What follows belongs to an exercise in optimizing a design on an open flow for small area and a short achievable clock period; a production flow would make more cautious choices.
RTL that was checked went through simulation tests only; none was proved equivalent to the original.
Some runs may be left out. An edit can pass the tests and still lose a function that they never use.
Function not checked in runs 8 to 11: the RTL went through the layout flow alone.

File: flow/config.mk
export PLATFORM = sky130hd
export DESIGN_NAME = tv80n
export DESIGN_NICKNAME = tv80n
export VERILOG_FILES = /design/flow/design.v
export SDC_FILE = /design/flow/constraint.sdc
export NUM_CORES = 4
export LEC_CHECK = 0
export CAP_MARGIN = 20
export CORE_MARGIN = 2
export CORE_UTILIZATION = 40
export SETUP_SLACK_MARGIN = 5.0
export SLEW_MARGIN = 20
File: flow/constraint.sdc
create_clock -name core_clock -period 12.0 [get_ports {clk}]
set_input_delay 2.4000 -clock core_clock [delete_from_list [all_inputs] [get_ports {clk}]]
set_output_delay 2.4000 -clock core_clock [all_outputs]
set_load 0.01 [all_outputs]
File: flow/design.v
module tv80_alu ( 
  Q, F_Out, 
  Arith16, Z16, ALU_Op, IR, ISet, BusA, BusB, F_In
  );
  parameter		Mode   = 0;
  parameter		Flag_C = 0;
  parameter		Flag_N = 1;
  parameter		Flag_P = 2;
  parameter		Flag_X = 3;
  parameter		Flag_H = 4;
  parameter		Flag_Y = 5;
  parameter		Flag_Z = 6;
  parameter		Flag_S = 7;
  input 		Arith16;
  input 		Z16;
  input [3:0]           ALU_Op ;
  input [5:0]           IR;
  input [1:0]           ISet;
  input [7:0]           BusA;
  input [7:0]           BusB;
  input [7:0]           F_In;
  output [7:0]          Q;
  output [7:0]          F_Out;
  reg [7:0]             Q;
  reg [7:0]             F_Out;
  function [4:0] AddSub4;
    input [3:0] A;
    input [3:0] B;
    input Sub;
    input Carry_In;
    begin
      AddSub4 = { 1'b0, A } + { 1'b0, (Sub)?~B:B } + {4'h0,Carry_In};
    end
  endfunction  
  function [3:0] AddSub3;
    input [2:0] A;
    input [2:0] B;
    input Sub;
    input Carry_In;
    begin
      AddSub3 = { 1'b0, A } + { 1'b0, (Sub)?~B:B } + {3'h0,Carry_In};
    end
  endfunction  
  function [1:0] AddSub1;
    input A;
    input B;
    input Sub;
    input Carry_In;
    begin
      AddSub1 = { 1'b0, A } + { 1'b0, (Sub)?~B:B } + {1'h0,Carry_In};
    end
  endfunction  
  reg UseCarry;
  reg Carry7_v;
  reg OverFlow_v;
  reg HalfCarry_v;
  reg Carry_v;
  reg [7:0] Q_v;
  reg [7:0] BusB_v;
  reg [7:0] BitMask;
  always @( ALU_Op or BusA or BusB or F_In or IR)
    begin
      case (IR[5:3])
        3'b000 : BitMask = 8'b00000001;
        3'b001 : BitMask = 8'b00000010;
        3'b010 : BitMask = 8'b00000100; 
        3'b011 : BitMask = 8'b00001000; 
        3'b100 : BitMask = 8'b00010000; 
        3'b101 : BitMask = 8'b00100000; 
        3'b110 : BitMask = 8'b01000000; 
        default: BitMask = 8'b10000000; 
      endcase  
      UseCarry = ~ ALU_Op[2] && ALU_Op[0];
      BusB_v = (ALU_Op[1]) ? ~BusB : BusB;
      { Carry_v, Q_v } = { 1'b0, BusA } + { 1'b0, BusB_v } + { 8'h00, ALU_Op[1] ^ (UseCarry && F_In[Flag_C]) };
      HalfCarry_v = Q_v[4] ^ BusA[4] ^ BusB_v[4];
      Carry7_v = Q_v[7] ^ BusA[7] ^ BusB_v[7];
      OverFlow_v = Carry_v ^ Carry7_v;
    end  
  reg [7:0] Q_t;
  reg [8:0] DAA_Q;
  always @ ( ALU_Op or Arith16 or BitMask or BusA or BusB
	    or Carry_v or F_In or HalfCarry_v or IR or ISet
	    or OverFlow_v or Q_v or Z16)
    begin
      Q_t = 8'hxx;
      DAA_Q = {9{1'bx}};
      F_Out = F_In;
      case (ALU_Op)
	4'b0000, 4'b0001,  4'b0010, 4'b0011, 4'b0100, 4'b0101, 4'b0110, 4'b0111 :
          begin
	    F_Out[Flag_N] = 1'b0;
	    F_Out[Flag_C] = 1'b0;
	    case (ALU_Op[2:0])
	      3'b000, 3'b001 :  
                begin
		  Q_t = Q_v;
		  F_Out[Flag_C] = Carry_v;
		  F_Out[Flag_H] = HalfCarry_v;
		  F_Out[Flag_P] = OverFlow_v;
                end
	      3'b010, 3'b011, 3'b111 :  
                begin
		  Q_t = Q_v;
		  F_Out[Flag_N] = 1'b1;
		  F_Out[Flag_C] = ~ Carry_v;
		  F_Out[Flag_H] = ~ HalfCarry_v;
		  F_Out[Flag_P] = OverFlow_v;
                end
	      3'b100 :  
                begin
		  Q_t[7:0] = BusA & BusB;
		  F_Out[Flag_H] = 1'b1;
                end
	      3'b101 :  
                begin
		  Q_t[7:0] = BusA ^ BusB;
		  F_Out[Flag_H] = 1'b0;
                end
	      default :  
                begin
		  Q_t[7:0] = BusA | BusB;
		  F_Out[Flag_H] = 1'b0;
                end
	    endcase  
	    if (ALU_Op[2:0] == 3'b111 ) 
              begin  
		F_Out[Flag_X] = BusB[3];
		F_Out[Flag_Y] = BusB[5];
	      end 
            else 
              begin
		F_Out[Flag_X] = Q_t[3];
		F_Out[Flag_Y] = Q_t[5];
	      end
	    if (Q_t[7:0] == 8'b00000000 ) 
              begin
		F_Out[Flag_Z] = 1'b1;
		if (Z16 == 1'b1 ) 
                  begin
		    F_Out[Flag_Z] = F_In[Flag_Z];	 
		  end
	      end 
            else 
              begin
		F_Out[Flag_Z] = 1'b0;
	      end  
	    F_Out[Flag_S] = Q_t[7];
	    case (ALU_Op[2:0])
	      3'b000, 3'b001, 3'b010, 3'b011, 3'b111 :  
                ;
	      default :
	        F_Out[Flag_P] = ~(^Q_t);                    
	    endcase  
	    if (Arith16 == 1'b1 ) 
              begin
		F_Out[Flag_S] = F_In[Flag_S];
		F_Out[Flag_Z] = F_In[Flag_Z];
		F_Out[Flag_P] = F_In[Flag_P];
	      end
          end  
	4'b1100 :
          begin
	    F_Out[Flag_H] = F_In[Flag_H];
	    F_Out[Flag_C] = F_In[Flag_C];
	    DAA_Q[7:0] = BusA;
	    DAA_Q[8] = 1'b0;
	    if (F_In[Flag_N] == 1'b0 ) 
              begin
		if (DAA_Q[3:0] > 9 || F_In[Flag_H] == 1'b1 ) 
                  begin
		    if ((DAA_Q[3:0] > 9) ) 
                      begin
			F_Out[Flag_H] = 1'b1;
		      end 
                    else 
                      begin
			F_Out[Flag_H] = 1'b0;
		      end
		    DAA_Q = DAA_Q + 6;
		  end  
		if (DAA_Q[8:4] > 9 || F_In[Flag_C] == 1'b1 ) 
                  begin
		    DAA_Q = DAA_Q + 96;  
		  end
	      end 
            else 
              begin
		if (DAA_Q[3:0] > 9 || F_In[Flag_H] == 1'b1 ) 
                  begin
		    if (DAA_Q[3:0] > 5 ) 
                      begin
			F_Out[Flag_H] = 1'b0;
		      end
		    DAA_Q[7:0] = DAA_Q[7:0] - 6;
		  end
		if (BusA > 153 || F_In[Flag_C] == 1'b1 ) 
                  begin
		    DAA_Q = DAA_Q - 352;  
		  end
	      end  
	    F_Out[Flag_X] = DAA_Q[3];
	    F_Out[Flag_Y] = DAA_Q[5];
	    F_Out[Flag_C] = F_In[Flag_C] || DAA_Q[8];
	    Q_t = DAA_Q[7:0];
	    if (DAA_Q[7:0] == 8'b00000000 ) 
              begin
		F_Out[Flag_Z] = 1'b1;
	      end 
            else 
              begin
		F_Out[Flag_Z] = 1'b0;
	      end
	    F_Out[Flag_S] = DAA_Q[7];
	    F_Out[Flag_P] = ~ (^DAA_Q);
          end  
	4'b1101, 4'b1110 :
          begin
	    Q_t[7:4] = BusA[7:4];
	    if (ALU_Op[0] == 1'b1 ) 
              begin
		Q_t[3:0] = BusB[7:4];
	      end 
            else 
              begin
		Q_t[3:0] = BusB[3:0];
	      end
	    F_Out[Flag_H] = 1'b0;
	    F_Out[Flag_N] = 1'b0;
	    F_Out[Flag_X] = Q_t[3];
	    F_Out[Flag_Y] = Q_t[5];
	    if (Q_t[7:0] == 8'b00000000 ) 
              begin
		F_Out[Flag_Z] = 1'b1;
	      end 
            else 
              begin
		F_Out[Flag_Z] = 1'b0;
	      end
	    F_Out[Flag_S] = Q_t[7];
            F_Out[Flag_P] = ~(^Q_t);
          end  
	4'b1001 :
          begin
	    Q_t[7:0] = BusB & BitMask;
	    F_Out[Flag_S] = Q_t[7];
	    if (Q_t[7:0] == 8'b00000000 ) 
              begin
		F_Out[Flag_Z] = 1'b1;
		F_Out[Flag_P] = 1'b1;
	      end 
            else 
              begin
		F_Out[Flag_Z] = 1'b0;
		F_Out[Flag_P] = 1'b0;
	      end
	    F_Out[Flag_H] = 1'b1;
	    F_Out[Flag_N] = 1'b0;
	    F_Out[Flag_X] = 1'b0;
	    F_Out[Flag_Y] = 1'b0;
	    if (IR[2:0] != 3'b110 ) 
              begin
		F_Out[Flag_X] = BusB[3];
		F_Out[Flag_Y] = BusB[5];
	      end
          end  
	4'b1010 :
	  Q_t[7:0] = BusB | BitMask;
	4'b1011 :
	  Q_t[7:0] = BusB & ~ BitMask;
	4'b1000 :
          begin
	    case (IR[5:3])
	      3'b000 :  
                begin
		  Q_t[7:1] = BusA[6:0];
		  Q_t[0] = BusA[7];
		  F_Out[Flag_C] = BusA[7];
                end
	      3'b010 :  
                begin
		  Q_t[7:1] = BusA[6:0];
		  Q_t[0] = F_In[Flag_C];
		  F_Out[Flag_C] = BusA[7];
                end
	      3'b001 :  
                begin
		  Q_t[6:0] = BusA[7:1];
		  Q_t[7] = BusA[0];
		  F_Out[Flag_C] = BusA[0];
                end
	      3'b011 :  
                begin                        
		  Q_t[6:0] = BusA[7:1];
		  Q_t[7] = F_In[Flag_C];
		  F_Out[Flag_C] = BusA[0];
                end
	      3'b100 :  
                begin
		  Q_t[7:1] = BusA[6:0];
		  Q_t[0] = 1'b0;
		  F_Out[Flag_C] = BusA[7];
                end
	      3'b110 :  
                begin
		  if (Mode == 3 ) 
                    begin
		      Q_t[7:4] = BusA[3:0];
		      Q_t[3:0] = BusA[7:4];
		      F_Out[Flag_C] = 1'b0;                            
		    end 
                  else 
                    begin
		      Q_t[7:1] = BusA[6:0];
		      Q_t[0] = 1'b1;
		      F_Out[Flag_C] = BusA[7];
		    end  
                end  
	      3'b101 :  
                begin
		  Q_t[6:0] = BusA[7:1];
		  Q_t[7] = BusA[7];
		  F_Out[Flag_C] = BusA[0];
                end
	      default :  
                begin
		  Q_t[6:0] = BusA[7:1];
		  Q_t[7] = 1'b0;
		  F_Out[Flag_C] = BusA[0];
                end
	    endcase  
	    F_Out[Flag_H] = 1'b0;
	    F_Out[Flag_N] = 1'b0;
	    F_Out[Flag_X] = Q_t[3];
	    F_Out[Flag_Y] = Q_t[5];
	    F_Out[Flag_S] = Q_t[7];
	    if (Q_t[7:0] == 8'b00000000 ) 
              begin
		F_Out[Flag_Z] = 1'b1;
	      end 
            else 
              begin
		F_Out[Flag_Z] = 1'b0;
	      end
            F_Out[Flag_P] = ~(^Q_t);
	    if (ISet == 2'b00 ) 
              begin
		F_Out[Flag_P] = F_In[Flag_P];
		F_Out[Flag_S] = F_In[Flag_S];
		F_Out[Flag_Z] = F_In[Flag_Z];
	      end
          end  
	default :
	  ;
      endcase  
      Q = Q_t;
    end  
endmodule  
module tv80_mcode 
  ( 
  MCycles, TStates, Prefix, Inc_PC, Inc_WZ, IncDec_16, Read_To_Reg, 
  Read_To_Acc, Set_BusA_To, Set_BusB_To, ALU_Op, Save_ALU, PreserveC, 
  Arith16, Set_Addr_To, IORQ, Jump, JumpE, JumpXY, Call, RstP, LDZ, 
  LDW, LDSPHL, Special_LD, ExchangeDH, ExchangeRp, ExchangeAF, 
  ExchangeRS, I_DJNZ, I_CPL, I_CCF, I_SCF, I_RETN, I_BT, I_BC, I_BTR, 
  I_RLD, I_RRD, I_INRC, SetDI, SetEI, IMode, Halt, NoRead, Write, 
  IR, ISet, MCycle_i, F, NMICycle, IntCycle
  );
  parameter             Mode   = 0;
  parameter             Flag_C = 0;
  parameter             Flag_N = 1;
  parameter             Flag_P = 2;
  parameter             Flag_X = 3;
  parameter             Flag_H = 4;
  parameter             Flag_Y = 5;
  parameter             Flag_Z = 6;
  parameter             Flag_S = 7;
  input [7:0]           IR;
  input [1:0]           ISet                    ;
  input [6:0]           MCycle_i                ;
  reg   [6:0]           MCycle                  ;
  input [7:0]           F                       ;
  input                 NMICycle                ;
  input                 IntCycle                ;
  output [2:0]          MCycles                 ;
  output [2:0]          TStates                 ;
  output [1:0]          Prefix                  ;  
  output                Inc_PC                  ;
  output                Inc_WZ                  ;
  output [3:0]          IncDec_16               ;  
  output                Read_To_Reg             ;
  output                Read_To_Acc             ;
  output [3:0]          Set_BusA_To     ;  
  output [3:0]          Set_BusB_To     ;  
  output [3:0]          ALU_Op                  ;
  output                Save_ALU                ;
  output                PreserveC               ;
  output                Arith16                 ;
  output [2:0]          Set_Addr_To             ;  
  output                IORQ                    ;
  output                Jump                    ;
  output                JumpE                   ;
  output                JumpXY                  ;
  output                Call                    ;
  output                RstP                    ;
  output                LDZ                     ;
  output                LDW                     ;
  output                LDSPHL                  ;
  output [2:0]          Special_LD              ;  
  output                ExchangeDH              ;
  output                ExchangeRp              ;
  output                ExchangeAF              ;
  output                ExchangeRS              ;
  output                I_DJNZ                  ;
  output                I_CPL                   ;
  output                I_CCF                   ;
  output                I_SCF                   ;
  output                I_RETN                  ;
  output                I_BT                    ;
  output                I_BC                    ;
  output                I_BTR                   ;
  output                I_RLD                   ;
  output                I_RRD                   ;
  output                I_INRC                  ;
  output                SetDI                   ;
  output                SetEI                   ;
  output [1:0]          IMode                   ;
  output                Halt                    ;
  output                NoRead                  ;
  output                Write   ;                
  reg [2:0]             MCycles                 ;
  reg [2:0]             TStates                 ;
  reg [1:0]             Prefix                  ;  
  reg                   Inc_PC                  ;
  reg                   Inc_WZ                  ;
  reg [3:0]             IncDec_16               ;  
  reg                   Read_To_Reg             ;
  reg                   Read_To_Acc             ;
  reg [3:0]             Set_BusA_To     ;  
  reg [3:0]             Set_BusB_To     ;  
  reg [3:0]             ALU_Op                  ;
  reg                   Save_ALU                ;
  reg                   PreserveC               ;
  reg                   Arith16                 ;
  reg [2:0]             Set_Addr_To             ;  
  reg                   IORQ                    ;
  reg                   Jump                    ;
  reg                   JumpE                   ;
  reg                   JumpXY                  ;
  reg                   Call                    ;
  reg                   RstP                    ;
  reg                   LDZ                     ;
  reg                   LDW                     ;
  reg                   LDSPHL                  ;
  reg [2:0]             Special_LD              ;  
  reg                   ExchangeDH              ;
  reg                   ExchangeRp              ;
  reg                   ExchangeAF              ;
  reg                   ExchangeRS              ;
  reg                   I_DJNZ                  ;
  reg                   I_CPL                   ;
  reg                   I_CCF                   ;
  reg                   I_SCF                   ;
  reg                   I_RETN                  ;
  reg                   I_BT                    ;
  reg                   I_BC                    ;
  reg                   I_BTR                   ;
  reg                   I_RLD                   ;
  reg                   I_RRD                   ;
  reg                   I_INRC                  ;
  reg                   SetDI                   ;
  reg                   SetEI                   ;
  reg [1:0]             IMode                   ;
  reg                   Halt                    ;
  reg                   NoRead                  ;
  reg                   Write   ;                
  parameter             aNone   = 3'b111;
  parameter             aBC     = 3'b000;
  parameter             aDE     = 3'b001;
  parameter             aXY     = 3'b010;
  parameter             aIOA    = 3'b100;
  parameter             aSP     = 3'b101;
  parameter             aZI     = 3'b110;
  function is_cc_true;
    input [7:0] FF;
    input [2:0] cc;
    begin
      if (Mode == 3 ) 
        begin
          case (cc)
            3'b000  : is_cc_true = FF[7] == 1'b0;  
            3'b001  : is_cc_true = FF[7] == 1'b1;  
            3'b010  : is_cc_true = FF[4] == 1'b0;  
            3'b011  : is_cc_true = FF[4] == 1'b1;  
            3'b100  : is_cc_true = 0;
            3'b101  : is_cc_true = 0;
            3'b110  : is_cc_true = 0;
            3'b111  : is_cc_true = 0;
          endcase
        end 
      else 
        begin
          case (cc)
            3'b000  : is_cc_true = FF[6] == 1'b0;  
            3'b001  : is_cc_true = FF[6] == 1'b1;  
            3'b010  : is_cc_true = FF[0] == 1'b0;  
            3'b011  : is_cc_true = FF[0] == 1'b1;  
            3'b100  : is_cc_true = FF[2] == 1'b0;  
            3'b101  : is_cc_true = FF[2] == 1'b1;  
            3'b110  : is_cc_true = FF[7] == 1'b0;  
            3'b111  : is_cc_true = FF[7] == 1'b1;  
          endcase
        end
    end
  endfunction  
  reg [2:0] DDD;
  reg [2:0] SSS;
  reg [1:0] DPAIR;
  always @ ( F or IR or ISet or IntCycle or MCycle_i
            or NMICycle)
    begin
      casez (MCycle_i)
        7'bzzzzzz1 : MCycle = 7'b0000001;
        7'bzzzzz10 : MCycle = 7'b0000010;
        7'bzzzz100 : MCycle = 7'b0000100;
        7'bzzz1000 : MCycle = 7'b0001000;
        7'bzz10000 : MCycle = 7'b0010000;
        7'bz100000 : MCycle = 7'b0100000;
        default    : MCycle = 7'b1000000;
      endcase
      DDD = IR[5:3];
      SSS = IR[2:0];
      DPAIR = IR[5:4];
      MCycles = 3'b001;
      if (MCycle[0] ) 
        begin
          TStates = 3'b100;
        end 
      else 
        begin
          TStates = 3'b011;
        end
      Prefix = 2'b00;
      Inc_PC = 1'b0;
      Inc_WZ = 1'b0;
      IncDec_16 = 4'b0000;
      Read_To_Acc = 1'b0;
      Read_To_Reg = 1'b0;
      Set_BusB_To = 4'b0000;
      Set_BusA_To = 4'b0000;
      ALU_Op = { 1'b0, IR[5:3] };
      Save_ALU = 1'b0;
      PreserveC = 1'b0;
      Arith16 = 1'b0;
      IORQ = 1'b0;
      Set_Addr_To = aNone;
      Jump = 1'b0;
      JumpE = 1'b0;
      JumpXY = 1'b0;
      Call = 1'b0;
      RstP = 1'b0;
      LDZ = 1'b0;
      LDW = 1'b0;
      LDSPHL = 1'b0;
      Special_LD = 3'b000;
      ExchangeDH = 1'b0;
      ExchangeRp = 1'b0;
      ExchangeAF = 1'b0;
      ExchangeRS = 1'b0;
      I_DJNZ = 1'b0;
      I_CPL = 1'b0;
      I_CCF = 1'b0;
      I_SCF = 1'b0;
      I_RETN = 1'b0;
      I_BT = 1'b0;
      I_BC = 1'b0;
      I_BTR = 1'b0;
      I_RLD = 1'b0;
      I_RRD = 1'b0;
      I_INRC = 1'b0;
      SetDI = 1'b0;
      SetEI = 1'b0;
      IMode = 2'b11;
      Halt = 1'b0;
      NoRead = 1'b0;
      Write = 1'b0;
      case (ISet)
        2'b00  :
          begin
            casez (IR)
              8'b01zzzzzz :
                begin
                  if (IR[5:0] == 6'b110110)
                    Halt = 1'b1;
                  else if (IR[2:0] == 3'b110)
                    begin
                      MCycles = 3'b010;
                      if (MCycle[0])
                        Set_Addr_To = aXY;
                      if (MCycle[1])
                        begin
                          Set_BusA_To[2:0] = DDD;
                          Read_To_Reg = 1'b1;
                        end
                    end  
                  else if (IR[5:3] == 3'b110)
                    begin
                      MCycles = 3'b010;
                      if (MCycle[0])
                        begin
                          Set_Addr_To = aXY;
                          Set_BusB_To[2:0] = SSS;
                          Set_BusB_To[3] = 1'b0;
                        end
                      if (MCycle[1])
                        Write = 1'b1;
                    end  
                  else
                    begin
                      Set_BusB_To[2:0] = SSS;
                      ExchangeRp = 1'b1;
                      Set_BusA_To[2:0] = DDD;
                      Read_To_Reg = 1'b1;
                    end  
                end  
              8'b00zzz110 :
                begin
                  if (IR[5:3] == 3'b110)
                    begin
                      MCycles = 3'b011;
                      if (MCycle[1])
                        begin
                          Inc_PC = 1'b1;
                          Set_Addr_To = aXY;
                          Set_BusB_To[2:0] = SSS;
                          Set_BusB_To[3] = 1'b0;
                        end
                      if (MCycle[2])
                        Write = 1'b1;
                    end  
                  else
                    begin
                      MCycles = 3'b010;
                      if (MCycle[1])
                        begin
                          Inc_PC = 1'b1;
                          Set_BusA_To[2:0] = DDD;
                          Read_To_Reg = 1'b1;
                        end
                    end
                end
              8'b00001010  :
                begin
                  MCycles = 3'b010;
                  if (MCycle[0])
                    Set_Addr_To = aBC;
                  if (MCycle[1])
                    Read_To_Acc = 1'b1;
                end  
              8'b00011010  :
                begin
                  MCycles = 3'b010;
                  if (MCycle[0])
                    Set_Addr_To = aDE;
                  if (MCycle[1])
                    Read_To_Acc = 1'b1;
                end  
              8'b00111010  :
                begin
                  if (Mode == 3 ) 
                    begin
                      MCycles = 3'b010;
                      if (MCycle[0])
                        Set_Addr_To = aXY;
                      if (MCycle[1])
                        begin
                          Read_To_Acc = 1'b1;
                          IncDec_16 = 4'b1110;
                        end
                    end 
                  else 
                    begin
                      MCycles = 3'b100;
                      if (MCycle[1])
                        begin
                          Inc_PC = 1'b1;
                          LDZ = 1'b1;
                        end
                      if (MCycle[2])
                        begin
                          Set_Addr_To = aZI;
                          Inc_PC = 1'b1;
                        end
                      if (MCycle[3])
                        begin
                          Read_To_Acc = 1'b1;
                        end
                    end  
                end  
              8'b00000010  :
                begin
                  MCycles = 3'b010;
                  if (MCycle[0])
                    begin
                      Set_Addr_To = aBC;
                      Set_BusB_To = 4'b0111;
                    end
                  if (MCycle[1])
                    begin
                      Write = 1'b1;
                    end
                end  
              8'b00010010  :
                begin
                  MCycles = 3'b010;
                  case (1'b1)  
                    MCycle[0] :
                      begin
                        Set_Addr_To = aDE;
                        Set_BusB_To = 4'b0111;
                      end
                    MCycle[1] :
                      Write = 1'b1;
                    default :;
                  endcase  
                end  
              8'b00110010  :
                begin
                  if (Mode == 3 ) 
                    begin
                      MCycles = 3'b010;
                      case (1'b1)  
                        MCycle[0] :
                          begin
                            Set_Addr_To = aXY;
                            Set_BusB_To = 4'b0111;
                          end
                        MCycle[1] :
                          begin
                            Write = 1'b1;
                            IncDec_16 = 4'b1110;
                          end
                        default :;
                      endcase  
                    end 
                  else 
                    begin
                      MCycles = 3'b100;
                      case (1'b1)  
                        MCycle[1] :
                          begin
                            Inc_PC = 1'b1;
                            LDZ = 1'b1;
                          end
                        MCycle[2] :
                          begin
                            Set_Addr_To = aZI;
                            Inc_PC = 1'b1;
                            Set_BusB_To = 4'b0111;
                          end
                        MCycle[3] :
                          begin
                            Write = 1'b1;
                          end
                        default :;
                      endcase
                    end  
                end  
              8'b00000001,8'b00010001,8'b00100001,8'b00110001  :
                begin
                  MCycles = 3'b011;
                  case (1'b1)  
                    MCycle[1] :
                      begin
                        Inc_PC = 1'b1;
                        Read_To_Reg = 1'b1;
                        if (DPAIR == 2'b11 ) 
                          begin
                            Set_BusA_To[3:0] = 4'b1000;
                          end 
                        else 
                          begin
                            Set_BusA_To[2:1] = DPAIR;
                            Set_BusA_To[0] = 1'b1;
                          end
                      end  
                    MCycle[2] :
                      begin
                        Inc_PC = 1'b1;
                        Read_To_Reg = 1'b1;
                        if (DPAIR == 2'b11 ) 
                          begin
                            Set_BusA_To[3:0] = 4'b1001;
                          end 
                        else 
                          begin
                            Set_BusA_To[2:1] = DPAIR;
                            Set_BusA_To[0] = 1'b0;
                          end
                      end  
                    default :;
                  endcase  
                end  
              8'b00101010  :
                begin
                  if (Mode == 3 ) 
                    begin
                      MCycles = 3'b010;
                      case (1'b1)  
                        MCycle[0] :
                          Set_Addr_To = aXY;
                        MCycle[1] :
                          begin
                            Read_To_Acc = 1'b1;
                            IncDec_16 = 4'b0110;
                          end
                        default :;
                      endcase
                    end 
                  else 
                    begin
                      MCycles = 3'b101;
                      case (1'b1)  
                        MCycle[1] :
                          begin
                            Inc_PC = 1'b1;
                            LDZ = 1'b1;
                          end
                        MCycle[2] :
                          begin
                            Set_Addr_To = aZI;
                            Inc_PC = 1'b1;
                            LDW = 1'b1;
                          end
                        MCycle[3] :
                          begin
                            Set_BusA_To[2:0] = 3'b101;  
                            Read_To_Reg = 1'b1;
                            Inc_WZ = 1'b1;
                            Set_Addr_To = aZI;
                          end
                        MCycle[4] :
                          begin
                            Set_BusA_To[2:0] = 3'b100;  
                            Read_To_Reg = 1'b1;
                          end
                        default :;
                      endcase
                    end  
                end  
              8'b00100010  :
                begin
                  if (Mode == 3 ) 
                    begin
                      MCycles = 3'b010;
                      case (1'b1)  
                        MCycle[0] :
                          begin
                            Set_Addr_To = aXY;
                            Set_BusB_To = 4'b0111;
                          end
                        MCycle[1] :
                          begin
                            Write = 1'b1;
                            IncDec_16 = 4'b0110;
                          end
                        default :;
                      endcase
                    end 
                  else 
                    begin
                      MCycles = 3'b101;
                      case (1'b1)  
                        MCycle[1] :
                          begin
                            Inc_PC = 1'b1;
                            LDZ = 1'b1;
                          end
                        MCycle[2] :
                          begin
                            Set_Addr_To = aZI;
                            Inc_PC = 1'b1;
                            LDW = 1'b1;
                            Set_BusB_To = 4'b0101;  
                          end
                        MCycle[3] :
                          begin
                            Inc_WZ = 1'b1;
                            Set_Addr_To = aZI;
                            Write = 1'b1;
                            Set_BusB_To = 4'b0100;  
                          end
                        MCycle[4] :                          
                          Write = 1'b1;
                        default :;
                      endcase
                    end  
                end  
              8'b11111001  :
                begin
                  TStates = 3'b110;
                  LDSPHL = 1'b1;
                end
              8'b11zz0101 :
                begin
                  MCycles = 3'b011;
                  case (1'b1)  
                    MCycle[0] :
                      begin
                        TStates = 3'b101;
                        IncDec_16 = 4'b1111;
                        Set_Addr_To = aSP;
                        if (DPAIR == 2'b11 ) 
                          begin
                            Set_BusB_To = 4'b0111;
                          end 
                        else
                          begin
                            Set_BusB_To[2:1] = DPAIR;
                            Set_BusB_To[0] = 1'b0;
                            Set_BusB_To[3] = 1'b0;
                          end
                      end  
                    MCycle[1] :
                      begin
                        IncDec_16 = 4'b1111;
                        Set_Addr_To = aSP;
                        if (DPAIR == 2'b11 ) 
                          begin
                            Set_BusB_To = 4'b1011;
                          end 
                        else 
                          begin
                            Set_BusB_To[2:1] = DPAIR;
                            Set_BusB_To[0] = 1'b1;
                            Set_BusB_To[3] = 1'b0;
                          end
                        Write = 1'b1;
                      end  
                    MCycle[2] :
                      Write = 1'b1;
                    default :;
                  endcase  
                end  
              8'b11zz0001 :
                begin
                  MCycles = 3'b011;
                  case (1'b1)  
                    MCycle[0] :
                      Set_Addr_To = aSP;
                    MCycle[1] :
                      begin
                        IncDec_16 = 4'b0111;
                        Set_Addr_To = aSP;
                        Read_To_Reg = 1'b1;
                        if (DPAIR == 2'b11 ) 
                          begin
                            Set_BusA_To[3:0] = 4'b1011;
                          end 
                        else 
                          begin
                            Set_BusA_To[2:1] = DPAIR;
                            Set_BusA_To[0] = 1'b1;
                          end
                      end  
                    MCycle[2] :
                      begin
                        IncDec_16 = 4'b0111;
                        Read_To_Reg = 1'b1;
                        if (DPAIR == 2'b11 ) 
                          begin
                            Set_BusA_To[3:0] = 4'b0111;
                          end 
                        else 
                          begin
                            Set_BusA_To[2:1] = DPAIR;
                            Set_BusA_To[0] = 1'b0;
                          end
                      end  
                    default :;
                  endcase  
                end  
              8'b11101011  :
                begin
                  if (Mode != 3 ) 
                    begin
                      ExchangeDH = 1'b1;
                    end
                end
              8'b00001000  :
                begin
                  if (Mode == 3 ) 
                    begin
                      MCycles = 3'b101;
                      case (1'b1)  
                        MCycle[1] :
                          begin
                            Inc_PC = 1'b1;
                            LDZ = 1'b1;
                          end
                        MCycle[2] :
                          begin
                            Set_Addr_To = aZI;
                            Inc_PC = 1'b1;
                            LDW = 1'b1;
                            Set_BusB_To = 4'b1000;
                          end
                        MCycle[3] :
                          begin
                            Inc_WZ = 1'b1;
                            Set_Addr_To = aZI;
                            Write = 1'b1;
                            Set_BusB_To = 4'b1001;
                          end
                        MCycle[4] :
                          Write = 1'b1;
                        default :;
                      endcase
                    end 
                  else if (Mode < 2 ) 
                    begin
                      ExchangeAF = 1'b1;
                    end
                end  
              8'b11011001  :
                begin
                  if (Mode == 3 ) 
                    begin
                      MCycles = 3'b011;
                      case (1'b1)  
                        MCycle[0] :
                          Set_Addr_To = aSP;
                        MCycle[1] :
                          begin
                            IncDec_16 = 4'b0111;
                            Set_Addr_To = aSP;
                            LDZ = 1'b1;
                          end
                        MCycle[2] :
                          begin
                            Jump = 1'b1;
                            IncDec_16 = 4'b0111;
                            I_RETN = 1'b1;
                            SetEI = 1'b1;
                          end
                        default :;
                      endcase
                    end 
                  else if (Mode < 2 ) 
                    begin
                      ExchangeRS = 1'b1;
                    end
                end  
              8'b11100011  :
                begin
                  if (Mode != 3 ) 
                    begin
                      MCycles = 3'b101;
                      case (1'b1)  
                        MCycle[0] :
                          Set_Addr_To = aSP;
                        MCycle[1] :
                          begin
                            Read_To_Reg = 1'b1;
                            Set_BusA_To = 4'b0101;
                            Set_BusB_To = 4'b0101;
                            Set_Addr_To = aSP;
                          end
                        MCycle[2] :
                          begin
                            IncDec_16 = 4'b0111;
                            Set_Addr_To = aSP;
                            TStates = 3'b100;
                            Write = 1'b1;
                          end
                        MCycle[3] :
                          begin
                            Read_To_Reg = 1'b1;
                            Set_BusA_To = 4'b0100;
                            Set_BusB_To = 4'b0100;
                            Set_Addr_To = aSP;
                          end
                        MCycle[4] :
                          begin
                            IncDec_16 = 4'b1111;
                            TStates = 3'b101;
                            Write = 1'b1;
                          end
                        default :;
                      endcase
                    end  
                end  
              8'b10zzzzzz :
                begin
                  if (IR[2:0] == 3'b110)
                    begin
                      MCycles = 3'b010;
                      case (1'b1)  
                        MCycle[0] :
                          Set_Addr_To = aXY;
                        MCycle[1] :
                          begin
                            Read_To_Reg = 1'b1;
                            Save_ALU = 1'b1;
                            Set_BusB_To[2:0] = SSS;
                            Set_BusA_To[2:0] = 3'b111;
                          end
                        default :;
                      endcase  
                    end  
                  else
                    begin
                      Set_BusB_To[2:0] = SSS;
                      Set_BusA_To[2:0] = 3'b111;
                      Read_To_Reg = 1'b1;
                      Save_ALU = 1'b1;
                    end  
                end  
              8'b11zzz110 :
                begin
                  MCycles = 3'b010;
                  if (MCycle[1] ) 
                    begin
                      Inc_PC = 1'b1;
                      Read_To_Reg = 1'b1;
                      Save_ALU = 1'b1;
                      Set_BusB_To[2:0] = SSS;
                      Set_BusA_To[2:0] = 3'b111;
                    end
                end
              8'b00zzz100 :
                begin
                  if (IR[5:3] == 3'b110)
                    begin
                      MCycles = 3'b011;
                      case (1'b1)  
                        MCycle[0] :
                          Set_Addr_To = aXY;
                        MCycle[1] :
                          begin
                            TStates = 3'b100;
                            Set_Addr_To = aXY;
                            Read_To_Reg = 1'b1;
                            Save_ALU = 1'b1;
                            PreserveC = 1'b1;
                            ALU_Op = 4'b0000;
                            Set_BusB_To = 4'b1010;
                            Set_BusA_To[2:0] = DDD;
                          end  
                        MCycle[2] :
                          Write = 1'b1;
                        default :;
                      endcase  
                    end  
                  else
                    begin
                      Set_BusB_To = 4'b1010;
                      Set_BusA_To[2:0] = DDD;
                      Read_To_Reg = 1'b1;
                      Save_ALU = 1'b1;
                      PreserveC = 1'b1;
                      ALU_Op = 4'b0000;
                    end
                end
              8'b00zzz101 :
                begin               
                  if (IR[5:3] == 3'b110)
                    begin
                      MCycles = 3'b011;
                      case (1'b1)  
                        MCycle[0] :
                          Set_Addr_To = aXY;
                        MCycle[1] :
                          begin
                            TStates = 3'b100;
                            Set_Addr_To = aXY;
                            ALU_Op = 4'b0010;
                            Read_To_Reg = 1'b1;
                            Save_ALU = 1'b1;
                            PreserveC = 1'b1;
                            Set_BusB_To = 4'b1010;
                            Set_BusA_To[2:0] = DDD;
                          end  
                        MCycle[2] :
                          Write = 1'b1;
                        default :;
                      endcase  
                    end
                  else
                    begin
                      Set_BusB_To = 4'b1010;
                      Set_BusA_To[2:0] = DDD;
                      Read_To_Reg = 1'b1;
                      Save_ALU = 1'b1;
                      PreserveC = 1'b1;
                      ALU_Op = 4'b0010;
                    end
                end
              8'b00100111  :
                begin
                  Set_BusA_To[2:0] = 3'b111;
                  Read_To_Reg = 1'b1;
                  ALU_Op = 4'b1100;
                  Save_ALU = 1'b1;
                end
              8'b00101111  :
                I_CPL = 1'b1;
              8'b00111111  :
                I_CCF = 1'b1;
              8'b00110111  :
                I_SCF = 1'b1;
              8'b00000000  :
                begin
                  if (NMICycle == 1'b1 ) 
                    begin
                      MCycles = 3'b011;
                      case (1'b1)  
                        MCycle[0] :
                          begin
                            TStates = 3'b101;
                            IncDec_16 = 4'b1111;
                            Set_Addr_To = aSP;
                            Set_BusB_To = 4'b1101;
                          end
                        MCycle[1] :
                          begin
                            TStates = 3'b100;
                            Write = 1'b1;
                            IncDec_16 = 4'b1111;
                            Set_Addr_To = aSP;
                            Set_BusB_To = 4'b1100;
                          end
                        MCycle[2] :
                          begin
                            TStates = 3'b100;
                            Write = 1'b1;
                          end
                        default :;
                      endcase  
                    end 
                  else if (IntCycle == 1'b1 ) 
                    begin
                      MCycles = 3'b101;
                      case (1'b1)  
                        MCycle[0] :
                          begin
                            LDZ = 1'b1;
                            TStates = 3'b101;
                            IncDec_16 = 4'b1111;
                            Set_Addr_To = aSP;
                            Set_BusB_To = 4'b1101;
                          end
                        MCycle[1] :
                          begin
                            TStates = 3'b100;
                            Write = 1'b1;
                            IncDec_16 = 4'b1111;
                            Set_Addr_To = aSP;
                            Set_BusB_To = 4'b1100;
                          end
                        MCycle[2] :
                          begin
                            TStates = 3'b100;
                            Write = 1'b1;
                          end
                        MCycle[3] :
                          begin
                            Inc_PC = 1'b1;
                            LDZ = 1'b1;
                          end
                        MCycle[4] :
                          Jump = 1'b1;
                        default :;
                      endcase
                    end
                end  
              8'b11110011  :
                SetDI = 1'b1;
              8'b11111011  :
                SetEI = 1'b1;
              8'b00zz1001  :
                begin
                  MCycles = 3'b011;
                  case (1'b1)  
                    MCycle[1] :
                      begin
                        NoRead = 1'b1;
                        ALU_Op = 4'b0000;
                        Read_To_Reg = 1'b1;
                        Save_ALU = 1'b1;
                        Set_BusA_To[2:0] = 3'b101;
                        case (IR[5:4])
                          0,1,2  :
                            begin
                              Set_BusB_To[2:1] = IR[5:4];
                              Set_BusB_To[0] = 1'b1;
                            end
                          default :
                            Set_BusB_To = 4'b1000;
                        endcase  
                        TStates = 3'b100;
                        Arith16 = 1'b1;
                      end  
                    MCycle[2] :
                      begin
                        NoRead = 1'b1;
                        Read_To_Reg = 1'b1;
                        Save_ALU = 1'b1;
                        ALU_Op = 4'b0001;
                        Set_BusA_To[2:0] = 3'b100;
                        case (IR[5:4])
                          0,1,2  :
                            Set_BusB_To[2:1] = IR[5:4];
                          default :
                            Set_BusB_To = 4'b1001;
                        endcase
                        Arith16 = 1'b1;
                      end  
                    default :;
                  endcase  
                end  
              8'b00zz0011 :
                begin
                  TStates = 3'b110;
                  IncDec_16[3:2] = 2'b01;
                  IncDec_16[1:0] = DPAIR;
                end
              8'b00zz1011 :
                begin
                  TStates = 3'b110;
                  IncDec_16[3:2] = 2'b11;
                  IncDec_16[1:0] = DPAIR;
                end
              8'b00000111,
                  8'b00010111,
                  8'b00001111,
                  8'b00011111 :
                    begin
                      Set_BusA_To[2:0] = 3'b111;
                      ALU_Op = 4'b1000;
                      Read_To_Reg = 1'b1;
                      Save_ALU = 1'b1;
                    end  
              8'b11000011  :
                begin
                  MCycles = 3'b011;
                  if (MCycle[1])
                    begin
                      Inc_PC = 1'b1;
                      LDZ = 1'b1;
                    end
                  if (MCycle[2])
                    begin
                      Inc_PC = 1'b1;
                      Jump = 1'b1;
                    end
                end  
              8'b11zzz010  :
                begin
                  if (IR[5] == 1'b1 && Mode == 3 ) 
                    begin
                      case (IR[4:3])
                        2'b00  :
                          begin
                            MCycles = 3'b010;
                            case (1'b1)  
                              MCycle[0] :
                                begin
                                  Set_Addr_To = aBC;
                                  Set_BusB_To   = 4'b0111;
                                end
                              MCycle[1] :
                                begin
                                  Write = 1'b1;
                                  IORQ = 1'b1;
                                end
                              default :;
                            endcase  
                          end  
                        2'b01  :
                          begin
                            MCycles = 3'b100;
                            case (1'b1)  
                              MCycle[1] :
                                begin
                                  Inc_PC = 1'b1;
                                  LDZ = 1'b1;
                                end
                              MCycle[2] :
                                begin
                                  Set_Addr_To = aZI;
                                  Inc_PC = 1'b1;
                                  Set_BusB_To = 4'b0111;
                                end
                              MCycle[3] :
                                Write = 1'b1;
                              default :;
                            endcase  
                          end  
                        2'b10  :
                          begin
                            MCycles = 3'b010;
                            case (1'b1)  
                              MCycle[0] :
                                Set_Addr_To = aBC;
                              MCycle[1] :
                                begin
                                  Read_To_Acc = 1'b1;
                                  IORQ = 1'b1;
                                end
                              default :;
                            endcase  
                          end  
                        2'b11  :
                          begin
                            MCycles = 3'b100;
                            case (1'b1)  
                              MCycle[1] :
                                begin
                                  Inc_PC = 1'b1;
                                  LDZ = 1'b1;
                                end
                              MCycle[2] :
                                begin
                                  Set_Addr_To = aZI;
                                  Inc_PC = 1'b1;
                                end
                              MCycle[3] :
                                Read_To_Acc = 1'b1;
                              default :;
                            endcase  
                          end
                      endcase
                    end 
                  else 
                    begin
                      MCycles = 3'b011;
                      case (1'b1)  
                        MCycle[1] :
                          begin
                            Inc_PC = 1'b1;
                            LDZ = 1'b1;
                          end
                        MCycle[2] :
                          begin
                            Inc_PC = 1'b1;
                            if (is_cc_true(F, IR[5:3]) ) 
                              begin
                                Jump = 1'b1;
                              end
                          end
                        default :;
                      endcase
                    end  
                end  
              8'b00011000  :
                begin
                  if (Mode != 2 ) 
                    begin
                      MCycles = 3'b011;
                      case (1'b1)  
                        MCycle[1] :
                          Inc_PC = 1'b1;
                        MCycle[2] :
                          begin
                            NoRead = 1'b1;
                            JumpE = 1'b1;
                            TStates = 3'b101;
                          end
                        default :;
                      endcase
                    end  
                end  
              8'b001zz000  :
                begin
                  if (Mode != 2 ) 
                    begin
                      MCycles = 3'd3;
                      case (1'b1)  
                        MCycle[1] :
                          begin
                            Inc_PC = 1'b1;
                            case (IR[4:3])
                              0 : MCycles = (F[Flag_Z]) ? 3'd2 : 3'd3;
                              1 : MCycles = (!F[Flag_Z]) ? 3'd2 : 3'd3;
                              2 : MCycles = (F[Flag_C]) ? 3'd2 : 3'd3;
                              3 : MCycles = (!F[Flag_C]) ? 3'd2 : 3'd3;
                            endcase
                          end
                        MCycle[2] :
                          begin
                            NoRead = 1'b1;
                            JumpE = 1'b1;
                            TStates = 3'd5;
                          end
                        default :;
                      endcase
                    end  
                end  
              8'b11101001  :
                JumpXY = 1'b1;
              8'b00010000  :
                begin
                  if (Mode == 3 ) 
                    begin
                      I_DJNZ = 1'b1;
                    end 
                  else if (Mode < 2 ) 
                    begin
                      MCycles = 3'b011;
                      case (1'b1)  
                        MCycle[0] :
                          begin
                            TStates = 3'b101;
                            I_DJNZ = 1'b1;
                            Set_BusB_To = 4'b1010;
                            Set_BusA_To[2:0] = 3'b000;
                            Read_To_Reg = 1'b1;
                            Save_ALU = 1'b1;
                            ALU_Op = 4'b0010;
                          end
                        MCycle[1] :
                          begin
                            I_DJNZ = 1'b1;
                            Inc_PC = 1'b1;
                          end
                        MCycle[2] :
                          begin
                            NoRead = 1'b1;
                            JumpE = 1'b1;
                            TStates = 3'b101;
                          end
                        default :;
                      endcase
                    end  
                end  
              8'b11001101  :
                begin
                  MCycles = 3'b101;
                  case (1'b1)  
                    MCycle[1] :
                      begin
                        Inc_PC = 1'b1;
                        LDZ = 1'b1;
                      end
                    MCycle[2] :
                      begin
                        IncDec_16 = 4'b1111;
                        Inc_PC = 1'b1;
                        TStates = 3'b100;
                        Set_Addr_To = aSP;
                        LDW = 1'b1;
                        Set_BusB_To = 4'b1101;
                      end
                    MCycle[3] :
                      begin
                        Write = 1'b1;
                        IncDec_16 = 4'b1111;
                        Set_Addr_To = aSP;
                        Set_BusB_To = 4'b1100;
                      end
                    MCycle[4] :
                      begin
                        Write = 1'b1;
                        Call = 1'b1;
                      end
                    default :;
                  endcase  
                end  
              8'b11zzz100  :
                begin
                  if (IR[5] == 1'b0 || Mode != 3 ) 
                    begin
                      MCycles = 3'b101;
                      case (1'b1)  
                        MCycle[1] :
                          begin
                            Inc_PC = 1'b1;
                            LDZ = 1'b1;
                          end
                        MCycle[2] :
                          begin
                            Inc_PC = 1'b1;
                            LDW = 1'b1;
                            if (is_cc_true(F, IR[5:3]) ) 
                              begin
                                IncDec_16 = 4'b1111;
                                Set_Addr_To = aSP;
                                TStates = 3'b100;
                                Set_BusB_To = 4'b1101;
                              end 
                            else 
                              begin
                                MCycles = 3'b011;
                              end  
                          end  
                        MCycle[3] :
                          begin
                            Write = 1'b1;
                            IncDec_16 = 4'b1111;
                            Set_Addr_To = aSP;
                            Set_BusB_To = 4'b1100;
                          end
                        MCycle[4] :
                          begin
                            Write = 1'b1;
                            Call = 1'b1;
                          end
                        default :;
                      endcase
                    end  
                end  
              8'b11001001  :
                begin
                  MCycles = 3'b011;
                  case (1'b1)  
                    MCycle[0] :
                      begin
                        TStates = 3'b101;
                        Set_Addr_To = aSP;
                      end
                    MCycle[1] :
                      begin
                        IncDec_16 = 4'b0111;
                        Set_Addr_To = aSP;
                        LDZ = 1'b1;
                      end
                    MCycle[2] :
                      begin
                        Jump = 1'b1;
                        IncDec_16 = 4'b0111;
                      end
                    default :;
                  endcase  
                end  
              8'b11000000,8'b11001000,8'b11010000,8'b11011000,8'b11100000,8'b11101000,8'b11110000,8'b11111000  :
                begin                  
                  if (IR[5] == 1'b1 && Mode == 3 ) 
                    begin
                      case (IR[4:3])
                        2'b00  :
                          begin
                            MCycles = 3'b011;
                            case (1'b1)  
                              MCycle[1] :
                                begin
                                  Inc_PC = 1'b1;
                                  Set_Addr_To = aIOA;
                                  Set_BusB_To   = 4'b0111;
                                end
                              MCycle[2] :
                                Write = 1'b1;
                              default :;
                            endcase  
                          end  
                        2'b01  :
                          begin
                            MCycles = 3'b011;
                            case (1'b1)  
                              MCycle[1] :
                                begin
                                  ALU_Op = 4'b0000;
                                  Inc_PC = 1'b1;
                                  Read_To_Reg = 1'b1;
                                  Save_ALU = 1'b1;
                                  Set_BusA_To = 4'b1000;
                                  Set_BusB_To = 4'b0110;
                                end
                              MCycle[2] :
                                begin
                                  NoRead = 1'b1;
                                  Read_To_Reg = 1'b1;
                                  Save_ALU = 1'b1;
                                  ALU_Op = 4'b0001;
                                  Set_BusA_To = 4'b1001;
                                  Set_BusB_To = 4'b1110;         
                                end
                              default :;
                            endcase  
                          end  
                        2'b10  :
                          begin
                            MCycles = 3'b011;
                            case (1'b1)  
                              MCycle[1] :
                                begin
                                  Inc_PC = 1'b1;
                                  Set_Addr_To = aIOA;
                                end
                              MCycle[2] :
                                Read_To_Acc = 1'b1;
                              default :;
                            endcase  
                          end  
                        2'b11  :
                          begin
                            MCycles = 3'b101;
                            case (1'b1)  
                              MCycle[1] :
                                begin
                                  Inc_PC = 1'b1;
                                  LDZ = 1'b1;
                                end
                              MCycle[2] :
                                begin
                                  Set_Addr_To = aZI;
                                  Inc_PC = 1'b1;
                                  LDW = 1'b1;
                                end
                              MCycle[3] :
                                begin
                                  Set_BusA_To[2:0] = 3'b101;  
                                  Read_To_Reg = 1'b1;
                                  Inc_WZ = 1'b1;
                                  Set_Addr_To = aZI;
                                end
                              MCycle[4] :
                                begin
                                  Set_BusA_To[2:0] = 3'b100;  
                                  Read_To_Reg = 1'b1;
                                end
                              default :;
                            endcase  
                          end  
                      endcase  
                    end 
                  else 
                    begin
                      MCycles = 3'b011;
                      case (1'b1)  
                        MCycle[0] :
                          begin
                            if (is_cc_true(F, IR[5:3]) )                              
                              begin
                                Set_Addr_To = aSP;
                              end 
                            else 
                              begin
                                MCycles = 3'b001;
                              end
                            TStates = 3'b101;
                          end  
                        MCycle[1] :
                          begin
                            IncDec_16 = 4'b0111;
                            Set_Addr_To = aSP;
                            LDZ = 1'b1;
                          end
                        MCycle[2] :
                          begin
                            Jump = 1'b1;
                            IncDec_16 = 4'b0111;
                          end
                        default :;
                      endcase
                    end  
                end  
              8'b11000111,8'b11001111,8'b11010111,8'b11011111,8'b11100111,8'b11101111,8'b11110111,8'b11111111  :
                begin
                  MCycles = 3'b011;
                  case (1'b1)  
                    MCycle[0] :
                      begin
                        TStates = 3'b101;
                        IncDec_16 = 4'b1111;
                        Set_Addr_To = aSP;
                        Set_BusB_To = 4'b1101;
                      end
                    MCycle[1] :
                      begin
                        Write = 1'b1;
                        IncDec_16 = 4'b1111;
                        Set_Addr_To = aSP;
                        Set_BusB_To = 4'b1100;
                      end
                    MCycle[2] :
                      begin
                        Write = 1'b1;
                        RstP = 1'b1;
                      end
                    default :;
                  endcase  
                end  
              8'b11011011  :
                begin
                  if (Mode != 3 ) 
                    begin
                      MCycles = 3'b011;
                      case (1'b1)  
                        MCycle[1] :
                          begin
                            Inc_PC = 1'b1;
                            Set_Addr_To = aIOA;
                          end
                        MCycle[2] :
                          begin
                            Read_To_Acc = 1'b1;
                            IORQ = 1'b1;
                          end
                        default :;
                      endcase
                    end  
                end  
              8'b11010011  :
                begin
                  if (Mode != 3 ) 
                    begin
                      MCycles = 3'b011;
                      case (1'b1)  
                        MCycle[1] :
                          begin
                            Inc_PC = 1'b1;
                            Set_Addr_To = aIOA;
                            Set_BusB_To = 4'b0111;
                          end
                        MCycle[2] :
                          begin
                            Write = 1'b1;
                            IORQ = 1'b1;
                          end
                        default :;
                      endcase
                    end  
                end  
              8'b11001011  :
                begin
                  if (Mode != 2 ) 
                    begin
                      Prefix = 2'b01;
                    end
                end              
              8'b11101101  :
                begin
                  if (Mode < 2 ) 
                    begin
                      Prefix = 2'b10;
                    end
                end
              8'b11011101,8'b11111101  :
                begin
                  if (Mode < 2 ) 
                    begin
                      Prefix = 2'b11;
                    end
                end
            endcase  
          end  
        2'b01  :
          begin
            Set_BusA_To[2:0] = IR[2:0];
            Set_BusB_To[2:0] = IR[2:0];
            casez (IR)
              8'b00000000,8'b00000001,8'b00000010,8'b00000011,8'b00000100,8'b00000101,8'b00000111,
              8'b00010000,8'b00010001,8'b00010010,8'b00010011,8'b00010100,8'b00010101,8'b00010111,
              8'b00001000,8'b00001001,8'b00001010,8'b00001011,8'b00001100,8'b00001101,8'b00001111,
              8'b00011000,8'b00011001,8'b00011010,8'b00011011,8'b00011100,8'b00011101,8'b00011111,
              8'b00100000,8'b00100001,8'b00100010,8'b00100011,8'b00100100,8'b00100101,8'b00100111,
              8'b00101000,8'b00101001,8'b00101010,8'b00101011,8'b00101100,8'b00101101,8'b00101111,
              8'b00110000,8'b00110001,8'b00110010,8'b00110011,8'b00110100,8'b00110101,8'b00110111,
              8'b00111000,8'b00111001,8'b00111010,8'b00111011,8'b00111100,8'b00111101,8'b00111111 :
                begin
                  if (MCycle[0] ) begin
                    ALU_Op = 4'b1000;
                    Read_To_Reg = 1'b1;
                    Save_ALU = 1'b1;
                  end
                end  
              8'b00zzz110  :
                begin
                  MCycles = 3'b011;
                  case (1'b1)  
                    MCycle[0], MCycle[6] :
                      Set_Addr_To = aXY;
                    MCycle[1] :
                      begin
                        ALU_Op = 4'b1000;
                        Read_To_Reg = 1'b1;
                        Save_ALU = 1'b1;
                        Set_Addr_To = aXY;
                        TStates = 3'b100;
                      end
                    MCycle[2] :
                      Write = 1'b1;
                    default :;
                  endcase  
                end  
              8'b01000000,8'b01000001,8'b01000010,8'b01000011,8'b01000100,8'b01000101,8'b01000111,
                  8'b01001000,8'b01001001,8'b01001010,8'b01001011,8'b01001100,8'b01001101,8'b01001111,
                  8'b01010000,8'b01010001,8'b01010010,8'b01010011,8'b01010100,8'b01010101,8'b01010111,
                  8'b01011000,8'b01011001,8'b01011010,8'b01011011,8'b01011100,8'b01011101,8'b01011111,
                  8'b01100000,8'b01100001,8'b01100010,8'b01100011,8'b01100100,8'b01100101,8'b01100111,
                  8'b01101000,8'b01101001,8'b01101010,8'b01101011,8'b01101100,8'b01101101,8'b01101111,
                  8'b01110000,8'b01110001,8'b01110010,8'b01110011,8'b01110100,8'b01110101,8'b01110111,
                  8'b01111000,8'b01111001,8'b01111010,8'b01111011,8'b01111100,8'b01111101,8'b01111111 :
                    begin
                      if (MCycle[0] )
                        begin
                          Set_BusB_To[2:0] = IR[2:0];
                          ALU_Op = 4'b1001;
                        end
                    end  
              8'b01000110,8'b01001110,8'b01010110,8'b01011110,8'b01100110,8'b01101110,8'b01110110,8'b01111110  :
                begin
                  MCycles = 3'b010;
                  case (1'b1)  
                    MCycle[0], MCycle[6] :
                      Set_Addr_To = aXY;
                    MCycle[1] :
                      begin
                        ALU_Op = 4'b1001;
                        TStates = 3'b100;
                      end
                    default :;
                  endcase  
                end  
              8'b11000000,8'b11000001,8'b11000010,8'b11000011,8'b11000100,8'b11000101,8'b11000111,
                  8'b11001000,8'b11001001,8'b11001010,8'b11001011,8'b11001100,8'b11001101,8'b11001111,
                  8'b11010000,8'b11010001,8'b11010010,8'b11010011,8'b11010100,8'b11010101,8'b11010111,
                  8'b11011000,8'b11011001,8'b11011010,8'b11011011,8'b11011100,8'b11011101,8'b11011111,
                  8'b11100000,8'b11100001,8'b11100010,8'b11100011,8'b11100100,8'b11100101,8'b11100111,
                  8'b11101000,8'b11101001,8'b11101010,8'b11101011,8'b11101100,8'b11101101,8'b11101111,
                  8'b11110000,8'b11110001,8'b11110010,8'b11110011,8'b11110100,8'b11110101,8'b11110111,
                  8'b11111000,8'b11111001,8'b11111010,8'b11111011,8'b11111100,8'b11111101,8'b11111111 :
                    begin
                      if (MCycle[0] ) 
                        begin
                          ALU_Op = 4'b1010;
                          Read_To_Reg = 1'b1;
                          Save_ALU = 1'b1;
                        end
                    end  
              8'b11000110,8'b11001110,8'b11010110,8'b11011110,8'b11100110,8'b11101110,8'b11110110,8'b11111110  :
                begin
                  MCycles = 3'b011;
                  case (1'b1)  
                    MCycle[0], MCycle[6] :
                      Set_Addr_To = aXY;
                    MCycle[1] :
                      begin
                        ALU_Op = 4'b1010;
                        Read_To_Reg = 1'b1;
                        Save_ALU = 1'b1;
                        Set_Addr_To = aXY;
                        TStates = 3'b100;
                      end
                    MCycle[2] :
                      Write = 1'b1;
                    default :;
                  endcase  
                end  
              8'b10000000,8'b10000001,8'b10000010,8'b10000011,8'b10000100,8'b10000101,8'b10000111,
                  8'b10001000,8'b10001001,8'b10001010,8'b10001011,8'b10001100,8'b10001101,8'b10001111,
                  8'b10010000,8'b10010001,8'b10010010,8'b10010011,8'b10010100,8'b10010101,8'b10010111,
                  8'b10011000,8'b10011001,8'b10011010,8'b10011011,8'b10011100,8'b10011101,8'b10011111,
                  8'b10100000,8'b10100001,8'b10100010,8'b10100011,8'b10100100,8'b10100101,8'b10100111,
                  8'b10101000,8'b10101001,8'b10101010,8'b10101011,8'b10101100,8'b10101101,8'b10101111,
                  8'b10110000,8'b10110001,8'b10110010,8'b10110011,8'b10110100,8'b10110101,8'b10110111,
                  8'b10111000,8'b10111001,8'b10111010,8'b10111011,8'b10111100,8'b10111101,8'b10111111 :
                    begin
                      if (MCycle[0] ) 
                        begin
                          ALU_Op = 4'b1011;
                          Read_To_Reg = 1'b1;
                          Save_ALU = 1'b1;
                        end
                    end  
              8'b10000110,8'b10001110,8'b10010110,8'b10011110,8'b10100110,8'b10101110,8'b10110110,8'b10111110  :
                begin
                  MCycles = 3'b011;
                  case (1'b1)  
                    MCycle[0], MCycle[6] :
                      Set_Addr_To = aXY;
                    MCycle[1] :
                      begin
                        ALU_Op = 4'b1011;
                        Read_To_Reg = 1'b1;
                        Save_ALU = 1'b1;
                        Set_Addr_To = aXY;
                        TStates = 3'b100;
                      end
                    MCycle[2] :
                      Write = 1'b1;
                    default :;
                  endcase  
                end  
            endcase  
          end  
        default :
          begin : default_ed_block
            casez (IR)
              8'b01010111  :
                begin
                  Special_LD = 3'b100;
                  TStates = 3'b101;
                end
              8'b01011111  :
                begin
                  Special_LD = 3'b101;
                  TStates = 3'b101;
                end
              8'b01000111  :
                begin
                  Special_LD = 3'b110;
                  TStates = 3'b101;
                end
              8'b01001111  :
                begin
                  Special_LD = 3'b111;
                  TStates = 3'b101;
                end
              8'b01001011,8'b01011011,8'b01101011,8'b01111011  :
                begin
                  MCycles = 3'b101;
                  case (1'b1)  
                    MCycle[1] :
                      begin
                        Inc_PC = 1'b1;
                        LDZ = 1'b1;
                      end
                    MCycle[2] :
                      begin
                        Set_Addr_To = aZI;
                        Inc_PC = 1'b1;
                        LDW = 1'b1;
                      end
                    MCycle[3] :
                      begin
                        Read_To_Reg = 1'b1;
                        if (IR[5:4] == 2'b11 ) 
                          begin
                            Set_BusA_To = 4'b1000;
                          end 
                        else 
                          begin
                            Set_BusA_To[2:1] = IR[5:4];
                            Set_BusA_To[0] = 1'b1;
                          end
                        Inc_WZ = 1'b1;
                        Set_Addr_To = aZI;
                      end  
                    MCycle[4] :
                      begin
                        Read_To_Reg = 1'b1;
                        if (IR[5:4] == 2'b11 ) 
                          begin
                            Set_BusA_To = 4'b1001;
                          end 
                        else 
                          begin
                            Set_BusA_To[2:1] = IR[5:4];
                            Set_BusA_To[0] = 1'b0;
                          end
                      end  
                    default :;
                  endcase  
                end  
              8'b01000011,8'b01010011,8'b01100011,8'b01110011  :
                begin
                  MCycles = 3'b101;
                  case (1'b1)  
                    MCycle[1] :
                      begin
                        Inc_PC = 1'b1;
                        LDZ = 1'b1;
                      end
                    MCycle[2] :
                      begin
                        Set_Addr_To = aZI;
                        Inc_PC = 1'b1;
                        LDW = 1'b1;
                        if (IR[5:4] == 2'b11 ) 
                          begin
                            Set_BusB_To = 4'b1000;
                          end 
                        else 
                          begin
                            Set_BusB_To[2:1] = IR[5:4];
                            Set_BusB_To[0] = 1'b1;
                            Set_BusB_To[3] = 1'b0;
                          end
                      end  
                    MCycle[3] :
                      begin
                        Inc_WZ = 1'b1;
                        Set_Addr_To = aZI;
                        Write = 1'b1;
                        if (IR[5:4] == 2'b11 ) 
                          begin
                            Set_BusB_To = 4'b1001;
                          end 
                        else 
                          begin
                            Set_BusB_To[2:1] = IR[5:4];
                            Set_BusB_To[0] = 1'b0;
                            Set_BusB_To[3] = 1'b0;
                          end
                      end  
                    MCycle[4] :
                      begin
                        Write = 1'b1;
                      end
                    default :;
                  endcase  
                end  
              8'b10100000 , 8'b10101000 , 8'b10110000 , 8'b10111000  :
                begin
                  MCycles = 3'b100;
                  case (1'b1)  
                    MCycle[0] :
                      begin
                        Set_Addr_To = aXY;
                        IncDec_16 = 4'b1100;  
                      end
                    MCycle[1] :
                      begin
                        Set_BusB_To = 4'b0110;
                        Set_BusA_To[2:0] = 3'b111;
                        ALU_Op = 4'b0000;
                        Set_Addr_To = aDE;
                        if (IR[3] == 1'b0 ) 
                          begin
                            IncDec_16 = 4'b0110;  
                          end 
                        else 
                          begin
                            IncDec_16 = 4'b1110;
                          end
                      end  
                    MCycle[2] :
                      begin
                        I_BT = 1'b1;
                        TStates = 3'b101;
                        Write = 1'b1;
                        if (IR[3] == 1'b0 ) 
                          begin
                            IncDec_16 = 4'b0101;  
                          end 
                        else 
                          begin
                            IncDec_16 = 4'b1101;
                          end
                      end  
                    MCycle[3] :
                      begin
                        NoRead = 1'b1;
                        TStates = 3'b101;
                      end
                    default :;
                  endcase  
                end  
              8'b10100001 , 8'b10101001 , 8'b10110001 , 8'b10111001  :
                begin
                  MCycles = 3'b100;
                  case (1'b1)  
                    MCycle[0] :
                      begin
                        Set_Addr_To = aXY;
                        IncDec_16 = 4'b1100;  
                      end
                    MCycle[1] :
                      begin
                        Set_BusB_To = 4'b0110;
                        Set_BusA_To[2:0] = 3'b111;
                        ALU_Op = 4'b0111;
                        Save_ALU = 1'b1;
                        PreserveC = 1'b1;
                        if (IR[3] == 1'b0 ) 
                          begin
                            IncDec_16 = 4'b0110;
                          end 
                        else 
                          begin
                            IncDec_16 = 4'b1110;
                          end
                      end  
                    MCycle[2] :
                      begin
                        NoRead = 1'b1;
                        I_BC = 1'b1;
                        TStates = 3'b101;
                      end
                    MCycle[3] :
                      begin
                        NoRead = 1'b1;
                        TStates = 3'b101;
                      end
                    default :;
                  endcase  
                end  
              8'b01000100,8'b01001100,8'b01010100,8'b01011100,8'b01100100,8'b01101100,8'b01110100,8'b01111100  :
                begin
                  ALU_Op = 4'b0010;
                  Set_BusB_To = 4'b0111;
                  Set_BusA_To = 4'b1010;
                  Read_To_Acc = 1'b1;
                  Save_ALU = 1'b1;
                end
              8'b01000110,8'b01001110,8'b01100110,8'b01101110  :
                begin
                  IMode = 2'b00;
                end
              8'b01010110,8'b01110110  :
                IMode = 2'b01;
              8'b01011110,8'b01110111  :
                IMode = 2'b10;
              8'b01001010,8'b01011010,8'b01101010,8'b01111010  :
                begin
                  MCycles = 3'b011;
                  case (1'b1)  
                    MCycle[1] :
                      begin
                        NoRead = 1'b1;
                        ALU_Op = 4'b0001;
                        Read_To_Reg = 1'b1;
                        Save_ALU = 1'b1;
                        Set_BusA_To[2:0] = 3'b101;
                        case (IR[5:4])
                          0,1,2  :
                            begin
                              Set_BusB_To[2:1] = IR[5:4];
                              Set_BusB_To[0] = 1'b1;
                            end
                          default :
                            Set_BusB_To = 4'b1000;
                        endcase
                        TStates = 3'b100;
                      end  
                    MCycle[2] :
                      begin
                        NoRead = 1'b1;
                        Read_To_Reg = 1'b1;
                        Save_ALU = 1'b1;
                        ALU_Op = 4'b0001;
                        Set_BusA_To[2:0] = 3'b100;
                        case (IR[5:4])
                          0,1,2  :
                            begin
                              Set_BusB_To[2:1] = IR[5:4];
                              Set_BusB_To[0] = 1'b0;
                            end
                          default :
                            Set_BusB_To = 4'b1001;
                        endcase  
                      end  
                    default :;
                  endcase  
                end  
              8'b01000010,8'b01010010,8'b01100010,8'b01110010  :
                begin
                  MCycles = 3'b011;
                  case (1'b1)  
                    MCycle[1] :
                      begin
                        NoRead = 1'b1;
                        ALU_Op = 4'b0011;
                        Read_To_Reg = 1'b1;
                        Save_ALU = 1'b1;
                        Set_BusA_To[2:0] = 3'b101;
                        case (IR[5:4])
                          0,1,2  :
                            begin
                              Set_BusB_To[2:1] = IR[5:4];
                              Set_BusB_To[0] = 1'b1;
                            end
                          default :
                            Set_BusB_To = 4'b1000;
                        endcase
                        TStates = 3'b100;
                      end  
                    MCycle[2] :
                      begin
                        NoRead = 1'b1;
                        ALU_Op = 4'b0011;
                        Read_To_Reg = 1'b1;
                        Save_ALU = 1'b1;
                        Set_BusA_To[2:0] = 3'b100;
                        case (IR[5:4])
                          0,1,2  :
                            Set_BusB_To[2:1] = IR[5:4];
                          default :
                            Set_BusB_To = 4'b1001;
                        endcase
                      end  
                    default :;
                  endcase  
                end  
              8'b01101111  :
                begin
                  MCycles = 3'b100;
                  case (1'b1)  
                    MCycle[1] :
                      begin
                        NoRead = 1'b1;
                        Set_Addr_To = aXY;
                      end
                    MCycle[2] :
                      begin
                        Read_To_Reg = 1'b1;
                        Set_BusB_To[2:0] = 3'b110;
                        Set_BusA_To[2:0] = 3'b111;
                        ALU_Op = 4'b1101;
                        TStates = 3'b100;
                        Set_Addr_To = aXY;
                        Save_ALU = 1'b1;
                      end
                    MCycle[3] :
                      begin
                        I_RLD = 1'b1;
                        Write = 1'b1;
                      end
                    default :;
                  endcase  
                end  
              8'b01100111  :
                begin
                  MCycles = 3'b100;
                  case (1'b1)  
                    MCycle[1] :
                      Set_Addr_To = aXY;
                    MCycle[2] :
                      begin
                        Read_To_Reg = 1'b1;
                        Set_BusB_To[2:0] = 3'b110;
                        Set_BusA_To[2:0] = 3'b111;
                        ALU_Op = 4'b1110;
                        TStates = 3'b100;
                        Set_Addr_To = aXY;
                        Save_ALU = 1'b1;
                      end
                    MCycle[3] :
                      begin
                        I_RRD = 1'b1;
                        Write = 1'b1;
                      end
                    default :;
                  endcase  
                end  
              8'b01000101,8'b01001101,8'b01010101,8'b01011101,8'b01100101,8'b01101101,8'b01110101,8'b01111101  :
                begin
                  MCycles = 3'b011;
                  case (1'b1)  
                    MCycle[0] :
                      Set_Addr_To = aSP;
                    MCycle[1] :
                      begin
                        IncDec_16 = 4'b0111;
                        Set_Addr_To = aSP;
                        LDZ = 1'b1;
                      end
                    MCycle[2] :
                      begin
                        Jump = 1'b1;
                        IncDec_16 = 4'b0111;
                        I_RETN = 1'b1;
                      end
                    default :;
                  endcase  
                end  
              8'b01000000,8'b01001000,8'b01010000,8'b01011000,8'b01100000,8'b01101000,8'b01110000,8'b01111000  :
                begin
                  MCycles = 3'b010;
                  case (1'b1)  
                    MCycle[0] :
                      Set_Addr_To = aBC;
                    MCycle[1] :
                      begin
                        IORQ = 1'b1;
                        if (IR[5:3] != 3'b110 ) 
                          begin
                            Read_To_Reg = 1'b1;
                            Set_BusA_To[2:0] = IR[5:3];
                          end
                        I_INRC = 1'b1;
                      end
                    default :;
                  endcase  
                end  
              8'b01000001,8'b01001001,8'b01010001,8'b01011001,8'b01100001,8'b01101001,8'b01110001,8'b01111001  :
                begin
                  MCycles = 3'b010;
                  case (1'b1)  
                    MCycle[0] :
                      begin
                        Set_Addr_To = aBC;
                        Set_BusB_To[2:0]        = IR[5:3];
                        if (IR[5:3] == 3'b110 ) 
                          begin
                            Set_BusB_To[3] = 1'b1;
                          end
                      end
                    MCycle[1] :
                      begin
                        Write = 1'b1;
                        IORQ = 1'b1;
                      end
                    default :;
                  endcase  
                end  
              8'b10100010 , 8'b10101010 , 8'b10110010 , 8'b10111010  :
                begin
                  MCycles = 3'b100;
                  case (1'b1)  
                    MCycle[0] :
                      begin
                        Set_Addr_To = aBC;
                        Set_BusB_To = 4'b1010;
                        Set_BusA_To = 4'b0000;
                        Read_To_Reg = 1'b1;
                        Save_ALU = 1'b1;
                        ALU_Op = 4'b0010;
                      end
                    MCycle[1] :
                      begin
                        IORQ = 1'b1;
                        Set_BusB_To = 4'b0110;
                        Set_Addr_To = aXY;
                      end
                    MCycle[2] :
                      begin
                        if (IR[3] == 1'b0 ) 
                          begin
			    IncDec_16 = 4'b0110;
                          end 
                        else 
                          begin
			    IncDec_16 = 4'b1110;
                          end
                        TStates = 3'b100;
                        Write = 1'b1;
                        I_BTR = 1'b1;
                      end  
                    MCycle[3] :
                      begin
                        NoRead = 1'b1;
                        TStates = 3'b101;
                      end
                    default :;
                  endcase  
                end  
              8'b10100011 , 8'b10101011 , 8'b10110011 , 8'b10111011  :
                begin
                  MCycles = 3'b100;
                  case (1'b1)  
                    MCycle[0] :
                      begin
                        TStates = 3'b101;
                        Set_Addr_To = aXY;
                        Set_BusB_To = 4'b1010;
                        Set_BusA_To = 4'b0000;
                        Read_To_Reg = 1'b1;
                        Save_ALU = 1'b1;
                        ALU_Op = 4'b0010;
                      end
                    MCycle[1] :
                      begin
                        Set_BusB_To = 4'b0110;
                        Set_Addr_To = aBC;
                        if (IR[3] == 1'b0 ) 
                          begin
                            IncDec_16 = 4'b0110;
                          end 
                        else 
                          begin
                            IncDec_16 = 4'b1110;
                          end
                      end
                    MCycle[2] :
                      begin
                        if (IR[3] == 1'b0 ) 
                          begin
                            IncDec_16 = 4'b0010;
                          end 
                        else 
                          begin
                            IncDec_16 = 4'b1010;
                          end
                        IORQ = 1'b1;
                        Write = 1'b1;
                        I_BTR = 1'b1;
                      end  
                    MCycle[3] :
                      begin
                        NoRead = 1'b1;
                        TStates = 3'b101;
                      end
                    default :;
                  endcase  
                end  
              default : ;
            endcase  
          end  
      endcase  
      if (Mode == 1 ) 
        begin
          if (MCycle[0] ) 
            begin
            end 
          else 
            begin
              TStates = 3'b011;
            end
        end
      if (Mode == 3 ) 
        begin
          if (MCycle[0] ) 
            begin
            end 
          else 
            begin
              TStates = 3'b100;
            end
        end
      if (Mode < 2 ) 
        begin
          if (MCycle[5] ) 
            begin
              Inc_PC = 1'b1;
              if (Mode == 1 ) 
                begin
                  Set_Addr_To = aXY;
                  TStates = 3'b100;
                  Set_BusB_To[2:0] = SSS;
                  Set_BusB_To[3] = 1'b0;
                end
              if (IR == 8'b00110110 || IR == 8'b11001011 ) 
                begin
                  Set_Addr_To = aNone;
                end
            end
          if (MCycle[6] ) 
            begin
              if (Mode == 0 ) 
                begin
                  TStates = 3'b101;
                end
              if (ISet != 2'b01 ) 
                begin
                  Set_Addr_To = aXY;
                end
              Set_BusB_To[2:0] = SSS;
              Set_BusB_To[3] = 1'b0;
              if (IR == 8'b00110110 || ISet == 2'b01 ) 
                begin
                  Inc_PC = 1'b1;
                end 
              else 
                begin
                  NoRead = 1'b1;
                end
            end
        end  
    end  
endmodule  
module tv80_reg ( 
  DOBH, DOAL, DOCL, DOBL, DOCH, DOAH, 
  AddrC, AddrA, AddrB, DIH, DIL, clk, CEN, WEH, WEL
  );
    input  [2:0] AddrC;
    output [7:0] DOBH;
    input  [2:0] AddrA;
    input  [2:0] AddrB;
    input  [7:0] DIH;
    output [7:0] DOAL;
    output [7:0] DOCL;
    input  [7:0] DIL;
    output [7:0] DOBL;
    output [7:0] DOCH;
    output [7:0] DOAH;
    input  clk, CEN, WEH, WEL;
  reg [7:0] RegsH [0:7];
  reg [7:0] RegsL [0:7];
  always @(posedge clk)
    begin
      if (CEN)
        begin
          if (WEH) RegsH[AddrA] <= DIH;
          if (WEL) RegsL[AddrA] <= DIL;
        end
    end
  assign DOAH = RegsH[AddrA];
  assign DOAL = RegsL[AddrA];
  assign DOBH = RegsH[AddrB];
  assign DOBL = RegsL[AddrB];
  assign DOCH = RegsH[AddrC];
  assign DOCL = RegsL[AddrC];
endmodule
module tv80_core ( 
  m1_n, iorq, no_read, write, rfsh_n, halt_n, busak_n, A, dout, mc,
  ts, intcycle_n, IntE, stop,
  reset_n, clk, cen, wait_n, int_n, nmi_n, busrq_n, dinst, di
  );
  parameter Mode = 1;    
  parameter IOWait = 1;  
  parameter Flag_C = 0;
  parameter Flag_N = 1;
  parameter Flag_P = 2;
  parameter Flag_X = 3;
  parameter Flag_H = 4;
  parameter Flag_Y = 5;
  parameter Flag_Z = 6;
  parameter Flag_S = 7;
  input     reset_n;            
  input     clk;                
  input     cen;                
  input     wait_n;             
  input     int_n;              
  input     nmi_n;              
  input     busrq_n;            
  output    m1_n;               
  output    iorq;               
  output    no_read;            
  output    write;              
  output    rfsh_n;             
  output    halt_n;             
  output    busak_n;            
  output [15:0] A; 
  input [7:0]   dinst;  
  input [7:0]   di;     
  output [7:0]  dout;     
  output [6:0]  mc;     
  output [6:0]  ts;     
  output        intcycle_n;     
  output        IntE;           
  output        stop;           
  reg    m1_n;          
  reg    iorq; 
  reg    halt_n;                
  reg    busak_n;               
  reg [15:0] A; 
  reg [7:0]  dout;        
  reg [6:0]  mc;        
  reg [6:0]  ts;        
  reg   intcycle_n;     
  reg   IntE;           
  reg   stop;           
  parameter     aNone    = 3'b111;
  parameter     aBC      = 3'b000;
  parameter     aDE      = 3'b001;
  parameter     aXY      = 3'b010;
  parameter     aIOA     = 3'b100;
  parameter     aSP      = 3'b101;
  parameter     aZI      = 3'b110;
  reg [7:0]     ACC, F;
  reg [7:0]     Ap, Fp;
  reg [7:0]     I;
  reg [15:0]    SP, PC;
  reg [7:0]     RegDIH;
  reg [7:0]     RegDIL;
  wire [15:0]   RegBusA;
  wire [15:0]   RegBusB;
  wire [15:0]   RegBusC;
  reg [2:0]     RegAddrA_r;
  reg [2:0]     RegAddrA;
  reg [2:0]     RegAddrB_r;
  reg [2:0]     RegAddrB;
  reg [2:0]     RegAddrC;
  reg           RegWEH;
  reg           RegWEL;
  reg           Alternate;
  reg [15:0]    TmpAddr;         
  reg [7:0]     IR;              
  reg [1:0]     ISet;            
  reg [15:0]    RegBusA_r;
  reg [15:0]    ID16;
  reg [7:0]     Save_Mux;
  reg [6:0]     tstate;
  reg [6:0]     mcycle;
  reg           last_mcycle, last_tstate;
  reg           IntE_FF1;
  reg           IntE_FF2;
  reg           Halt_FF;
  reg           BusReq_s;
  reg           BusAck;
  reg           ClkEn;
  reg           NMI_s;
  reg           INT_s;
  reg [1:0]     IStatus;
  reg [7:0]     DI_Reg;
  reg           T_Res;
  reg [1:0]     XY_State;
  reg [2:0]     Pre_XY_F_M;
  reg           NextIs_XY_Fetch;
  reg           XY_Ind;
  reg           No_BTR;
  reg           BTR_r;
  reg           Auto_Wait;
  reg           Auto_Wait_t1;
  reg           Auto_Wait_t2;
  reg           IncDecZ;
  reg [7:0]     BusB;
  reg [7:0]     BusA;
  wire [7:0]    ALU_Q;
  wire [7:0]    F_Out;
  reg [4:0]     Read_To_Reg_r;
  reg           Arith16_r;
  reg           Z16_r;
  reg [3:0]     ALU_Op_r;
  reg           Save_ALU_r;
  reg           PreserveC_r;
  reg [2:0]     mcycles;
  wire [2:0]    mcycles_d;
  wire [2:0]    tstates;
  reg           IntCycle;
  reg           NMICycle;
  wire          Inc_PC;
  wire          Inc_WZ;
  wire [3:0]    IncDec_16_mc;
  wire [3:0]    IncDec_16;
  wire [1:0]    Prefix;
  wire          Read_To_Acc;
  wire          Read_To_Reg;
  wire [3:0]     Set_BusB_To;
  wire [3:0]     Set_BusA_To;
  wire [3:0]     ALU_Op;
  wire           Save_ALU;
  wire           PreserveC;
  wire           Arith16;
  wire [2:0]     Set_Addr_To;
  wire           Jump;
  wire           JumpE;
  wire           JumpXY;
  wire           Call;
  wire           RstP;
  wire           LDZ;
  wire           LDW;
  wire           LDSPHL;
  wire           iorq_i;
  wire [2:0]     Special_LD;
  wire           ExchangeDH_mc;
  wire           ExchangeDH;
  wire           ExchangeRp;
  wire           ExchangeAF;
  wire           ExchangeRS;
  wire           I_DJNZ;
  wire           I_CPL;
  wire           I_CCF;
  wire           I_SCF;
  wire           I_RETN;
  wire           I_BT;
  wire           I_BC;
  wire           I_BTR;
  wire           I_RLD;
  wire           I_RRD;
  wire           I_INRC;
  wire           SetDI;
  wire           SetEI;
  wire [1:0]     IMode;
  wire           Halt;
  reg [15:0]     PC16;
  reg [15:0]     PC16_B;
  reg [15:0]     SP16, XYD16;
  reg            ID16Z;
  reg [15:0]     ID16_B;
  reg            Oldnmi_n;
  tv80_mcode #(Mode, Flag_C, Flag_N, Flag_P, Flag_X, Flag_H, Flag_Y, Flag_Z, Flag_S) i_mcode
    (
     .IR                   (IR),
     .ISet                 (ISet),
     .MCycle_i             (mcycle),
     .F                    (F),
     .NMICycle             (NMICycle),
     .IntCycle             (IntCycle),
     .MCycles              (mcycles_d),
     .TStates              (tstates),
     .Prefix               (Prefix),
     .Inc_PC               (Inc_PC),
     .Inc_WZ               (Inc_WZ),
     .IncDec_16            (IncDec_16_mc),
     .Read_To_Acc          (Read_To_Acc),
     .Read_To_Reg          (Read_To_Reg),
     .Set_BusB_To          (Set_BusB_To),
     .Set_BusA_To          (Set_BusA_To),
     .ALU_Op               (ALU_Op),
     .Save_ALU             (Save_ALU),
     .PreserveC            (PreserveC),
     .Arith16              (Arith16),
     .Set_Addr_To          (Set_Addr_To),
     .IORQ                 (iorq_i),
     .Jump                 (Jump),
     .JumpE                (JumpE),
     .JumpXY               (JumpXY),
     .Call                 (Call),
     .RstP                 (RstP),
     .LDZ                  (LDZ),
     .LDW                  (LDW),
     .LDSPHL               (LDSPHL),
     .Special_LD           (Special_LD),
     .ExchangeDH           (ExchangeDH_mc),
     .ExchangeRp           (ExchangeRp),
     .ExchangeAF           (ExchangeAF),
     .ExchangeRS           (ExchangeRS),
     .I_DJNZ               (I_DJNZ),
     .I_CPL                (I_CPL),
     .I_CCF                (I_CCF),
     .I_SCF                (I_SCF),
     .I_RETN               (I_RETN),
     .I_BT                 (I_BT),
     .I_BC                 (I_BC),
     .I_BTR                (I_BTR),
     .I_RLD                (I_RLD),
     .I_RRD                (I_RRD),
     .I_INRC               (I_INRC),
     .SetDI                (SetDI),
     .SetEI                (SetEI),
     .IMode                (IMode),
     .Halt                 (Halt),
     .NoRead               (no_read),
     .Write                (write)
     );
  wire [7:0]     IR_m1n = (IntCycle == 1'b1 && IStatus == 2'b01) ? 8'b11111111 :
                          (Halt_FF == 1'b1 || (IntCycle == 1'b1 && IStatus == 2'b10) || NMICycle == 1'b1) ? 8'b00000000 :
                          dinst;
  wire [1:0]     ISet_m1n = (Prefix == 2'b01 || Prefix == 2'b10) ? Prefix : 2'b00;
  wire [3:0]     IncDec_16_m1n;
  wire           ExchangeDH_m1n;
  reg  [3:0]     IncDec_16_q;
  reg            ExchangeDH_q;
  reg            IR_m1_loaded;
  tv80_mcode #(Mode, Flag_C, Flag_N, Flag_P, Flag_X, Flag_H, Flag_Y, Flag_Z, Flag_S) i_mcode_m1
    (
     .IR                   (IR_m1n),
     .ISet                 (ISet_m1n),
     .MCycle_i             (7'b0000001),
     .F                    (F),
     .NMICycle             (NMICycle),
     .IntCycle             (IntCycle),
     .MCycles              (),
     .TStates              (),
     .Prefix               (),
     .Inc_PC               (),
     .Inc_WZ               (),
     .IncDec_16            (IncDec_16_m1n),
     .Read_To_Acc          (),
     .Read_To_Reg          (),
     .Set_BusB_To          (),
     .Set_BusA_To          (),
     .ALU_Op               (),
     .Save_ALU             (),
     .PreserveC            (),
     .Arith16              (),
     .Set_Addr_To          (),
     .IORQ                 (),
     .Jump                 (),
     .JumpE                (),
     .JumpXY               (),
     .Call                 (),
     .RstP                 (),
     .LDZ                  (),
     .LDW                  (),
     .LDSPHL               (),
     .Special_LD           (),
     .ExchangeDH           (ExchangeDH_m1n),
     .ExchangeRp           (),
     .ExchangeAF           (),
     .ExchangeRS           (),
     .I_DJNZ               (),
     .I_CPL                (),
     .I_CCF                (),
     .I_SCF                (),
     .I_RETN               (),
     .I_BT                 (),
     .I_BC                 (),
     .I_BTR                (),
     .I_RLD                (),
     .I_RRD                (),
     .I_INRC               (),
     .SetDI                (),
     .SetEI                (),
     .IMode                (),
     .Halt                 (),
     .NoRead               (),
     .Write                ()
     );
  always @ (posedge clk)
    begin
      if (ClkEn == 1'b1 && mcycle[0] && tstate[2] && wait_n == 1'b1)
        begin
          IncDec_16_q <= IncDec_16_m1n;
          ExchangeDH_q <= ExchangeDH_m1n;
        end
      else if (mcycle[0] && (tstate[3] || (tstate[2] && IR_m1_loaded)))
        begin
          IncDec_16_q <= IncDec_16_q;
          ExchangeDH_q <= ExchangeDH_q;
        end
      else
        begin
          IncDec_16_q <= IncDec_16_mc;
          ExchangeDH_q <= mcycle[0] & ExchangeDH_mc;
        end
      if (tstate[1])
        IR_m1_loaded <= 1'b0;
      else if (ClkEn == 1'b1 && mcycle[0] && tstate[2] && wait_n == 1'b1)
        IR_m1_loaded <= 1'b1;
    end
  assign IncDec_16 = IncDec_16_q;
  assign ExchangeDH = ExchangeDH_q;
  tv80_alu #(Mode, Flag_C, Flag_N, Flag_P, Flag_X, Flag_H, Flag_Y, Flag_Z, Flag_S) i_alu
    (
     .Arith16              (Arith16_r),
     .Z16                  (Z16_r),
     .ALU_Op               (ALU_Op_r),
     .IR                   (IR[5:0]),
     .ISet                 (ISet),
     .BusA                 (BusA),
     .BusB                 (BusB),
     .F_In                 (F),
     .Q                    (ALU_Q),
     .F_Out                (F_Out)
     );
  function [6:0] number_to_bitvec;
    input [2:0] num;
    begin
      case (num)
        1 : number_to_bitvec = 7'b0000001;
        2 : number_to_bitvec = 7'b0000010;
        3 : number_to_bitvec = 7'b0000100;
        4 : number_to_bitvec = 7'b0001000;
        5 : number_to_bitvec = 7'b0010000;
        6 : number_to_bitvec = 7'b0100000;
        7 : number_to_bitvec = 7'b1000000;
        default : number_to_bitvec = 7'bx;
      endcase  
    end
  endfunction  
  function [2:0] mcyc_to_number;
    input [6:0] mcyc;
    begin
      casez (mcyc)
        7'b1zzzzzz : mcyc_to_number = 3'h7;
        7'b01zzzzz : mcyc_to_number = 3'h6;
        7'b001zzzz : mcyc_to_number = 3'h5;
        7'b0001zzz : mcyc_to_number = 3'h4;
        7'b00001zz : mcyc_to_number = 3'h3;
        7'b000001z : mcyc_to_number = 3'h2;
        7'b0000001 : mcyc_to_number = 3'h1;
        default : mcyc_to_number = 3'h1;
      endcase
    end
  endfunction
  always @( mcycle or mcycles or tstate or tstates)
    begin
      case (mcycles)
        1 : last_mcycle = mcycle[0];
        2 : last_mcycle = mcycle[1];
        3 : last_mcycle = mcycle[2];
        4 : last_mcycle = mcycle[3];
        5 : last_mcycle = mcycle[4];
        6 : last_mcycle = mcycle[5];
        7 : last_mcycle = mcycle[6];
        default : last_mcycle = 1'bx;
      endcase  
      case (tstates)
        0 : last_tstate = tstate[0];
        1 : last_tstate = tstate[1];
        2 : last_tstate = tstate[2];
        3 : last_tstate = tstate[3];
        4 : last_tstate = tstate[4];
        5 : last_tstate = tstate[5];
        6 : last_tstate = tstate[6];
        default : last_tstate = 1'bx;
      endcase
    end  
  always @( ALU_Q or BusAck or BusB or DI_Reg
	   or ExchangeRp or IR or Save_ALU_r or Set_Addr_To or XY_Ind
	   or XY_State or cen or last_tstate or mcycle)
    begin
      ClkEn = cen && ~ BusAck;
      if (last_tstate)
        T_Res = 1'b1;
      else T_Res = 1'b0;
      if (XY_State != 2'b00 && XY_Ind == 1'b0 &&
          ((Set_Addr_To == aXY) ||
           (mcycle[0] && IR == 8'b11001011) ||
           (mcycle[0] && IR == 8'b00110110)))
        NextIs_XY_Fetch = 1'b1;
      else 
        NextIs_XY_Fetch = 1'b0;
      if (ExchangeRp)
        Save_Mux = BusB;
      else if (!Save_ALU_r)
        Save_Mux = DI_Reg;
      else
        Save_Mux = ALU_Q;
    end  
  always @ (posedge clk or negedge reset_n)
    begin
      if (reset_n == 1'b0 ) 
        begin
          PC <= 0;   
          A <= 0;
          ;
          IR <= 8'b00000000;
          ISet <= 2'b00;
          XY_State <= 2'b00;
          IStatus <= 2'b00;
          ;
          dout <= 8'b00000000;
          ;
          ;
          ;
          ;
          ;
          ;
          Alternate <= 1'b0;
          ;
          ;
          BTR_r <= 1'b0;
          ;
          ;
          ;
          ;
          XY_Ind <= 1'b0;
        end 
      else 
        begin
          if (ClkEn == 1'b1 ) 
            begin
              ;
              ;
              ;
              ;
              if (IMode != 2'b11 ) 
                begin
                  IStatus <= IMode;
                end
              ;
              ;
              if (ISet == 2'b10 && ALU_Op[2] == 1'b0 && ALU_Op[0] == 1'b1 && mcycle[2] ) 
                begin
                  ;
                end 
              else 
                begin
                  ;
                end
              if (mcycle[0] && (tstate[1] | tstate[2] | tstate[3] )) 
                begin
                  if (tstate[2] && wait_n == 1'b1 ) 
                    begin
                      if (Jump == 1'b0 && Call == 1'b0 && NMICycle == 1'b0 && IntCycle == 1'b0 && ~ (Halt_FF == 1'b1 || Halt == 1'b1) ) 
                        begin
                          PC <= PC16;
                        end
                      if (IntCycle == 1'b1 && IStatus == 2'b01 ) 
                        begin
                          IR <= 8'b11111111;
                        end 
                      else if (Halt_FF == 1'b1 || (IntCycle == 1'b1 && IStatus == 2'b10) || NMICycle == 1'b1 ) 
                        begin
                          IR <= 8'b00000000;
			  ;  
                        end 
                      else 
                        begin
                          IR <= dinst;
                        end
                      ISet <= 2'b00;
                      if (Prefix != 2'b00 ) 
                        begin
                          if (Prefix == 2'b11 ) 
                            begin
                              if (IR[5] == 1'b1 ) 
                                begin
                                  XY_State <= 2'b10;
                                end 
                              else 
                                begin
                                  XY_State <= 2'b01;
                                end
                            end 
                          else 
                            begin
                              if (Prefix == 2'b10 ) 
                                begin
                                  XY_State <= 2'b00;
                                  XY_Ind <= 1'b0;
                                end
                              ISet <= Prefix;
                            end
                        end 
                      else 
                        begin
                          XY_State <= 2'b00;
                          XY_Ind <= 1'b0;
                        end
                    end  
                end 
              else 
                begin
                  if (mcycle[5] ) 
                    begin
                      XY_Ind <= 1'b1;
                      if (Prefix == 2'b01 ) 
                        begin
                          ISet <= 2'b01;
                        end
                    end
                  if (T_Res == 1'b1 ) 
                    begin
                      BTR_r <= (I_BT || I_BC || I_BTR) && ~ No_BTR;
                      if (Jump == 1'b1 ) 
                        begin
                          A[15:8] <= DI_Reg;
                          A[7:0] <= TmpAddr[7:0];
                          PC[15:8] <= DI_Reg;
                          PC[7:0] <= TmpAddr[7:0];
                        end 
                      else if (JumpXY == 1'b1 ) 
                        begin
                          A <= RegBusC;
                          PC <= RegBusC;
                        end else if (Call == 1'b1 || RstP == 1'b1 ) 
                          begin
                            A <= TmpAddr;
                            PC <= TmpAddr;
                          end 
                        else if (last_mcycle && NMICycle == 1'b1 ) 
                          begin
                            A <= 16'b0000000001100110;
                            PC <= 16'b0000000001100110;
                          end 
                        else if (mcycle[2] && IntCycle == 1'b1 && IStatus == 2'b10 ) 
                          begin
                            A[15:8] <= I;
                            A[7:0] <= TmpAddr[7:0];
                            PC[15:8] <= I;
                            PC[7:0] <= TmpAddr[7:0];
                          end 
                        else 
                          begin
                            case (Set_Addr_To)
                              aXY :
                                begin
                                  if (XY_State == 2'b00 ) 
                                    begin
                                      A <= RegBusC;
                                    end 
                                  else 
                                    begin
                                      if (NextIs_XY_Fetch == 1'b1 )
                                        begin
                                          A <= PC;
                                        end 
                                      else 
                                        begin
                                          A <= TmpAddr;
                                        end
                                    end  
                                end  
                              aIOA :
                                begin
                                  if (Mode == 3 ) 
                                    begin
                                      A[15:8] <= 8'hFF;
                                    end 
                                  else if (Mode == 2 ) 
                                    begin
                                      A[15:8] <= DI_Reg;
                                    end 
                                  else 
                                    begin
                                      A[15:8] <= ACC;
                                    end
                                  A[7:0] <= DI_Reg;
                                end  
                              aSP :
                                begin
                                  A <= SP;
                                end
                              aBC :
                                begin
                                  if (Mode == 3 && iorq_i == 1'b1 ) 
                                    begin
                                      A[15:8] <= 8'hFF;
                                      A[7:0] <= RegBusC[7:0];
                                    end 
                                  else 
                                    begin
                                      A <= RegBusC;
                                    end
                                end  
                              aDE :
                                begin
                                  A <= RegBusC;
                                end
                              aZI :
                                begin                                  
                                  if (Inc_WZ == 1'b1 ) 
                                    begin
                                      A <= TmpAddr + 1;
                                    end 
                                  else 
                                    begin
                                      A[15:8] <= DI_Reg;
                                      A[7:0] <= TmpAddr[7:0];
                                    end
                                end  
                              default   :
                                begin                                    
                                  A <= PC;
                                end
                            endcase  
                          end  
                      ;
                      ;
                      if (I_CPL == 1'b1 ) 
                        begin
                          ;
                          ;
                          ;
                          ;
                          ;
                        end
                      if (I_CCF == 1'b1 ) 
                        begin
                          ;
                          ;
                          ;
                          ;
                          ;
                        end
                      if (I_SCF == 1'b1 ) 
                        begin
                          ;
                          ;
                          ;
                          ;
                          ;
                        end
                    end  
                  if (tstate[2] && wait_n == 1'b1 ) 
                    begin
                      if (ISet == 2'b01 && mcycle[6] ) 
                        begin
                          IR <= dinst;
                        end
                      if (JumpE == 1'b1 ) 
                        begin
                          PC <= PC16;
                        end 
                      else if (Inc_PC == 1'b1 ) 
                        begin
                          PC <= PC16;
                        end
                      if (BTR_r == 1'b1 ) 
                        begin
                          PC <= PC16;
                        end
                      if (RstP == 1'b1 ) 
                        begin
                          ;
                        end
                    end
                  if (tstate[3] && mcycle[5] ) 
                    begin
                      ;
                    end
                  if ((tstate[2] && wait_n == 1'b1) || (tstate[4] && mcycle[0]) ) 
                    begin
                      if (IncDec_16[2:0] == 3'b111 ) 
                        begin
                          ;
                        end
                    end
                  if (LDSPHL == 1'b1 ) 
                    begin
                      ;
                    end
                  if (ExchangeAF == 1'b1 ) 
                    begin
                      ;
                      ;
                      ;
                      ;
                    end
                  if (ExchangeRS == 1'b1 ) 
                    begin
                      Alternate <= ~ Alternate;
                    end
                end  
              if (tstate[3] ) 
                begin
                  if (LDZ == 1'b1 ) 
                    begin
                      ;
                    end
                  if (LDW == 1'b1 ) 
                    begin
                      ;
                    end
                  if (Special_LD[2] == 1'b1 ) 
                    begin
                      case (Special_LD[1:0])
                        2'b00 :
                          begin
                            ;
                            ;
			    ;
			    ;
			    ;
			    ; 
                          end
                        2'b01 :
                          begin
                            ;
                            ;
			    ;
			    ;
			    ;
			    ; 
                          end
                        2'b10 :
                          ;
                        default : ;
                      endcase
                    end
                end  
              if ((I_DJNZ == 1'b0 && Save_ALU_r == 1'b1) || ALU_Op_r == 4'b1001 ) 
                begin
                  if (Mode == 3 ) 
                    begin
                      ;
                      ;
                      ;
                      if (PreserveC_r == 1'b0 ) 
                        begin
                          ;
                        end
                    end 
                  else 
                    begin
                      ;
                      if (PreserveC_r == 1'b0 ) 
                        begin
                          ;
                        end
                    end
                end  
              if (T_Res == 1'b1 && I_INRC == 1'b1 ) 
                begin
                  ;
                  ;
                  if (DI_Reg[7:0] == 8'b00000000 ) 
                    begin
                      ;
                    end 
                  else 
                    begin
                      ;
                    end
                  ;
                  ;
                end  
              if (tstate[1] && Auto_Wait_t1 == 1'b0 ) 
                begin
                  dout <= BusB;
                  if (I_RLD == 1'b1 ) 
                    begin
                      dout[3:0] <= BusA[3:0];
                      dout[7:4] <= BusB[3:0];
                    end
                  if (I_RRD == 1'b1 ) 
                    begin
                      dout[3:0] <= BusB[7:4];
                      dout[7:4] <= BusA[3:0];
                    end
                end
              if (T_Res == 1'b1 ) 
                begin
                  ;
                  ;
                  if (Read_To_Acc == 1'b1 ) 
                    begin
                      ;
                      ;
                    end
                end
              if (tstate[1] && I_BT == 1'b1 ) 
                begin
                  ;
                  ;
                  ;
                  ;
                end
              if (I_BC == 1'b1 || I_BT == 1'b1 ) 
                begin
                  ;
                end
              if ((tstate[1] && Save_ALU_r == 1'b0 && Auto_Wait_t1 == 1'b0) ||
                  (Save_ALU_r == 1'b1 && ALU_Op_r != 4'b0111) ) 
                begin
                  case (Read_To_Reg_r)
                    5'b10111 :
                      ;
                    5'b10110 :
                      dout <= Save_Mux;
                    5'b11000 :
                      ;
                    5'b11001 :
                      ;
                    5'b11011 :
                      ;
                    default : ;
                  endcase
                end  
            end  
        end  
    end
  always @ (posedge clk)
    begin
      if (1'b0) 
        begin
          ;   
          ;
          TmpAddr <= 0;
          ;
          ;
          ;
          ;
          mcycles <= 3'b000;
          ;
          ACC <= 8'hFF;
          F <= 8'hFF;
          Ap <= 8'hFF;
          Fp <= 8'hFF;
          I <= 0;
          SP <= 16'hFFFF;
          ;
          Read_To_Reg_r <= 5'b00000;
          Arith16_r <= 1'b0;
          ;
          Z16_r <= 1'b0;
          ALU_Op_r <= 4'b0000;
          Save_ALU_r <= 1'b0;
          PreserveC_r <= 1'b0;
          ;
        end 
      else 
        begin
          if (ClkEn == 1'b1 ) 
            begin
              ALU_Op_r <= 4'b0000;
              Save_ALU_r <= 1'b0;
              Read_To_Reg_r <= 5'b00000;
              mcycles <= mcycles_d;
              if (IMode != 2'b11 ) 
                begin
                  ;
                end
              Arith16_r <= Arith16;
              PreserveC_r <= PreserveC;
              if (ISet == 2'b10 && ALU_Op[2] == 1'b0 && ALU_Op[0] == 1'b1 && mcycle[2] ) 
                begin
                  Z16_r <= 1'b1;
                end 
              else 
                begin
                  Z16_r <= 1'b0;
                end
              if (mcycle[0] && (tstate[1] | tstate[2] | tstate[3] )) 
                begin
                  if (tstate[2] && wait_n == 1'b1 ) 
                    begin
                      if (Jump == 1'b0 && Call == 1'b0 && NMICycle == 1'b0 && IntCycle == 1'b0 && ~ (Halt_FF == 1'b1 || Halt == 1'b1) ) 
                        begin
                          ;
                        end
                      if (IntCycle == 1'b1 && IStatus == 2'b01 ) 
                        begin
                          ;
                        end 
                      else if (Halt_FF == 1'b1 || (IntCycle == 1'b1 && IStatus == 2'b10) || NMICycle == 1'b1 ) 
                        begin
                          ;
			  TmpAddr[7:0] <= dinst;  
                        end 
                      else 
                        begin
                          ;
                        end
                      ;
                      if (Prefix != 2'b00 ) 
                        begin
                          if (Prefix == 2'b11 ) 
                            begin
                              if (IR[5] == 1'b1 ) 
                                begin
                                  ;
                                end 
                              else 
                                begin
                                  ;
                                end
                            end 
                          else 
                            begin
                              if (Prefix == 2'b10 ) 
                                begin
                                  ;
                                  ;
                                end
                              ;
                            end
                        end 
                      else 
                        begin
                          ;
                          ;
                        end
                    end  
                end 
              else 
                begin
                  if (mcycle[5] ) 
                    begin
                      ;
                      if (Prefix == 2'b01 ) 
                        begin
                          ;
                        end
                    end
                  if (T_Res == 1'b1 ) 
                    begin
                      ;
                      if (Jump == 1'b1 ) 
                        begin
                          ;
                          ;
                          ;
                          ;
                        end 
                      else if (JumpXY == 1'b1 ) 
                        begin
                          ;
                          ;
                        end else if (Call == 1'b1 || RstP == 1'b1 ) 
                          begin
                            ;
                            ;
                          end 
                        else if (last_mcycle && NMICycle == 1'b1 ) 
                          begin
                            ;
                            ;
                          end 
                        else if (mcycle[2] && IntCycle == 1'b1 && IStatus == 2'b10 ) 
                          begin
                            ;
                            ;
                            ;
                            ;
                          end 
                        else 
                          begin
                            case (Set_Addr_To)
                              aXY :
                                begin
                                  if (XY_State == 2'b00 ) 
                                    begin
                                      ;
                                    end 
                                  else 
                                    begin
                                      if (NextIs_XY_Fetch == 1'b1 )
                                        begin
                                          ;
                                        end 
                                      else 
                                        begin
                                          ;
                                        end
                                    end  
                                end  
                              aIOA :
                                begin
                                  if (Mode == 3 ) 
                                    begin
                                      ;
                                    end 
                                  else if (Mode == 2 ) 
                                    begin
                                      ;
                                    end 
                                  else 
                                    begin
                                      ;
                                    end
                                  ;
                                end  
                              aSP :
                                begin
                                  ;
                                end
                              aBC :
                                begin
                                  if (Mode == 3 && iorq_i == 1'b1 ) 
                                    begin
                                      ;
                                      ;
                                    end 
                                  else 
                                    begin
                                      ;
                                    end
                                end  
                              aDE :
                                begin
                                  ;
                                end
                              aZI :
                                begin                                  
                                  if (Inc_WZ == 1'b1 ) 
                                    begin
                                      ;
                                    end 
                                  else 
                                    begin
                                      ;
                                      ;
                                    end
                                end  
                              default   :
                                begin                                    
                                  ;
                                end
                            endcase  
                          end  
                      Save_ALU_r <= Save_ALU;
                      ALU_Op_r <= ALU_Op;
                      if (I_CPL == 1'b1 ) 
                        begin
                          ACC <= ~ ACC;
                          F[Flag_Y] <= ~ ACC[5];
                          F[Flag_H] <= 1'b1;
                          F[Flag_X] <= ~ ACC[3];
                          F[Flag_N] <= 1'b1;
                        end
                      if (I_CCF == 1'b1 ) 
                        begin
                          F[Flag_C] <= ~ F[Flag_C];
                          F[Flag_Y] <= ACC[5];
                          F[Flag_H] <= F[Flag_C];
                          F[Flag_X] <= ACC[3];
                          F[Flag_N] <= 1'b0;
                        end
                      if (I_SCF == 1'b1 ) 
                        begin
                          F[Flag_C] <= 1'b1;
                          F[Flag_Y] <= ACC[5];
                          F[Flag_H] <= 1'b0;
                          F[Flag_X] <= ACC[3];
                          F[Flag_N] <= 1'b0;
                        end
                    end  
                  if (tstate[2] && wait_n == 1'b1 ) 
                    begin
                      if (ISet == 2'b01 && mcycle[6] ) 
                        begin
                          ;
                        end
                      if (JumpE == 1'b1 ) 
                        begin
                          ;
                        end 
                      else if (Inc_PC == 1'b1 ) 
                        begin
                          ;
                        end
                      if (BTR_r == 1'b1 ) 
                        begin
                          ;
                        end
                      if (RstP == 1'b1 ) 
                        begin
                          TmpAddr <= { 10'h0, IR[5:3], 3'h0 };
                        end
                    end
                  if (tstate[3] && mcycle[5] ) 
                    begin
                      TmpAddr <= XYD16;
                    end
                  if ((tstate[2] && wait_n == 1'b1) || (tstate[4] && mcycle[0]) ) 
                    begin
                      if (IncDec_16[2:0] == 3'b111 ) 
                        begin
                          SP <= SP16;
                        end
                    end
                  if (LDSPHL == 1'b1 ) 
                    begin
                      SP <= RegBusC;
                    end
                  if (ExchangeAF == 1'b1 ) 
                    begin
                      Ap <= ACC;
                      ACC <= Ap;
                      Fp <= F;
                      F <= Fp;
                    end
                  if (ExchangeRS == 1'b1 ) 
                    begin
                      ;
                    end
                end  
              if (tstate[3] ) 
                begin
                  if (LDZ == 1'b1 ) 
                    begin
                      TmpAddr[7:0] <= DI_Reg;
                    end
                  if (LDW == 1'b1 ) 
                    begin
                      TmpAddr[15:8] <= DI_Reg;
                    end
                  if (Special_LD[2] == 1'b1 ) 
                    begin
                      case (Special_LD[1:0])
                        2'b00 :
                          begin
                            ACC <= I;
                            F[Flag_P] <= IntE_FF2;
			    F[Flag_Z] <= (I == 0);
			    F[Flag_S] <= I[7];
			    F[Flag_H] <= 0;
			    F[Flag_N] <= 0; 
                          end
                        2'b01 :
                          begin
                            ACC <= 0;
                            F[Flag_P] <= IntE_FF2;
			    F[Flag_Z] <= (I == 0);
			    F[Flag_S] <= I[7];
			    F[Flag_H] <= 0;
			    F[Flag_N] <= 0; 
                          end
                        2'b10 :
                          I <= ACC;
                        default : ;
                      endcase
                    end
                end  
              if ((I_DJNZ == 1'b0 && Save_ALU_r == 1'b1) || ALU_Op_r == 4'b1001 ) 
                begin
                  if (Mode == 3 ) 
                    begin
                      F[6] <= F_Out[6];
                      F[5] <= F_Out[5];
                      F[7] <= F_Out[7];
                      if (PreserveC_r == 1'b0 ) 
                        begin
                          F[4] <= F_Out[4];
                        end
                    end 
                  else 
                    begin
                      F[7:1] <= F_Out[7:1];
                      if (PreserveC_r == 1'b0 ) 
                        begin
                          F[Flag_C] <= F_Out[0];
                        end
                    end
                end  
              if (T_Res == 1'b1 && I_INRC == 1'b1 ) 
                begin
                  F[Flag_H] <= 1'b0;
                  F[Flag_N] <= 1'b0;
                  if (DI_Reg[7:0] == 8'b00000000 ) 
                    begin
                      F[Flag_Z] <= 1'b1;
                    end 
                  else 
                    begin
                      F[Flag_Z] <= 1'b0;
                    end
                  F[Flag_S] <= DI_Reg[7];
                  F[Flag_P] <= ~ (^DI_Reg[7:0]);
                end  
              if (tstate[1] && Auto_Wait_t1 == 1'b0 ) 
                begin
                  ;
                  if (I_RLD == 1'b1 ) 
                    begin
                      ;
                      ;
                    end
                  if (I_RRD == 1'b1 ) 
                    begin
                      ;
                      ;
                    end
                end
              if (T_Res == 1'b1 ) 
                begin
                  Read_To_Reg_r[3:0] <= Set_BusA_To;
                  Read_To_Reg_r[4] <= Read_To_Reg;
                  if (Read_To_Acc == 1'b1 ) 
                    begin
                      Read_To_Reg_r[3:0] <= 4'b0111;
                      Read_To_Reg_r[4] <= 1'b1;
                    end
                end
              if (tstate[1] && I_BT == 1'b1 ) 
                begin
                  F[Flag_X] <= ALU_Q[3];
                  F[Flag_Y] <= ALU_Q[1];
                  F[Flag_H] <= 1'b0;
                  F[Flag_N] <= 1'b0;
                end
              if (I_BC == 1'b1 || I_BT == 1'b1 ) 
                begin
                  F[Flag_P] <= IncDecZ;
                end
              if ((tstate[1] && Save_ALU_r == 1'b0 && Auto_Wait_t1 == 1'b0) ||
                  (Save_ALU_r == 1'b1 && ALU_Op_r != 4'b0111) ) 
                begin
                  case (Read_To_Reg_r)
                    5'b10111 :
                      ACC <= Save_Mux;
                    5'b10110 :
                      ;
                    5'b11000 :
                      SP[7:0] <= Save_Mux;
                    5'b11001 :
                      SP[15:8] <= Save_Mux;
                    5'b11011 :
                      F <= Save_Mux;
                    default : ;
                  endcase
                end  
            end  
        end  
    end
  always @ (posedge clk)
    begin
      if (ClkEn == 1'b1 ) 
        begin
          RegAddrA_r <= { Alternate, Set_BusA_To[2:1] };
          if (XY_Ind == 1'b0 && XY_State != 2'b00 && Set_BusA_To[2:1] == 2'b10 ) 
            begin
              RegAddrA_r <= { XY_State[1],  2'b11 };
            end
          RegAddrB_r <= { Alternate, Set_BusB_To[2:1] };
          if (XY_Ind == 1'b0 && XY_State != 2'b00 && Set_BusB_To[2:1] == 2'b10 ) 
            begin
              RegAddrB_r <= { XY_State[1],  2'b11 };
            end
          RegAddrC <= { Alternate,  Set_Addr_To[1:0] };
          if ((JumpXY == 1'b1 || LDSPHL == 1'b1) ) 
            begin
              RegAddrC <= { Alternate, 2'b10 };
            end
          if (((JumpXY == 1'b1 || LDSPHL == 1'b1) && XY_State != 2'b00) || (mcycle[5]) ) 
            begin
              RegAddrC <= { XY_State[1],  2'b11 };
            end
          if (I_DJNZ == 1'b1 && Save_ALU_r == 1'b1 && Mode < 2 ) 
            begin
              IncDecZ <= F_Out[Flag_Z];
            end
          if ((tstate[2] || (tstate[3] && mcycle[0])) && IncDec_16[2:0] == 3'b100 ) 
            begin
              if (ID16Z) 
                begin
                  IncDecZ <= 1'b0;
                end 
              else 
                begin
                  IncDecZ <= 1'b1;
                end
            end
          RegBusA_r <= RegBusA;
        end
    end  
  always @( Alternate or ExchangeDH or IncDec_16
	   or RegAddrA_r or RegAddrB_r or XY_State or mcycle or tstate)
    begin
      if ((tstate[2] || (tstate[3] && mcycle[0] && IncDec_16[2] == 1'b1)) && XY_State == 2'b00)
        RegAddrA = { Alternate, IncDec_16[1:0] };
      else if ((tstate[2] || (tstate[3] && mcycle[0] && IncDec_16[2] == 1'b1)) && IncDec_16[1:0] == 2'b10)
        RegAddrA = { XY_State[1], 2'b11 };
      else if (ExchangeDH == 1'b1 && tstate[3])
        RegAddrA = { Alternate, 2'b10 };
      else if (ExchangeDH == 1'b1 && tstate[4])
        RegAddrA = { Alternate, 2'b01 };
      else
        RegAddrA = RegAddrA_r;
      if (ExchangeDH == 1'b1 && tstate[3])
        RegAddrB = { Alternate, 2'b01 };
      else
        RegAddrB = RegAddrB_r;
    end  
  always @( ALU_Op_r or Auto_Wait_t1 or ExchangeDH
	   or IncDec_16 or Read_To_Reg_r or Save_ALU_r or mcycle
	   or tstate or wait_n)
    begin
      RegWEH = 1'b0;
      RegWEL = 1'b0;
      if ((tstate[1] && ~Save_ALU_r && ~Auto_Wait_t1) ||
          (Save_ALU_r && (ALU_Op_r != 4'b0111)) ) 
        begin
          case (Read_To_Reg_r)
            5'b10000 , 5'b10001 , 5'b10010 , 5'b10011 , 5'b10100 , 5'b10101 :
              begin
                RegWEH = ~ Read_To_Reg_r[0];
                RegWEL = Read_To_Reg_r[0];
              end  
            default : ;
          endcase  
        end  
      if (ExchangeDH && (tstate[3] || tstate[4]) ) 
        begin
          RegWEH = 1'b1;
          RegWEL = 1'b1;
        end
      if (IncDec_16[2] && ((tstate[2] && wait_n && ~mcycle[0]) || (tstate[3] && mcycle[0])) ) 
        begin
          case (IncDec_16[1:0])
            2'b00 , 2'b01 , 2'b10 :
              begin
                RegWEH = 1'b1;
                RegWEL = 1'b1;
              end  
            default : ;
          endcase
        end
    end  
  always @( ExchangeDH or ID16 or IncDec_16 or RegBusA_r
	   or RegBusB or Save_Mux or mcycle or tstate)
    begin
      RegDIH = Save_Mux;
      RegDIL = Save_Mux;
      if (ExchangeDH == 1'b1 && tstate[3] ) 
        begin
          RegDIH = RegBusB[15:8];
          RegDIL = RegBusB[7:0];
        end
      else if (ExchangeDH == 1'b1 && tstate[4] ) 
        begin
          RegDIH = RegBusA_r[15:8];
          RegDIL = RegBusA_r[7:0];
        end
      else if (IncDec_16[2] == 1'b1 && ((tstate[2] && ~mcycle[0]) || (tstate[3] && mcycle[0])) ) 
        begin
          RegDIH = ID16[15:8];
          RegDIL = ID16[7:0];
        end
    end
  tv80_reg i_reg
    (
     .clk                  (clk),
     .CEN                  (ClkEn),
     .WEH                  (RegWEH),
     .WEL                  (RegWEL),
     .AddrA                (RegAddrA),
     .AddrB                (RegAddrB),
     .AddrC                (RegAddrC),
     .DIH                  (RegDIH),
     .DIL                  (RegDIL),
     .DOAH                 (RegBusA[15:8]),
     .DOAL                 (RegBusA[7:0]),
     .DOBH                 (RegBusB[15:8]),
     .DOBL                 (RegBusB[7:0]),
     .DOCH                 (RegBusC[15:8]),
     .DOCL                 (RegBusC[7:0])
     );
  always @ (posedge clk)
    begin
      if (ClkEn == 1'b1 ) 
        begin
          case (Set_BusB_To)
            4'b0111 :
              BusB <= ACC;
            4'b0000 , 4'b0001 , 4'b0010 , 4'b0011 , 4'b0100 , 4'b0101 :
              begin
                if (Set_BusB_To[0] == 1'b1 ) 
                  begin
                    BusB <= RegBusB[7:0];
                  end 
                else 
                  begin
                    BusB <= RegBusB[15:8];
                  end
              end
            4'b0110 :
              BusB <= DI_Reg;
            4'b1000 :
              BusB <= SP[7:0];
            4'b1001 :
              BusB <= SP[15:8];
            4'b1010 :
              BusB <= 8'b00000001;
            4'b1011 :
              BusB <= F;
            4'b1100 :
              BusB <= PC[7:0];
            4'b1101 :
              BusB <= PC[15:8];
            4'b1110 :
              BusB <= 8'b00000000;
            default :
              BusB <= 8'h0;
          endcase
          case (Set_BusA_To)
            4'b0111 :
              BusA <= ACC;
            4'b0000 , 4'b0001 , 4'b0010 , 4'b0011 , 4'b0100 , 4'b0101 :
              begin
                if (Set_BusA_To[0] == 1'b1 )
                  begin
                    BusA <= RegBusA[7:0];
                  end 
                else 
                  begin
                    BusA <= RegBusA[15:8];
                  end
              end
            4'b0110 :
              BusA <= DI_Reg;
            4'b1000 :
              BusA <= SP[7:0];
            4'b1001 :
              BusA <= SP[15:8];
            4'b1010 :
              BusA <= 8'b00000000;
            default :
              BusA <= 8'h0;
          endcase
        end
    end
  assign rfsh_n = 1'b1;
  always @( BusAck or Halt_FF or I_DJNZ or IntCycle
	   or IntE_FF1 or di or iorq_i or mcycle or tstate)
    begin
      mc = mcycle;
      ts = tstate;
      DI_Reg = di;
      halt_n = ~ Halt_FF;
      busak_n = ~ BusAck;
      intcycle_n = ~ IntCycle;
      IntE = IntE_FF1;
      iorq = iorq_i;
      stop = I_DJNZ;
    end
  always @ (posedge clk or negedge reset_n)
    begin : sync_inputs
      if (~reset_n) 
        begin
          ;
          ;
          NMI_s <= 1'b0;
          Oldnmi_n <= 1'b0;
        end 
      else
        begin
          if (cen == 1'b1 ) 
            begin
              ;
              ;
              if (NMICycle == 1'b1 ) 
                begin
                  NMI_s <= 1'b0;
                end 
              else if (nmi_n == 1'b0 && Oldnmi_n == 1'b1 ) 
                begin
                  NMI_s <= 1'b1;
                end
              Oldnmi_n <= nmi_n;
            end
        end
    end
  always @ (posedge clk)
    begin : sync_inputs_nr
      if (1'b0) 
        begin
          BusReq_s <= 1'b0;
          INT_s <= 1'b0;
          ;
          ;
        end 
      else
        begin
          if (cen == 1'b1 ) 
            begin
              BusReq_s <= ~ busrq_n;
              INT_s <= ~ int_n;
              if (NMICycle == 1'b1 ) 
                begin
                  ;
                end 
              else if (nmi_n == 1'b0 && Oldnmi_n == 1'b1 ) 
                begin
                  ;
                end
              ;
            end
        end
    end
  always @ (posedge clk or negedge reset_n)
    begin
      if (reset_n == 1'b0 ) 
        begin
          mcycle <= 7'b0000001;
          tstate <= 7'b0000001;
          Pre_XY_F_M <= 3'b000;
          Halt_FF <= 1'b0;
          BusAck <= 1'b0;
          NMICycle <= 1'b0;
          IntCycle <= 1'b0;
          IntE_FF1 <= 1'b0;
          IntE_FF2 <= 1'b0;
          ;
          ;
          Auto_Wait_t2 <= 1'b0;
          m1_n <= 1'b1;
        end 
      else
        begin
          if (cen == 1'b1 ) 
            begin
              if (T_Res == 1'b1 ) 
                begin
                  ;
                end 
              else 
                begin
		  ;
                end
              Auto_Wait_t2 <= Auto_Wait_t1 & !T_Res;
              ;
              if (tstate[2] ) 
                begin
                  if (SetEI == 1'b1 ) 
                    begin
                      if (!NMICycle)
                        IntE_FF1 <= 1'b1;
                      IntE_FF2 <= 1'b1;
                    end
                  if (I_RETN == 1'b1 ) 
                    begin
                      IntE_FF1 <= IntE_FF2;
                    end
                end
              if (tstate[3] ) 
                begin
                  if (SetDI == 1'b1 ) 
                    begin
                      IntE_FF1 <= 1'b0;
                      IntE_FF2 <= 1'b0;
                    end
                end
              if (IntCycle == 1'b1 || NMICycle == 1'b1 ) 
                begin
                  Halt_FF <= 1'b0;
                end
              if (mcycle[0] && tstate[2] && wait_n == 1'b1 ) 
                begin
                  m1_n <= 1'b1;
                end
              if (BusReq_s == 1'b1 && BusAck == 1'b1 ) 
                begin
                end 
              else 
                begin
                  BusAck <= 1'b0;
                  if (tstate[2] && wait_n == 1'b0 ) 
                    begin
                    end 
                  else if (T_Res == 1'b1 ) 
                    begin
                      if (Halt == 1'b1 ) 
                        begin
                          Halt_FF <= 1'b1;
                        end
                      if (BusReq_s == 1'b1 ) 
                        begin
                          BusAck <= 1'b1;
                        end 
                      else 
                        begin
                          tstate <= 7'b0000010;
                          if (NextIs_XY_Fetch == 1'b1 ) 
                            begin
                              mcycle <= 7'b0100000;
                              Pre_XY_F_M <= mcyc_to_number(mcycle);
                              if (IR == 8'b00110110 && Mode == 0 ) 
                                begin
                                  Pre_XY_F_M <= 3'b010;
                                end
                            end 
                          else if ((mcycle[6]) || (mcycle[5] && Mode == 1 && ISet != 2'b01) ) 
                            begin
                              mcycle <= number_to_bitvec(Pre_XY_F_M + 1);
                            end 
                          else if ((last_mcycle) ||
                                   No_BTR == 1'b1 ||
                                   (mcycle[1] && I_DJNZ == 1'b1 && IncDecZ == 1'b1) ) 
                            begin
                              m1_n <= 1'b0;
                              mcycle <= 7'b0000001;
                              IntCycle <= 1'b0;
                              NMICycle <= 1'b0;
                              if (NMI_s == 1'b1 && Prefix == 2'b00 ) 
                                begin
                                  NMICycle <= 1'b1;
                                  IntE_FF1 <= 1'b0;
                                end 
                              else if ((IntE_FF1 == 1'b1 && INT_s == 1'b1) && Prefix == 2'b00 && SetEI == 1'b0 ) 
                                begin
                                  IntCycle <= 1'b1;
                                  IntE_FF1 <= 1'b0;
                                  IntE_FF2 <= 1'b0;
                                end
                            end 
                          else 
                            begin
                              mcycle <= { mcycle[5:0], mcycle[6] };
                            end
                        end
                    end 
                  else 
                    begin    
                      if ( ~(Auto_Wait == 1'b1 && Auto_Wait_t2 == 1'b0) &&
                           ~(IOWait == 1 && iorq_i == 1'b1 && Auto_Wait_t1 == 1'b0) ) 
                        begin
                          tstate <= { tstate[5:0], tstate[6] };
                        end
                    end
                end
              if (tstate[0]) 
                begin
                  m1_n <= 1'b0;
                end
            end
        end
    end
  always @ (posedge clk)
    begin
      if (1'b0) 
        begin
          ;
          ;
          ;
          ;
          ;
          ;
          ;
          ;
          ;
          No_BTR <= 1'b0;
          Auto_Wait_t1 <= 1'b0;
          ;
          ;
        end 
      else
        begin
          if (cen == 1'b1 ) 
            begin
              if (T_Res == 1'b1 ) 
                begin
                  Auto_Wait_t1 <= 1'b0;
                end 
              else 
                begin
		  Auto_Wait_t1 <= Auto_Wait || (iorq_i & ~Auto_Wait_t2);
                end
              ;
              No_BTR <= (I_BT && (~ IR[4] || ~ F[Flag_P])) || (I_BC && (~ IR[4] || F[Flag_Z] || ~ F[Flag_P])) || (I_BTR && (~ IR[4] || F[Flag_Z]));
              if (tstate[2] ) 
                begin
                  if (SetEI == 1'b1 ) 
                    begin
                      if (!NMICycle)
                        ;
                      ;
                    end
                  if (I_RETN == 1'b1 ) 
                    begin
                      ;
                    end
                end
              if (tstate[3] ) 
                begin
                  if (SetDI == 1'b1 ) 
                    begin
                      ;
                      ;
                    end
                end
              if (IntCycle == 1'b1 || NMICycle == 1'b1 ) 
                begin
                  ;
                end
              if (mcycle[0] && tstate[2] && wait_n == 1'b1 ) 
                begin
                  ;
                end
              if (BusReq_s == 1'b1 && BusAck == 1'b1 ) 
                begin
                end 
              else 
                begin
                  ;
                  if (tstate[2] && wait_n == 1'b0 ) 
                    begin
                    end 
                  else if (T_Res == 1'b1 ) 
                    begin
                      if (Halt == 1'b1 ) 
                        begin
                          ;
                        end
                      if (BusReq_s == 1'b1 ) 
                        begin
                          ;
                        end 
                      else 
                        begin
                          ;
                          if (NextIs_XY_Fetch == 1'b1 ) 
                            begin
                              ;
                              ;
                              if (IR == 8'b00110110 && Mode == 0 ) 
                                begin
                                  ;
                                end
                            end 
                          else if ((mcycle[6]) || (mcycle[5] && Mode == 1 && ISet != 2'b01) ) 
                            begin
                              ;
                            end 
                          else if ((last_mcycle) ||
                                   No_BTR == 1'b1 ||
                                   (mcycle[1] && I_DJNZ == 1'b1 && IncDecZ == 1'b1) ) 
                            begin
                              ;
                              ;
                              ;
                              ;
                              if (NMI_s == 1'b1 && Prefix == 2'b00 ) 
                                begin
                                  ;
                                  ;
                                end 
                              else if ((IntE_FF1 == 1'b1 && INT_s == 1'b1) && Prefix == 2'b00 && SetEI == 1'b0 ) 
                                begin
                                  ;
                                  ;
                                  ;
                                end
                            end 
                          else 
                            begin
                              ;
                            end
                        end
                    end 
                  else 
                    begin    
                      if ( ~(Auto_Wait == 1'b1 && Auto_Wait_t2 == 1'b0) &&
                           ~(IOWait == 1 && iorq_i == 1'b1 && Auto_Wait_t1 == 1'b0) ) 
                        begin
                          ;
                        end
                    end
                end
              if (tstate[0]) 
                begin
                  ;
                end
            end
        end
    end
  function [15:0] incdec16;
    input [15:0] a;
    input        dec;
    reg   [15:0] x;
    reg   [15:0] t;
    integer      k;
    begin
      x = dec ? ~a : a;
      t[0] = 1'b1;
      for (k = 1; k < 16; k = k + 1)
        t[k] = t[k-1] & x[k-1];
      incdec16 = a ^ t;
    end
  endfunction
  always @( BTR_r or DI_Reg or IncDec_16 or JumpE or PC
	   or RegBusA or RegBusC or SP)
    begin
      if (JumpE == 1'b1 )
        PC16 = PC + { {8{DI_Reg[7]}}, DI_Reg };
      else if (BTR_r == 1'b1 )
        PC16 = { incdec16(PC[15:1], 1'b1), PC[0] };
      else
        PC16 = incdec16(PC, 1'b0);
      SP16 = incdec16(SP, IncDec_16[3]);
      XYD16 = RegBusC + { {8{DI_Reg[7]}}, DI_Reg };
      ID16 = incdec16(RegBusA, IncDec_16[3]);
      ID16Z = IncDec_16[3] ? (RegBusA == 16'h0001) : (RegBusA == 16'hFFFF);
    end  
  always @( IntCycle or NMICycle or mcycle)
    begin
      Auto_Wait = 1'b0;
      if (IntCycle == 1'b1 || NMICycle == 1'b1 ) 
        begin
          if (mcycle[0] ) 
            begin
              Auto_Wait = 1'b1;
            end
        end
    end  
endmodule  
module tv80n ( 
  m1_n, mreq_n, iorq_n, rd_n, wr_n, rfsh_n, halt_n, busak_n, A, dout,
  reset_n, clk, wait_n, int_n, nmi_n, busrq_n, di
  );
  parameter Mode = 0;     
  parameter T2Write = 0;  
  parameter IOWait  = 1;  
  input         reset_n; 
  input         clk; 
  input         wait_n; 
  input         int_n; 
  input         nmi_n; 
  input         busrq_n; 
  output        m1_n; 
  output        mreq_n; 
  output        iorq_n; 
  output        rd_n; 
  output        wr_n; 
  output        rfsh_n; 
  output        halt_n; 
  output        busak_n; 
  output [15:0] A;
  input [7:0]   di;
  output [7:0]  dout;
  reg           mreq_n; 
  reg           iorq_n; 
  reg           rd_n; 
  reg           wr_n; 
  reg           nxt_mreq_n; 
  reg           nxt_iorq_n; 
  reg           nxt_rd_n; 
  reg           nxt_wr_n; 
  wire          cen;
  wire          intcycle_n;
  wire          no_read;
  wire          write;
  wire          iorq;
  reg [7:0]     di_reg;
  wire [6:0]    mcycle;
  wire [6:0]    tstate;
  assign    cen = 1;
  tv80_core #(Mode, IOWait) i_tv80_core
    (
     .cen (cen),
     .m1_n (m1_n),
     .iorq (iorq),
     .no_read (no_read),
     .write (write),
     .rfsh_n (rfsh_n),
     .halt_n (halt_n),
     .wait_n (wait_n),
     .int_n (int_n),
     .nmi_n (nmi_n),
     .reset_n (reset_n),
     .busrq_n (busrq_n),
     .busak_n (busak_n),
     .clk (clk),
     .IntE (),
     .stop (),
     .A (A),
     .dinst (di),
     .di (di_reg),
     .dout (dout),
     .mc (mcycle),
     .ts (tstate),
     .intcycle_n (intcycle_n)
     );  
  always @*
    begin
      nxt_mreq_n = 1;
      nxt_rd_n   = 1;
      nxt_iorq_n = 1;
      nxt_wr_n   = 1;
      if (mcycle[0])
        begin
	  if (tstate[1] || tstate[2])
            begin
	      nxt_rd_n = ~ intcycle_n;
	      nxt_mreq_n = ~ intcycle_n;
	      nxt_iorq_n = intcycle_n;
	    end
        end  
      else
        begin
	  if ((tstate[1] || tstate[2]) && !no_read && !write)
            begin
	      nxt_rd_n = 1'b0;
	      nxt_iorq_n = ~ iorq;
	      nxt_mreq_n = iorq;
	    end
	  if (T2Write == 0)
            begin                          
	      if (tstate[2] && write)
                begin
		  nxt_wr_n = 1'b0;
		  nxt_iorq_n = ~ iorq;
		  nxt_mreq_n = iorq;
                end
            end
	  else
            begin
	      if ((tstate[1] || (tstate[2] && !wait_n)) && write)
                begin
		  nxt_wr_n = 1'b0;
		  nxt_iorq_n = ~ iorq;
		  nxt_mreq_n = iorq;
		end
	    end  
	end  
    end  
  always @(posedge clk)
    begin
      if (!reset_n)
        begin
	  rd_n   <= 1'b1;
	  wr_n   <= 1'b1;
	  iorq_n <= 1'b1;
	  mreq_n <= 1'b1;
        end
      else
        begin
	  rd_n <= nxt_rd_n;
	  wr_n <= nxt_wr_n;
	  iorq_n <= nxt_iorq_n;
	  mreq_n <= nxt_mreq_n;
	end  
    end  
  always @(posedge clk)
    begin
      if (!reset_n)
        begin
	  di_reg <= 0;
        end
      else
        begin
	  if (tstate[2] && wait_n == 1'b1)
	    di_reg <= di;
	end  
    end  
endmodule  
File: flow/flow/run.sh
#!/bin/bash
# The standard layout (standard.sh), with one change: Yosys's ABC technology
# mapping uses flow/abc_speed.script, an area-oriented script, in place of ORFS's
# scripts/abc_speed.script. Everything else, including the flip-flop mapping
# and so the registers, is the standard flow's.
set -euo pipefail
W=$(pwd)
rm -rf "$W/orfs_scripts"
cp -r "$FLOW_HOME/scripts" "$W/orfs_scripts"
cp "$W/flow/abc_speed.script" "$W/orfs_scripts/abc_speed.script"
bash "$W/standard.sh" SCRIPTS_DIR="$W/orfs_scripts" finish > "$W/flow_make.log" 2>&1
File: flow/flow/abc_speed.script
strash
&get -n
&st
&deepsyn -T 30
&put
dch -f
map -a -B 0.9
topo
&get -n
&st
&dch -f
&nf -R 1000
&st
&syn2
&dch -f
&nf -R 1000
&put
topo
stime -c
buffer -c
upsize -c
dnsize -c
File: flow/standard.sh
#!/bin/bash
# synth_recipe.tcl (not shown) runs the flow's synth.tcl, then flattens the netlist and writes it again
# the make line also repeats each setting of config.mk as NAME=value (left out here)
make -C /OpenROAD-flow-scripts/flow DESIGN_CONFIG=/design/flow/config.mk WORK_HOME=/design/flow/orfs CLKGATE_MAP_FILE= SYNTH_SCRIPT=/design/flow/synth_recipe.tcl "${@:-finish}"
==> run notes, run 1 <==
status: timing/DRC/antenna clean
initial drt markers: 6536
worst min path class: reg2reg
endpoints failing hold: 0
post-synthesis simple-gate area fraction: 21.8%
top_reg_cell synth: edfxtp_1
clk latency of the worst-skew pair: 0.61 ns
Worst-path clk slew: 0.06 ns
clock skew: 0.0417 ns
die footprint: 0.0765 mm2
crit path max-delay cell type: nor2b_2
RSZ-0062 raised after global routing: yes
minimum clock period: 7.02 ns
Net Count, Synth: 3743
port bufs: 44
Max Freq: 0.142 GHz
largest registers: i_tv80_core.i_reg.RegsH (64), i_tv80_core.i_reg.RegsL (64)
Slew @ Worst Pin: 1.40 ns
Post-synth EDFFs: 263
Cell Area, Synth: 0.0297 mm2
Final Slew Violations: 0
CP peak stage delay: 0.83 ns
Chip Height: 277 um
DPL Wire Length: 115 mm
placed insts: 4487
drt drc: 0
synthesis-stage register bit count: 364
final setup vio count: 0
WS Path Type: reg2reg
synthesized area per cell: 8.25 um2
Netlist cell types: 109
post-synth top area share: 26.6%
largest family of logic cells by synthesized area: compound AO/OA/AOI/OAI gates
first-pass GRT wire length: 223 mm
WP data arrival: 7.48 ns
CP Data Required Time: 12.46 ns
Most common cell on crit path: nor2_1
complex-gate fraction of the synthesized area: 28.0%
Vias/cell: 7.21
top post-synthesis cells by area: edfxtp_1 27%, dfrtp_1 6.8%, nor2_1 5.4%
Ys Warns: 5
Root Driver: clkbuf_16
setup TNS: 0 ns
routability cong.: 1.14
mux cell area share after synthesis: 2.30%
Seq/Total Area, Yosys: 34.8%
crit path max fanout: 27
fin nets: 3713
area grow syn2layout: 10.6%
Synth Area in Adders: 5.32%
Gate Count Post-Synth: 3605
clk sinks: 364
largest net degree at the start of global routing: 69
Die W: 277 um
CTS tree: done
Placed Area: 0.0314 mm2
initial antenna violation count: 7
CTS Buffer Depth: 3
Rel. slew slack: 5.87%
post-synth top area cell: edfxtp_1
period utilisation layout: 58.5%
H-tree depth: 2
share of cells above drive strength 1: 8.75%
vias in the first global route: 30.5k
crit start category: register
Starting Density: 40.6%
Max-Cap Viols: 0
total CTS buffers: 45
Worst setup EP type: register
io pins: 46
post-synthesis xor/xnor area fraction: 3.18%
DR pass1 iterations: 12
GRT overflow: 0
async set-reset flop share out of synthesis: 23.1%
Post-DRT Antenna Nets: 0
run 1: cell type report:
type	count	area (um2)
multi-input combinational	2893	18100
fill	7371	40400
timing repair buffer	157	1290
sequential	364	10300
inverter	114	430
clock buffer	62	1250
tap	959	1200
clock inverter	21	236
antenna	7	17.5
run 1: what timing repair did:
item / in CTS / in global routing
hold endpoints to repair: 0 / 0
buffers inserted: 0 / 0
resized for setup: 0 / 3
endpoints found under the setup margin: 0 / 14
hold buffers: 0 / 0
run 1: layer usage:
metal	vias up	track usage, %	share of wire, %
met5	-	0	0.017
met4	4	22.9	7.4
met3	664	11.8	14
met2	2829	57.4	41
met1	15790	51.9	38
li1	13708	-	-
run 1: cells by family (layout without fill, tap and decap cells):
logic type / count (synthesis) / after routing
XOR/XNOR: 108 / 108
AO/OA/AOI/OAI: 1236 / 1236
adder cells (fa/ha/maj): 124 / 124
buffers and inverters: 348 / 354
other: 1 / 8
multiplexers: 48 / 48
AND/OR/NAND/NOR: 1376 / 1376
flip-flops: 364 / 364
run 1: Yosys cell counts (all sizes together) (38+ instances only):
cell	n
o21ai	280
nand2	420
edfxtp	263
a22oi	51
xor2	70
dfrtp	81
a31oi	42
o22ai	94
a211oi	42
ha	120
o221ai	39
and3	45
inv	111
a222oi	60
a221oi	47
xnor2	38
nor4	41
nor2	436
nand3	124
clkbuf	188
a21oi	278
buf	46
o21a	45
nor3	95
run 1: worst paths after layout:
| check | cells after the start | slack [ns] | from | end |
|---|---|---|---|---|
| setup / recovery | 25 | 4.98 | i_tv80_core.IR[4]$_DFFE_PN0P_ | i_tv80_core.A[9]$_DFFE_PN0P_ |
| hold reg to reg | 2 | 0.48 | i_tv80_core.IR_m1_loaded$_SDFFE_PP0P_ | i_tv80_core.IR_m1_loaded$_SDFFE_PP0P_ |
| setup reg to reg | 25 | 4.98 | i_tv80_core.IR[4]$_DFFE_PN0P_ | i_tv80_core.A[9]$_DFFE_PN0P_ |
| hold / removal | 2 | 0.48 | i_tv80_core.IR_m1_loaded$_SDFFE_PP0P_ | i_tv80_core.IR_m1_loaded$_SDFFE_PP0P_ |
| max in group asynchronous | 2 | 8.89 | reset_n | i_tv80_core.A[3]$_DFFE_PN0P_ |
| min in group asynchronous | 1 | 1.85 | reset_n | i_tv80_core.Oldnmi_n$_DFF_PN0_ |
run 1: through the flow:
step,setup WS (ns),hold WS (ns)
after floorplan,6.74,0.419
after global placement,5.07,0.454
after detailed placement,5.23,0.469
after CTS,5.21,0.481
after global routing,4.99,0.510
final,4.98,0.484
run 1: placed cells by master, fill, tap and decap left out, types with 44 or more instances in the layout:
cell type  synthesis  routed
a21oi_1          276     276
nor3_1            91      89
and3_1            44      44
xor2_1            70      70
edfxtp_1         263     263
a221oi_1          47      47
o22ai_1           94      94
a222oi_1          60      60
a22oi_1           50      50
o21a_1            45      45
buf_4              4     114
inv_1            108     107
nand3_1          121     121
nand2_1          415     415
dfrtp_1           81      80
nor2_1           425     415
o21ai_0          264     262
ha_1             120     120
clkbuf_16          0      47
run 1: critical path, delay by kind of cell (launching register included):
kind / cells / cell delay [ns]
and+or+nand+nor: 16 / 4.22
AOI/OAI and AO/OA: 7 / 1.64
DFF: 1 / 0.50
buffers and inverters: 2 / 0.48
### Cells coloured by class, run 1

(2 px per um)
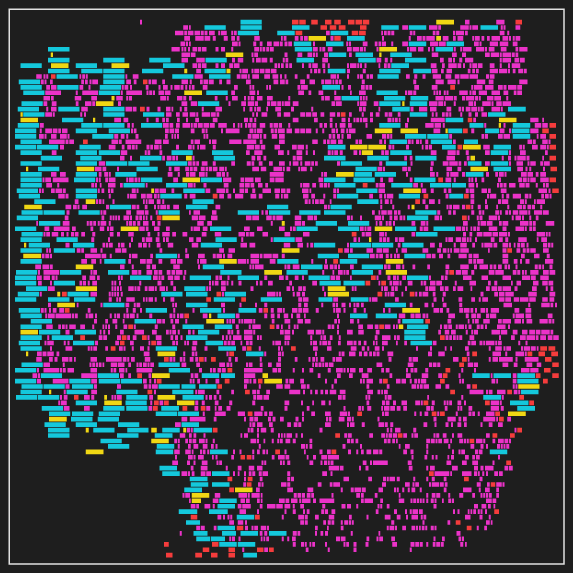
sequential cells: in cyan, cells 364, share of their area 33%. clock drivers and dummy loads: in yellow, cells 83, share of their area 4.7%. combinational and other logic: in magenta, cells 3007, share of their area 59%. remaining buffers and delay cells: in red, cells 157, share of their area 4.1%.
final instance area: 0.0329 mm2
Core Region: 0.0733 mm2
Final Core Density: 44.9%
FP Rows: 99
sequential cell area share: 31.4%

### Met2 routing, run 1

(1.5 px per um)
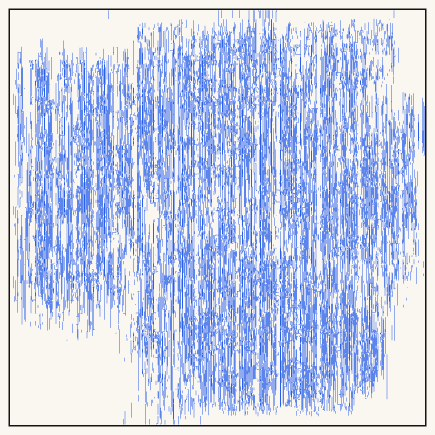
3017 nets have wire on it. The layer carries 64.1 mm of wire. The wires run mostly vertical. The longest straight run is 123 um.
routed via count: 33.0k
final WL: 156 mm
met2 Use GR: 57.4%

### Routing congestion map, run 1

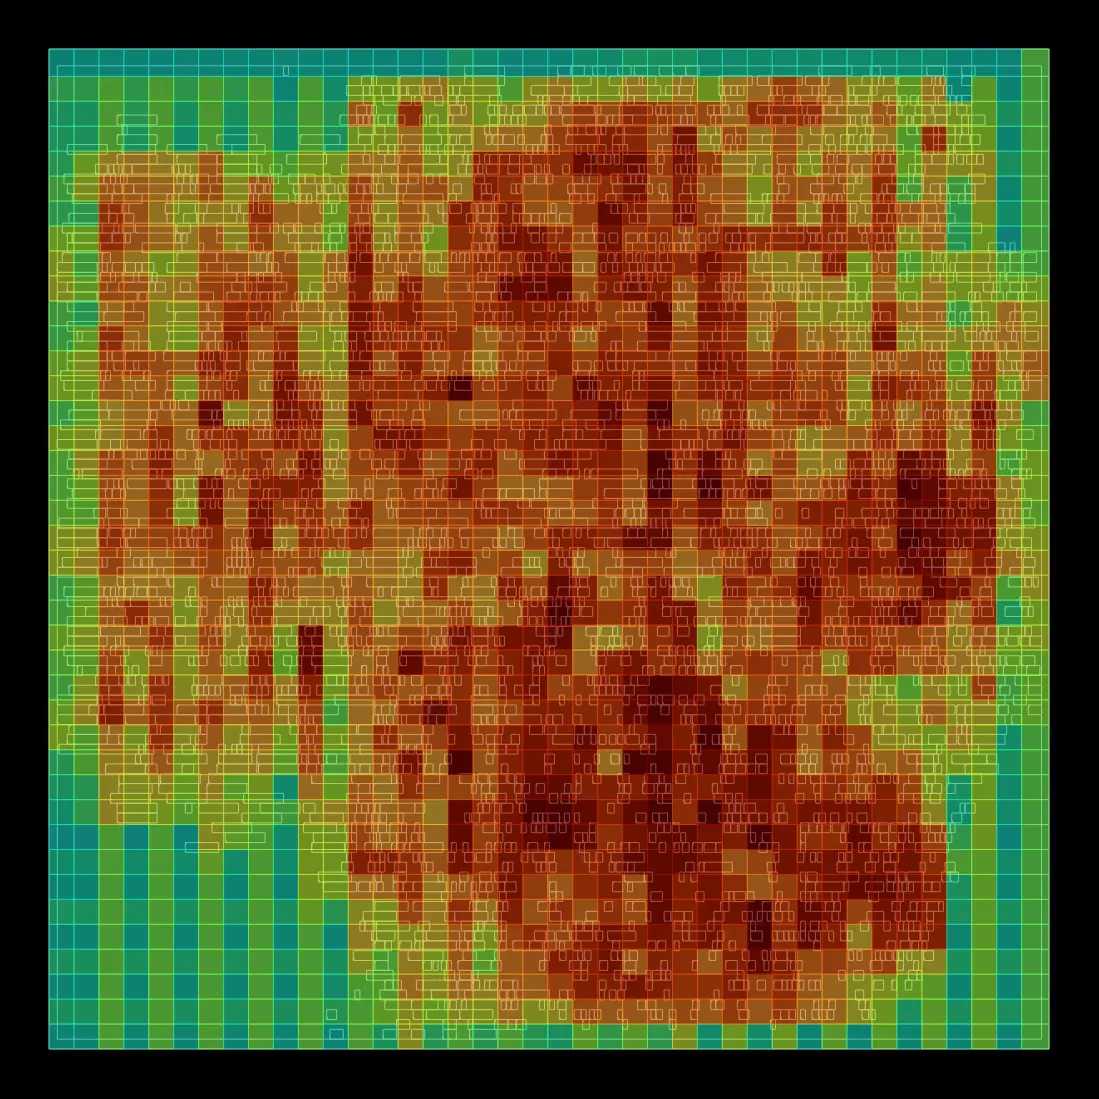
global routing met1 resource utilization: 51.9%
Routed wire per std cell: 34.2 um
Total GRT Usage: 39.5%
GR peak layer: met2
met3 Usage GRT: 11.8%

### Gate families picked out, run 1

(1.5 px per um)
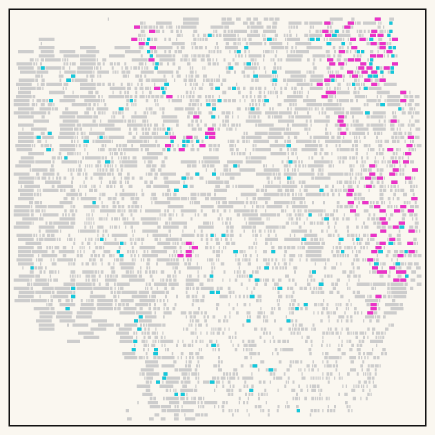
fa/ha/maj cells: in magenta, cells 124, most used ha_1. non-inverting ao/oa cells: in cyan, cells 145, most used o21a_1, where widely spread.
Post-Layout Cell Count: 4577
multi-input combinational area share: 55.1%

### Wire density map, run 1

(1.5 px per um) 28 x 28 tiles, from dark blue (low) to red (high), scaled to the fullest tile. Values are wire area over tile area, all layers added.
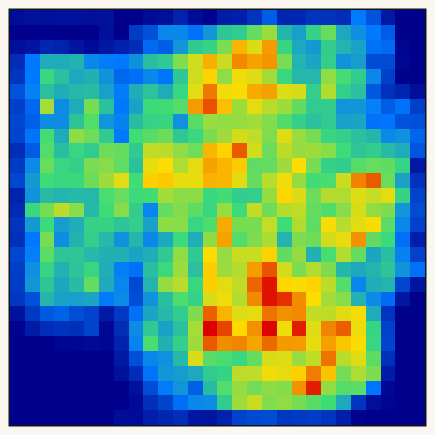

==> run 1 -> run 2 <==
--- a/flow/config.mk
+++ b/flow/config.mk
@@ -9,4 +9,3 @@
 export CORE_MARGIN = 2
 export CORE_UTILIZATION = 40
-export SETUP_SLACK_MARGIN = 5.0
 export SLEW_MARGIN = 20
### Wire density map, run 2

(1.5 px per um) 28 x 28 tiles, from dark blue (low) to red (high), scaled to the fullest tile. Values are wire area over tile area, all layers added.
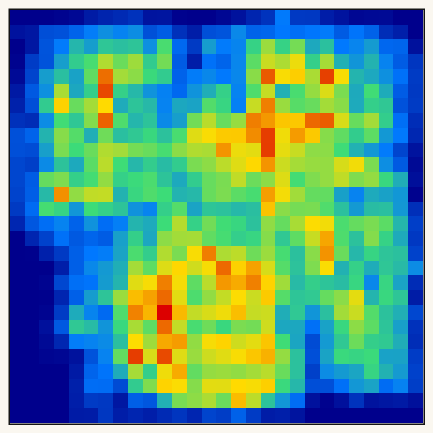
8.4% of the tiles are nearly empty. The mean over all tiles is 0.35. The emptiest ninth of the die: south-west. 38% of the tiles are over half the peak. The fullest tile reaches 0.87.
routed via count: 32.6k
final WL: 151 mm
Routed wire per std cell: 32.8 um
Total GRT Usage: 38.9%

### Met2 routing, run 2

(1.5 px per um)
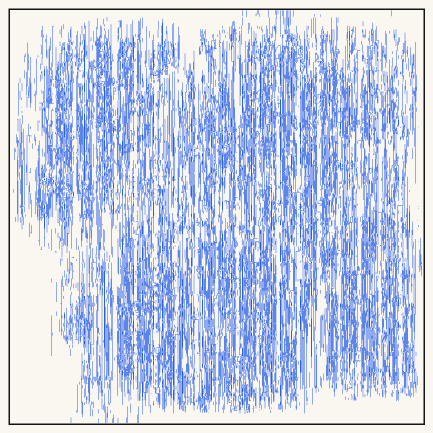
The wires run mostly vertical. The layer holds 42% of the routed length.
met2 Use GR: 57.2%

==> run notes, run 2 <==
Root Driver: clkbuf_16
H-tree depth: 2
WP data arrival: 7.83 ns
Slew @ Worst Pin: 1.29 ns
hold depth: 1
top-count cell post-synth: nor2_1
CTS tree: done
drt drc: 0
fin nets: 3744
Ys Warns: 5
clk latency of the worst-skew pair: 0.62 ns
Core Region: 0.0730 mm2
crit path max fanout: 46
Die W: 276 um
DR pass1 iterations: 8
initial antenna violation count: 9
commonest non-fill, non-tap cell in the layout: nor2_1
Cell Area, Synth: 0.0295 mm2
GRT overflow: 0
multi-input logic area: 0.0179 mm2
endpoints failing hold: 0
worst r2r src: i_tv80_core.IR[3]$_DFFE_PN0P_
Vias/cell: 7.08
post_cts resized: 0
Max-Cap Viols: 0
storage element area: 0.0103 mm2
Net Count, Synth: 3770
Post-synth top cells: 429 x nor2_1, 386 x nand2_1, 333 x a21oi_1, 269 x o21ai_0, 263 x edfxtp_1
CP peak stage delay: 0.67 ns
Final Slew Violations: 0
Reg2Reg Setup Slack: 4.63 ns
routability cong.: 1.05
CP Data Required Time: 12.45 ns
final setup vio count: 0
Post-synth EDFFs: 263
status: timing/DRC/antenna clean
Starting Density: 40.4%
io pins: 46
largest registers: i_tv80_core.i_reg.RegsH (64), i_tv80_core.i_reg.RegsL (64)
first-pass GRT wire length: 216 mm
vias in the first global route: 30.0k
top post-synthesis cells by area: edfxtp_1 27%, dfrtp_1 6.9%, a21oi_1 5.6%
DPL Wire Length: 112 mm
clock skew: 0.0416 ns
crit start category: register
clk sinks: 364
most frequent cells in the layout: 422 x nor2_1, 386 x nand2_1, 332 x a21oi_1, 264 x o21ai_0, 263 x edfxtp_1
filler cell count: 7336
area grow syn2layout: 11.0%
FP Rows: 99
total CTS buffers: 44
CTS Buffer Depth: 3
Gate Count Post-Synth: 3632
post-synth top area share: 26.8%
synthesis-stage register bit count: 364
crit path max-delay cell type: dfrtp_2
share of cells above drive strength 1: 8.54%
Netlist cell types: 102
Rel. slew slack: 13.3%
Chip Height: 276 um
Worst setup EP type: register
[run 2: cell count changes after synthesis, moves of 15 or more]
cell | before | now
a21oi_1 | 276 | 333
nand2_1 | 415 | 386
a221o_1 | 24 | 8
nand4_1 | 34 | 50
buf_2 | 13 | 28
[run 2: critical path, delay by kind of cell, from the launching register on]
kind | cells | cell delay [ns]
simple gates | 10 | 2.64
compound gates | 7 | 2.37
buf+inv | 4 | 1.46
flops | 1 | 0.67
[run 2: logic make-up after synthesis]
group | count (synthesis) | synth area share [%]
compound gates | 1270 | 28.1
flops | 364 | 35.1
fa+ha+maj | 124 | 5.36
other cells | 1 | 0.0127
xor+xnor | 109 | 3.23
mux | 38 | 1.53
buf+inv | 348 | 4.68
simple gates | 1378 | 22.0
[run 2: per-layer routing]
layer	global-route usage [%]	wire, um
met5	0	92
met4	18.1	8200
met3	9.65	19900
met2	57.2	62900
met1	53.5	60000
[run 2: final cells by class]
class | instances | share of cell area (%)
well taps | 959 | 3.66
repair buffers | 166 | 4.13
diodes | 3 | 0.0229
flip-flops and latches | 364 | 31.6
clock inverters | 27 | 1.12
clock buffers | 55 | 3.68
inverters | 110 | 1.28
multi-input cells | 2920 | 54.5
[run 2: per-stage QoR]
stage                     cells  utilization, %  hold WS, ns  instance area (um2)
after detailed placement   4518            42.7        0.477                31200
after global placement     4518            42.7        0.465                31200
after CTS                  4600            44.9        0.486                32700
after floorplan            3632               -        0.419                29500
after global routing       4601            44.9        0.508                32800
final                      4604            44.9        0.483                32800
[run 2: how the worst max path moves through the flow]
stage	to
2_1_floorplan	busak_n
3_3_place_gp	i_tv80_core.PC[7]$_DFFE_PN0P_
3_5_place_dp	i_tv80_core.PC[7]$_DFFE_PN0P_
4_1_cts	i_tv80_core.PC[7]$_DFFE_PN0P_
5_1_grt	i_tv80_core.A[4]$_DFFE_PN0P_
6_report	i_tv80_core.PC[7]$_DFFE_PN0P_
### Cells coloured by class, run 2

(2 px per um)
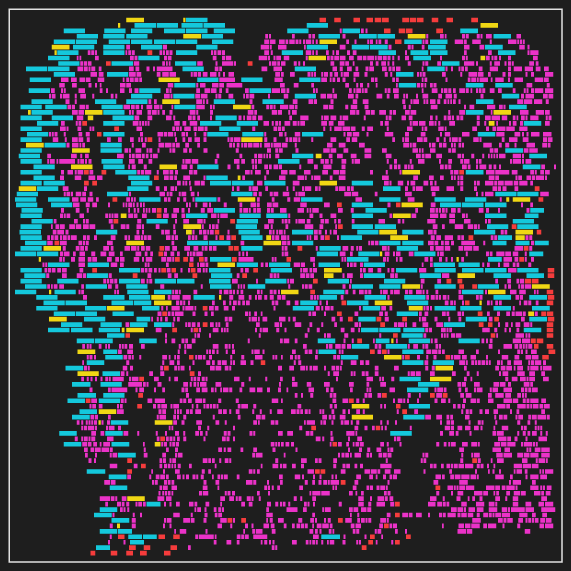

==> run 2 -> run 3 <==
==> flow/flow/abc_speed.script (replaced) <==
strash
&get -n
&st
&deepsyn -T 30
&put
dch -f
map -B 0.9
topo
&get -n
&st
&dch -f
&nf -R 20
&st
&syn2
&dch -f
&nf -R 20
&put
topo
stime -c
buffer -c
upsize -c
dnsize -c
### Cells coloured by class, run 3

(2 px per um)
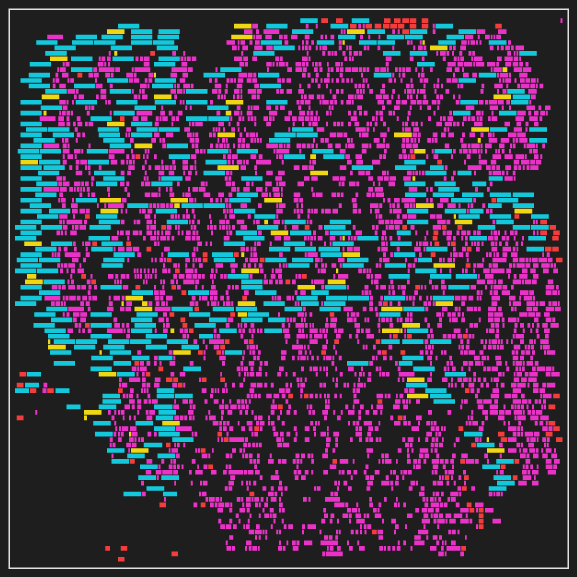
combinational and other logic: in magenta, cells 3040, share of their area 59%. remaining buffers and delay cells: in red, cells 146, share of their area 3.8%. clock drivers and dummy loads: in yellow, cells 77, share of their area 4.5%. sequential cells: in cyan, cells 364, share of their area 33%.
final instance area: 0.0330 mm2
Core Region: 0.0746 mm2
Final Core Density: 44.3%

### Met2 routing, run 3

(1.5 px per um)
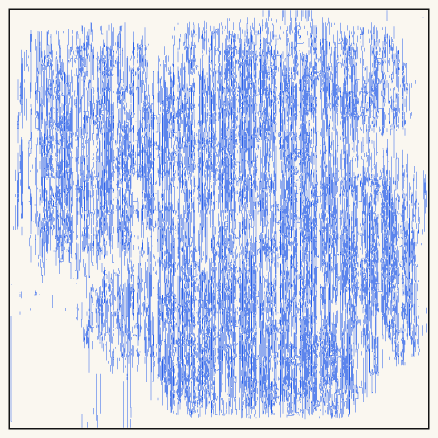
routed via count: 32.8k
final WL: 150 mm

==> run notes, run 3 <==
routability cong.: 1.06
Chip Height: 279 um
Seq/Total Area, Yosys: 34.3%
commonest non-fill, non-tap cell in the layout: nor2_1
post-synthesis simple-gate area fraction: 22.6%
vias in the first global route: 30.2k
crit path max-delay cell type: o32ai_1
Net Count, Synth: 3794
Post-synth EDFFs: 263
status: timing/DRC/antenna clean
total CTS buffers: 43
area grow syn2layout: 9.43%
clock skew: 0.0444 ns
Reg2Reg Setup Slack: 5.29 ns
period utilisation layout: 55.9%
async set-reset flop share out of synthesis: 23.1%
most frequent cells in the layout: 434 x nor2_1, 386 x nand2_1, 289 x a21oi_1, 263 x edfxtp_1, 255 x o21ai_0
minimum clock period: 6.71 ns
FP Rows: 100
CTS tree: done
DR pass1 iterations: 9
top-count cell post-synth: nor2_1
RSZ-0062 raised after global routing: no
Synth Area in Adders: 5.24%
Total GRT Usage: 37.3%
post-synth top area share: 26.2%
crit start category: register
io pins: 46
clk sinks: 364
CP peak stage delay: 0.98 ns
port bufs: 44
Cell Area, Synth: 0.0302 mm2
Routed wire per std cell: 32.7 um
first-pass GRT wire length: 215 mm
fin nets: 3733
worst min path class: reg2reg
H-tree depth: 2
Ys Warns: 5
Post-DRT Antenna Nets: 0
CP top delay family: simple AND/OR/NAND/NOR gates
Met3 Wirelength: 21.2 mm
top post-synthesis cells by area: edfxtp_1 26%, dfrtp_1 6.7%, nor2_1 5.4%
WP data arrival: 6.99 ns
Max Freq: 0.149 GHz
Netlist cell types: 124
hold slack: 0.459 ns
Buffers & Inverters on Critical Path: 3
largest registers: i_tv80_core.i_reg.RegsH (64), i_tv80_core.i_reg.RegsL (64)
post_cts resized: 0
die footprint: 0.0777 mm2
top_reg_cell synth: edfxtp_1
CP Data Required Time: 12.27 ns
Root Driver: clkbuf_16
Vias/cell: 7.13
Gate Count Post-Synth: 3656
DPL Wire Length: 111 mm
Post-synth top cells: 437 x nor2_1, 386 x nand2_1, 291 x a21oi_1, 263 x edfxtp_1, 258 x o21ai_0
Starting Density: 40.5%
Max-Cap Viols: 0
initial antenna violation count: 7
GRT overflow: 0
final setup vio count: 0
DRT met1 WL: 58.3 mm
metal2 WL: 62.1 mm
Final Slew Violations: 0
WS Path Type: reg2reg
initial drt markers: 5789
largest net degree at the start of global routing: 64
largest family of logic cells by synthesized area: compound AO/OA/AOI/OAI gates
Worst-path clk slew: 0.06 ns
complex-gate fraction of the synthesized area: 26.9%
Slew @ Worst Pin: 1.19 ns
synthesis-stage register bit count: 364
endpoints failing hold: 0
## run 3: metrics by stage
step           util (%)  area [um2]  std cells  setup WS (ns)
4_1_cts            44.3       33000       4595           5.61
5_1_grt            44.3       33000       4596           5.21
2_1_floorplan         -       30200       3656           7.02
6_report           44.3       33000       4600           5.29
3_5_place_dp       42.3       31600       4518           5.63
3_3_place_gp       42.3       31600       4517           5.38
## run 3: cell families (layout without fill, tap and decap cells)
kind of cell / count (synthesis) / count (layout)
compound gates: 1222 / 1222
mux: 56 / 56
flops: 364 / 364
buf+inv: 374 / 345
other cells: 1 / 5
simple gates: 1408 / 1408
xor+xnor: 107 / 107
fa+ha+maj: 124 / 124
## run 3: worst paths after layout
path	start	endpoint	cells after the start
hold reg to reg	i_tv80_core.NMI_s$_DFFE_PN0P_	i_tv80_core.IntE_FF1$_DFF_PN0_	1
setup / recovery	i_tv80_core.IR[3]$_DFFE_PN0P_	i_tv80_core.i_reg.RegsH[2][2]$_DFFE_PP_	14
min in group asynchronous	reset_n	i_tv80_core.Oldnmi_n$_DFF_PN0_	1
hold / removal	i_tv80_core.NMI_s$_DFFE_PN0P_	i_tv80_core.IntE_FF1$_DFF_PN0_	1
max in group asynchronous	reset_n	i_tv80_core.A[11]$_DFFE_PN0P_	3
setup reg to reg	i_tv80_core.IR[3]$_DFFE_PN0P_	i_tv80_core.i_reg.RegsH[2][2]$_DFFE_PP_	14
## run 3: worst reg2reg max path, cell delays in order, from the launching register on
cell and delay [ns]:
dfrtp_2 0.86, buf_4 0.64, and4_4 0.37, nand3_1 0.14, nand4b_1 0.36, o2111ai_2 0.16, nor2_1 0.33, and2_1 0.54
nand4_1 0.94, o211ai_1 0.40, o21ai_0 0.13, buf_4 0.21, inv_1 0.14, o21ai_0 0.20, o32ai_1 0.98
## run 3: area by class of cell
class	instances	area (um2)
diodes	4	10.0
clock inverters	25	300
repair buffers	146	1200
well taps	969	1210
fillers	7502	41500
clock buffers	52	1130
inverters	122	460
flip-flops and latches	364	10300
multi-input cells	2918	18400
## run 3: per-layer routing
layer  GRT usage (%)  vias up
met2            54.6     2712
li1                -    13772
met4            17.6        4
met3            11.4      588
met1            50.2    15708
met5               0        -
### Wire density map, run 3

(1.5 px per um) 28 x 28 tiles, from dark blue (low) to red (high), scaled to the fullest tile. Values are wire area over tile area, all layers added.
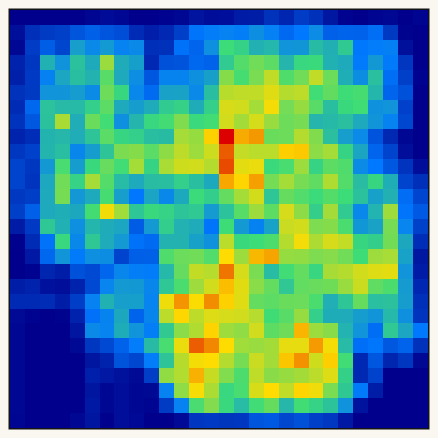

==> run 3 -> run 4 <==
==> flow/flow/run.sh (replaced) <==
#!/bin/bash
set -euo pipefail
W=$(pwd)
rm -rf "$W/orfs_scripts"
cp -r "$FLOW_HOME/scripts" "$W/orfs_scripts"
cp "$W/flow/abc_speed.script" "$W/orfs_scripts/abc_speed.script"
bash "$W/standard.sh" SCRIPTS_DIR="$W/orfs_scripts" SETUP_SLACK_MARGIN=6.5 finish > "$W/flow_make.log" 2>&1
### Wire density map, run 4

(1.5 px per um) 28 x 28 tiles, from dark blue (low) to red (high), scaled to the fullest tile. Values are wire area over tile area, all layers added.
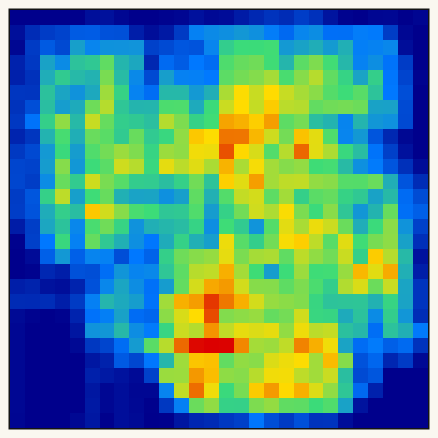
The fullest tile reaches 0.93. The emptiest ninth of the die: south-west. The mean over all tiles is 0.35. 12% of the tiles are nearly empty. 37% of the tiles are over half the peak.
Routed wire per std cell: 32.7 um
final WL: 152 mm
Total GRT Usage: 37.5%
routed via count: 33.0k

### Cells coloured by class, run 4

(2 px per um)
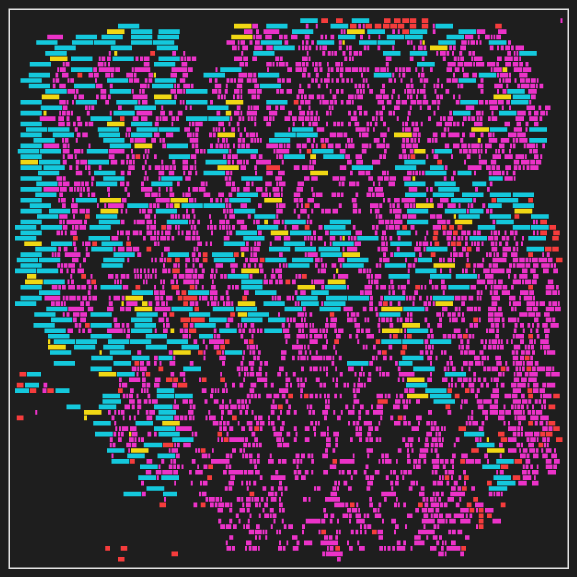
combinational and other logic: in magenta, cells 3043, share of their area 59%. clock drivers and dummy loads: in yellow, cells 77, share of their area 4.4%. remaining buffers and delay cells: in red, cells 187, share of their area 4.9%. sequential cells: in cyan, cells 364, share of their area 32%.
sequential cell area share: 30.6%
Final Core Density: 45.3%

==> run notes, run 4 <==
status: timing/DRC/antenna clean
filler cell count: 7470
H-tree depth: 2
Rel. slew slack: 22.5%
share of cells above drive strength 1: 10.7%
crit path max fanout: 14
vias in the first global route: 30.4k
Post-DRT Antenna Nets: 0
clk latency of the worst-skew pair: 0.62 ns
Netlist cell types: 124
initial drt markers: 5685
worst r2r src: i_tv80_core.mcycle[1]$_DFFE_PN0P_
io pins: 46
clk sinks: 364
Root Driver: clkbuf_16
WP data arrival: 5.91 ns
minimum clock period: 5.47 ns
DPL Wire Length: 111 mm
first-pass GRT wire length: 216 mm
WS Path Type: reg2reg
top-count cell post-synth: nor2_1
drt drc: 0
post-synth top area cell: edfxtp_1
Ys Warns: 5
Starting Density: 40.5%
Seq/Total Area, Yosys: 34.3%
async set-reset flop share out of synthesis: 23.1%
most frequent cells in the layout: 427 x nor2_1, 385 x nand2_1, 286 x a21oi_1, 263 x edfxtp_1, 254 x o21ai_0
hold_buf cts: 0
Reg2Reg Setup Slack: 6.53 ns
CP Data Required Time: 12.45 ns
CTS tree: done
Max Freq: 0.183 GHz
Cell Area, Synth: 0.0302 mm2
setup TNS: 0 ns
Chip Height: 279 um
period utilisation layout: 45.6%
endpoints failing hold: 0
routability cong.: 1.06
Net Count, Synth: 3794
total CTS buffers: 43
Post-synth top cells: 437 x nor2_1, 386 x nand2_1, 291 x a21oi_1, 263 x edfxtp_1, 258 x o21ai_0
worst min path class: reg2reg
largest registers: i_tv80_core.i_reg.RegsH (64), i_tv80_core.i_reg.RegsL (64)
RSZ-0062 raised after global routing: no
clock skew: 0.0467 ns
Max-Cap Viols: 0
crit path launch: i_tv80_core.mcycle[1]$_DFFE_PN0P_
port bufs: 44
FP Rows: 100
GRT overflow: 0
top post-synthesis cells by area: edfxtp_1 26%, dfrtp_1 6.7%, nor2_1 5.4%
DR pass1 iterations: 13
Slew @ Worst Pin: 1.15 ns
commonest non-fill, non-tap cell in the layout: nor2_1
Vias/cell: 7.11
Core Region: 0.0746 mm2
area grow syn2layout: 12.0%
fin nets: 3777
largest net degree at the start of global routing: 64
top_reg_cell synth: edfxtp_1
Worst setup EP type: register
final setup vio count: 0
synthesis-stage register bit count: 364
Post-synth EDFFs: 263
initial antenna violation count: 9
CTS Buffer Depth: 3
post-synth top area share: 26.2%
Die W: 279 um
synthesized area per cell: 8.26 um2
die footprint: 0.0777 mm2
crit start category: register
Gate Count Post-Synth: 3656
hold slack: 0.460 ns
Worst-path clk slew: 0.06 ns
hold_sp: i_tv80_core.NMI_s$_DFFE_PN0P_
Final Slew Violations: 0
-- run 4: timing repair --
action,in CTS,in global routing
pin swaps,4,6
gates resized for setup,33,61
endpoints found under the setup margin,198,175
gates cloned,2,1
setup buffers,11,31
-- run 4: cells by family after synthesis --
| logic type | share of synthesized area (%) |
|---|---|
| compound gates | 26.9 |
| buf+inv | 5.14 |
| simple gates | 22.6 |
| mux | 2.63 |
| flops | 34.3 |
| xor+xnor | 3.15 |
| fa+ha+maj | 5.24 |
| other cells | 0.0124 |
-- run 4: final timing paths --
check / to / cells past startpoint
setup / recovery: i_tv80_core.PC[10]$_DFFE_PN0P_ / 18
hold / removal: i_tv80_core.IntE_FF1$_DFF_PN0_ / 1
setup reg to reg: i_tv80_core.PC[10]$_DFFE_PN0P_ / 18
hold reg to reg: i_tv80_core.IntE_FF1$_DFF_PN0_ / 1
max in group asynchronous: i_tv80_core.A[13]$_DFFE_PN0P_ / 3
min in group asynchronous: i_tv80_core.Oldnmi_n$_DFF_PN0_ / 1
-- run 4: area by class of cell --
| class | instances | area (um2) | area share (%) |
|---|---|---|---|
| Clock buffer | 52 | 1130 | 3.34 |
| Sequential cell | 364 | 10400 | 30.6 |
| Tap cell | 969 | 1210 | 3.59 |
| Multi-Input combinational cell | 2921 | 18700 | 55.4 |
| Timing Repair Buffer | 187 | 1610 | 4.75 |
| Inverter | 122 | 468 | 1.38 |
| Antenna cell | 6 | 15.0 | 0.0444 |
| Clock inverter | 25 | 300 | 0.889 |
-- run 4: through the flow --
step | setup slack (ns) | util [%] | cell area (um2) | std cells
4_1_cts | 6.42 | 44.6 | 33300 | 4608
3_3_place_gp | 5.38 | 42.3 | 31600 | 4517
6_report | 6.53 | 45.3 | 33800 | 4646
3_5_place_dp | 5.63 | 42.3 | 31600 | 4518
5_1_grt | 6.50 | 45.3 | 33800 | 4640
2_1_floorplan | 7.02 | - | 30200 | 3656
-- run 4: routing by layer --
| metal | share of wire, % | routed length, um | GRT usage [%] | vias to the layer above |
|---|---|---|---|---|
| met5 | 0.071 | 108 | 0 | - |
| met4 | 6.5 | 9950 | 19.3 | 8 |
| met3 | 14 | 21600 | 11.6 | 623 |
| met2 | 41 | 62100 | 54.2 | 2759 |
| met1 | 38 | 58200 | 50.2 | 15778 |
| li1 | - | - | - | 13867 |
-- run 4: worst max-delay path, stage by stage, from the launching register on --
cell,delay (ns)
dfrtp_1,0.63
nor2_4,0.41
nand2_1,0.38
buf_4,0.28
nor2_2,0.44
nand4_1,0.34
nor3_1,0.30
nand4_1,0.15
nor2_1,0.27
o21a_4,0.36
a21oi_4,0.15
and3_1,0.32
a221o_1,0.32
a21oi_1,0.13
nor3_1,0.06
a21oi_1,0.37
o221ai_1,0.16
nor2_1,0.12
o22ai_1,0.07
### Routing congestion map, run 4

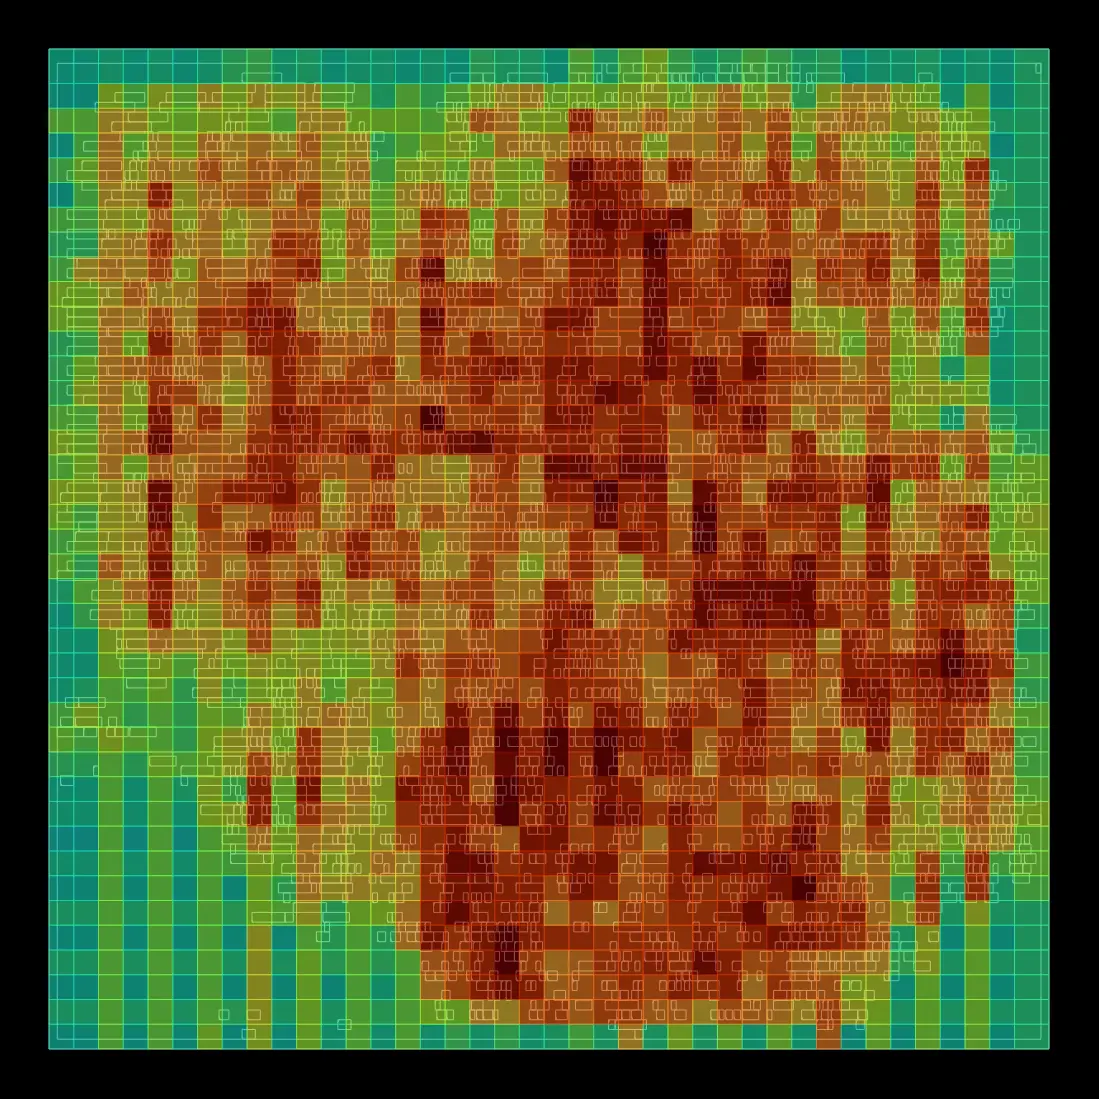

==> run 4 -> run 5 <==
==> flow/flow/abc_speed.script (replaced) <==
strash
&get -n
&st
&deepsyn -T 30
&put
dch -f
map -a -B 0.9
topo
&get -n
&st
&dch -f
&nf -R 1000
&st
&syn2
&dch -f
&nf -R 1000
&put
topo
stime -c
buffer -c
upsize -c
dnsize -c
### Routing congestion map, run 5

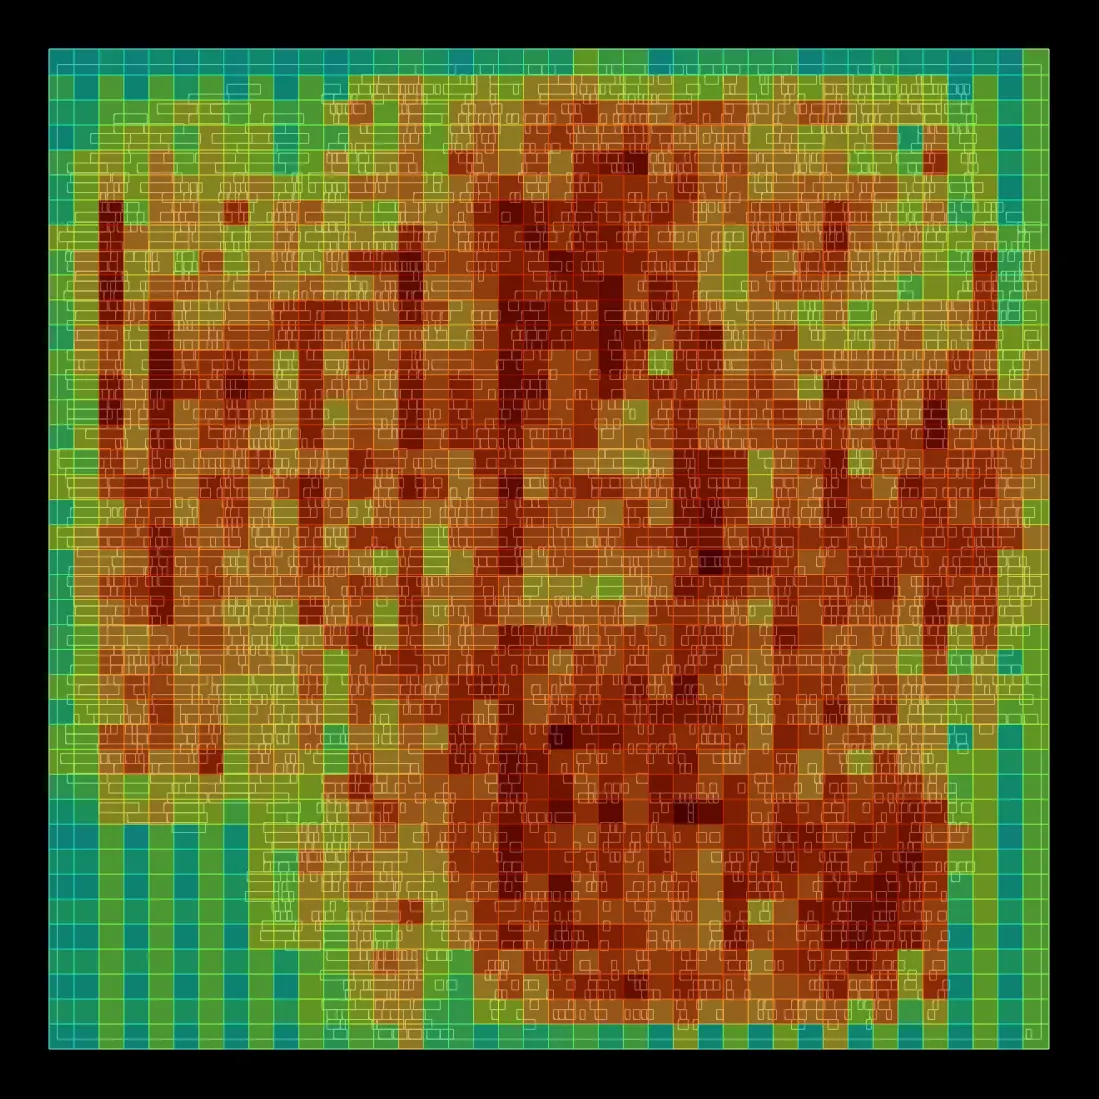
Total GRT Usage: 39.1%
Routed wire per std cell: 33.9 um
Final Core Density: 46.2%

### Gate families picked out, run 5

(1.5 px per um)
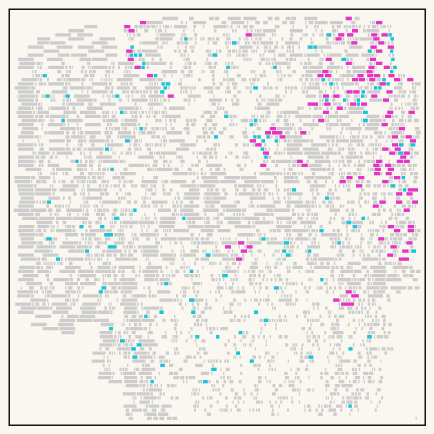
fa/ha/maj cells: in magenta, cells 124, most used ha_1. non-inverting ao/oa cells: in cyan, cells 126, most used o21a_1, where widely spread.
commonest non-fill, non-tap cell in the layout: nor2_1
Post-Layout Cell Count: 4605
multi-input combinational area share: 54.9%

==> run notes, run 5 <==
top post-synthesis cells by area: edfxtp_1 27%, dfrtp_1 6.8%, nor2_1 5.5%
clock skew: 0.0291 ns
Max Freq: 0.181 GHz
initial drt markers: 5700
die footprint: 0.0763 mm2
crit start category: register
routed via count: 32.5k
Final Slew Violations: 0
Net Count, Synth: 3740
Die W: 276 um
Vias/cell: 7.05
setup TNS: 0 ns
Cell Area, Synth: 0.0297 mm2
first-pass GRT wire length: 220 mm
multi-input logic area: 0.0186 mm2
Ys Warns: 5
total CTS buffers: 45
period utilisation layout: 46.1%
hold_buf cts: 0
status: timing/DRC/antenna clean
final setup vio count: 0
crit path max fanout: 32
worst min path class: reg2reg
CTS tree: done
Chip Height: 276 um
area grow syn2layout: 14.1%
pre-CTS WS: 5.57 ns
endpoints failing hold: 0
Max-Cap Viols: 0
Worst setup EP type: register
io pins: 46
final setup margin: 6.47 ns
Slew @ Worst Pin: 1.19 ns
Seq/Total Area, Yosys: 34.9%
H-tree depth: 2
most frequent cells in the layout: 410 x nor2_1, 392 x nand2_1, 281 x a21oi_1, 263 x edfxtp_1, 226 x o21ai_0
CP Data Required Time: 12.44 ns
Post-DRT Antenna Nets: 0
Core Region: 0.0732 mm2
async set-reset flop share out of synthesis: 23.1%
Starting Density: 40.5%
top-count cell post-synth: nor2_1
WS Path Type: reg2reg
GRT overflow: 0
synthesis-stage register bit count: 364
FP Rows: 99
Worst-path clk slew: 0.06 ns
Netlist cell types: 108
initial antenna violation count: 5
top_reg_cell synth: edfxtp_1
RSZ-0062 raised after global routing: yes
largest registers: i_tv80_core.i_reg.RegsH (64), i_tv80_core.i_reg.RegsL (64)
DR pass1 iterations: 10
clk latency of the worst-skew pair: 0.62 ns
routability cong.: 1.07
minimum clock period: 5.53 ns
storage element area: 0.0104 mm2
fin nets: 3746
CTS Buffer Depth: 3
largest net degree at the start of global routing: 65
share of cells above drive strength 1: 12.3%
clk sinks: 364
vias in the first global route: 30.0k
final WL: 156 mm
Reg2Reg Setup Slack: 6.47 ns
Gate Count Post-Synth: 3602
port bufs: 44
Rel. slew slack: 19.9%
DPL Wire Length: 115 mm
synthesized area per cell: 8.23 um2
hold slack: 0.476 ns
Post-synth top cells: 438 x nor2_1, 398 x nand2_1, 286 x a21oi_1, 263 x edfxtp_1, 232 x o21ai_0
==> run 5: cell count changes after synthesis, moves of 9 or more <==
cell / previous run / this run
buf_2: 46 / 18
or2_2: 14 / 24
a211oi_1: 22 / 40
and3_1: 53 / 40
a22o_1: 23 / 10
nand2_1: 386 / 398
o211ai_1: 42 / 33
a2111oi_0: 3 / 12
nand4_1: 55 / 37
a22oi_1: 47 / 59
clkbuf_1: 168 / 184
o21ai_0: 258 / 232
==> run 5: critical path: stages (launching register included) <==
cell and delay, ns:
dfrtp_1 0.37, buf_6 0.22, nand2b_2 0.40, nor2_2 0.60
nand3_1 0.24, nor2_2 0.46, nor2_1 0.11, nand3_1 0.17
nor2_1 0.06, buf_4 0.19, a211o_1 0.27, nand2_1 0.08
nand4_1 0.12, nand2_1 0.14, nand2_1 0.10, a32oi_2 0.45
nand3_1 0.19, nor2_1 0.51, a22o_1 0.34, a21oi_1 0.12
nand3_1 0.19
==> run 5: path summary, 6_finish.rpt <==
check | to | depth (start not counted) | start
min | i_tv80_core.IR_m1_loaded$_SDFFE_PP0P_ | 2 | i_tv80_core.IR_m1_loaded$_SDFFE_PP0P_
min in group asynchronous | i_tv80_core.Oldnmi_n$_DFF_PN0_ | 1 | reset_n
min reg2reg | i_tv80_core.IR_m1_loaded$_SDFFE_PP0P_ | 2 | i_tv80_core.IR_m1_loaded$_SDFFE_PP0P_
max in group asynchronous | i_tv80_core.A[6]$_DFFE_PN0P_ | 3 | reset_n
max reg2reg | i_tv80_core.BusB[3]$_DFFE_PN_ | 20 | i_tv80_core.IR[4]$_DFFE_PN0P_
max | i_tv80_core.BusB[3]$_DFFE_PN_ | 20 | i_tv80_core.IR[4]$_DFFE_PN0P_
==> run 5: timing repair <==
item / CTS / global route
gates cloned: 4 / 1
setup buffers: 14 / 22
pin swaps: 6 / 11
setup endpoints to repair: 218 / 175
resized for setup: 65 / 105
==> run 5: layer usage <==
layer / track usage (%) / share of wire (%) / up-vias
met2: 57.7 / 41 / 2662
met5: 0 / 0.033 / -
met4: 20.1 / 6.5 / 10
met3: 12.2 / 14 / 572
li1: - / - / 13698
met1: 51.4 / 38 / 15524
==> run 5: per-stage QoR <==
stage / std cells / area [um2]
floorplan: 3602 / 29700
global placement: 4479 / 31300
detailed placement: 4479 / 31300
CTS: 4579 / 33200
global route: 4602 / 33800
finish: 4605 / 33900
==> run 5: logic make-up after synthesis <==
kind of cell	synth area share (%)
other cells	0.0126
buf+inv	4.78
xor+xnor	3.28
flops	34.9
mux	2.91
compound gates	26.9
fa+ha+maj	5.33
simple gates	21.9
==> run 5: final cells by class <==
type	instances	area share, %
clock buffers	51	3.39
flip-flops and latches	364	30.6
multi-input cells	2888	54.9
inverters	112	1.29
well taps	959	3.54
diodes	3	0.0222
repair buffers	197	5.12
clock inverters	31	1.13
### Wire density map, run 5

(1.5 px per um) 28 x 28 tiles, from dark blue (low) to red (high), scaled to the fullest tile. Values are wire area over tile area, all layers added.
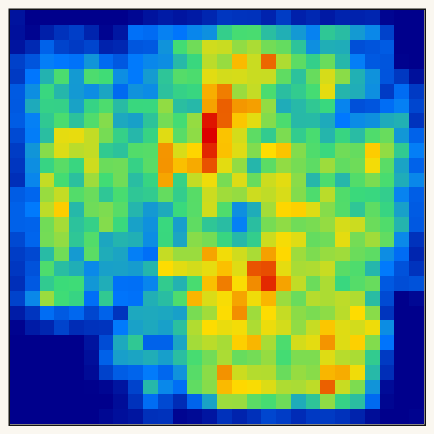

==> run 5 -> run 6 <==
==> flow/flow/run.sh (replaced) <==
#!/bin/bash
set -euo pipefail
W=$(pwd)
rm -rf "$W/orfs_scripts"
cp -r "$FLOW_HOME/scripts" "$W/orfs_scripts"
cp "$W/flow/abc_speed.script" "$W/orfs_scripts/abc_speed.script"
bash "$W/standard.sh" SCRIPTS_DIR="$W/orfs_scripts" SETUP_SLACK_MARGIN=7 finish > "$W/flow_make.log" 2>&1
==> flow/flow/abc_speed.script (replaced) <==
strash
&get -n
&st
&deepsyn -T 30
&put
dch -f
map -B 0.9
topo
&get -n
&st
&dch -f
&nf -R 20
&st
&syn2
&dch -f
&nf -R 20
&put
topo
stime -c
buffer -c
upsize -c
dnsize -c
### Wire density map, run 6

(1.5 px per um) 28 x 28 tiles, from dark blue (low) to red (high), scaled to the fullest tile. Values are wire area over tile area, all layers added.
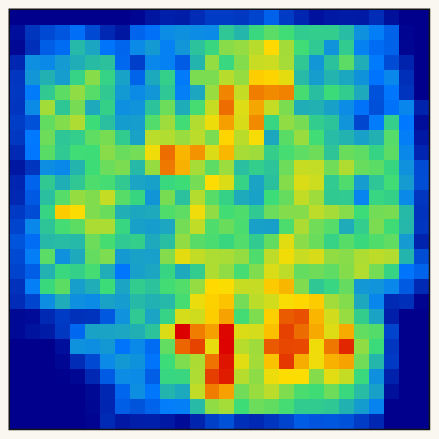
8.9% of the tiles are nearly empty. 40% of the tiles are over half the peak. The fullest tile reaches 0.92. The mean over all tiles is 0.38.
Routed wire per std cell: 34.7 um
routed via count: 33.7k
Total GRT Usage: 40.3%

==> run notes, run 6 <==
status: timing/DRC/antenna clean
DPL Wire Length: 118 mm
CP Data Required Time: 12.49 ns
DR pass1 iterations: 11
Vias/cell: 7.13
WS Path Type: reg2reg
die footprint: 0.0779 mm2
vias in the first global route: 31.0k
async set-reset flop share out of synthesis: 23.1%
Placed Area: 0.0318 mm2
largest net degree at the start of global routing: 56
fin nets: 3860
post-synth top area cell: edfxtp_1
initial antenna violation count: 7
crit path max fanout: 11
final setup vio count: 0
FP Rows: 100
CP top delay family: compound AO/OA/AOI/OAI gates
Slew @ Worst Pin: 1.29 ns
clk sinks: 364
initial drt markers: 6187
final instance area: 0.0355 mm2
Chip Height: 279 um
Post-Layout Cell Count: 4726
placed insts: 4525
setup TNS: 0 ns
Post-synth top cells: 425 x nand2_1, 397 x nor2_1, 263 x edfxtp_1, 261 x o21ai_0, 248 x a21oi_1
top_reg_cell synth: edfxtp_1
CP peak stage delay: 0.48 ns
Worst-path clk slew: 0.06 ns
filler cell count: 7326
largest registers: i_tv80_core.i_reg.RegsH (64), i_tv80_core.i_reg.RegsL (64)
Post-synth EDFFs: 263
crit start category: register
Root Driver: clkbuf_16
area grow syn2layout: 17.2%
period utilisation layout: 42.6%
commonest non-fill, non-tap cell in the layout: nand2_1
Final Slew Violations: 0
port bufs: 44
Post-DRT Antenna Nets: 0
io pins: 46
Ys Warns: 5
Gate Count Post-Synth: 3638
Rel. slew slack: 14.2%
WP data arrival: 5.61 ns
hold_buf cts: 0
Worst setup EP type: register
Buffers & Inverters on Critical Path: 4
Net Count, Synth: 3776
RSZ-0062 raised after global routing: yes
minimum clock period: 5.12 ns
Die W: 279 um
total CTS buffers: 44
synthesized area per cell: 8.32 um2
routability cong.: 1.06
CTS Buffer Depth: 3
endpoints failing hold: 0
H-tree depth: 2
crit path max-delay cell type: dfrtp_2
top-count cell post-synth: nand2_1
worst min path class: reg2reg
drt drc: 0
first-pass GRT wire length: 229 mm
top post-synthesis cells by area: edfxtp_1 26%, dfrtp_1 6.7%, nand2_1 5.3%
Max Freq: 0.195 GHz
post-synth top area share: 26.1%
Netlist cell types: 120
share of cells above drive strength 1: 16.0%
most frequent cells in the layout: 402 x nand2_1, 369 x nor2_1, 263 x edfxtp_1, 249 x o21ai_0, 229 x a21oi_1
Cell Area, Synth: 0.0303 mm2
### Cells coloured by class, run 6

(2 px per um)
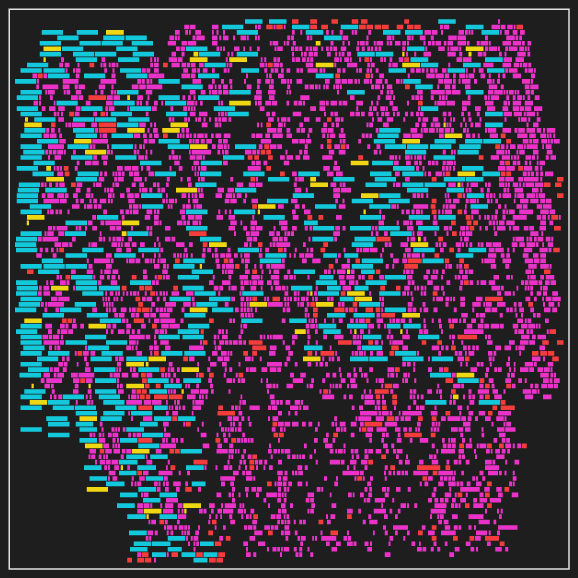
Core Region: 0.0747 mm2
sequential cell area share: 29.2%

## run 6: through the flow
step	util (%)	hold slack (ns)
5_1_grt	47.5	0.476
6_report	47.5	0.477
2_1_floorplan	-	0.418
3_5_place_dp	42.5	0.461
3_3_place_gp	42.5	0.445
4_1_cts	45.9	0.472
## run 6: area by class of cell
type / instances / area [um2] / area share [%]
multi-input combinational: 2901 / 19300 / 54.4
sequential: 364 / 10400 / 29.2
timing repair buffer: 283 / 2660 / 7.51
tap: 969 / 1210 / 3.42
clock buffer: 51 / 1170 / 3.30
inverter: 128 / 493 / 1.39
clock inverter: 29 / 260 / 0.734
antenna: 1 / 2.50 / 0.00705
## run 6: timing repair
item	4_1_cts	5_1_grt
resized for setup	146	132
setup endpoints to repair	266	183
gates cloned	2	9
setup buffers	55	54
pin swaps	18	38
## run 6: routing by layer
metal | share of wire, % | track usage (%) | vias to the layer above | wire length [um]
li1 | - | - | 14026 | -
met1 | 39 | 55.0 | 16265 | 63200
met2 | 41 | 58.3 | 2766 | 67500
met3 | 14 | 11.4 | 653 | 22800
met4 | 6.4 | 19.9 | 10 | 10600
met5 | 0.037 | 0 | - | 61
## run 6: cell families (layout without fill, tap and decap cells)
kind of cell / after synthesis / count (layout) / synth area share, %
simple gates: 1372 / 1373 / 21.8
compound gates: 1232 / 1233 / 27.7
buf+inv: 375 / 491 / 5.24
flops: 364 / 364 / 34.2
fa+ha+maj: 124 / 124 / 5.22
xor+xnor: 109 / 109 / 3.15
mux: 61 / 61 / 2.74
other cells: 1 / 2 / 0.0124
## run 6: path summary, 6_finish.rpt
check	start	end	slack, ns	depth (start not counted)
max reg2reg	i_tv80_core.IR[0]$_DFFE_PN0P_	i_tv80_core.PC[7]$_DFFE_PN0P_	6.88	21
min in group asynchronous	reset_n	i_tv80_core.Oldnmi_n$_DFF_PN0_	1.79	1
max	i_tv80_core.IR[0]$_DFFE_PN0P_	i_tv80_core.PC[7]$_DFFE_PN0P_	6.88	21
max in group asynchronous	reset_n	i_tv80_core.IR[2]$_DFFE_PN0P_	8.92	2
min	i_tv80_core.A[5]$_DFFE_PN0P_	i_tv80_core.A[5]$_DFFE_PN0P_	0.48	2
min reg2reg	i_tv80_core.A[5]$_DFFE_PN0P_	i_tv80_core.A[5]$_DFFE_PN0P_	0.48	2
## run 6: worst min-delay path, cell delays in order, from the launching register on
cell and delay (ns):
dfrtp_1 0.34, nand2_1 0.06, nand2_1 0.05
### Routing congestion map, run 6

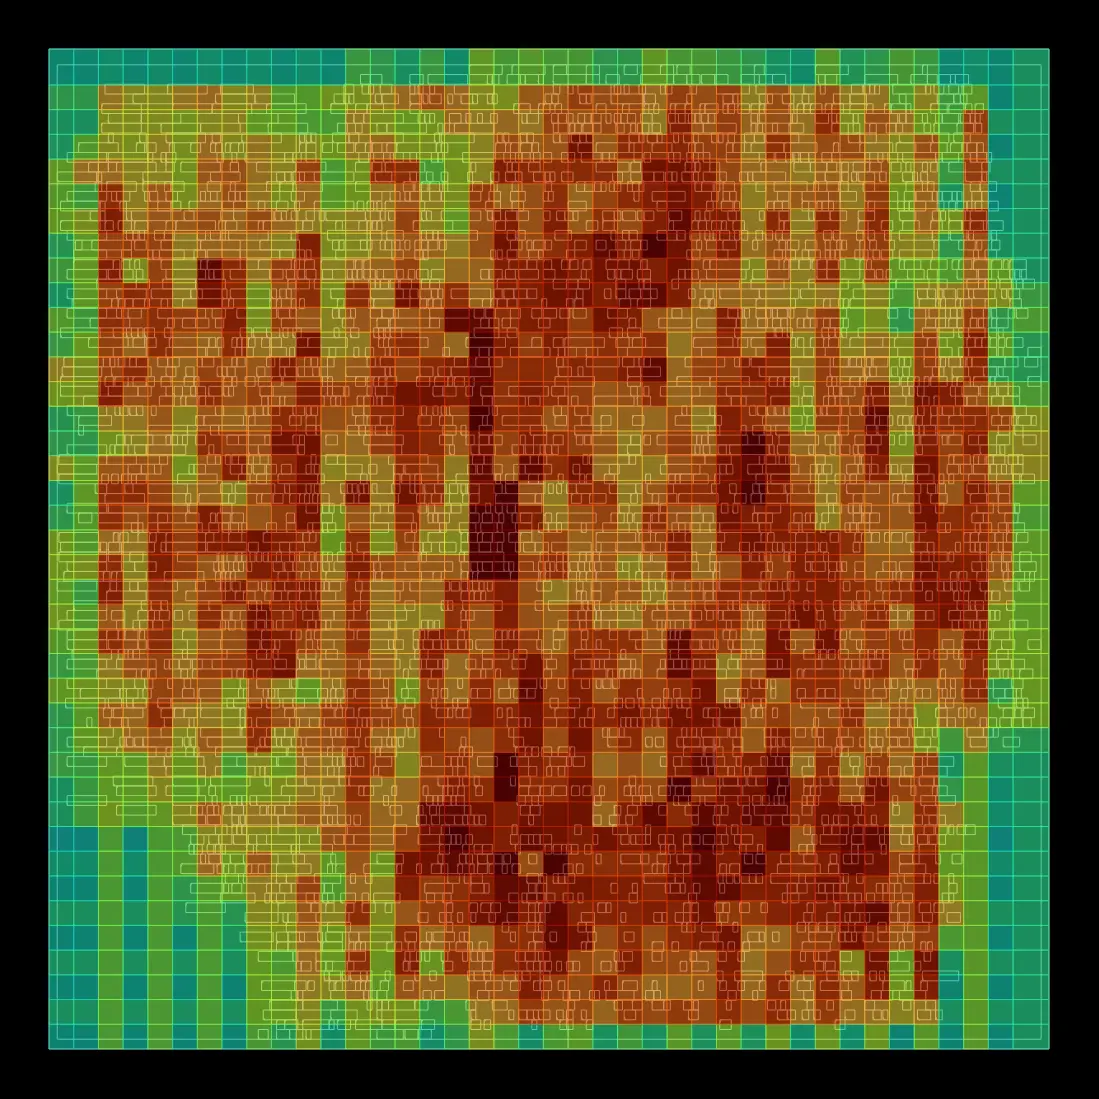

==> run 6 -> run 7 <==
--- a/flow/config.mk
+++ b/flow/config.mk
@@ -9,3 +9,5 @@
 export CORE_MARGIN = 2
 export CORE_UTILIZATION = 40
+export CTS_CLUSTER_DIAMETER = 100
+export CTS_CLUSTER_SIZE = 20
 export SLEW_MARGIN = 20
### Routing congestion map, run 7

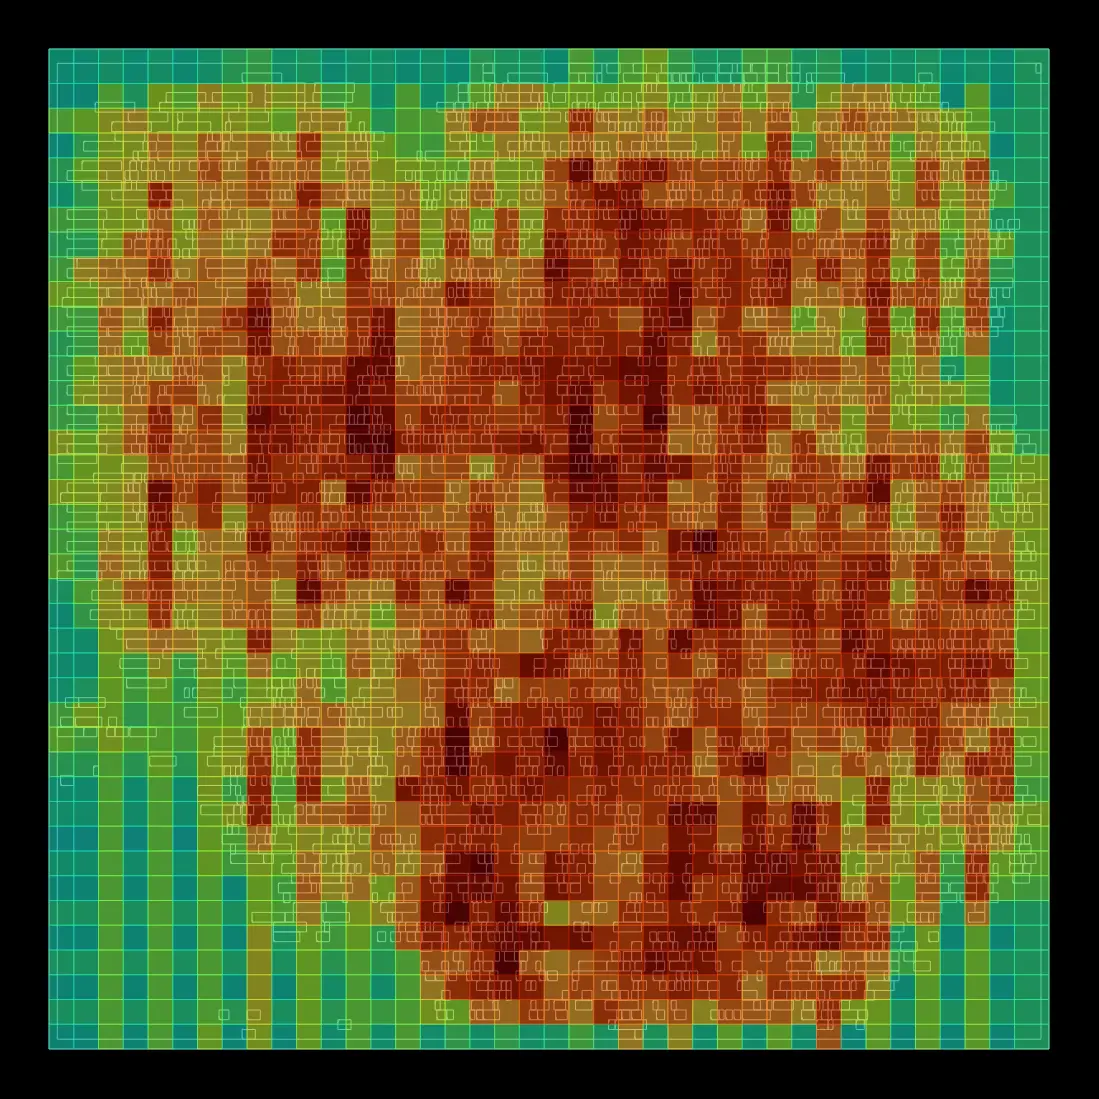
met3 Usage GRT: 11.7%
Final Core Density: 46.8%
Total GRT Usage: 37.9%

### Wire density map, run 7

(1.5 px per um) 28 x 28 tiles, from dark blue (low) to red (high), scaled to the fullest tile. Values are wire area over tile area, all layers added.
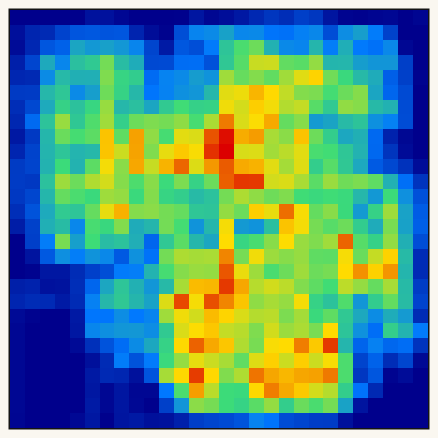
The mean over all tiles is 0.36. 12% of the tiles are nearly empty. The emptiest ninth of the die: south-west. The fullest tile reaches 0.92. 40% of the tiles are over half the peak.
Routed wire per std cell: 33.0 um
final WL: 156 mm
routed via count: 33.6k

==> run notes, run 7 <==
top_reg_cell synth: edfxtp_1
largest family of logic cells by synthesized area: compound AO/OA/AOI/OAI gates
Seq/Total Area, Yosys: 34.3%
post-synthesis simple-gate area fraction: 22.6%
period utilisation layout: 41.9%
RSZ-0062 raised after global routing: yes
worst min path class: reg2reg
hold_sp: i_tv80_core.NMI_s$_DFFE_PN0P_
first-pass GRT wire length: 218 mm
hold depth: 1
Max-Cap Viols: 0
FP Rows: 100
Buffers & Inverters on Critical Path: 2
r2r endpoint: i_tv80_core.TmpAddr[15]$_DFFE_PN_
Gate Count Post-Synth: 3656
top-count cell post-synth: nor2_1
Reg2Reg Setup Slack: 6.97 ns
post-synth top area cell: edfxtp_1
largest registers: i_tv80_core.i_reg.RegsH (64), i_tv80_core.i_reg.RegsL (64)
share of cells above drive strength 1: 15.0%
Worst-path clk slew: 0.09 ns
GRT overflow: 0
most frequent cells in the layout: 405 x nor2_1, 379 x nand2_1, 271 x a21oi_1, 263 x edfxtp_1, 239 x o21ai_0
Worst setup EP type: register
Chip Height: 279 um
CP peak stage delay: 0.56 ns
Worst Hold Path EP: i_tv80_core.IntE_FF1$_DFF_PN0_
commonest non-fill, non-tap cell in the layout: nor2_1
initial antenna violation count: 6
clock skew: 0.0309 ns
CP top delay family: compound AO/OA/AOI/OAI gates
Starting Density: 40.5%
crit-path cells: buf_4, or2_2, o22ai_2, or4_1, o21ai_1, buf_4, ha_4, a21oi_4, o21bai_2, a21oi_2, nor2_1, o21a_1, o21a_1, o21a_1, o21a_1, o21a_1, o21a_1, o21a_1, nor2_2, o21bai_1, a21oi_1, xnor3_1, a221o_1
endpoints failing hold: 0
hold_buf cts: 0
clk sinks: 364
H-tree depth: 1
Netlist cell types: 124
worst r2r src: i_tv80_core.RegAddrC[0]$_SDFFCE_PP1N_
CTS tree: done
Post-synth EDFFs: 263
Die W: 279 um
CTS Buffer Depth: 3
pre-CTS WS: 5.63 ns
Synth Area in Adders: 5.24%
Final Slew Violations: 0
Post-DRT Antenna Nets: 0
port bufs: 44
Rel. slew slack: 10.5%
Cell Area, Synth: 0.0302 mm2
post-synth top area share: 26.2%
crit start category: register
fin nets: 3858
post-synthesis xor/xnor area fraction: 3.15%
final setup margin: 6.97 ns
crit path max-delay cell type: edfxtp_1
WS Path Type: reg2reg
worst reg-to-reg path cell count: 23
DR pass1 iterations: 9
total CTS buffers: 25
setup TNS: 0 ns
Core Region: 0.0746 mm2
vias in the first global route: 30.6k
Most common cell on crit path: o21a_1
clk latency of the worst-skew pair: 0.62 ns
Post-Layout Cell Count: 4714
Root Driver: clkbuf_16
Net Count, Synth: 3794
routability cong.: 1.06
Ys Warns: 5
placed insts: 4518
synthesized area per cell: 8.26 um2
filler cell count: 7388
initial drt markers: 6038
final setup vio count: 0
async set-reset flop share out of synthesis: 23.1%
mux cell area share after synthesis: 2.63%
top post-synthesis cells by area: edfxtp_1 26%, dfrtp_1 6.7%, nor2_1 5.4%
status: timing/DRC/antenna clean
CP Data Required Time: 12.37 ns
Max Freq: 0.199 GHz
crit path max fanout: 6
DPL Wire Length: 111 mm
io pins: 46
synthesis-stage register bit count: 364
die footprint: 0.0777 mm2
Post-synth top cells: 437 x nor2_1, 386 x nand2_1, 291 x a21oi_1, 263 x edfxtp_1, 258 x o21ai_0
largest net degree at the start of global routing: 64
WP data arrival: 5.39 ns
Vias/cell: 7.13
complex-gate fraction of the synthesized area: 26.9%
minimum clock period: 5.03 ns
area grow syn2layout: 15.5%
drt drc: 0
Slew @ Worst Pin: 1.33 ns
## run 7: changes by cell type in the layout (fill, tap and decap cells not counted), sizes merged, moves of 11 or more
cell / before / now
a21oi: 249 / 296
nor2: 403 / 448
nand2: 429 / 390
a211oi: 47 / 22
clkinv: 22 / 4
clkbuf: 59 / 42
nand4: 41 / 58
o21ai: 301 / 286
o221ai: 43 / 31
o211ai: 54 / 43
## run 7: logic make-up after synthesis
family | Yosys count
AND/OR/NAND/NOR | 1408
AO/OA/AOI/OAI | 1222
buffers and inverters | 374
flip-flops | 364
adder cells (fa/ha/maj) | 124
XOR/XNOR | 107
multiplexers | 56
other | 1
## run 7: worst max-delay path by stage
stage	depth (start not counted)	to	from
2_1_floorplan	1	busak_n	i_tv80_core.BusAck$_DFFE_PN0N_
3_3_place_gp	18	i_tv80_core.PC[10]$_DFFE_PN0P_	i_tv80_core.mcycle[1]$_DFFE_PN0P_
3_5_place_dp	18	i_tv80_core.PC[10]$_DFFE_PN0P_	i_tv80_core.mcycle[1]$_DFFE_PN0P_
4_1_cts	18	i_tv80_core.PC[10]$_DFFE_PN0P_	i_tv80_core.IR[3]$_DFFE_PN0P_
5_1_grt	23	i_tv80_core.TmpAddr[15]$_DFFE_PN_	i_tv80_core.RegAddrC[0]$_SDFFCE_PP1N_
6_report	23	i_tv80_core.TmpAddr[15]$_DFFE_PN_	i_tv80_core.RegAddrC[0]$_SDFFCE_PP1N_
## run 7: final cells by class
cell class	instances	area, um2	share of cell area, %
antenna	6	15.0	0.0431
clock inverter	11	138	0.395
tap	969	1210	3.48
timing repair buffer	283	2640	7.58
clock buffer	35	663	1.90
inverter	122	472	1.35
sequential	364	10400	29.7
multi-input combinational	2924	19400	55.5
## run 7: per-stage QoR
stage | hold WS [ns] | instance area (um2) | utilization (%)
2_1_floorplan | 0.424 | 30200 | -
3_3_place_gp | 0.460 | 31600 | 42.3
3_5_place_dp | 0.454 | 31600 | 42.3
4_1_cts | 0.466 | 33400 | 44.8
5_1_grt | 0.489 | 34800 | 46.7
6_report | 0.466 | 34900 | 46.8
## run 7: what timing repair did
item                                    4_1_cts  5_1_grt
resized for setup                           125      155
cloned                                        6        6
endpoints found under the setup margin      246      201
setup buffers                                49       83
pin swaps                                    15       45
## run 7: per-layer routing
| layer | vias up | wire length, um | global-route usage [%] |
|---|---|---|---|
| met2 | 2763 | 63300 | 55.3 |
| li1 | 14017 | - | - |
| met3 | 690 | 21900 | 11.7 |
| met4 | 6 | 10900 | 18.7 |
| met5 | - | 36 | 0 |
| met1 | 16118 | 59400 | 50.7 |
## run 7: worst reg2reg max path, cell delays in order (launching register included)
cell	delay, ns
edfxtp_1	0.56
buf_4	0.18
or2_2	0.18
o22ai_2	0.08
or4_1	0.51
o21ai_1	0.11
buf_4	0.20
ha_4	0.23
a21oi_4	0.13
o21bai_2	0.09
a21oi_2	0.16
nor2_1	0.06
o21a_1	0.18
o21a_1	0.23
o21a_1	0.23
o21a_1	0.19
o21a_1	0.18
o21a_1	0.18
o21a_1	0.18
nor2_2	0.13
o21bai_1	0.08
a21oi_1	0.16
xnor3_1	0.23
a221o_1	0.29
### Cells coloured by class, run 7

(2 px per um)
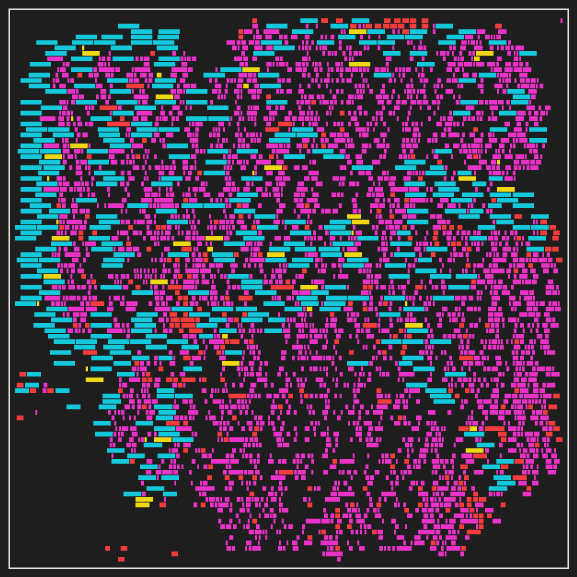

==> run 7 -> run 8 <==
--- a/flow/design.v
+++ b/flow/design.v
@@ -2996,5 +2996,5 @@
           IStatus <= 2'b00;
           ;
-          dout <= 8'b00000000;
+          ;
           ;
           ;
@@ -3355,14 +3355,14 @@
               if (tstate[1] && Auto_Wait_t1 == 1'b0 ) 
                 begin
-                  dout <= BusB;
+                  ;
                   if (I_RLD == 1'b1 ) 
                     begin
-                      dout[3:0] <= BusA[3:0];
-                      dout[7:4] <= BusB[3:0];
+                      ;
+                      ;
                     end
                   if (I_RRD == 1'b1 ) 
                     begin
-                      dout[3:0] <= BusB[7:4];
-                      dout[7:4] <= BusA[3:0];
+                      ;
+                      ;
                     end
                 end
@@ -3395,5 +3395,5 @@
                       ;
                     5'b10110 :
-                      dout <= Save_Mux;
+                      ;
                     5'b11000 :
                       ;
@@ -3420,5 +3420,5 @@
           ;
           mcycles <= 3'b000;
-          ;
+          dout <= 8'b00000000;
           ACC <= 8'hFF;
           F <= 8'hFF;
@@ -3779,14 +3779,14 @@
               if (tstate[1] && Auto_Wait_t1 == 1'b0 ) 
                 begin
-                  ;
+                  dout <= BusB;
                   if (I_RLD == 1'b1 ) 
                     begin
-                      ;
-                      ;
+                      dout[3:0] <= BusA[3:0];
+                      dout[7:4] <= BusB[3:0];
                     end
                   if (I_RRD == 1'b1 ) 
                     begin
-                      ;
-                      ;
+                      dout[3:0] <= BusB[7:4];
+                      dout[7:4] <= BusA[3:0];
                     end
                 end
@@ -3819,5 +3819,5 @@
                       ACC <= Save_Mux;
                     5'b10110 :
-                      ;
+                      dout <= Save_Mux;
                     5'b11000 :
                       SP[7:0] <= Save_Mux;
==> flow/run.sh (new file) <==
#!/bin/bash
# synth_recipe.tcl (not shown) runs the flow's synth.tcl, then flattens the netlist and writes it again
# the make line also repeats each setting of config.mk as NAME=value (left out here)
make -C /OpenROAD-flow-scripts/flow DESIGN_CONFIG=/design/flow/config.mk WORK_HOME=/design/flow/orfs CLKGATE_MAP_FILE= SYNTH_SCRIPT=/design/flow/synth_recipe.tcl finish
--- a/flow/config.mk
+++ b/flow/config.mk
@@ -9,5 +9,3 @@
 export CORE_MARGIN = 2
 export CORE_UTILIZATION = 40
-export CTS_CLUSTER_DIAMETER = 100
-export CTS_CLUSTER_SIZE = 20
 export SLEW_MARGIN = 20
removed: flow/flow/run.sh
removed: flow/flow/abc_speed.script
removed: flow/standard.sh
### Cells coloured by class, run 8

(2 px per um)
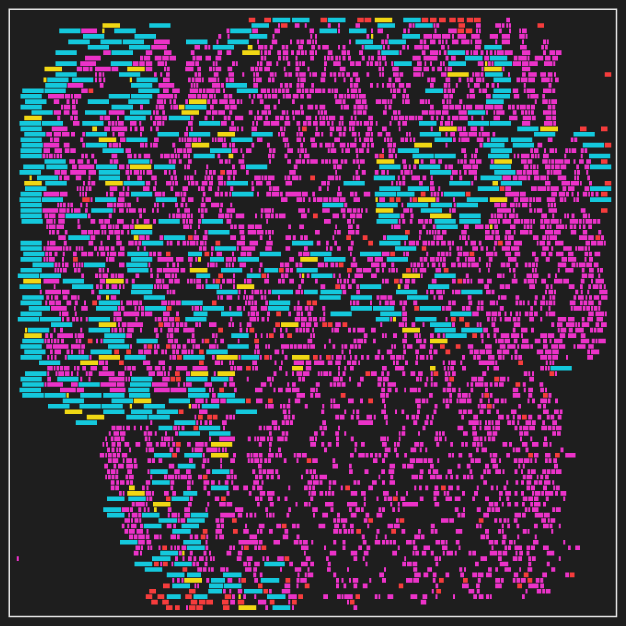
sequential cells: in cyan, cells 364, share of their area 28%. remaining buffers and delay cells: in red, cells 191, share of their area 4.1%. combinational and other logic: in magenta, cells 3757, share of their area 64%. clock drivers and dummy loads: in yellow, cells 82, share of their area 4.0%.
Core Region: 0.0885 mm2
sequential cell area share: 26.8%
Final Core Density: 43.8%
FP Rows: 109
final instance area: 0.0388 mm2

### Met2 routing, run 8

(1.5 px per um)
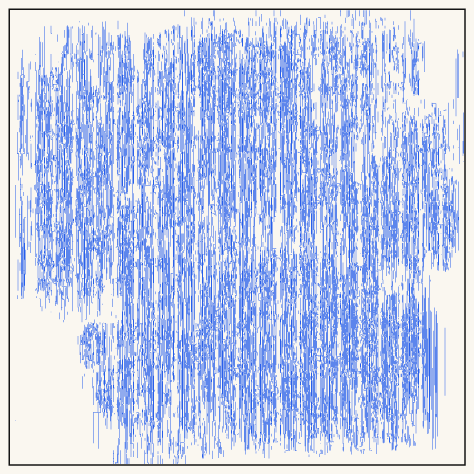
3666 nets have wire on it. The layer carries 79.2 mm of wire. The layer holds 41% of the routed length.
routed via count: 40.3k
final WL: 194 mm
met2 Use GR: 59.5%

==> run notes, run 8 <==
status: timing/DRC/antenna clean
Die W: 303 um
first-pass GRT wire length: 273 mm
Worst setup EP type: register
die footprint: 0.0917 mm2
final setup vio count: 0
period utilisation layout: 55.6%
DR pass1 iterations: 26
RSZ-0062 raised after global routing: no
post_cts resized: 0
post-synth top area share: 22.8%
clock skew: 0.0337 ns
crit path max-delay cell type: nand2b_1
post-synth top area cell: edfxtp_1
io pins: 46
H-tree depth: 2
Root Driver: clkbuf_16
Cell Area, Synth: 0.0357 mm2
fin nets: 4496
clk latency of the worst-skew pair: 0.63 ns
Net Count, Synth: 4626
Post-synth EDFFs: 271
synthesis-stage register bit count: 364
routability cong.: 1.14
crit start category: register
Slew @ Worst Pin: 1.28 ns
Post-DRT Antenna Nets: 0
Vias/cell: 7.25
clk sinks: 364
CTS tree: done
CP top delay family: compound AO/OA/AOI/OAI gates
WS Path Type: reg2reg
Gate Count Post-Synth: 4488
Seq/Total Area, Yosys: 29.1%
setup TNS: 0 ns
crit-path cells: buf_4, buf_4, or3_1, nand2_1, a31oi_1, nand4_1, o31a_1, a311o_1, a21o_1, a31oi_4, buf_4, nand2b_1, nor2_1, a22o_1
most frequent cells in the layout: 520 x nand2_1, 420 x nor2_1, 344 x a21oi_1, 302 x o21ai_0, 271 x edfxtp_1
CP peak stage delay: 0.91 ns
top_reg_cell synth: edfxtp_1
Most common cell on crit path: buf_4
vias in the first global route: 36.8k
async set-reset flop share out of synthesis: 20.9%
total CTS buffers: 44
Max Freq: 0.150 GHz
GRT overflow: 0
Rel. slew slack: 13.6%
initial drt markers: 7179
Starting Density: 40.4%
CTS Buffer Depth: 3
minimum clock period: 6.67 ns
largest net degree at the start of global routing: 65
Final Slew Violations: 0
Routed wire per std cell: 34.8 um
WP data arrival: 7.16 ns
top-count cell post-synth: nand2_1
hold_buf cts: 0
Netlist cell types: 116
initial antenna violation count: 10
area grow syn2layout: 8.56%
hold slack: 0.484 ns
Post-synth top cells: 520 x nand2_1, 425 x nor2_1, 345 x a21oi_1, 303 x o21ai_0, 271 x edfxtp_1
Total GRT Usage: 41.1%
Ys Warns: 5
Max-Cap Viols: 0
top post-synthesis cells by area: edfxtp_1 23%, nand2_1 5.5%, dfrtp_1 5.1%
largest registers: i_tv80_core.i_reg.RegsH (64), i_tv80_core.i_reg.RegsL (64)
crit path max fanout: 57
Buffers & Inverters on Critical Path: 3
Chip Height: 303 um
endpoints failing hold: 0
commonest non-fill, non-tap cell in the layout: nand2_1
setup bufs post-CTS: 0
drt drc: 0
Worst-path clk slew: 0.06 ns
port bufs: 44
CP Data Required Time: 12.49 ns
worst min path class: reg2reg
share of cells above drive strength 1: 9.01%
DPL Wire Length: 142 mm
synthesized area per cell: 7.96 um2
run 8: cell types whose count changed after synthesis, moves of 44 or more:
cell,delta
a21oi_1,+54
nand3_1,+48
mux2i_1,+89
clkbuf_1,+87
a211oi_1,+59
nand2_1,+134
xnor2_1,+44
a222oi_1,-50
o21ai_0,+45
run 8: layer usage:
metal	vias to the layer above	wire [um]	global-route usage, %
li1	16788	-	-
met1	19412	73600	53.8
met2	3315	79200	59.5
met3	798	27600	13.7
met4	10	13400	22.6
met5	-	60	0
run 8: final cells by class:
type	instances	area [um2]
Antenna cell	4	10.0
Clock buffer	53	1180
Clock inverter	29	327
Fill cell	8852	49700
Inverter	128	483
Multi-Input combinational cell	3629	23400
Sequential cell	364	10400
Tap cell	1165	1460
Timing Repair Buffer	191	1550
run 8: logic make-up after synthesis:
logic type                 after synthesis  share of synthesized area [%]
AOI/OAI and AO/OA                     1493                           27.8
xor gates and xnor gates               127                           3.11
adders and majority gates              125                           4.45
buffers and inverters                  495                           5.81
DFF                                    364                           29.1
muxes                                  195                           6.99
other                                    1                         0.0105
and+or+nand+nor                       1688                           22.7
run 8: worst paths after layout:
check	end	depth (start not counted)	start	slack, ns
setup / recovery	i_tv80_core.A[1]$_DFFE_PN0P_	14	i_tv80_core.IR[3]$_DFFE_PN0P_	5.33
setup reg to reg	i_tv80_core.A[1]$_DFFE_PN0P_	14	i_tv80_core.IR[3]$_DFFE_PN0P_	5.33
hold reg to reg	i_tv80_core.A[6]$_DFFE_PN0P_	2	i_tv80_core.A[6]$_DFFE_PN0P_	0.48
hold / removal	i_tv80_core.A[6]$_DFFE_PN0P_	2	i_tv80_core.A[6]$_DFFE_PN0P_	0.48
max in group asynchronous	i_tv80_core.A[2]$_DFFE_PN0P_	2	reset_n	8.96
min in group asynchronous	i_tv80_core.NMICycle$_DFFE_PN0P_	1	reset_n	1.70
run 8: tightest hold or removal path, delay by kind of cell (launching register included):
family           cells  cell delay, ns
flip-flops           1            0.34
AND/OR/NAND/NOR      1            0.05
AO/OA/AOI/OAI        1            0.05
run 8: stage by stage:
step                      cells  setup WS [ns]  area (um2)
after CTS                  5558           5.85       38800
final                      5563           5.33       38800
after detailed placement   5476           5.85       37300
after global routing       5559           5.40       38800
after global placement     5474           5.90       37200
after floorplan            4488           6.51       35700
### Gate families picked out, run 8

(1.5 px per um)
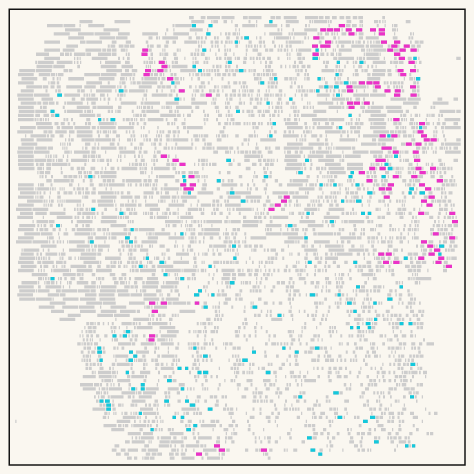

==> run 8 -> run 9 <==
--- a/flow/design.v
+++ b/flow/design.v
@@ -365,5 +365,5 @@
   ExchangeRS, I_DJNZ, I_CPL, I_CCF, I_SCF, I_RETN, I_BT, I_BC, I_BTR, 
   I_RLD, I_RRD, I_INRC, SetDI, SetEI, IMode, Halt, NoRead, Write, 
-  IR, ISet, MCycle_i, F, NMICycle, IntCycle
+  IR, ISet, MCycle, F, NMICycle, IntCycle
   );
   parameter             Mode   = 0;
@@ -378,6 +378,5 @@
   input [7:0]           IR;
   input [1:0]           ISet                    ;
-  input [6:0]           MCycle_i                ;
-  reg   [6:0]           MCycle                  ;
+  input [6:0]           MCycle                  ;
   input [7:0]           F                       ;
   input                 NMICycle                ;
@@ -517,16 +516,7 @@
   reg [2:0] SSS;
   reg [1:0] DPAIR;
-  always @ ( F or IR or ISet or IntCycle or MCycle_i
+  always @ ( F or IR or ISet or IntCycle or MCycle
             or NMICycle)
     begin
-      casez (MCycle_i)
-        7'bzzzzzz1 : MCycle = 7'b0000001;
-        7'bzzzzz10 : MCycle = 7'b0000010;
-        7'bzzzz100 : MCycle = 7'b0000100;
-        7'bzzz1000 : MCycle = 7'b0001000;
-        7'bzz10000 : MCycle = 7'b0010000;
-        7'bz100000 : MCycle = 7'b0100000;
-        default    : MCycle = 7'b1000000;
-      endcase
       DDD = IR[5:3];
       SSS = IR[2:0];
@@ -2700,5 +2690,6 @@
   reg [2:0]     mcycles;
   wire [2:0]    mcycles_d;
-  wire [2:0]    tstates;
+  wire [2:0]    tstates_mc;
+  reg  [2:0]    tstates;
   reg           IntCycle;
   reg           NMICycle;
@@ -2757,10 +2748,10 @@
      .IR                   (IR),
      .ISet                 (ISet),
-     .MCycle_i             (mcycle),
+     .MCycle               (mcycle),
      .F                    (F),
      .NMICycle             (NMICycle),
      .IntCycle             (IntCycle),
      .MCycles              (mcycles_d),
-     .TStates              (tstates),
+     .TStates              (tstates_mc),
      .Prefix               (Prefix),
      .Inc_PC               (Inc_PC),
@@ -2821,5 +2812,5 @@
      .IR                   (IR_m1n),
      .ISet                 (ISet_m1n),
-     .MCycle_i             (7'b0000001),
+     .MCycle               (7'b0000001),
      .F                    (F),
      .NMICycle             (NMICycle),
@@ -2939,4 +2930,6 @@
     end
   endfunction
+  always @ (posedge clk)
+    tstates <= tstates_mc;
   always @( mcycle or mcycles or tstate or tstates)
     begin
### Gate families picked out, run 9

(1.5 px per um)
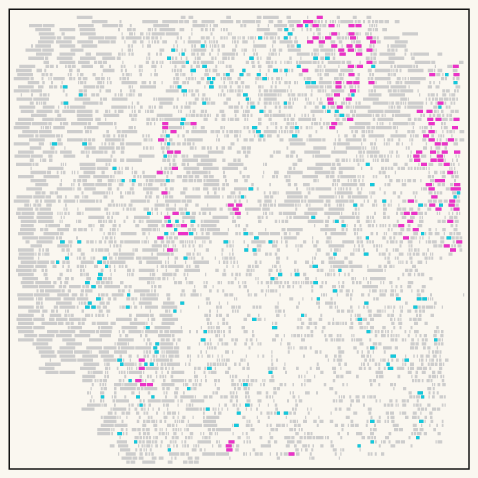
non-inverting ao/oa cells: in cyan, cells 177, most used a21o_1, where widely spread. fa/ha/maj cells: in magenta, cells 124, most used ha_1.
Post-Layout Cell Count: 5565
multi-input combinational area share: 60.4%
commonest non-fill, non-tap cell in the layout: nand2_1

### Wire density map, run 9

(1 px per um) 31 x 31 tiles, from dark blue (low) to red (high), scaled to the fullest tile. Values are wire area over tile area, all layers added.
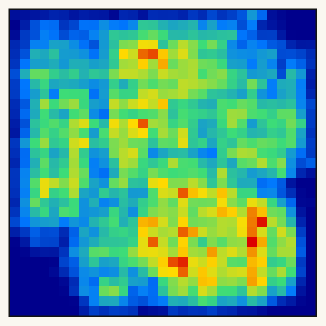
7.7% of the tiles are nearly empty. The emptiest ninth of the die: south-west. 36% of the tiles are over half the peak. The mean over all tiles is 0.38.
Total GRT Usage: 41.3%
routed via count: 40.5k
Routed wire per std cell: 35.8 um
final WL: 199 mm

==> run notes, run 9 <==
status: timing/DRC/antenna clean
synthesized area per cell: 8.15 um2
worst min path class: reg2reg
clk latency of the worst-skew pair: 0.64 ns
top-count cell post-synth: nand2_1
first-pass GRT wire length: 281 mm
Chip Height: 306 um
initial antenna violation count: 14
Post-DRT Antenna Nets: 0
async set-reset flop share out of synthesis: 20.7%
final instance area: 0.0397 mm2
Max Freq: 0.151 GHz
largest net degree at the start of global routing: 81
Synth Area in Adders: 4.35%
Ys Warns: 5
Post-synth top cells: 454 x nand2_1, 420 x nor2_1, 362 x a21oi_1, 277 x o21ai_0, 271 x edfxtp_1
Met3 Wirelength: 24.5 mm
complex-gate fraction of the synthesized area: 29.0%
clock skew: 0.0395 ns
area grow syn2layout: 9.07%
Vias/cell: 7.27
Starting Density: 40.4%
minimum clock period: 6.62 ns
largest family of logic cells by synthesized area: compound AO/OA/AOI/OAI gates
post-synth top area share: 22.4%
FP Rows: 110
post-synthesis simple-gate area fraction: 21.4%
crit path max fanout: 29
Post-synth EDFFs: 271
period utilisation layout: 55.2%
filler cell count: 9137
synthesis-stage register bit count: 367
top layer in use: met5
total CTS buffers: 47
Cell Area, Synth: 0.0364 mm2
H-tree depth: 2
hold_buf cts: 0
WP data arrival: 6.88 ns
setup TNS: 0 ns
share of cells above drive strength 1: 10.5%
final setup vio count: 0
WS Path Type: reg2reg
drt drc: 0
clk sinks: 367
most frequent cells in the layout: 454 x nand2_1, 412 x nor2_1, 360 x a21oi_1, 273 x o21ai_0, 271 x edfxtp_1
Netlist cell types: 109
Final Slew Violations: 0
Net Count, Synth: 4598
top post-synthesis cells by area: edfxtp_1 22%, dfrtp_1 5.0%, a21oi_1 5.0%
DR pass1 iterations: 8
CTS tree: done
routability cong.: 1.09
Seq/Total Area, Yosys: 28.7%
RSZ-0062 raised after global routing: no
Root Driver: clkbuf_16
vias in the first global route: 37.6k
endpoints failing hold: 0
crit start category: register
metal2 WL: 84.3 mm
fin nets: 4481
[run 9: changes by cell type in the layout (fill, tap and decap cells not counted), moves of 16 or more]
| cell | delta |
|---|---|
| nand2_1 | -66 |
| nor3_1 | -18 |
| a21oi_1 | +16 |
| o21ai_0 | -29 |
| nand3_1 | -16 |
| o221ai_1 | +25 |
| mux4_2 | +20 |
| a22oi_1 | +35 |
[run 9: metrics by stage]
step                      hold WS, ns  util [%]  std cells  setup slack (ns)
after floorplan                 0.417         -       4460              5.76
after global placement          0.457      42.2       5467              4.92
after detailed placement        0.465      42.2       5470              5.65
after CTS                       0.481      44.0       5557              5.62
after global routing            0.509      44.0       5557              5.19
final                           0.487      44.1       5565              5.38
[run 9: cell type report]
class	count	area [um2]	share of cell area, %
diodes	8	20.0	0.0505
well taps	1176	1470	3.71
clock buffers	52	1210	3.06
inverters	136	515	1.30
flip-flops and latches	367	10500	26.4
multi-input cells	3593	24000	60.4
repair buffers	198	1610	4.05
clock inverters	35	425	1.07
[run 9: cell families after synthesis]
| group | count (synthesis) |
|---|---|
| AO/OA/AOI/OAI | 1545 |
| XOR/XNOR | 119 |
| adder cells (fa/ha/maj) | 124 |
| buffers and inverters | 500 |
| flip-flops | 367 |
| multiplexers | 208 |
| other | 1 |
| AND/OR/NAND/NOR | 1596 |
[run 9: final timing paths]
path / from / to / slack (ns) / cells after the start
worst max register to register: i_tv80_core.tstate[3]$_DFFE_PN0P_ / i_tv80_core.i_reg.RegsL[2][6]$_DFFE_PP_ / 5.38 / 12
worst max-delay path: i_tv80_core.tstate[3]$_DFFE_PN0P_ / i_tv80_core.i_reg.RegsL[2][6]$_DFFE_PP_ / 5.38 / 12
max in group asynchronous: reset_n / i_tv80_core.A[3]$_DFFE_PN0P_ / 8.94 / 2
worst min register to register: i_tv80_core.IR_m1_loaded$_SDFFE_PP0P_ / i_tv80_core.IR_m1_loaded$_SDFFE_PP0P_ / 0.49 / 2
min in group asynchronous: reset_n / i_tv80_core.IntE_FF1$_DFF_PN0_ / 1.75 / 1
worst min-delay path: i_tv80_core.IR_m1_loaded$_SDFFE_PP0P_ / i_tv80_core.IR_m1_loaded$_SDFFE_PP0P_ / 0.49 / 2
[run 9: worst max-delay path: stages (launching register included)]
cell and delay, ns:
dfrtp_1 0.73, a31o_2 0.59, a311oi_2 0.88, or2_2 0.70
o21ai_0 0.63, or2_2 0.48, a221oi_1 0.54, nand4_1 0.19
a21oi_1 0.15, buf_4 0.21, xor2_1 0.16, nor2_1 0.05
o31ai_1 0.89
[run 9: per-layer routing]
metal  GRT usage [%]  vias up
li1                -    16972
met1            52.8    19474
met2            61.8     3188
met3            11.5      820
met4            25.5       10
met5               0        -
### Routing congestion map, run 9

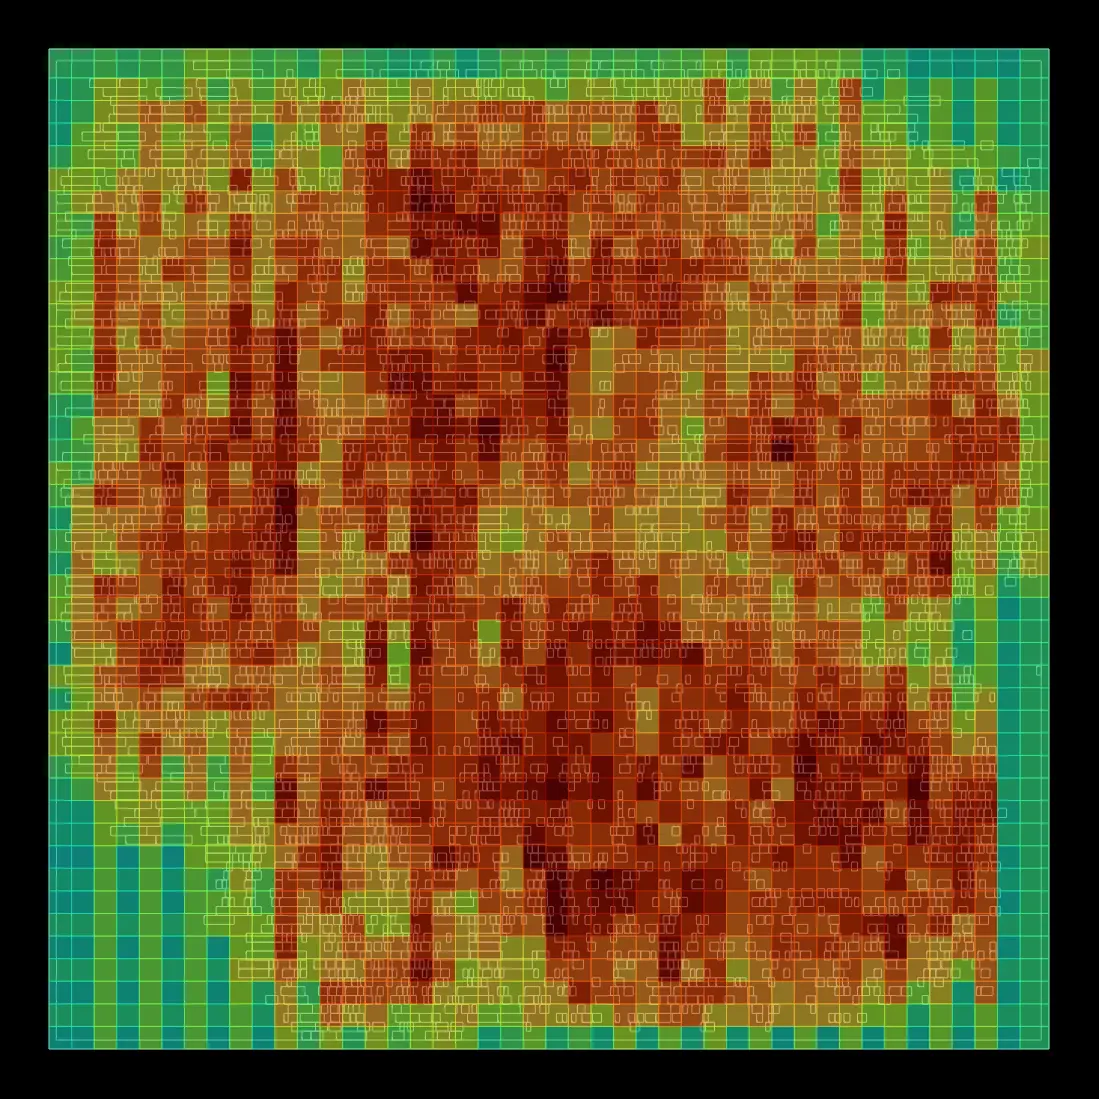

## Run 10: large edit since run 9, in outline
flow/design.v: 4547 -> 3872 lines; modules unchanged: 3
  tv80_alu: edited, 358 -> 356 lines
  tv80_core: edited, 1831 -> 1158 lines
==> module tv80_alu as of run 10 <==
module tv80_alu ( 
  Q, F_Out, 
  Arith16, Z16, ALU_Op, IR, ISet, BusA, BusB, F_In
  );
  parameter		Mode   = 0;
  parameter		Flag_C = 0;
  parameter		Flag_N = 1;
  parameter		Flag_P = 2;
  parameter		Flag_X = 3;
  parameter		Flag_H = 4;
  parameter		Flag_Y = 5;
  parameter		Flag_Z = 6;
  parameter		Flag_S = 7;
  input 		Arith16;
  input 		Z16;
  input [3:0]           ALU_Op ;
  input [5:0]           IR;
  input [1:0]           ISet;
  input [7:0]           BusA;
  input [7:0]           BusB;
  input [7:0]           F_In;
  output [7:0]          Q;
  output [7:0]          F_Out;
  reg [7:0]             Q;
  reg [7:0]             F_Out;
  function [4:0] AddSub4;
    input [3:0] A;
    input [3:0] B;
    input Sub;
    input Carry_In;
    begin
      AddSub4 = { 1'b0, A } + { 1'b0, (Sub)?~B:B } + {4'h0,Carry_In};
    end
  endfunction  
  function [3:0] AddSub3;
    input [2:0] A;
    input [2:0] B;
    input Sub;
    input Carry_In;
    begin
      AddSub3 = { 1'b0, A } + { 1'b0, (Sub)?~B:B } + {3'h0,Carry_In};
    end
  endfunction  
  function [1:0] AddSub1;
    input A;
    input B;
    input Sub;
    input Carry_In;
    begin
      AddSub1 = { 1'b0, A } + { 1'b0, (Sub)?~B:B } + {1'h0,Carry_In};
    end
  endfunction  
  reg UseCarry;
  reg Carry7_v;
  reg OverFlow_v;
  reg HalfCarry_v;
  reg Carry_v;
  reg [7:0] Q_v;
  reg [7:0] BitMask;
  always @( ALU_Op or BusA or BusB or F_In or IR)
    begin
      case (IR[5:3])
        3'b000 : BitMask = 8'b00000001;
        3'b001 : BitMask = 8'b00000010;
        3'b010 : BitMask = 8'b00000100; 
        3'b011 : BitMask = 8'b00001000; 
        3'b100 : BitMask = 8'b00010000; 
        3'b101 : BitMask = 8'b00100000; 
        3'b110 : BitMask = 8'b01000000; 
        default: BitMask = 8'b10000000; 
      endcase  
      UseCarry = ~ ALU_Op[2] && ALU_Op[0];
      { HalfCarry_v, Q_v[3:0] } = AddSub4(BusA[3:0], BusB[3:0], ALU_Op[1], ALU_Op[1] ^ (UseCarry && F_In[Flag_C]) );
      { Carry7_v, Q_v[6:4]  } = AddSub3(BusA[6:4], BusB[6:4], ALU_Op[1], HalfCarry_v);
      { Carry_v, Q_v[7] } = AddSub1(BusA[7], BusB[7], ALU_Op[1], Carry7_v);
      OverFlow_v = Carry_v ^ Carry7_v;
    end  
  reg [7:0] Q_t;
  reg [8:0] DAA_Q;
  always @ ( ALU_Op or Arith16 or BitMask or BusA or BusB
	    or Carry_v or F_In or HalfCarry_v or IR or ISet
	    or OverFlow_v or Q_v or Z16)
    begin
      Q_t = 8'hxx;
      DAA_Q = {9{1'bx}};
      F_Out = F_In;
      case (ALU_Op)
	4'b0000, 4'b0001,  4'b0010, 4'b0011, 4'b0100, 4'b0101, 4'b0110, 4'b0111 :
          begin
	    F_Out[Flag_N] = 1'b0;
	    F_Out[Flag_C] = 1'b0;
	    case (ALU_Op[2:0])
	      3'b000, 3'b001 :  
                begin
		  Q_t = Q_v;
		  F_Out[Flag_C] = Carry_v;
		  F_Out[Flag_H] = HalfCarry_v;
		  F_Out[Flag_P] = OverFlow_v;
                end
	      3'b010, 3'b011, 3'b111 :  
                begin
		  Q_t = Q_v;
		  F_Out[Flag_N] = 1'b1;
		  F_Out[Flag_C] = ~ Carry_v;
		  F_Out[Flag_H] = ~ HalfCarry_v;
		  F_Out[Flag_P] = OverFlow_v;
                end
	      3'b100 :  
                begin
		  Q_t[7:0] = BusA & BusB;
		  F_Out[Flag_H] = 1'b1;
                end
	      3'b101 :  
                begin
		  Q_t[7:0] = BusA ^ BusB;
		  F_Out[Flag_H] = 1'b0;
                end
	      default :  
                begin
		  Q_t[7:0] = BusA | BusB;
		  F_Out[Flag_H] = 1'b0;
                end
	    endcase  
	    if (ALU_Op[2:0] == 3'b111 ) 
              begin  
		F_Out[Flag_X] = BusB[3];
		F_Out[Flag_Y] = BusB[5];
	      end 
            else 
              begin
		F_Out[Flag_X] = Q_t[3];
		F_Out[Flag_Y] = Q_t[5];
	      end
	    if (Q_t[7:0] == 8'b00000000 ) 
              begin
		F_Out[Flag_Z] = 1'b1;
		if (Z16 == 1'b1 ) 
                  begin
		    F_Out[Flag_Z] = F_In[Flag_Z];	 
		  end
	      end 
            else 
              begin
		F_Out[Flag_Z] = 1'b0;
	      end  
	    F_Out[Flag_S] = Q_t[7];
	    case (ALU_Op[2:0])
	      3'b000, 3'b001, 3'b010, 3'b011, 3'b111 :  
                ;
	      default :
	        F_Out[Flag_P] = ~(^Q_t);                    
	    endcase  
	    if (Arith16 == 1'b1 ) 
              begin
		F_Out[Flag_S] = F_In[Flag_S];
		F_Out[Flag_Z] = F_In[Flag_Z];
		F_Out[Flag_P] = F_In[Flag_P];
	      end
          end  
	4'b1100 :
          begin
	    F_Out[Flag_H] = F_In[Flag_H];
	    F_Out[Flag_C] = F_In[Flag_C];
	    DAA_Q[7:0] = BusA;
	    DAA_Q[8] = 1'b0;
	    if (F_In[Flag_N] == 1'b0 ) 
              begin
		if (DAA_Q[3:0] > 9 || F_In[Flag_H] == 1'b1 ) 
                  begin
		    if ((DAA_Q[3:0] > 9) ) 
                      begin
			F_Out[Flag_H] = 1'b1;
		      end 
                    else 
                      begin
			F_Out[Flag_H] = 1'b0;
		      end
		    DAA_Q = DAA_Q + 6;
		  end  
		if (DAA_Q[8:4] > 9 || F_In[Flag_C] == 1'b1 ) 
                  begin
		    DAA_Q = DAA_Q + 96;  
		  end
	      end 
            else 
              begin
		if (DAA_Q[3:0] > 9 || F_In[Flag_H] == 1'b1 ) 
                  begin
		    if (DAA_Q[3:0] > 5 ) 
                      begin
			F_Out[Flag_H] = 1'b0;
		      end
		    DAA_Q[7:0] = DAA_Q[7:0] - 6;
		  end
		if (BusA > 153 || F_In[Flag_C] == 1'b1 ) 
                  begin
		    DAA_Q = DAA_Q - 352;  
		  end
	      end  
	    F_Out[Flag_X] = DAA_Q[3];
	    F_Out[Flag_Y] = DAA_Q[5];
	    F_Out[Flag_C] = F_In[Flag_C] || DAA_Q[8];
	    Q_t = DAA_Q[7:0];
	    if (DAA_Q[7:0] == 8'b00000000 ) 
              begin
		F_Out[Flag_Z] = 1'b1;
	      end 
            else 
              begin
		F_Out[Flag_Z] = 1'b0;
	      end
	    F_Out[Flag_S] = DAA_Q[7];
	    F_Out[Flag_P] = ~ (^DAA_Q);
          end  
	4'b1101, 4'b1110 :
          begin
	    Q_t[7:4] = BusA[7:4];
	    if (ALU_Op[0] == 1'b1 ) 
              begin
		Q_t[3:0] = BusB[7:4];
	      end 
            else 
              begin
		Q_t[3:0] = BusB[3:0];
	      end
	    F_Out[Flag_H] = 1'b0;
	    F_Out[Flag_N] = 1'b0;
	    F_Out[Flag_X] = Q_t[3];
	    F_Out[Flag_Y] = Q_t[5];
	    if (Q_t[7:0] == 8'b00000000 ) 
              begin
		F_Out[Flag_Z] = 1'b1;
	      end 
            else 
              begin
		F_Out[Flag_Z] = 1'b0;
	      end
	    F_Out[Flag_S] = Q_t[7];
            F_Out[Flag_P] = ~(^Q_t);
          end  
	4'b1001 :
          begin
	    Q_t[7:0] = BusB & BitMask;
	    F_Out[Flag_S] = Q_t[7];
	    if (Q_t[7:0] == 8'b00000000 ) 
              begin
		F_Out[Flag_Z] = 1'b1;
		F_Out[Flag_P] = 1'b1;
	      end 
            else 
              begin
		F_Out[Flag_Z] = 1'b0;
		F_Out[Flag_P] = 1'b0;
	      end
	    F_Out[Flag_H] = 1'b1;
	    F_Out[Flag_N] = 1'b0;
	    F_Out[Flag_X] = 1'b0;
	    F_Out[Flag_Y] = 1'b0;
	    if (IR[2:0] != 3'b110 ) 
              begin
		F_Out[Flag_X] = BusB[3];
		F_Out[Flag_Y] = BusB[5];
	      end
          end  
	4'b1010 :
	  Q_t[7:0] = BusB | BitMask;
	4'b1011 :
	  Q_t[7:0] = BusB & ~ BitMask;
	4'b1000 :
          begin
	    case (IR[5:3])
	      3'b000 :  
                begin
		  Q_t[7:1] = BusA[6:0];
		  Q_t[0] = BusA[7];
		  F_Out[Flag_C] = BusA[7];
                end
	      3'b010 :  
                begin
		  Q_t[7:1] = BusA[6:0];
		  Q_t[0] = F_In[Flag_C];
		  F_Out[Flag_C] = BusA[7];
                end
	      3'b001 :  
                begin
		  Q_t[6:0] = BusA[7:1];
		  Q_t[7] = BusA[0];
		  F_Out[Flag_C] = BusA[0];
                end
	      3'b011 :  
                begin                        
		  Q_t[6:0] = BusA[7:1];
		  Q_t[7] = F_In[Flag_C];
		  F_Out[Flag_C] = BusA[0];
                end
	      3'b100 :  
                begin
		  Q_t[7:1] = BusA[6:0];
		  Q_t[0] = 1'b0;
		  F_Out[Flag_C] = BusA[7];
                end
	      3'b110 :  
                begin
		  if (Mode == 3 ) 
                    begin
		      Q_t[7:4] = BusA[3:0];
		      Q_t[3:0] = BusA[7:4];
		      F_Out[Flag_C] = 1'b0;                            
		    end 
                  else 
                    begin
		      Q_t[7:1] = BusA[6:0];
		      Q_t[0] = 1'b1;
		      F_Out[Flag_C] = BusA[7];
		    end  
                end  
	      3'b101 :  
                begin
		  Q_t[6:0] = BusA[7:1];
		  Q_t[7] = BusA[7];
		  F_Out[Flag_C] = BusA[0];
                end
	      default :  
                begin
		  Q_t[6:0] = BusA[7:1];
		  Q_t[7] = 1'b0;
		  F_Out[Flag_C] = BusA[0];
                end
	    endcase  
	    F_Out[Flag_H] = 1'b0;
	    F_Out[Flag_N] = 1'b0;
	    F_Out[Flag_X] = Q_t[3];
	    F_Out[Flag_Y] = Q_t[5];
	    F_Out[Flag_S] = Q_t[7];
	    if (Q_t[7:0] == 8'b00000000 ) 
              begin
		F_Out[Flag_Z] = 1'b1;
	      end 
            else 
              begin
		F_Out[Flag_Z] = 1'b0;
	      end
            F_Out[Flag_P] = ~(^Q_t);
	    if (ISet == 2'b00 ) 
              begin
		F_Out[Flag_P] = F_In[Flag_P];
		F_Out[Flag_S] = F_In[Flag_S];
		F_Out[Flag_Z] = F_In[Flag_Z];
	      end
          end  
	default :
	  ;
      endcase  
      Q = Q_t;
    end  
endmodule  
### Routing congestion map, run 10

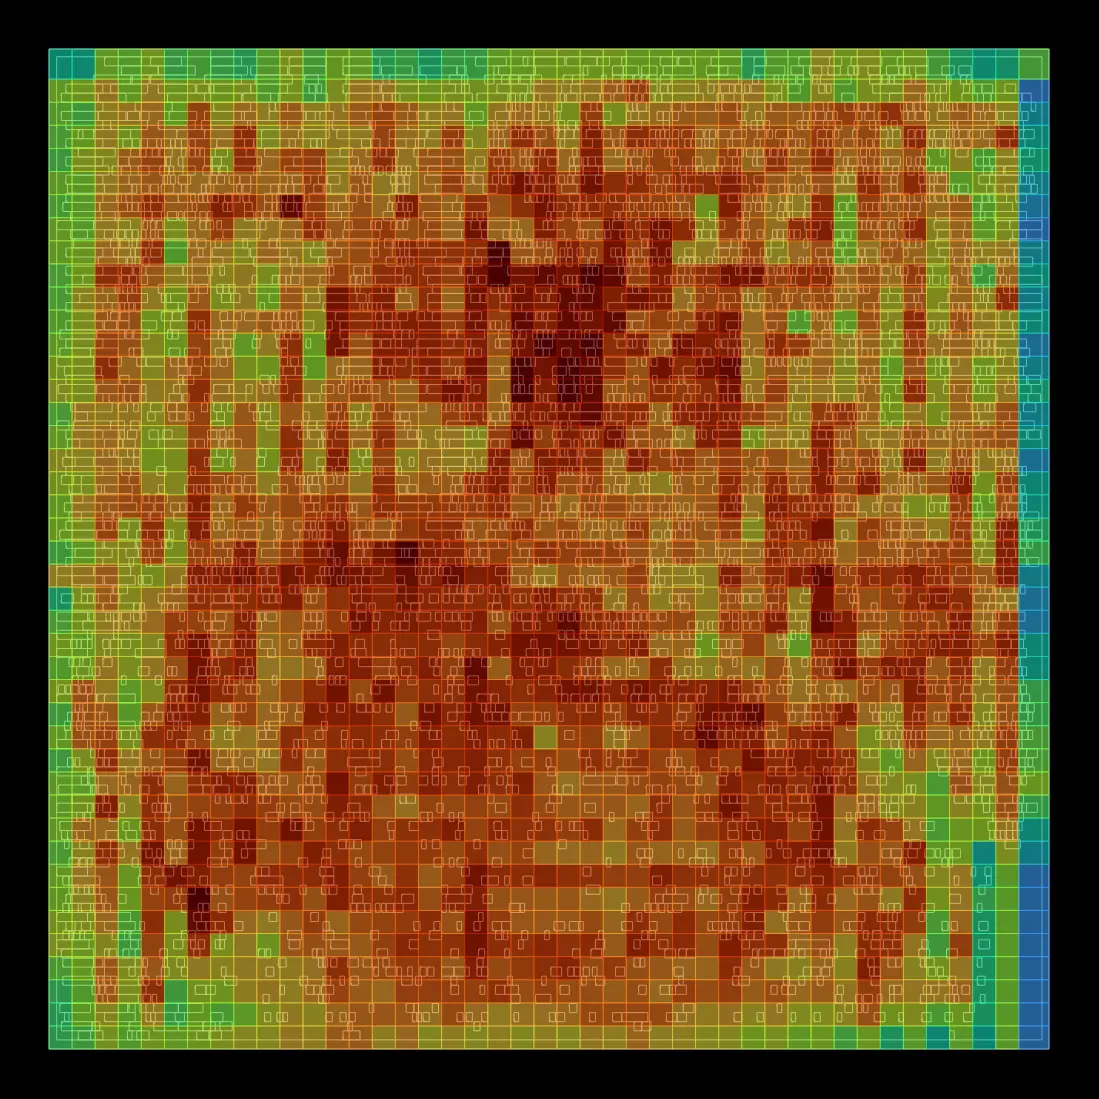
GR peak layer: met1
global routing met1 resource utilization: 64.2%
Total GRT Usage: 44.9%
Final Core Density: 44.3%
met3 Usage GRT: 15.0%

==> run notes, run 10 <==
Ys Warns: 5
CTS tree: done
Max Freq: 0.102 GHz
Root Driver: clkbuf_16
post-synthesis simple-gate area fraction: 21.8%
RSZ-0062 raised after global routing: no
CTS Buffer Depth: 3
routability cong.: 1.09
placed insts: 5464
Worst setup EP type: register
top post-synthesis cells by area: edfxtp_1 15%, dfrtp_1 9.0%, nand2_1 6.0%
WS Path Type: reg2reg
status: timing/DRC/antenna clean
commonest non-fill, non-tap cell in the layout: nand2_1
Routed wire per std cell: 37.3 um
CP Data Required Time: 12.29 ns
async set-reset flop share out of synthesis: 49.2%
largest family of logic cells by synthesized area: compound AO/OA/AOI/OAI gates
Worst-path clk slew: 0.06 ns
area grow syn2layout: 10.3%
Starting Density: 40.2%
Seq/Total Area, Yosys: 28.2%
mux cell area share after synthesis: 8.08%
initial drt markers: 6550
storage element area: 0.00983 mm2
total CTS buffers: 44
setup bufs post-CTS: 0
Post-synth top cells: 559 x nand2_1, 404 x nor2_1, 385 x o21ai_0, 368 x a21oi_1, 269 x clkbuf_1
die footprint: 0.0893 mm2
DPL Wire Length: 157 mm
Gate Count Post-Synth: 4440
post_cts resized: 0
Rel. slew slack: 6.49%
H-tree depth: 2
routed via count: 39.8k
port bufs: 44
Chip Height: 299 um
multi-input logic area: 0.0232 mm2
top_reg_cell synth: edfxtp_1
filler cell count: 8846
final setup vio count: 0
hold_buf cts: 0
WP data arrival: 10.13 ns
first-pass GRT wire length: 288 mm
clk latency of the worst-skew pair: 0.65 ns
post-synth top area cell: edfxtp_1
synthesized area per cell: 7.83 um2
synthesis-stage register bit count: 358
crit start category: register
clock skew: 0.0259 ns
final setup margin: 2.15 ns
Vias/cell: 7.18
Net Count, Synth: 4563
GRT overflow: 0
period utilisation layout: 82.1%
initial antenna violation count: 11
Synth Area in Adders: 4.13%
Slew @ Worst Pin: 1.39 ns
pre-CTS WS: 2.35 ns
minimum clock period: 9.85 ns
crit path max fanout: 43
io pins: 46
final WL: 207 mm
endpoints failing hold: 0
met2 Use GR: 61.7%
worst min path class: reg2reg
### Cells coloured by class, run 10

(2 px per um)
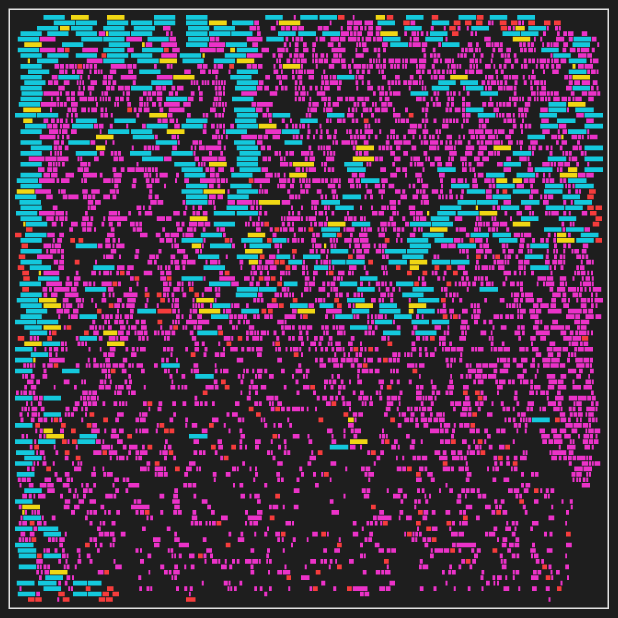
clock drivers and dummy loads: in yellow, cells 82, share of their area 4.4%. remaining buffers and delay cells: in red, cells 230, share of their area 5.0%. combinational and other logic: in magenta, cells 3721, share of their area 64%. sequential cells: in cyan, cells 358, share of their area 27%.
Core Region: 0.0865 mm2
final instance area: 0.0383 mm2
FP Rows: 108
sequential cell area share: 25.6%

## run 10: cell type report
type                       count  area share (%)
multi-input combinational   3607            60.4
sequential                   358            25.6
timing repair buffer         230            4.83
tap                         1155            3.77
clock buffer                  68            3.48
inverter                     114            1.12
clock inverter                14           0.731
antenna                        4          0.0261
## run 10: critical path: stages (launching register included)
cell      delay (ns)
dfrtp_4         0.82
buf_4           0.57
or2_1           0.26
or4_1           0.19
a31oi_1         0.27
or4_1           0.71
nor2_1          0.49
nand3_2         0.66
buf_4           0.46
and3_1          0.19
a32o_1          0.28
a21o_1          0.46
nand3_1         0.56
o22a_1          0.21
o221ai_1        0.11
nor3_1          0.54
ha_1            0.44
nand3_1         0.15
o21ai_0         0.13
or3_4           0.41
a21o_1          0.20
xor2_1          0.25
a211oi_1        0.12
o31ai_1         0.94
## run 10: final timing paths
| check | start | endpoint | slack, ns | depth (start not counted) |
|---|---|---|---|---|
| setup / recovery | i_tv80_core.IR[3]$_DFFE_PN0P_ | i_tv80_core.i_reg.RegsH[2][2]$_DFFE_PP_ | 2.15 | 23 |
| hold / removal | i_tv80_core.A[4]$_DFFE_PN0P_ | i_tv80_core.A[4]$_DFFE_PN0P_ | 0.48 | 2 |
| setup reg to reg | i_tv80_core.IR[3]$_DFFE_PN0P_ | i_tv80_core.i_reg.RegsH[2][2]$_DFFE_PP_ | 2.15 | 23 |
| hold reg to reg | i_tv80_core.A[4]$_DFFE_PN0P_ | i_tv80_core.A[4]$_DFFE_PN0P_ | 0.48 | 2 |
| max in group asynchronous | reset_n | i_tv80_core.PC[10]$_DFFE_PN0P_ | 8.78 | 2 |
| min in group asynchronous | reset_n | i_tv80_core.IR[4]$_DFFE_PN0P_ | 1.82 | 1 |
## run 10: cell families after synthesis
family                   count (synthesis)
adder cells (fa/ha/maj)                110
AO/OA/AOI/OAI                         1572
AND/OR/NAND/NOR                       1604
multiplexers                           224
buffers and inverters                  475
other                                    1
flip-flops                             358
XOR/XNOR                                96
## run 10: per-stage QoR
| step | area (um2) | hold WS (ns) |
|---|---|---|
| finish | 38300 | 0.478 |
| global route | 38300 | 0.511 |
| CTS | 38300 | 0.481 |
| detailed placement | 36700 | 0.465 |
| global placement | 36700 | 0.460 |
| floorplan | 34800 | 0.439 |
## run 10: per-layer routing
| layer | vias up | wire, um |
|---|---|---|
| li1 | 16563 | - |
| met1 | 19677 | 86900 |
| met2 | 3007 | 81300 |
| met3 | 583 | 28400 |
| met5 | - | 125 |
| met4 | 8 | 10200 |
### Wire density map, run 10

(1 px per um) 30 x 30 tiles, from dark blue (low) to red (high), scaled to the fullest tile. Values are wire area over tile area, all layers added.
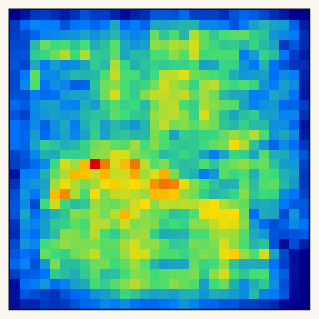

==> run 10 -> run 11 <==
--- a/flow/config.mk
+++ b/flow/config.mk
@@ -6,6 +6,8 @@
 export NUM_CORES = 4
 export LEC_CHECK = 0
-export CAP_MARGIN = 20
+export CAP_MARGIN = 0
 export CORE_MARGIN = 2
-export CORE_UTILIZATION = 40
-export SLEW_MARGIN = 20
+export CORE_UTILIZATION = 55
+export CTS_BUF_LIST = sky130_fd_sc_hd__clkbuf_4 sky130_fd_sc_hd__clkbuf_8
+export CTS_CLUSTER_SIZE = 30
+export SLEW_MARGIN = 0
### Wire density map, run 11

(1.5 px per um) 26 x 26 tiles, from dark blue (low) to red (high), scaled to the fullest tile. Values are wire area over tile area, all layers added.
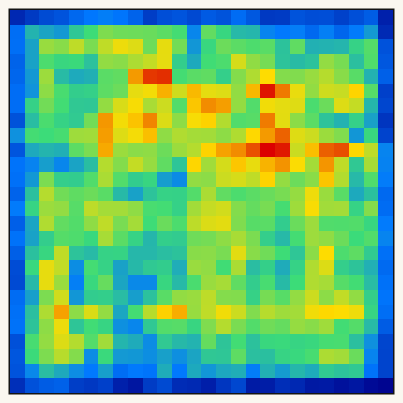
The fullest tile reaches 1.1. 0.10% of the tiles are nearly empty. 54% of the tiles are over half the peak.
routed via count: 41.4k
Routed wire per std cell: 36.0 um
final WL: 189 mm

==> run notes, run 11 <==
worst reg-to-reg path cell count: 25
post-synth top area cell: edfxtp_1
DPL Wire Length: 136 mm
Vias/cell: 7.90
status: failed layout checks
CP Data Required Time: 12.34 ns
Die W: 255 um
RSZ-0062 raised after global routing: no
Netlist cell types: 128
Gate Count Post-Synth: 4440
largest registers: i_tv80_core.i_reg.RegsH (64), i_tv80_core.i_reg.RegsL (64)
first-pass GRT wire length: 269 mm
total CTS buffers: 59
Slew @ Worst Pin: 1.64 ns
FP Rows: 92
post_cts resized: 0
violated checks: capacitance limit, slew limit
synthesized area per cell: 7.83 um2
synthesis-stage register bit count: 358
Post-DRT Antenna Nets: 0
setup bufs post-CTS: 0
area grow syn2layout: 7.31%
crit start category: register
H-tree depth: 2
clock skew: 0.0412 ns
CTS tree: done
minimum clock period: 9.58 ns
most frequent cells in the layout: 559 x nand2_1, 403 x nor2_1, 382 x o21ai_0, 368 x a21oi_1, 170 x edfxtp_1
mux cell area share after synthesis: 8.08%
Post-synth EDFFs: 170
setup TNS: 0 ns
top_reg_cell synth: edfxtp_1
share of cells above drive strength 1: 11.8%
Worst setup EP type: register
Worst Hold Path EP: i_tv80_core.A[4]$_DFFE_PN0P_
multi-input logic area: 0.0231 mm2
hold_buf cts: 0
filler cell count: 5513
Max-Cap Viols: 2
initial antenna violation count: 13
Core Region: 0.0627 mm2
r2r endpoint: i_tv80_core.i_reg.RegsH[1][2]$_DFFE_PP_
final setup margin: 2.42 ns
pre-CTS WS: 2.91 ns
Net Count, Synth: 4563
Cell Area, Synth: 0.0348 mm2
vias in the first global route: 38.2k
Final Slew Violations: 9
Synth Area in Adders: 4.13%
Reg2Reg Setup Slack: 2.42 ns
Total GRT Usage: 55.8%
die footprint: 0.0652 mm2
post-synthesis xor/xnor area fraction: 2.44%
Starting Density: 55.4%
WP data arrival: 9.93 ns
period utilisation layout: 79.9%
async set-reset flop share out of synthesis: 49.2%
largest net degree at the start of global routing: 154
post-synth top area share: 14.7%
Root Driver: clkbuf_8
largest family of logic cells by synthesized area: compound AO/OA/AOI/OAI gates
WS Path Type: reg2reg
DR pass1 iterations: 12
routability cong.: 1.13
Max Freq: 0.104 GHz
CTS Buffer Depth: 3
Post-synth top cells: 559 x nand2_1, 404 x nor2_1, 385 x o21ai_0, 368 x a21oi_1, 269 x clkbuf_1
CP peak stage delay: 0.85 ns
Most common cell on crit path: buf_4
hold depth: 2
clk sinks: 358
initial drt markers: 8431
crit path max-delay cell type: o31ai_1
drt drc: 0
clk latency of the worst-skew pair: 0.72 ns
commonest non-fill, non-tap cell in the layout: nand2_1
Seq/Total Area, Yosys: 28.2%
top-count cell post-synth: nand2_1
Ys Warns: 5
storage element area: 0.00983 mm2
top post-synthesis cells by area: edfxtp_1 15%, dfrtp_1 9.0%, nand2_1 6.0%
final setup vio count: 0
Worst-path clk slew: 0.06 ns
io pins: 46
crit path launch: i_tv80_core.IR[0]$_DFFE_PN0P_
fin nets: 4459
complex-gate fraction of the synthesized area: 29.7%
port bufs: 44
worst min path class: reg2reg
crit path max fanout: 33
Chip Height: 255 um
Rel. slew slack: -10.6%
GRT overflow: 0
worst r2r src: i_tv80_core.IR[0]$_DFFE_PN0P_
hold_sp: i_tv80_core.A[4]$_DFFE_PN0P_
endpoints failing hold: 0
post-synthesis simple-gate area fraction: 21.8%
### Gate families picked out, run 11

(2 px per um)
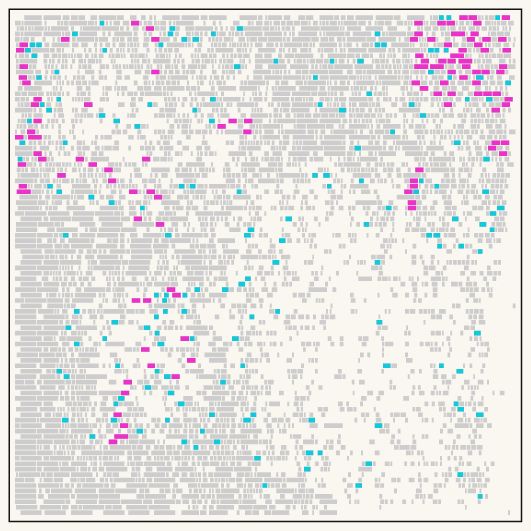
non-inverting ao/oa cells: in cyan, cells 161, most used a21o_1, where widely spread. fa/ha/maj cells: in magenta, cells 110, most used ha_1.
Post-Layout Cell Count: 5240
multi-input combinational area share: 61.9%

==> run 11: stage by stage <==
stage                     util [%]  instances  cell area [um2]  hold WS (ns)
final                         59.5       5240            37300         0.484
after global routing          59.4       5230            37300         0.520
after detailed placement      57.4       5119            36000         0.470
after CTS                     59.4       5227            37300         0.483
after global placement        57.4       5119            36000         0.463
after floorplan                  -       4440            34800         0.439
==> run 11: area by class of cell <==
cell class              instances  share of cell area, %
multi-input cells            3607                   61.9
flip-flops and latches        358                   26.3
repair buffers                196                   4.31
clock buffers                  88                   2.93
well taps                     846                   2.84
inverters                     114                   1.15
clock inverters                20                  0.453
diodes                         11                 0.0738
==> run 11: worst max-delay path: cells and delay by family (launching register included) <==
family | cells | cell delay [ns]
simple gates | 11 | 3.87
compound gates | 8 | 2.36
buf+inv | 4 | 1.42
flops | 1 | 0.68
fa+ha+maj | 1 | 0.58
xor+xnor | 1 | 0.25
==> run 11: worst max-delay path by stage <==
stage	endpoint	slack [ns]	cells past startpoint
floorplan	i_tv80_core.SP[14]$_DFFE_PN1N_	5.31	33
global placement	i_tv80_core.i_reg.RegsH[2][3]$_DFFE_PP_	3.15	28
detailed placement	i_tv80_core.i_reg.RegsH[2][3]$_DFFE_PP_	2.91	28
CTS	i_tv80_core.i_reg.RegsH[1][2]$_DFFE_PP_	2.81	27
global route	i_tv80_core.i_reg.RegsH[1][2]$_DFFE_PP_	2.07	27
finish	i_tv80_core.i_reg.RegsH[1][2]$_DFFE_PP_	2.42	25
==> run 11: cells by family (layout without fill, tap and decap cells) <==
family                     count (synthesis)  in the layout
muxes                                    224            224
DFF                                      358            358
other                                      1             12
buffers and inverters                    475            418
adders and majority gates                110            110
xor gates and xnor gates                  96             96
AOI/OAI and AO/OA                       1572           1572
and+or+nand+nor                         1604           1604
==> run 11: per-layer routing <==
| metal | part of all wire [%] | up-vias | GRT usage, % |
|---|---|---|---|
| li1 | - | 16550 | - |
| met1 | 33 | 19187 | 66.9 |
| met2 | 39 | 4259 | 78.3 |
| met3 | 16 | 1365 | 23.3 |
| met4 | 11 | 12 | 43.8 |
| met5 | 0.11 | - | 1.39 |

==> gallery <==
Met2 routing.
panel A
(1.5 px per um)
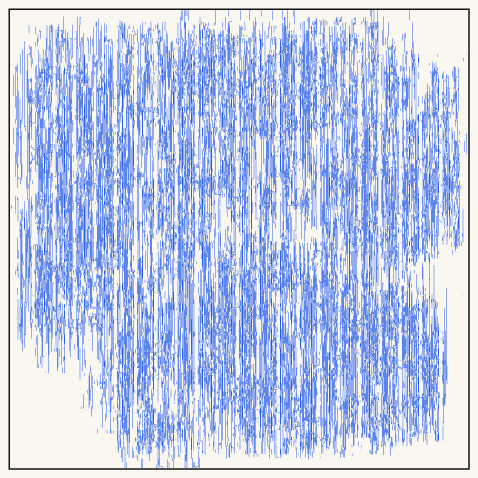
panel B
(2 px per um)
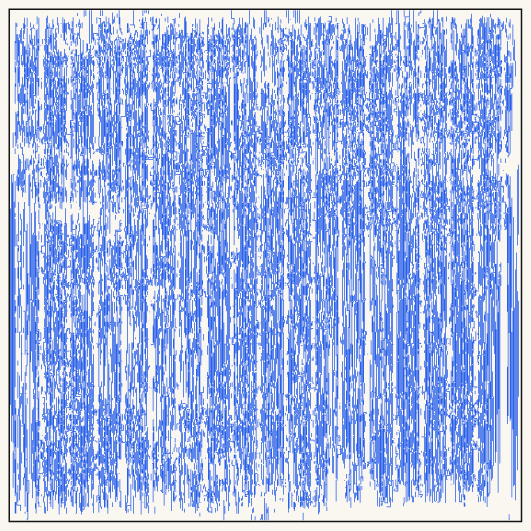
panel C
(1.5 px per um)
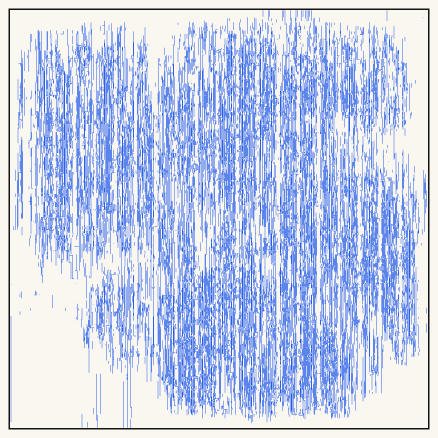
panel D
(1.5 px per um)
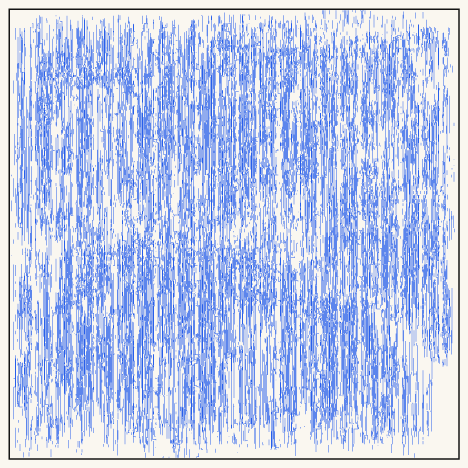
run 4: panel C
run 11: panel B
run 9: panel A
run 10: panel D
Of these, smallest die: panel B


==> gallery <==
Cells coloured by class.
(2 px per um)
(a)
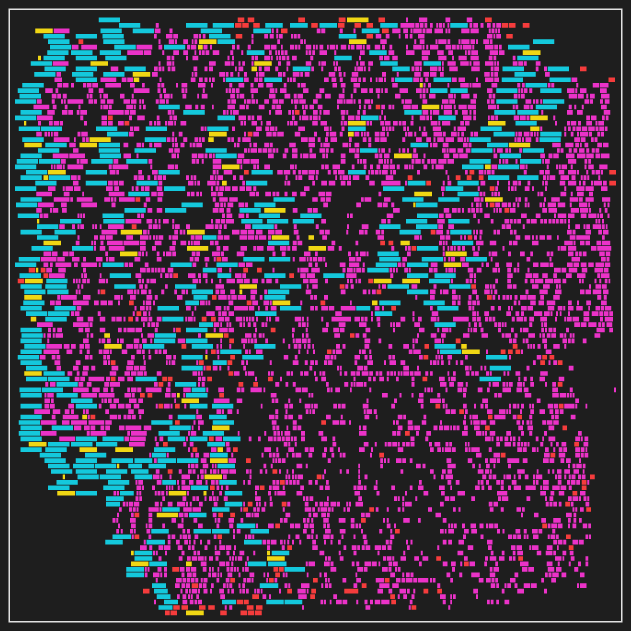
(b)
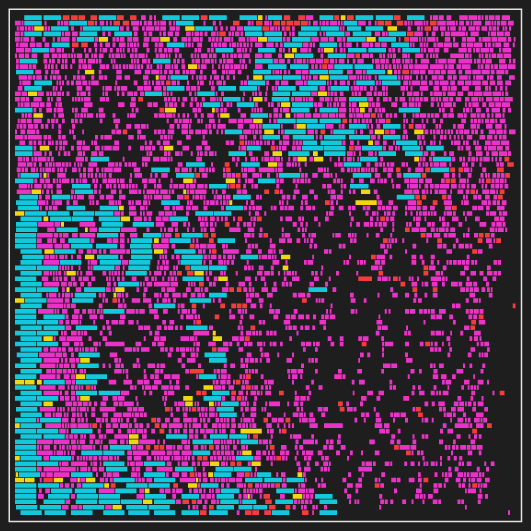
Run 9 is (a).
Run 11 is (b).
- highest utilization: (b)
- largest die: (a)

Key to (b):
clock drivers and dummy loads: in yellow, cells 108, share of their area 3.5%. remaining buffers and delay cells: in red, cells 196, share of their area 4.4%. sequential cells: in cyan, cells 358, share of their area 27%. combinational and other logic: in magenta, cells 3721, share of their area 65%.

static timing again, ports no longer ideal:
The flow's constraints put no driver on any port. The routed layouts listed below were extracted and timed again, unchanged, in two steps. Step 1 sets driving cells, clkbuf_16 on the clock port and buf_2 on the other inputs (assumed; they add their load-dependent delay and slew). Step 2 moves the port delays by t, midway between the first and last clock arrival at a register: inputs arrive t later, outputs are due t later. That takes back most of the time a late clock gives input paths. Three values: ideal ports, drivers, drivers and shift; two values: the first two.
| run | t (ns) | slack for setup (ns) | clock arrival spread, ns |
|---|---|---|---|
| run 1 | 0.659 | 4.976 / 4.976 / 4.976 | 0.041 / 0.042 |
| run 2 | 0.667 | 4.629 / 4.629 / 4.629 | 0.048 / 0.048 |
| run 3 | 0.659 | 5.286 / 5.286 / 5.286 | 0.045 / 0.044 |
| run 4 | 0.659 | 6.534 / 6.534 / 6.218 | 0.047 / 0.048 |
| run 5 | 0.671 | 6.472 / 6.472 / 6.210 | 0.029 / 0.029 |
| run 6 | 0.659 | 6.885 / 6.885 / 6.567 | 0.028 / 0.028 |
| run 7 | 0.671 | 6.973 / 6.973 / 6.527 | 0.031 / 0.031 |
| run 8 | 0.681 | 5.325 / 5.325 / 5.325 | 0.034 / 0.034 |
| run 9 | 0.688 | 5.375 / 5.375 / 5.375 | 0.039 / 0.040 |
| run 10 | 0.704 | 2.154 / 2.154 / 2.154 | 0.027 / 0.027 |
| run 11 | 0.766 | 2.415 / 2.415 / 2.415 | 0.041 / 0.042 |
The setup slack of run 7, which loses most, moves by 0.000 ns with the drivers and by -0.446 ns with both steps.
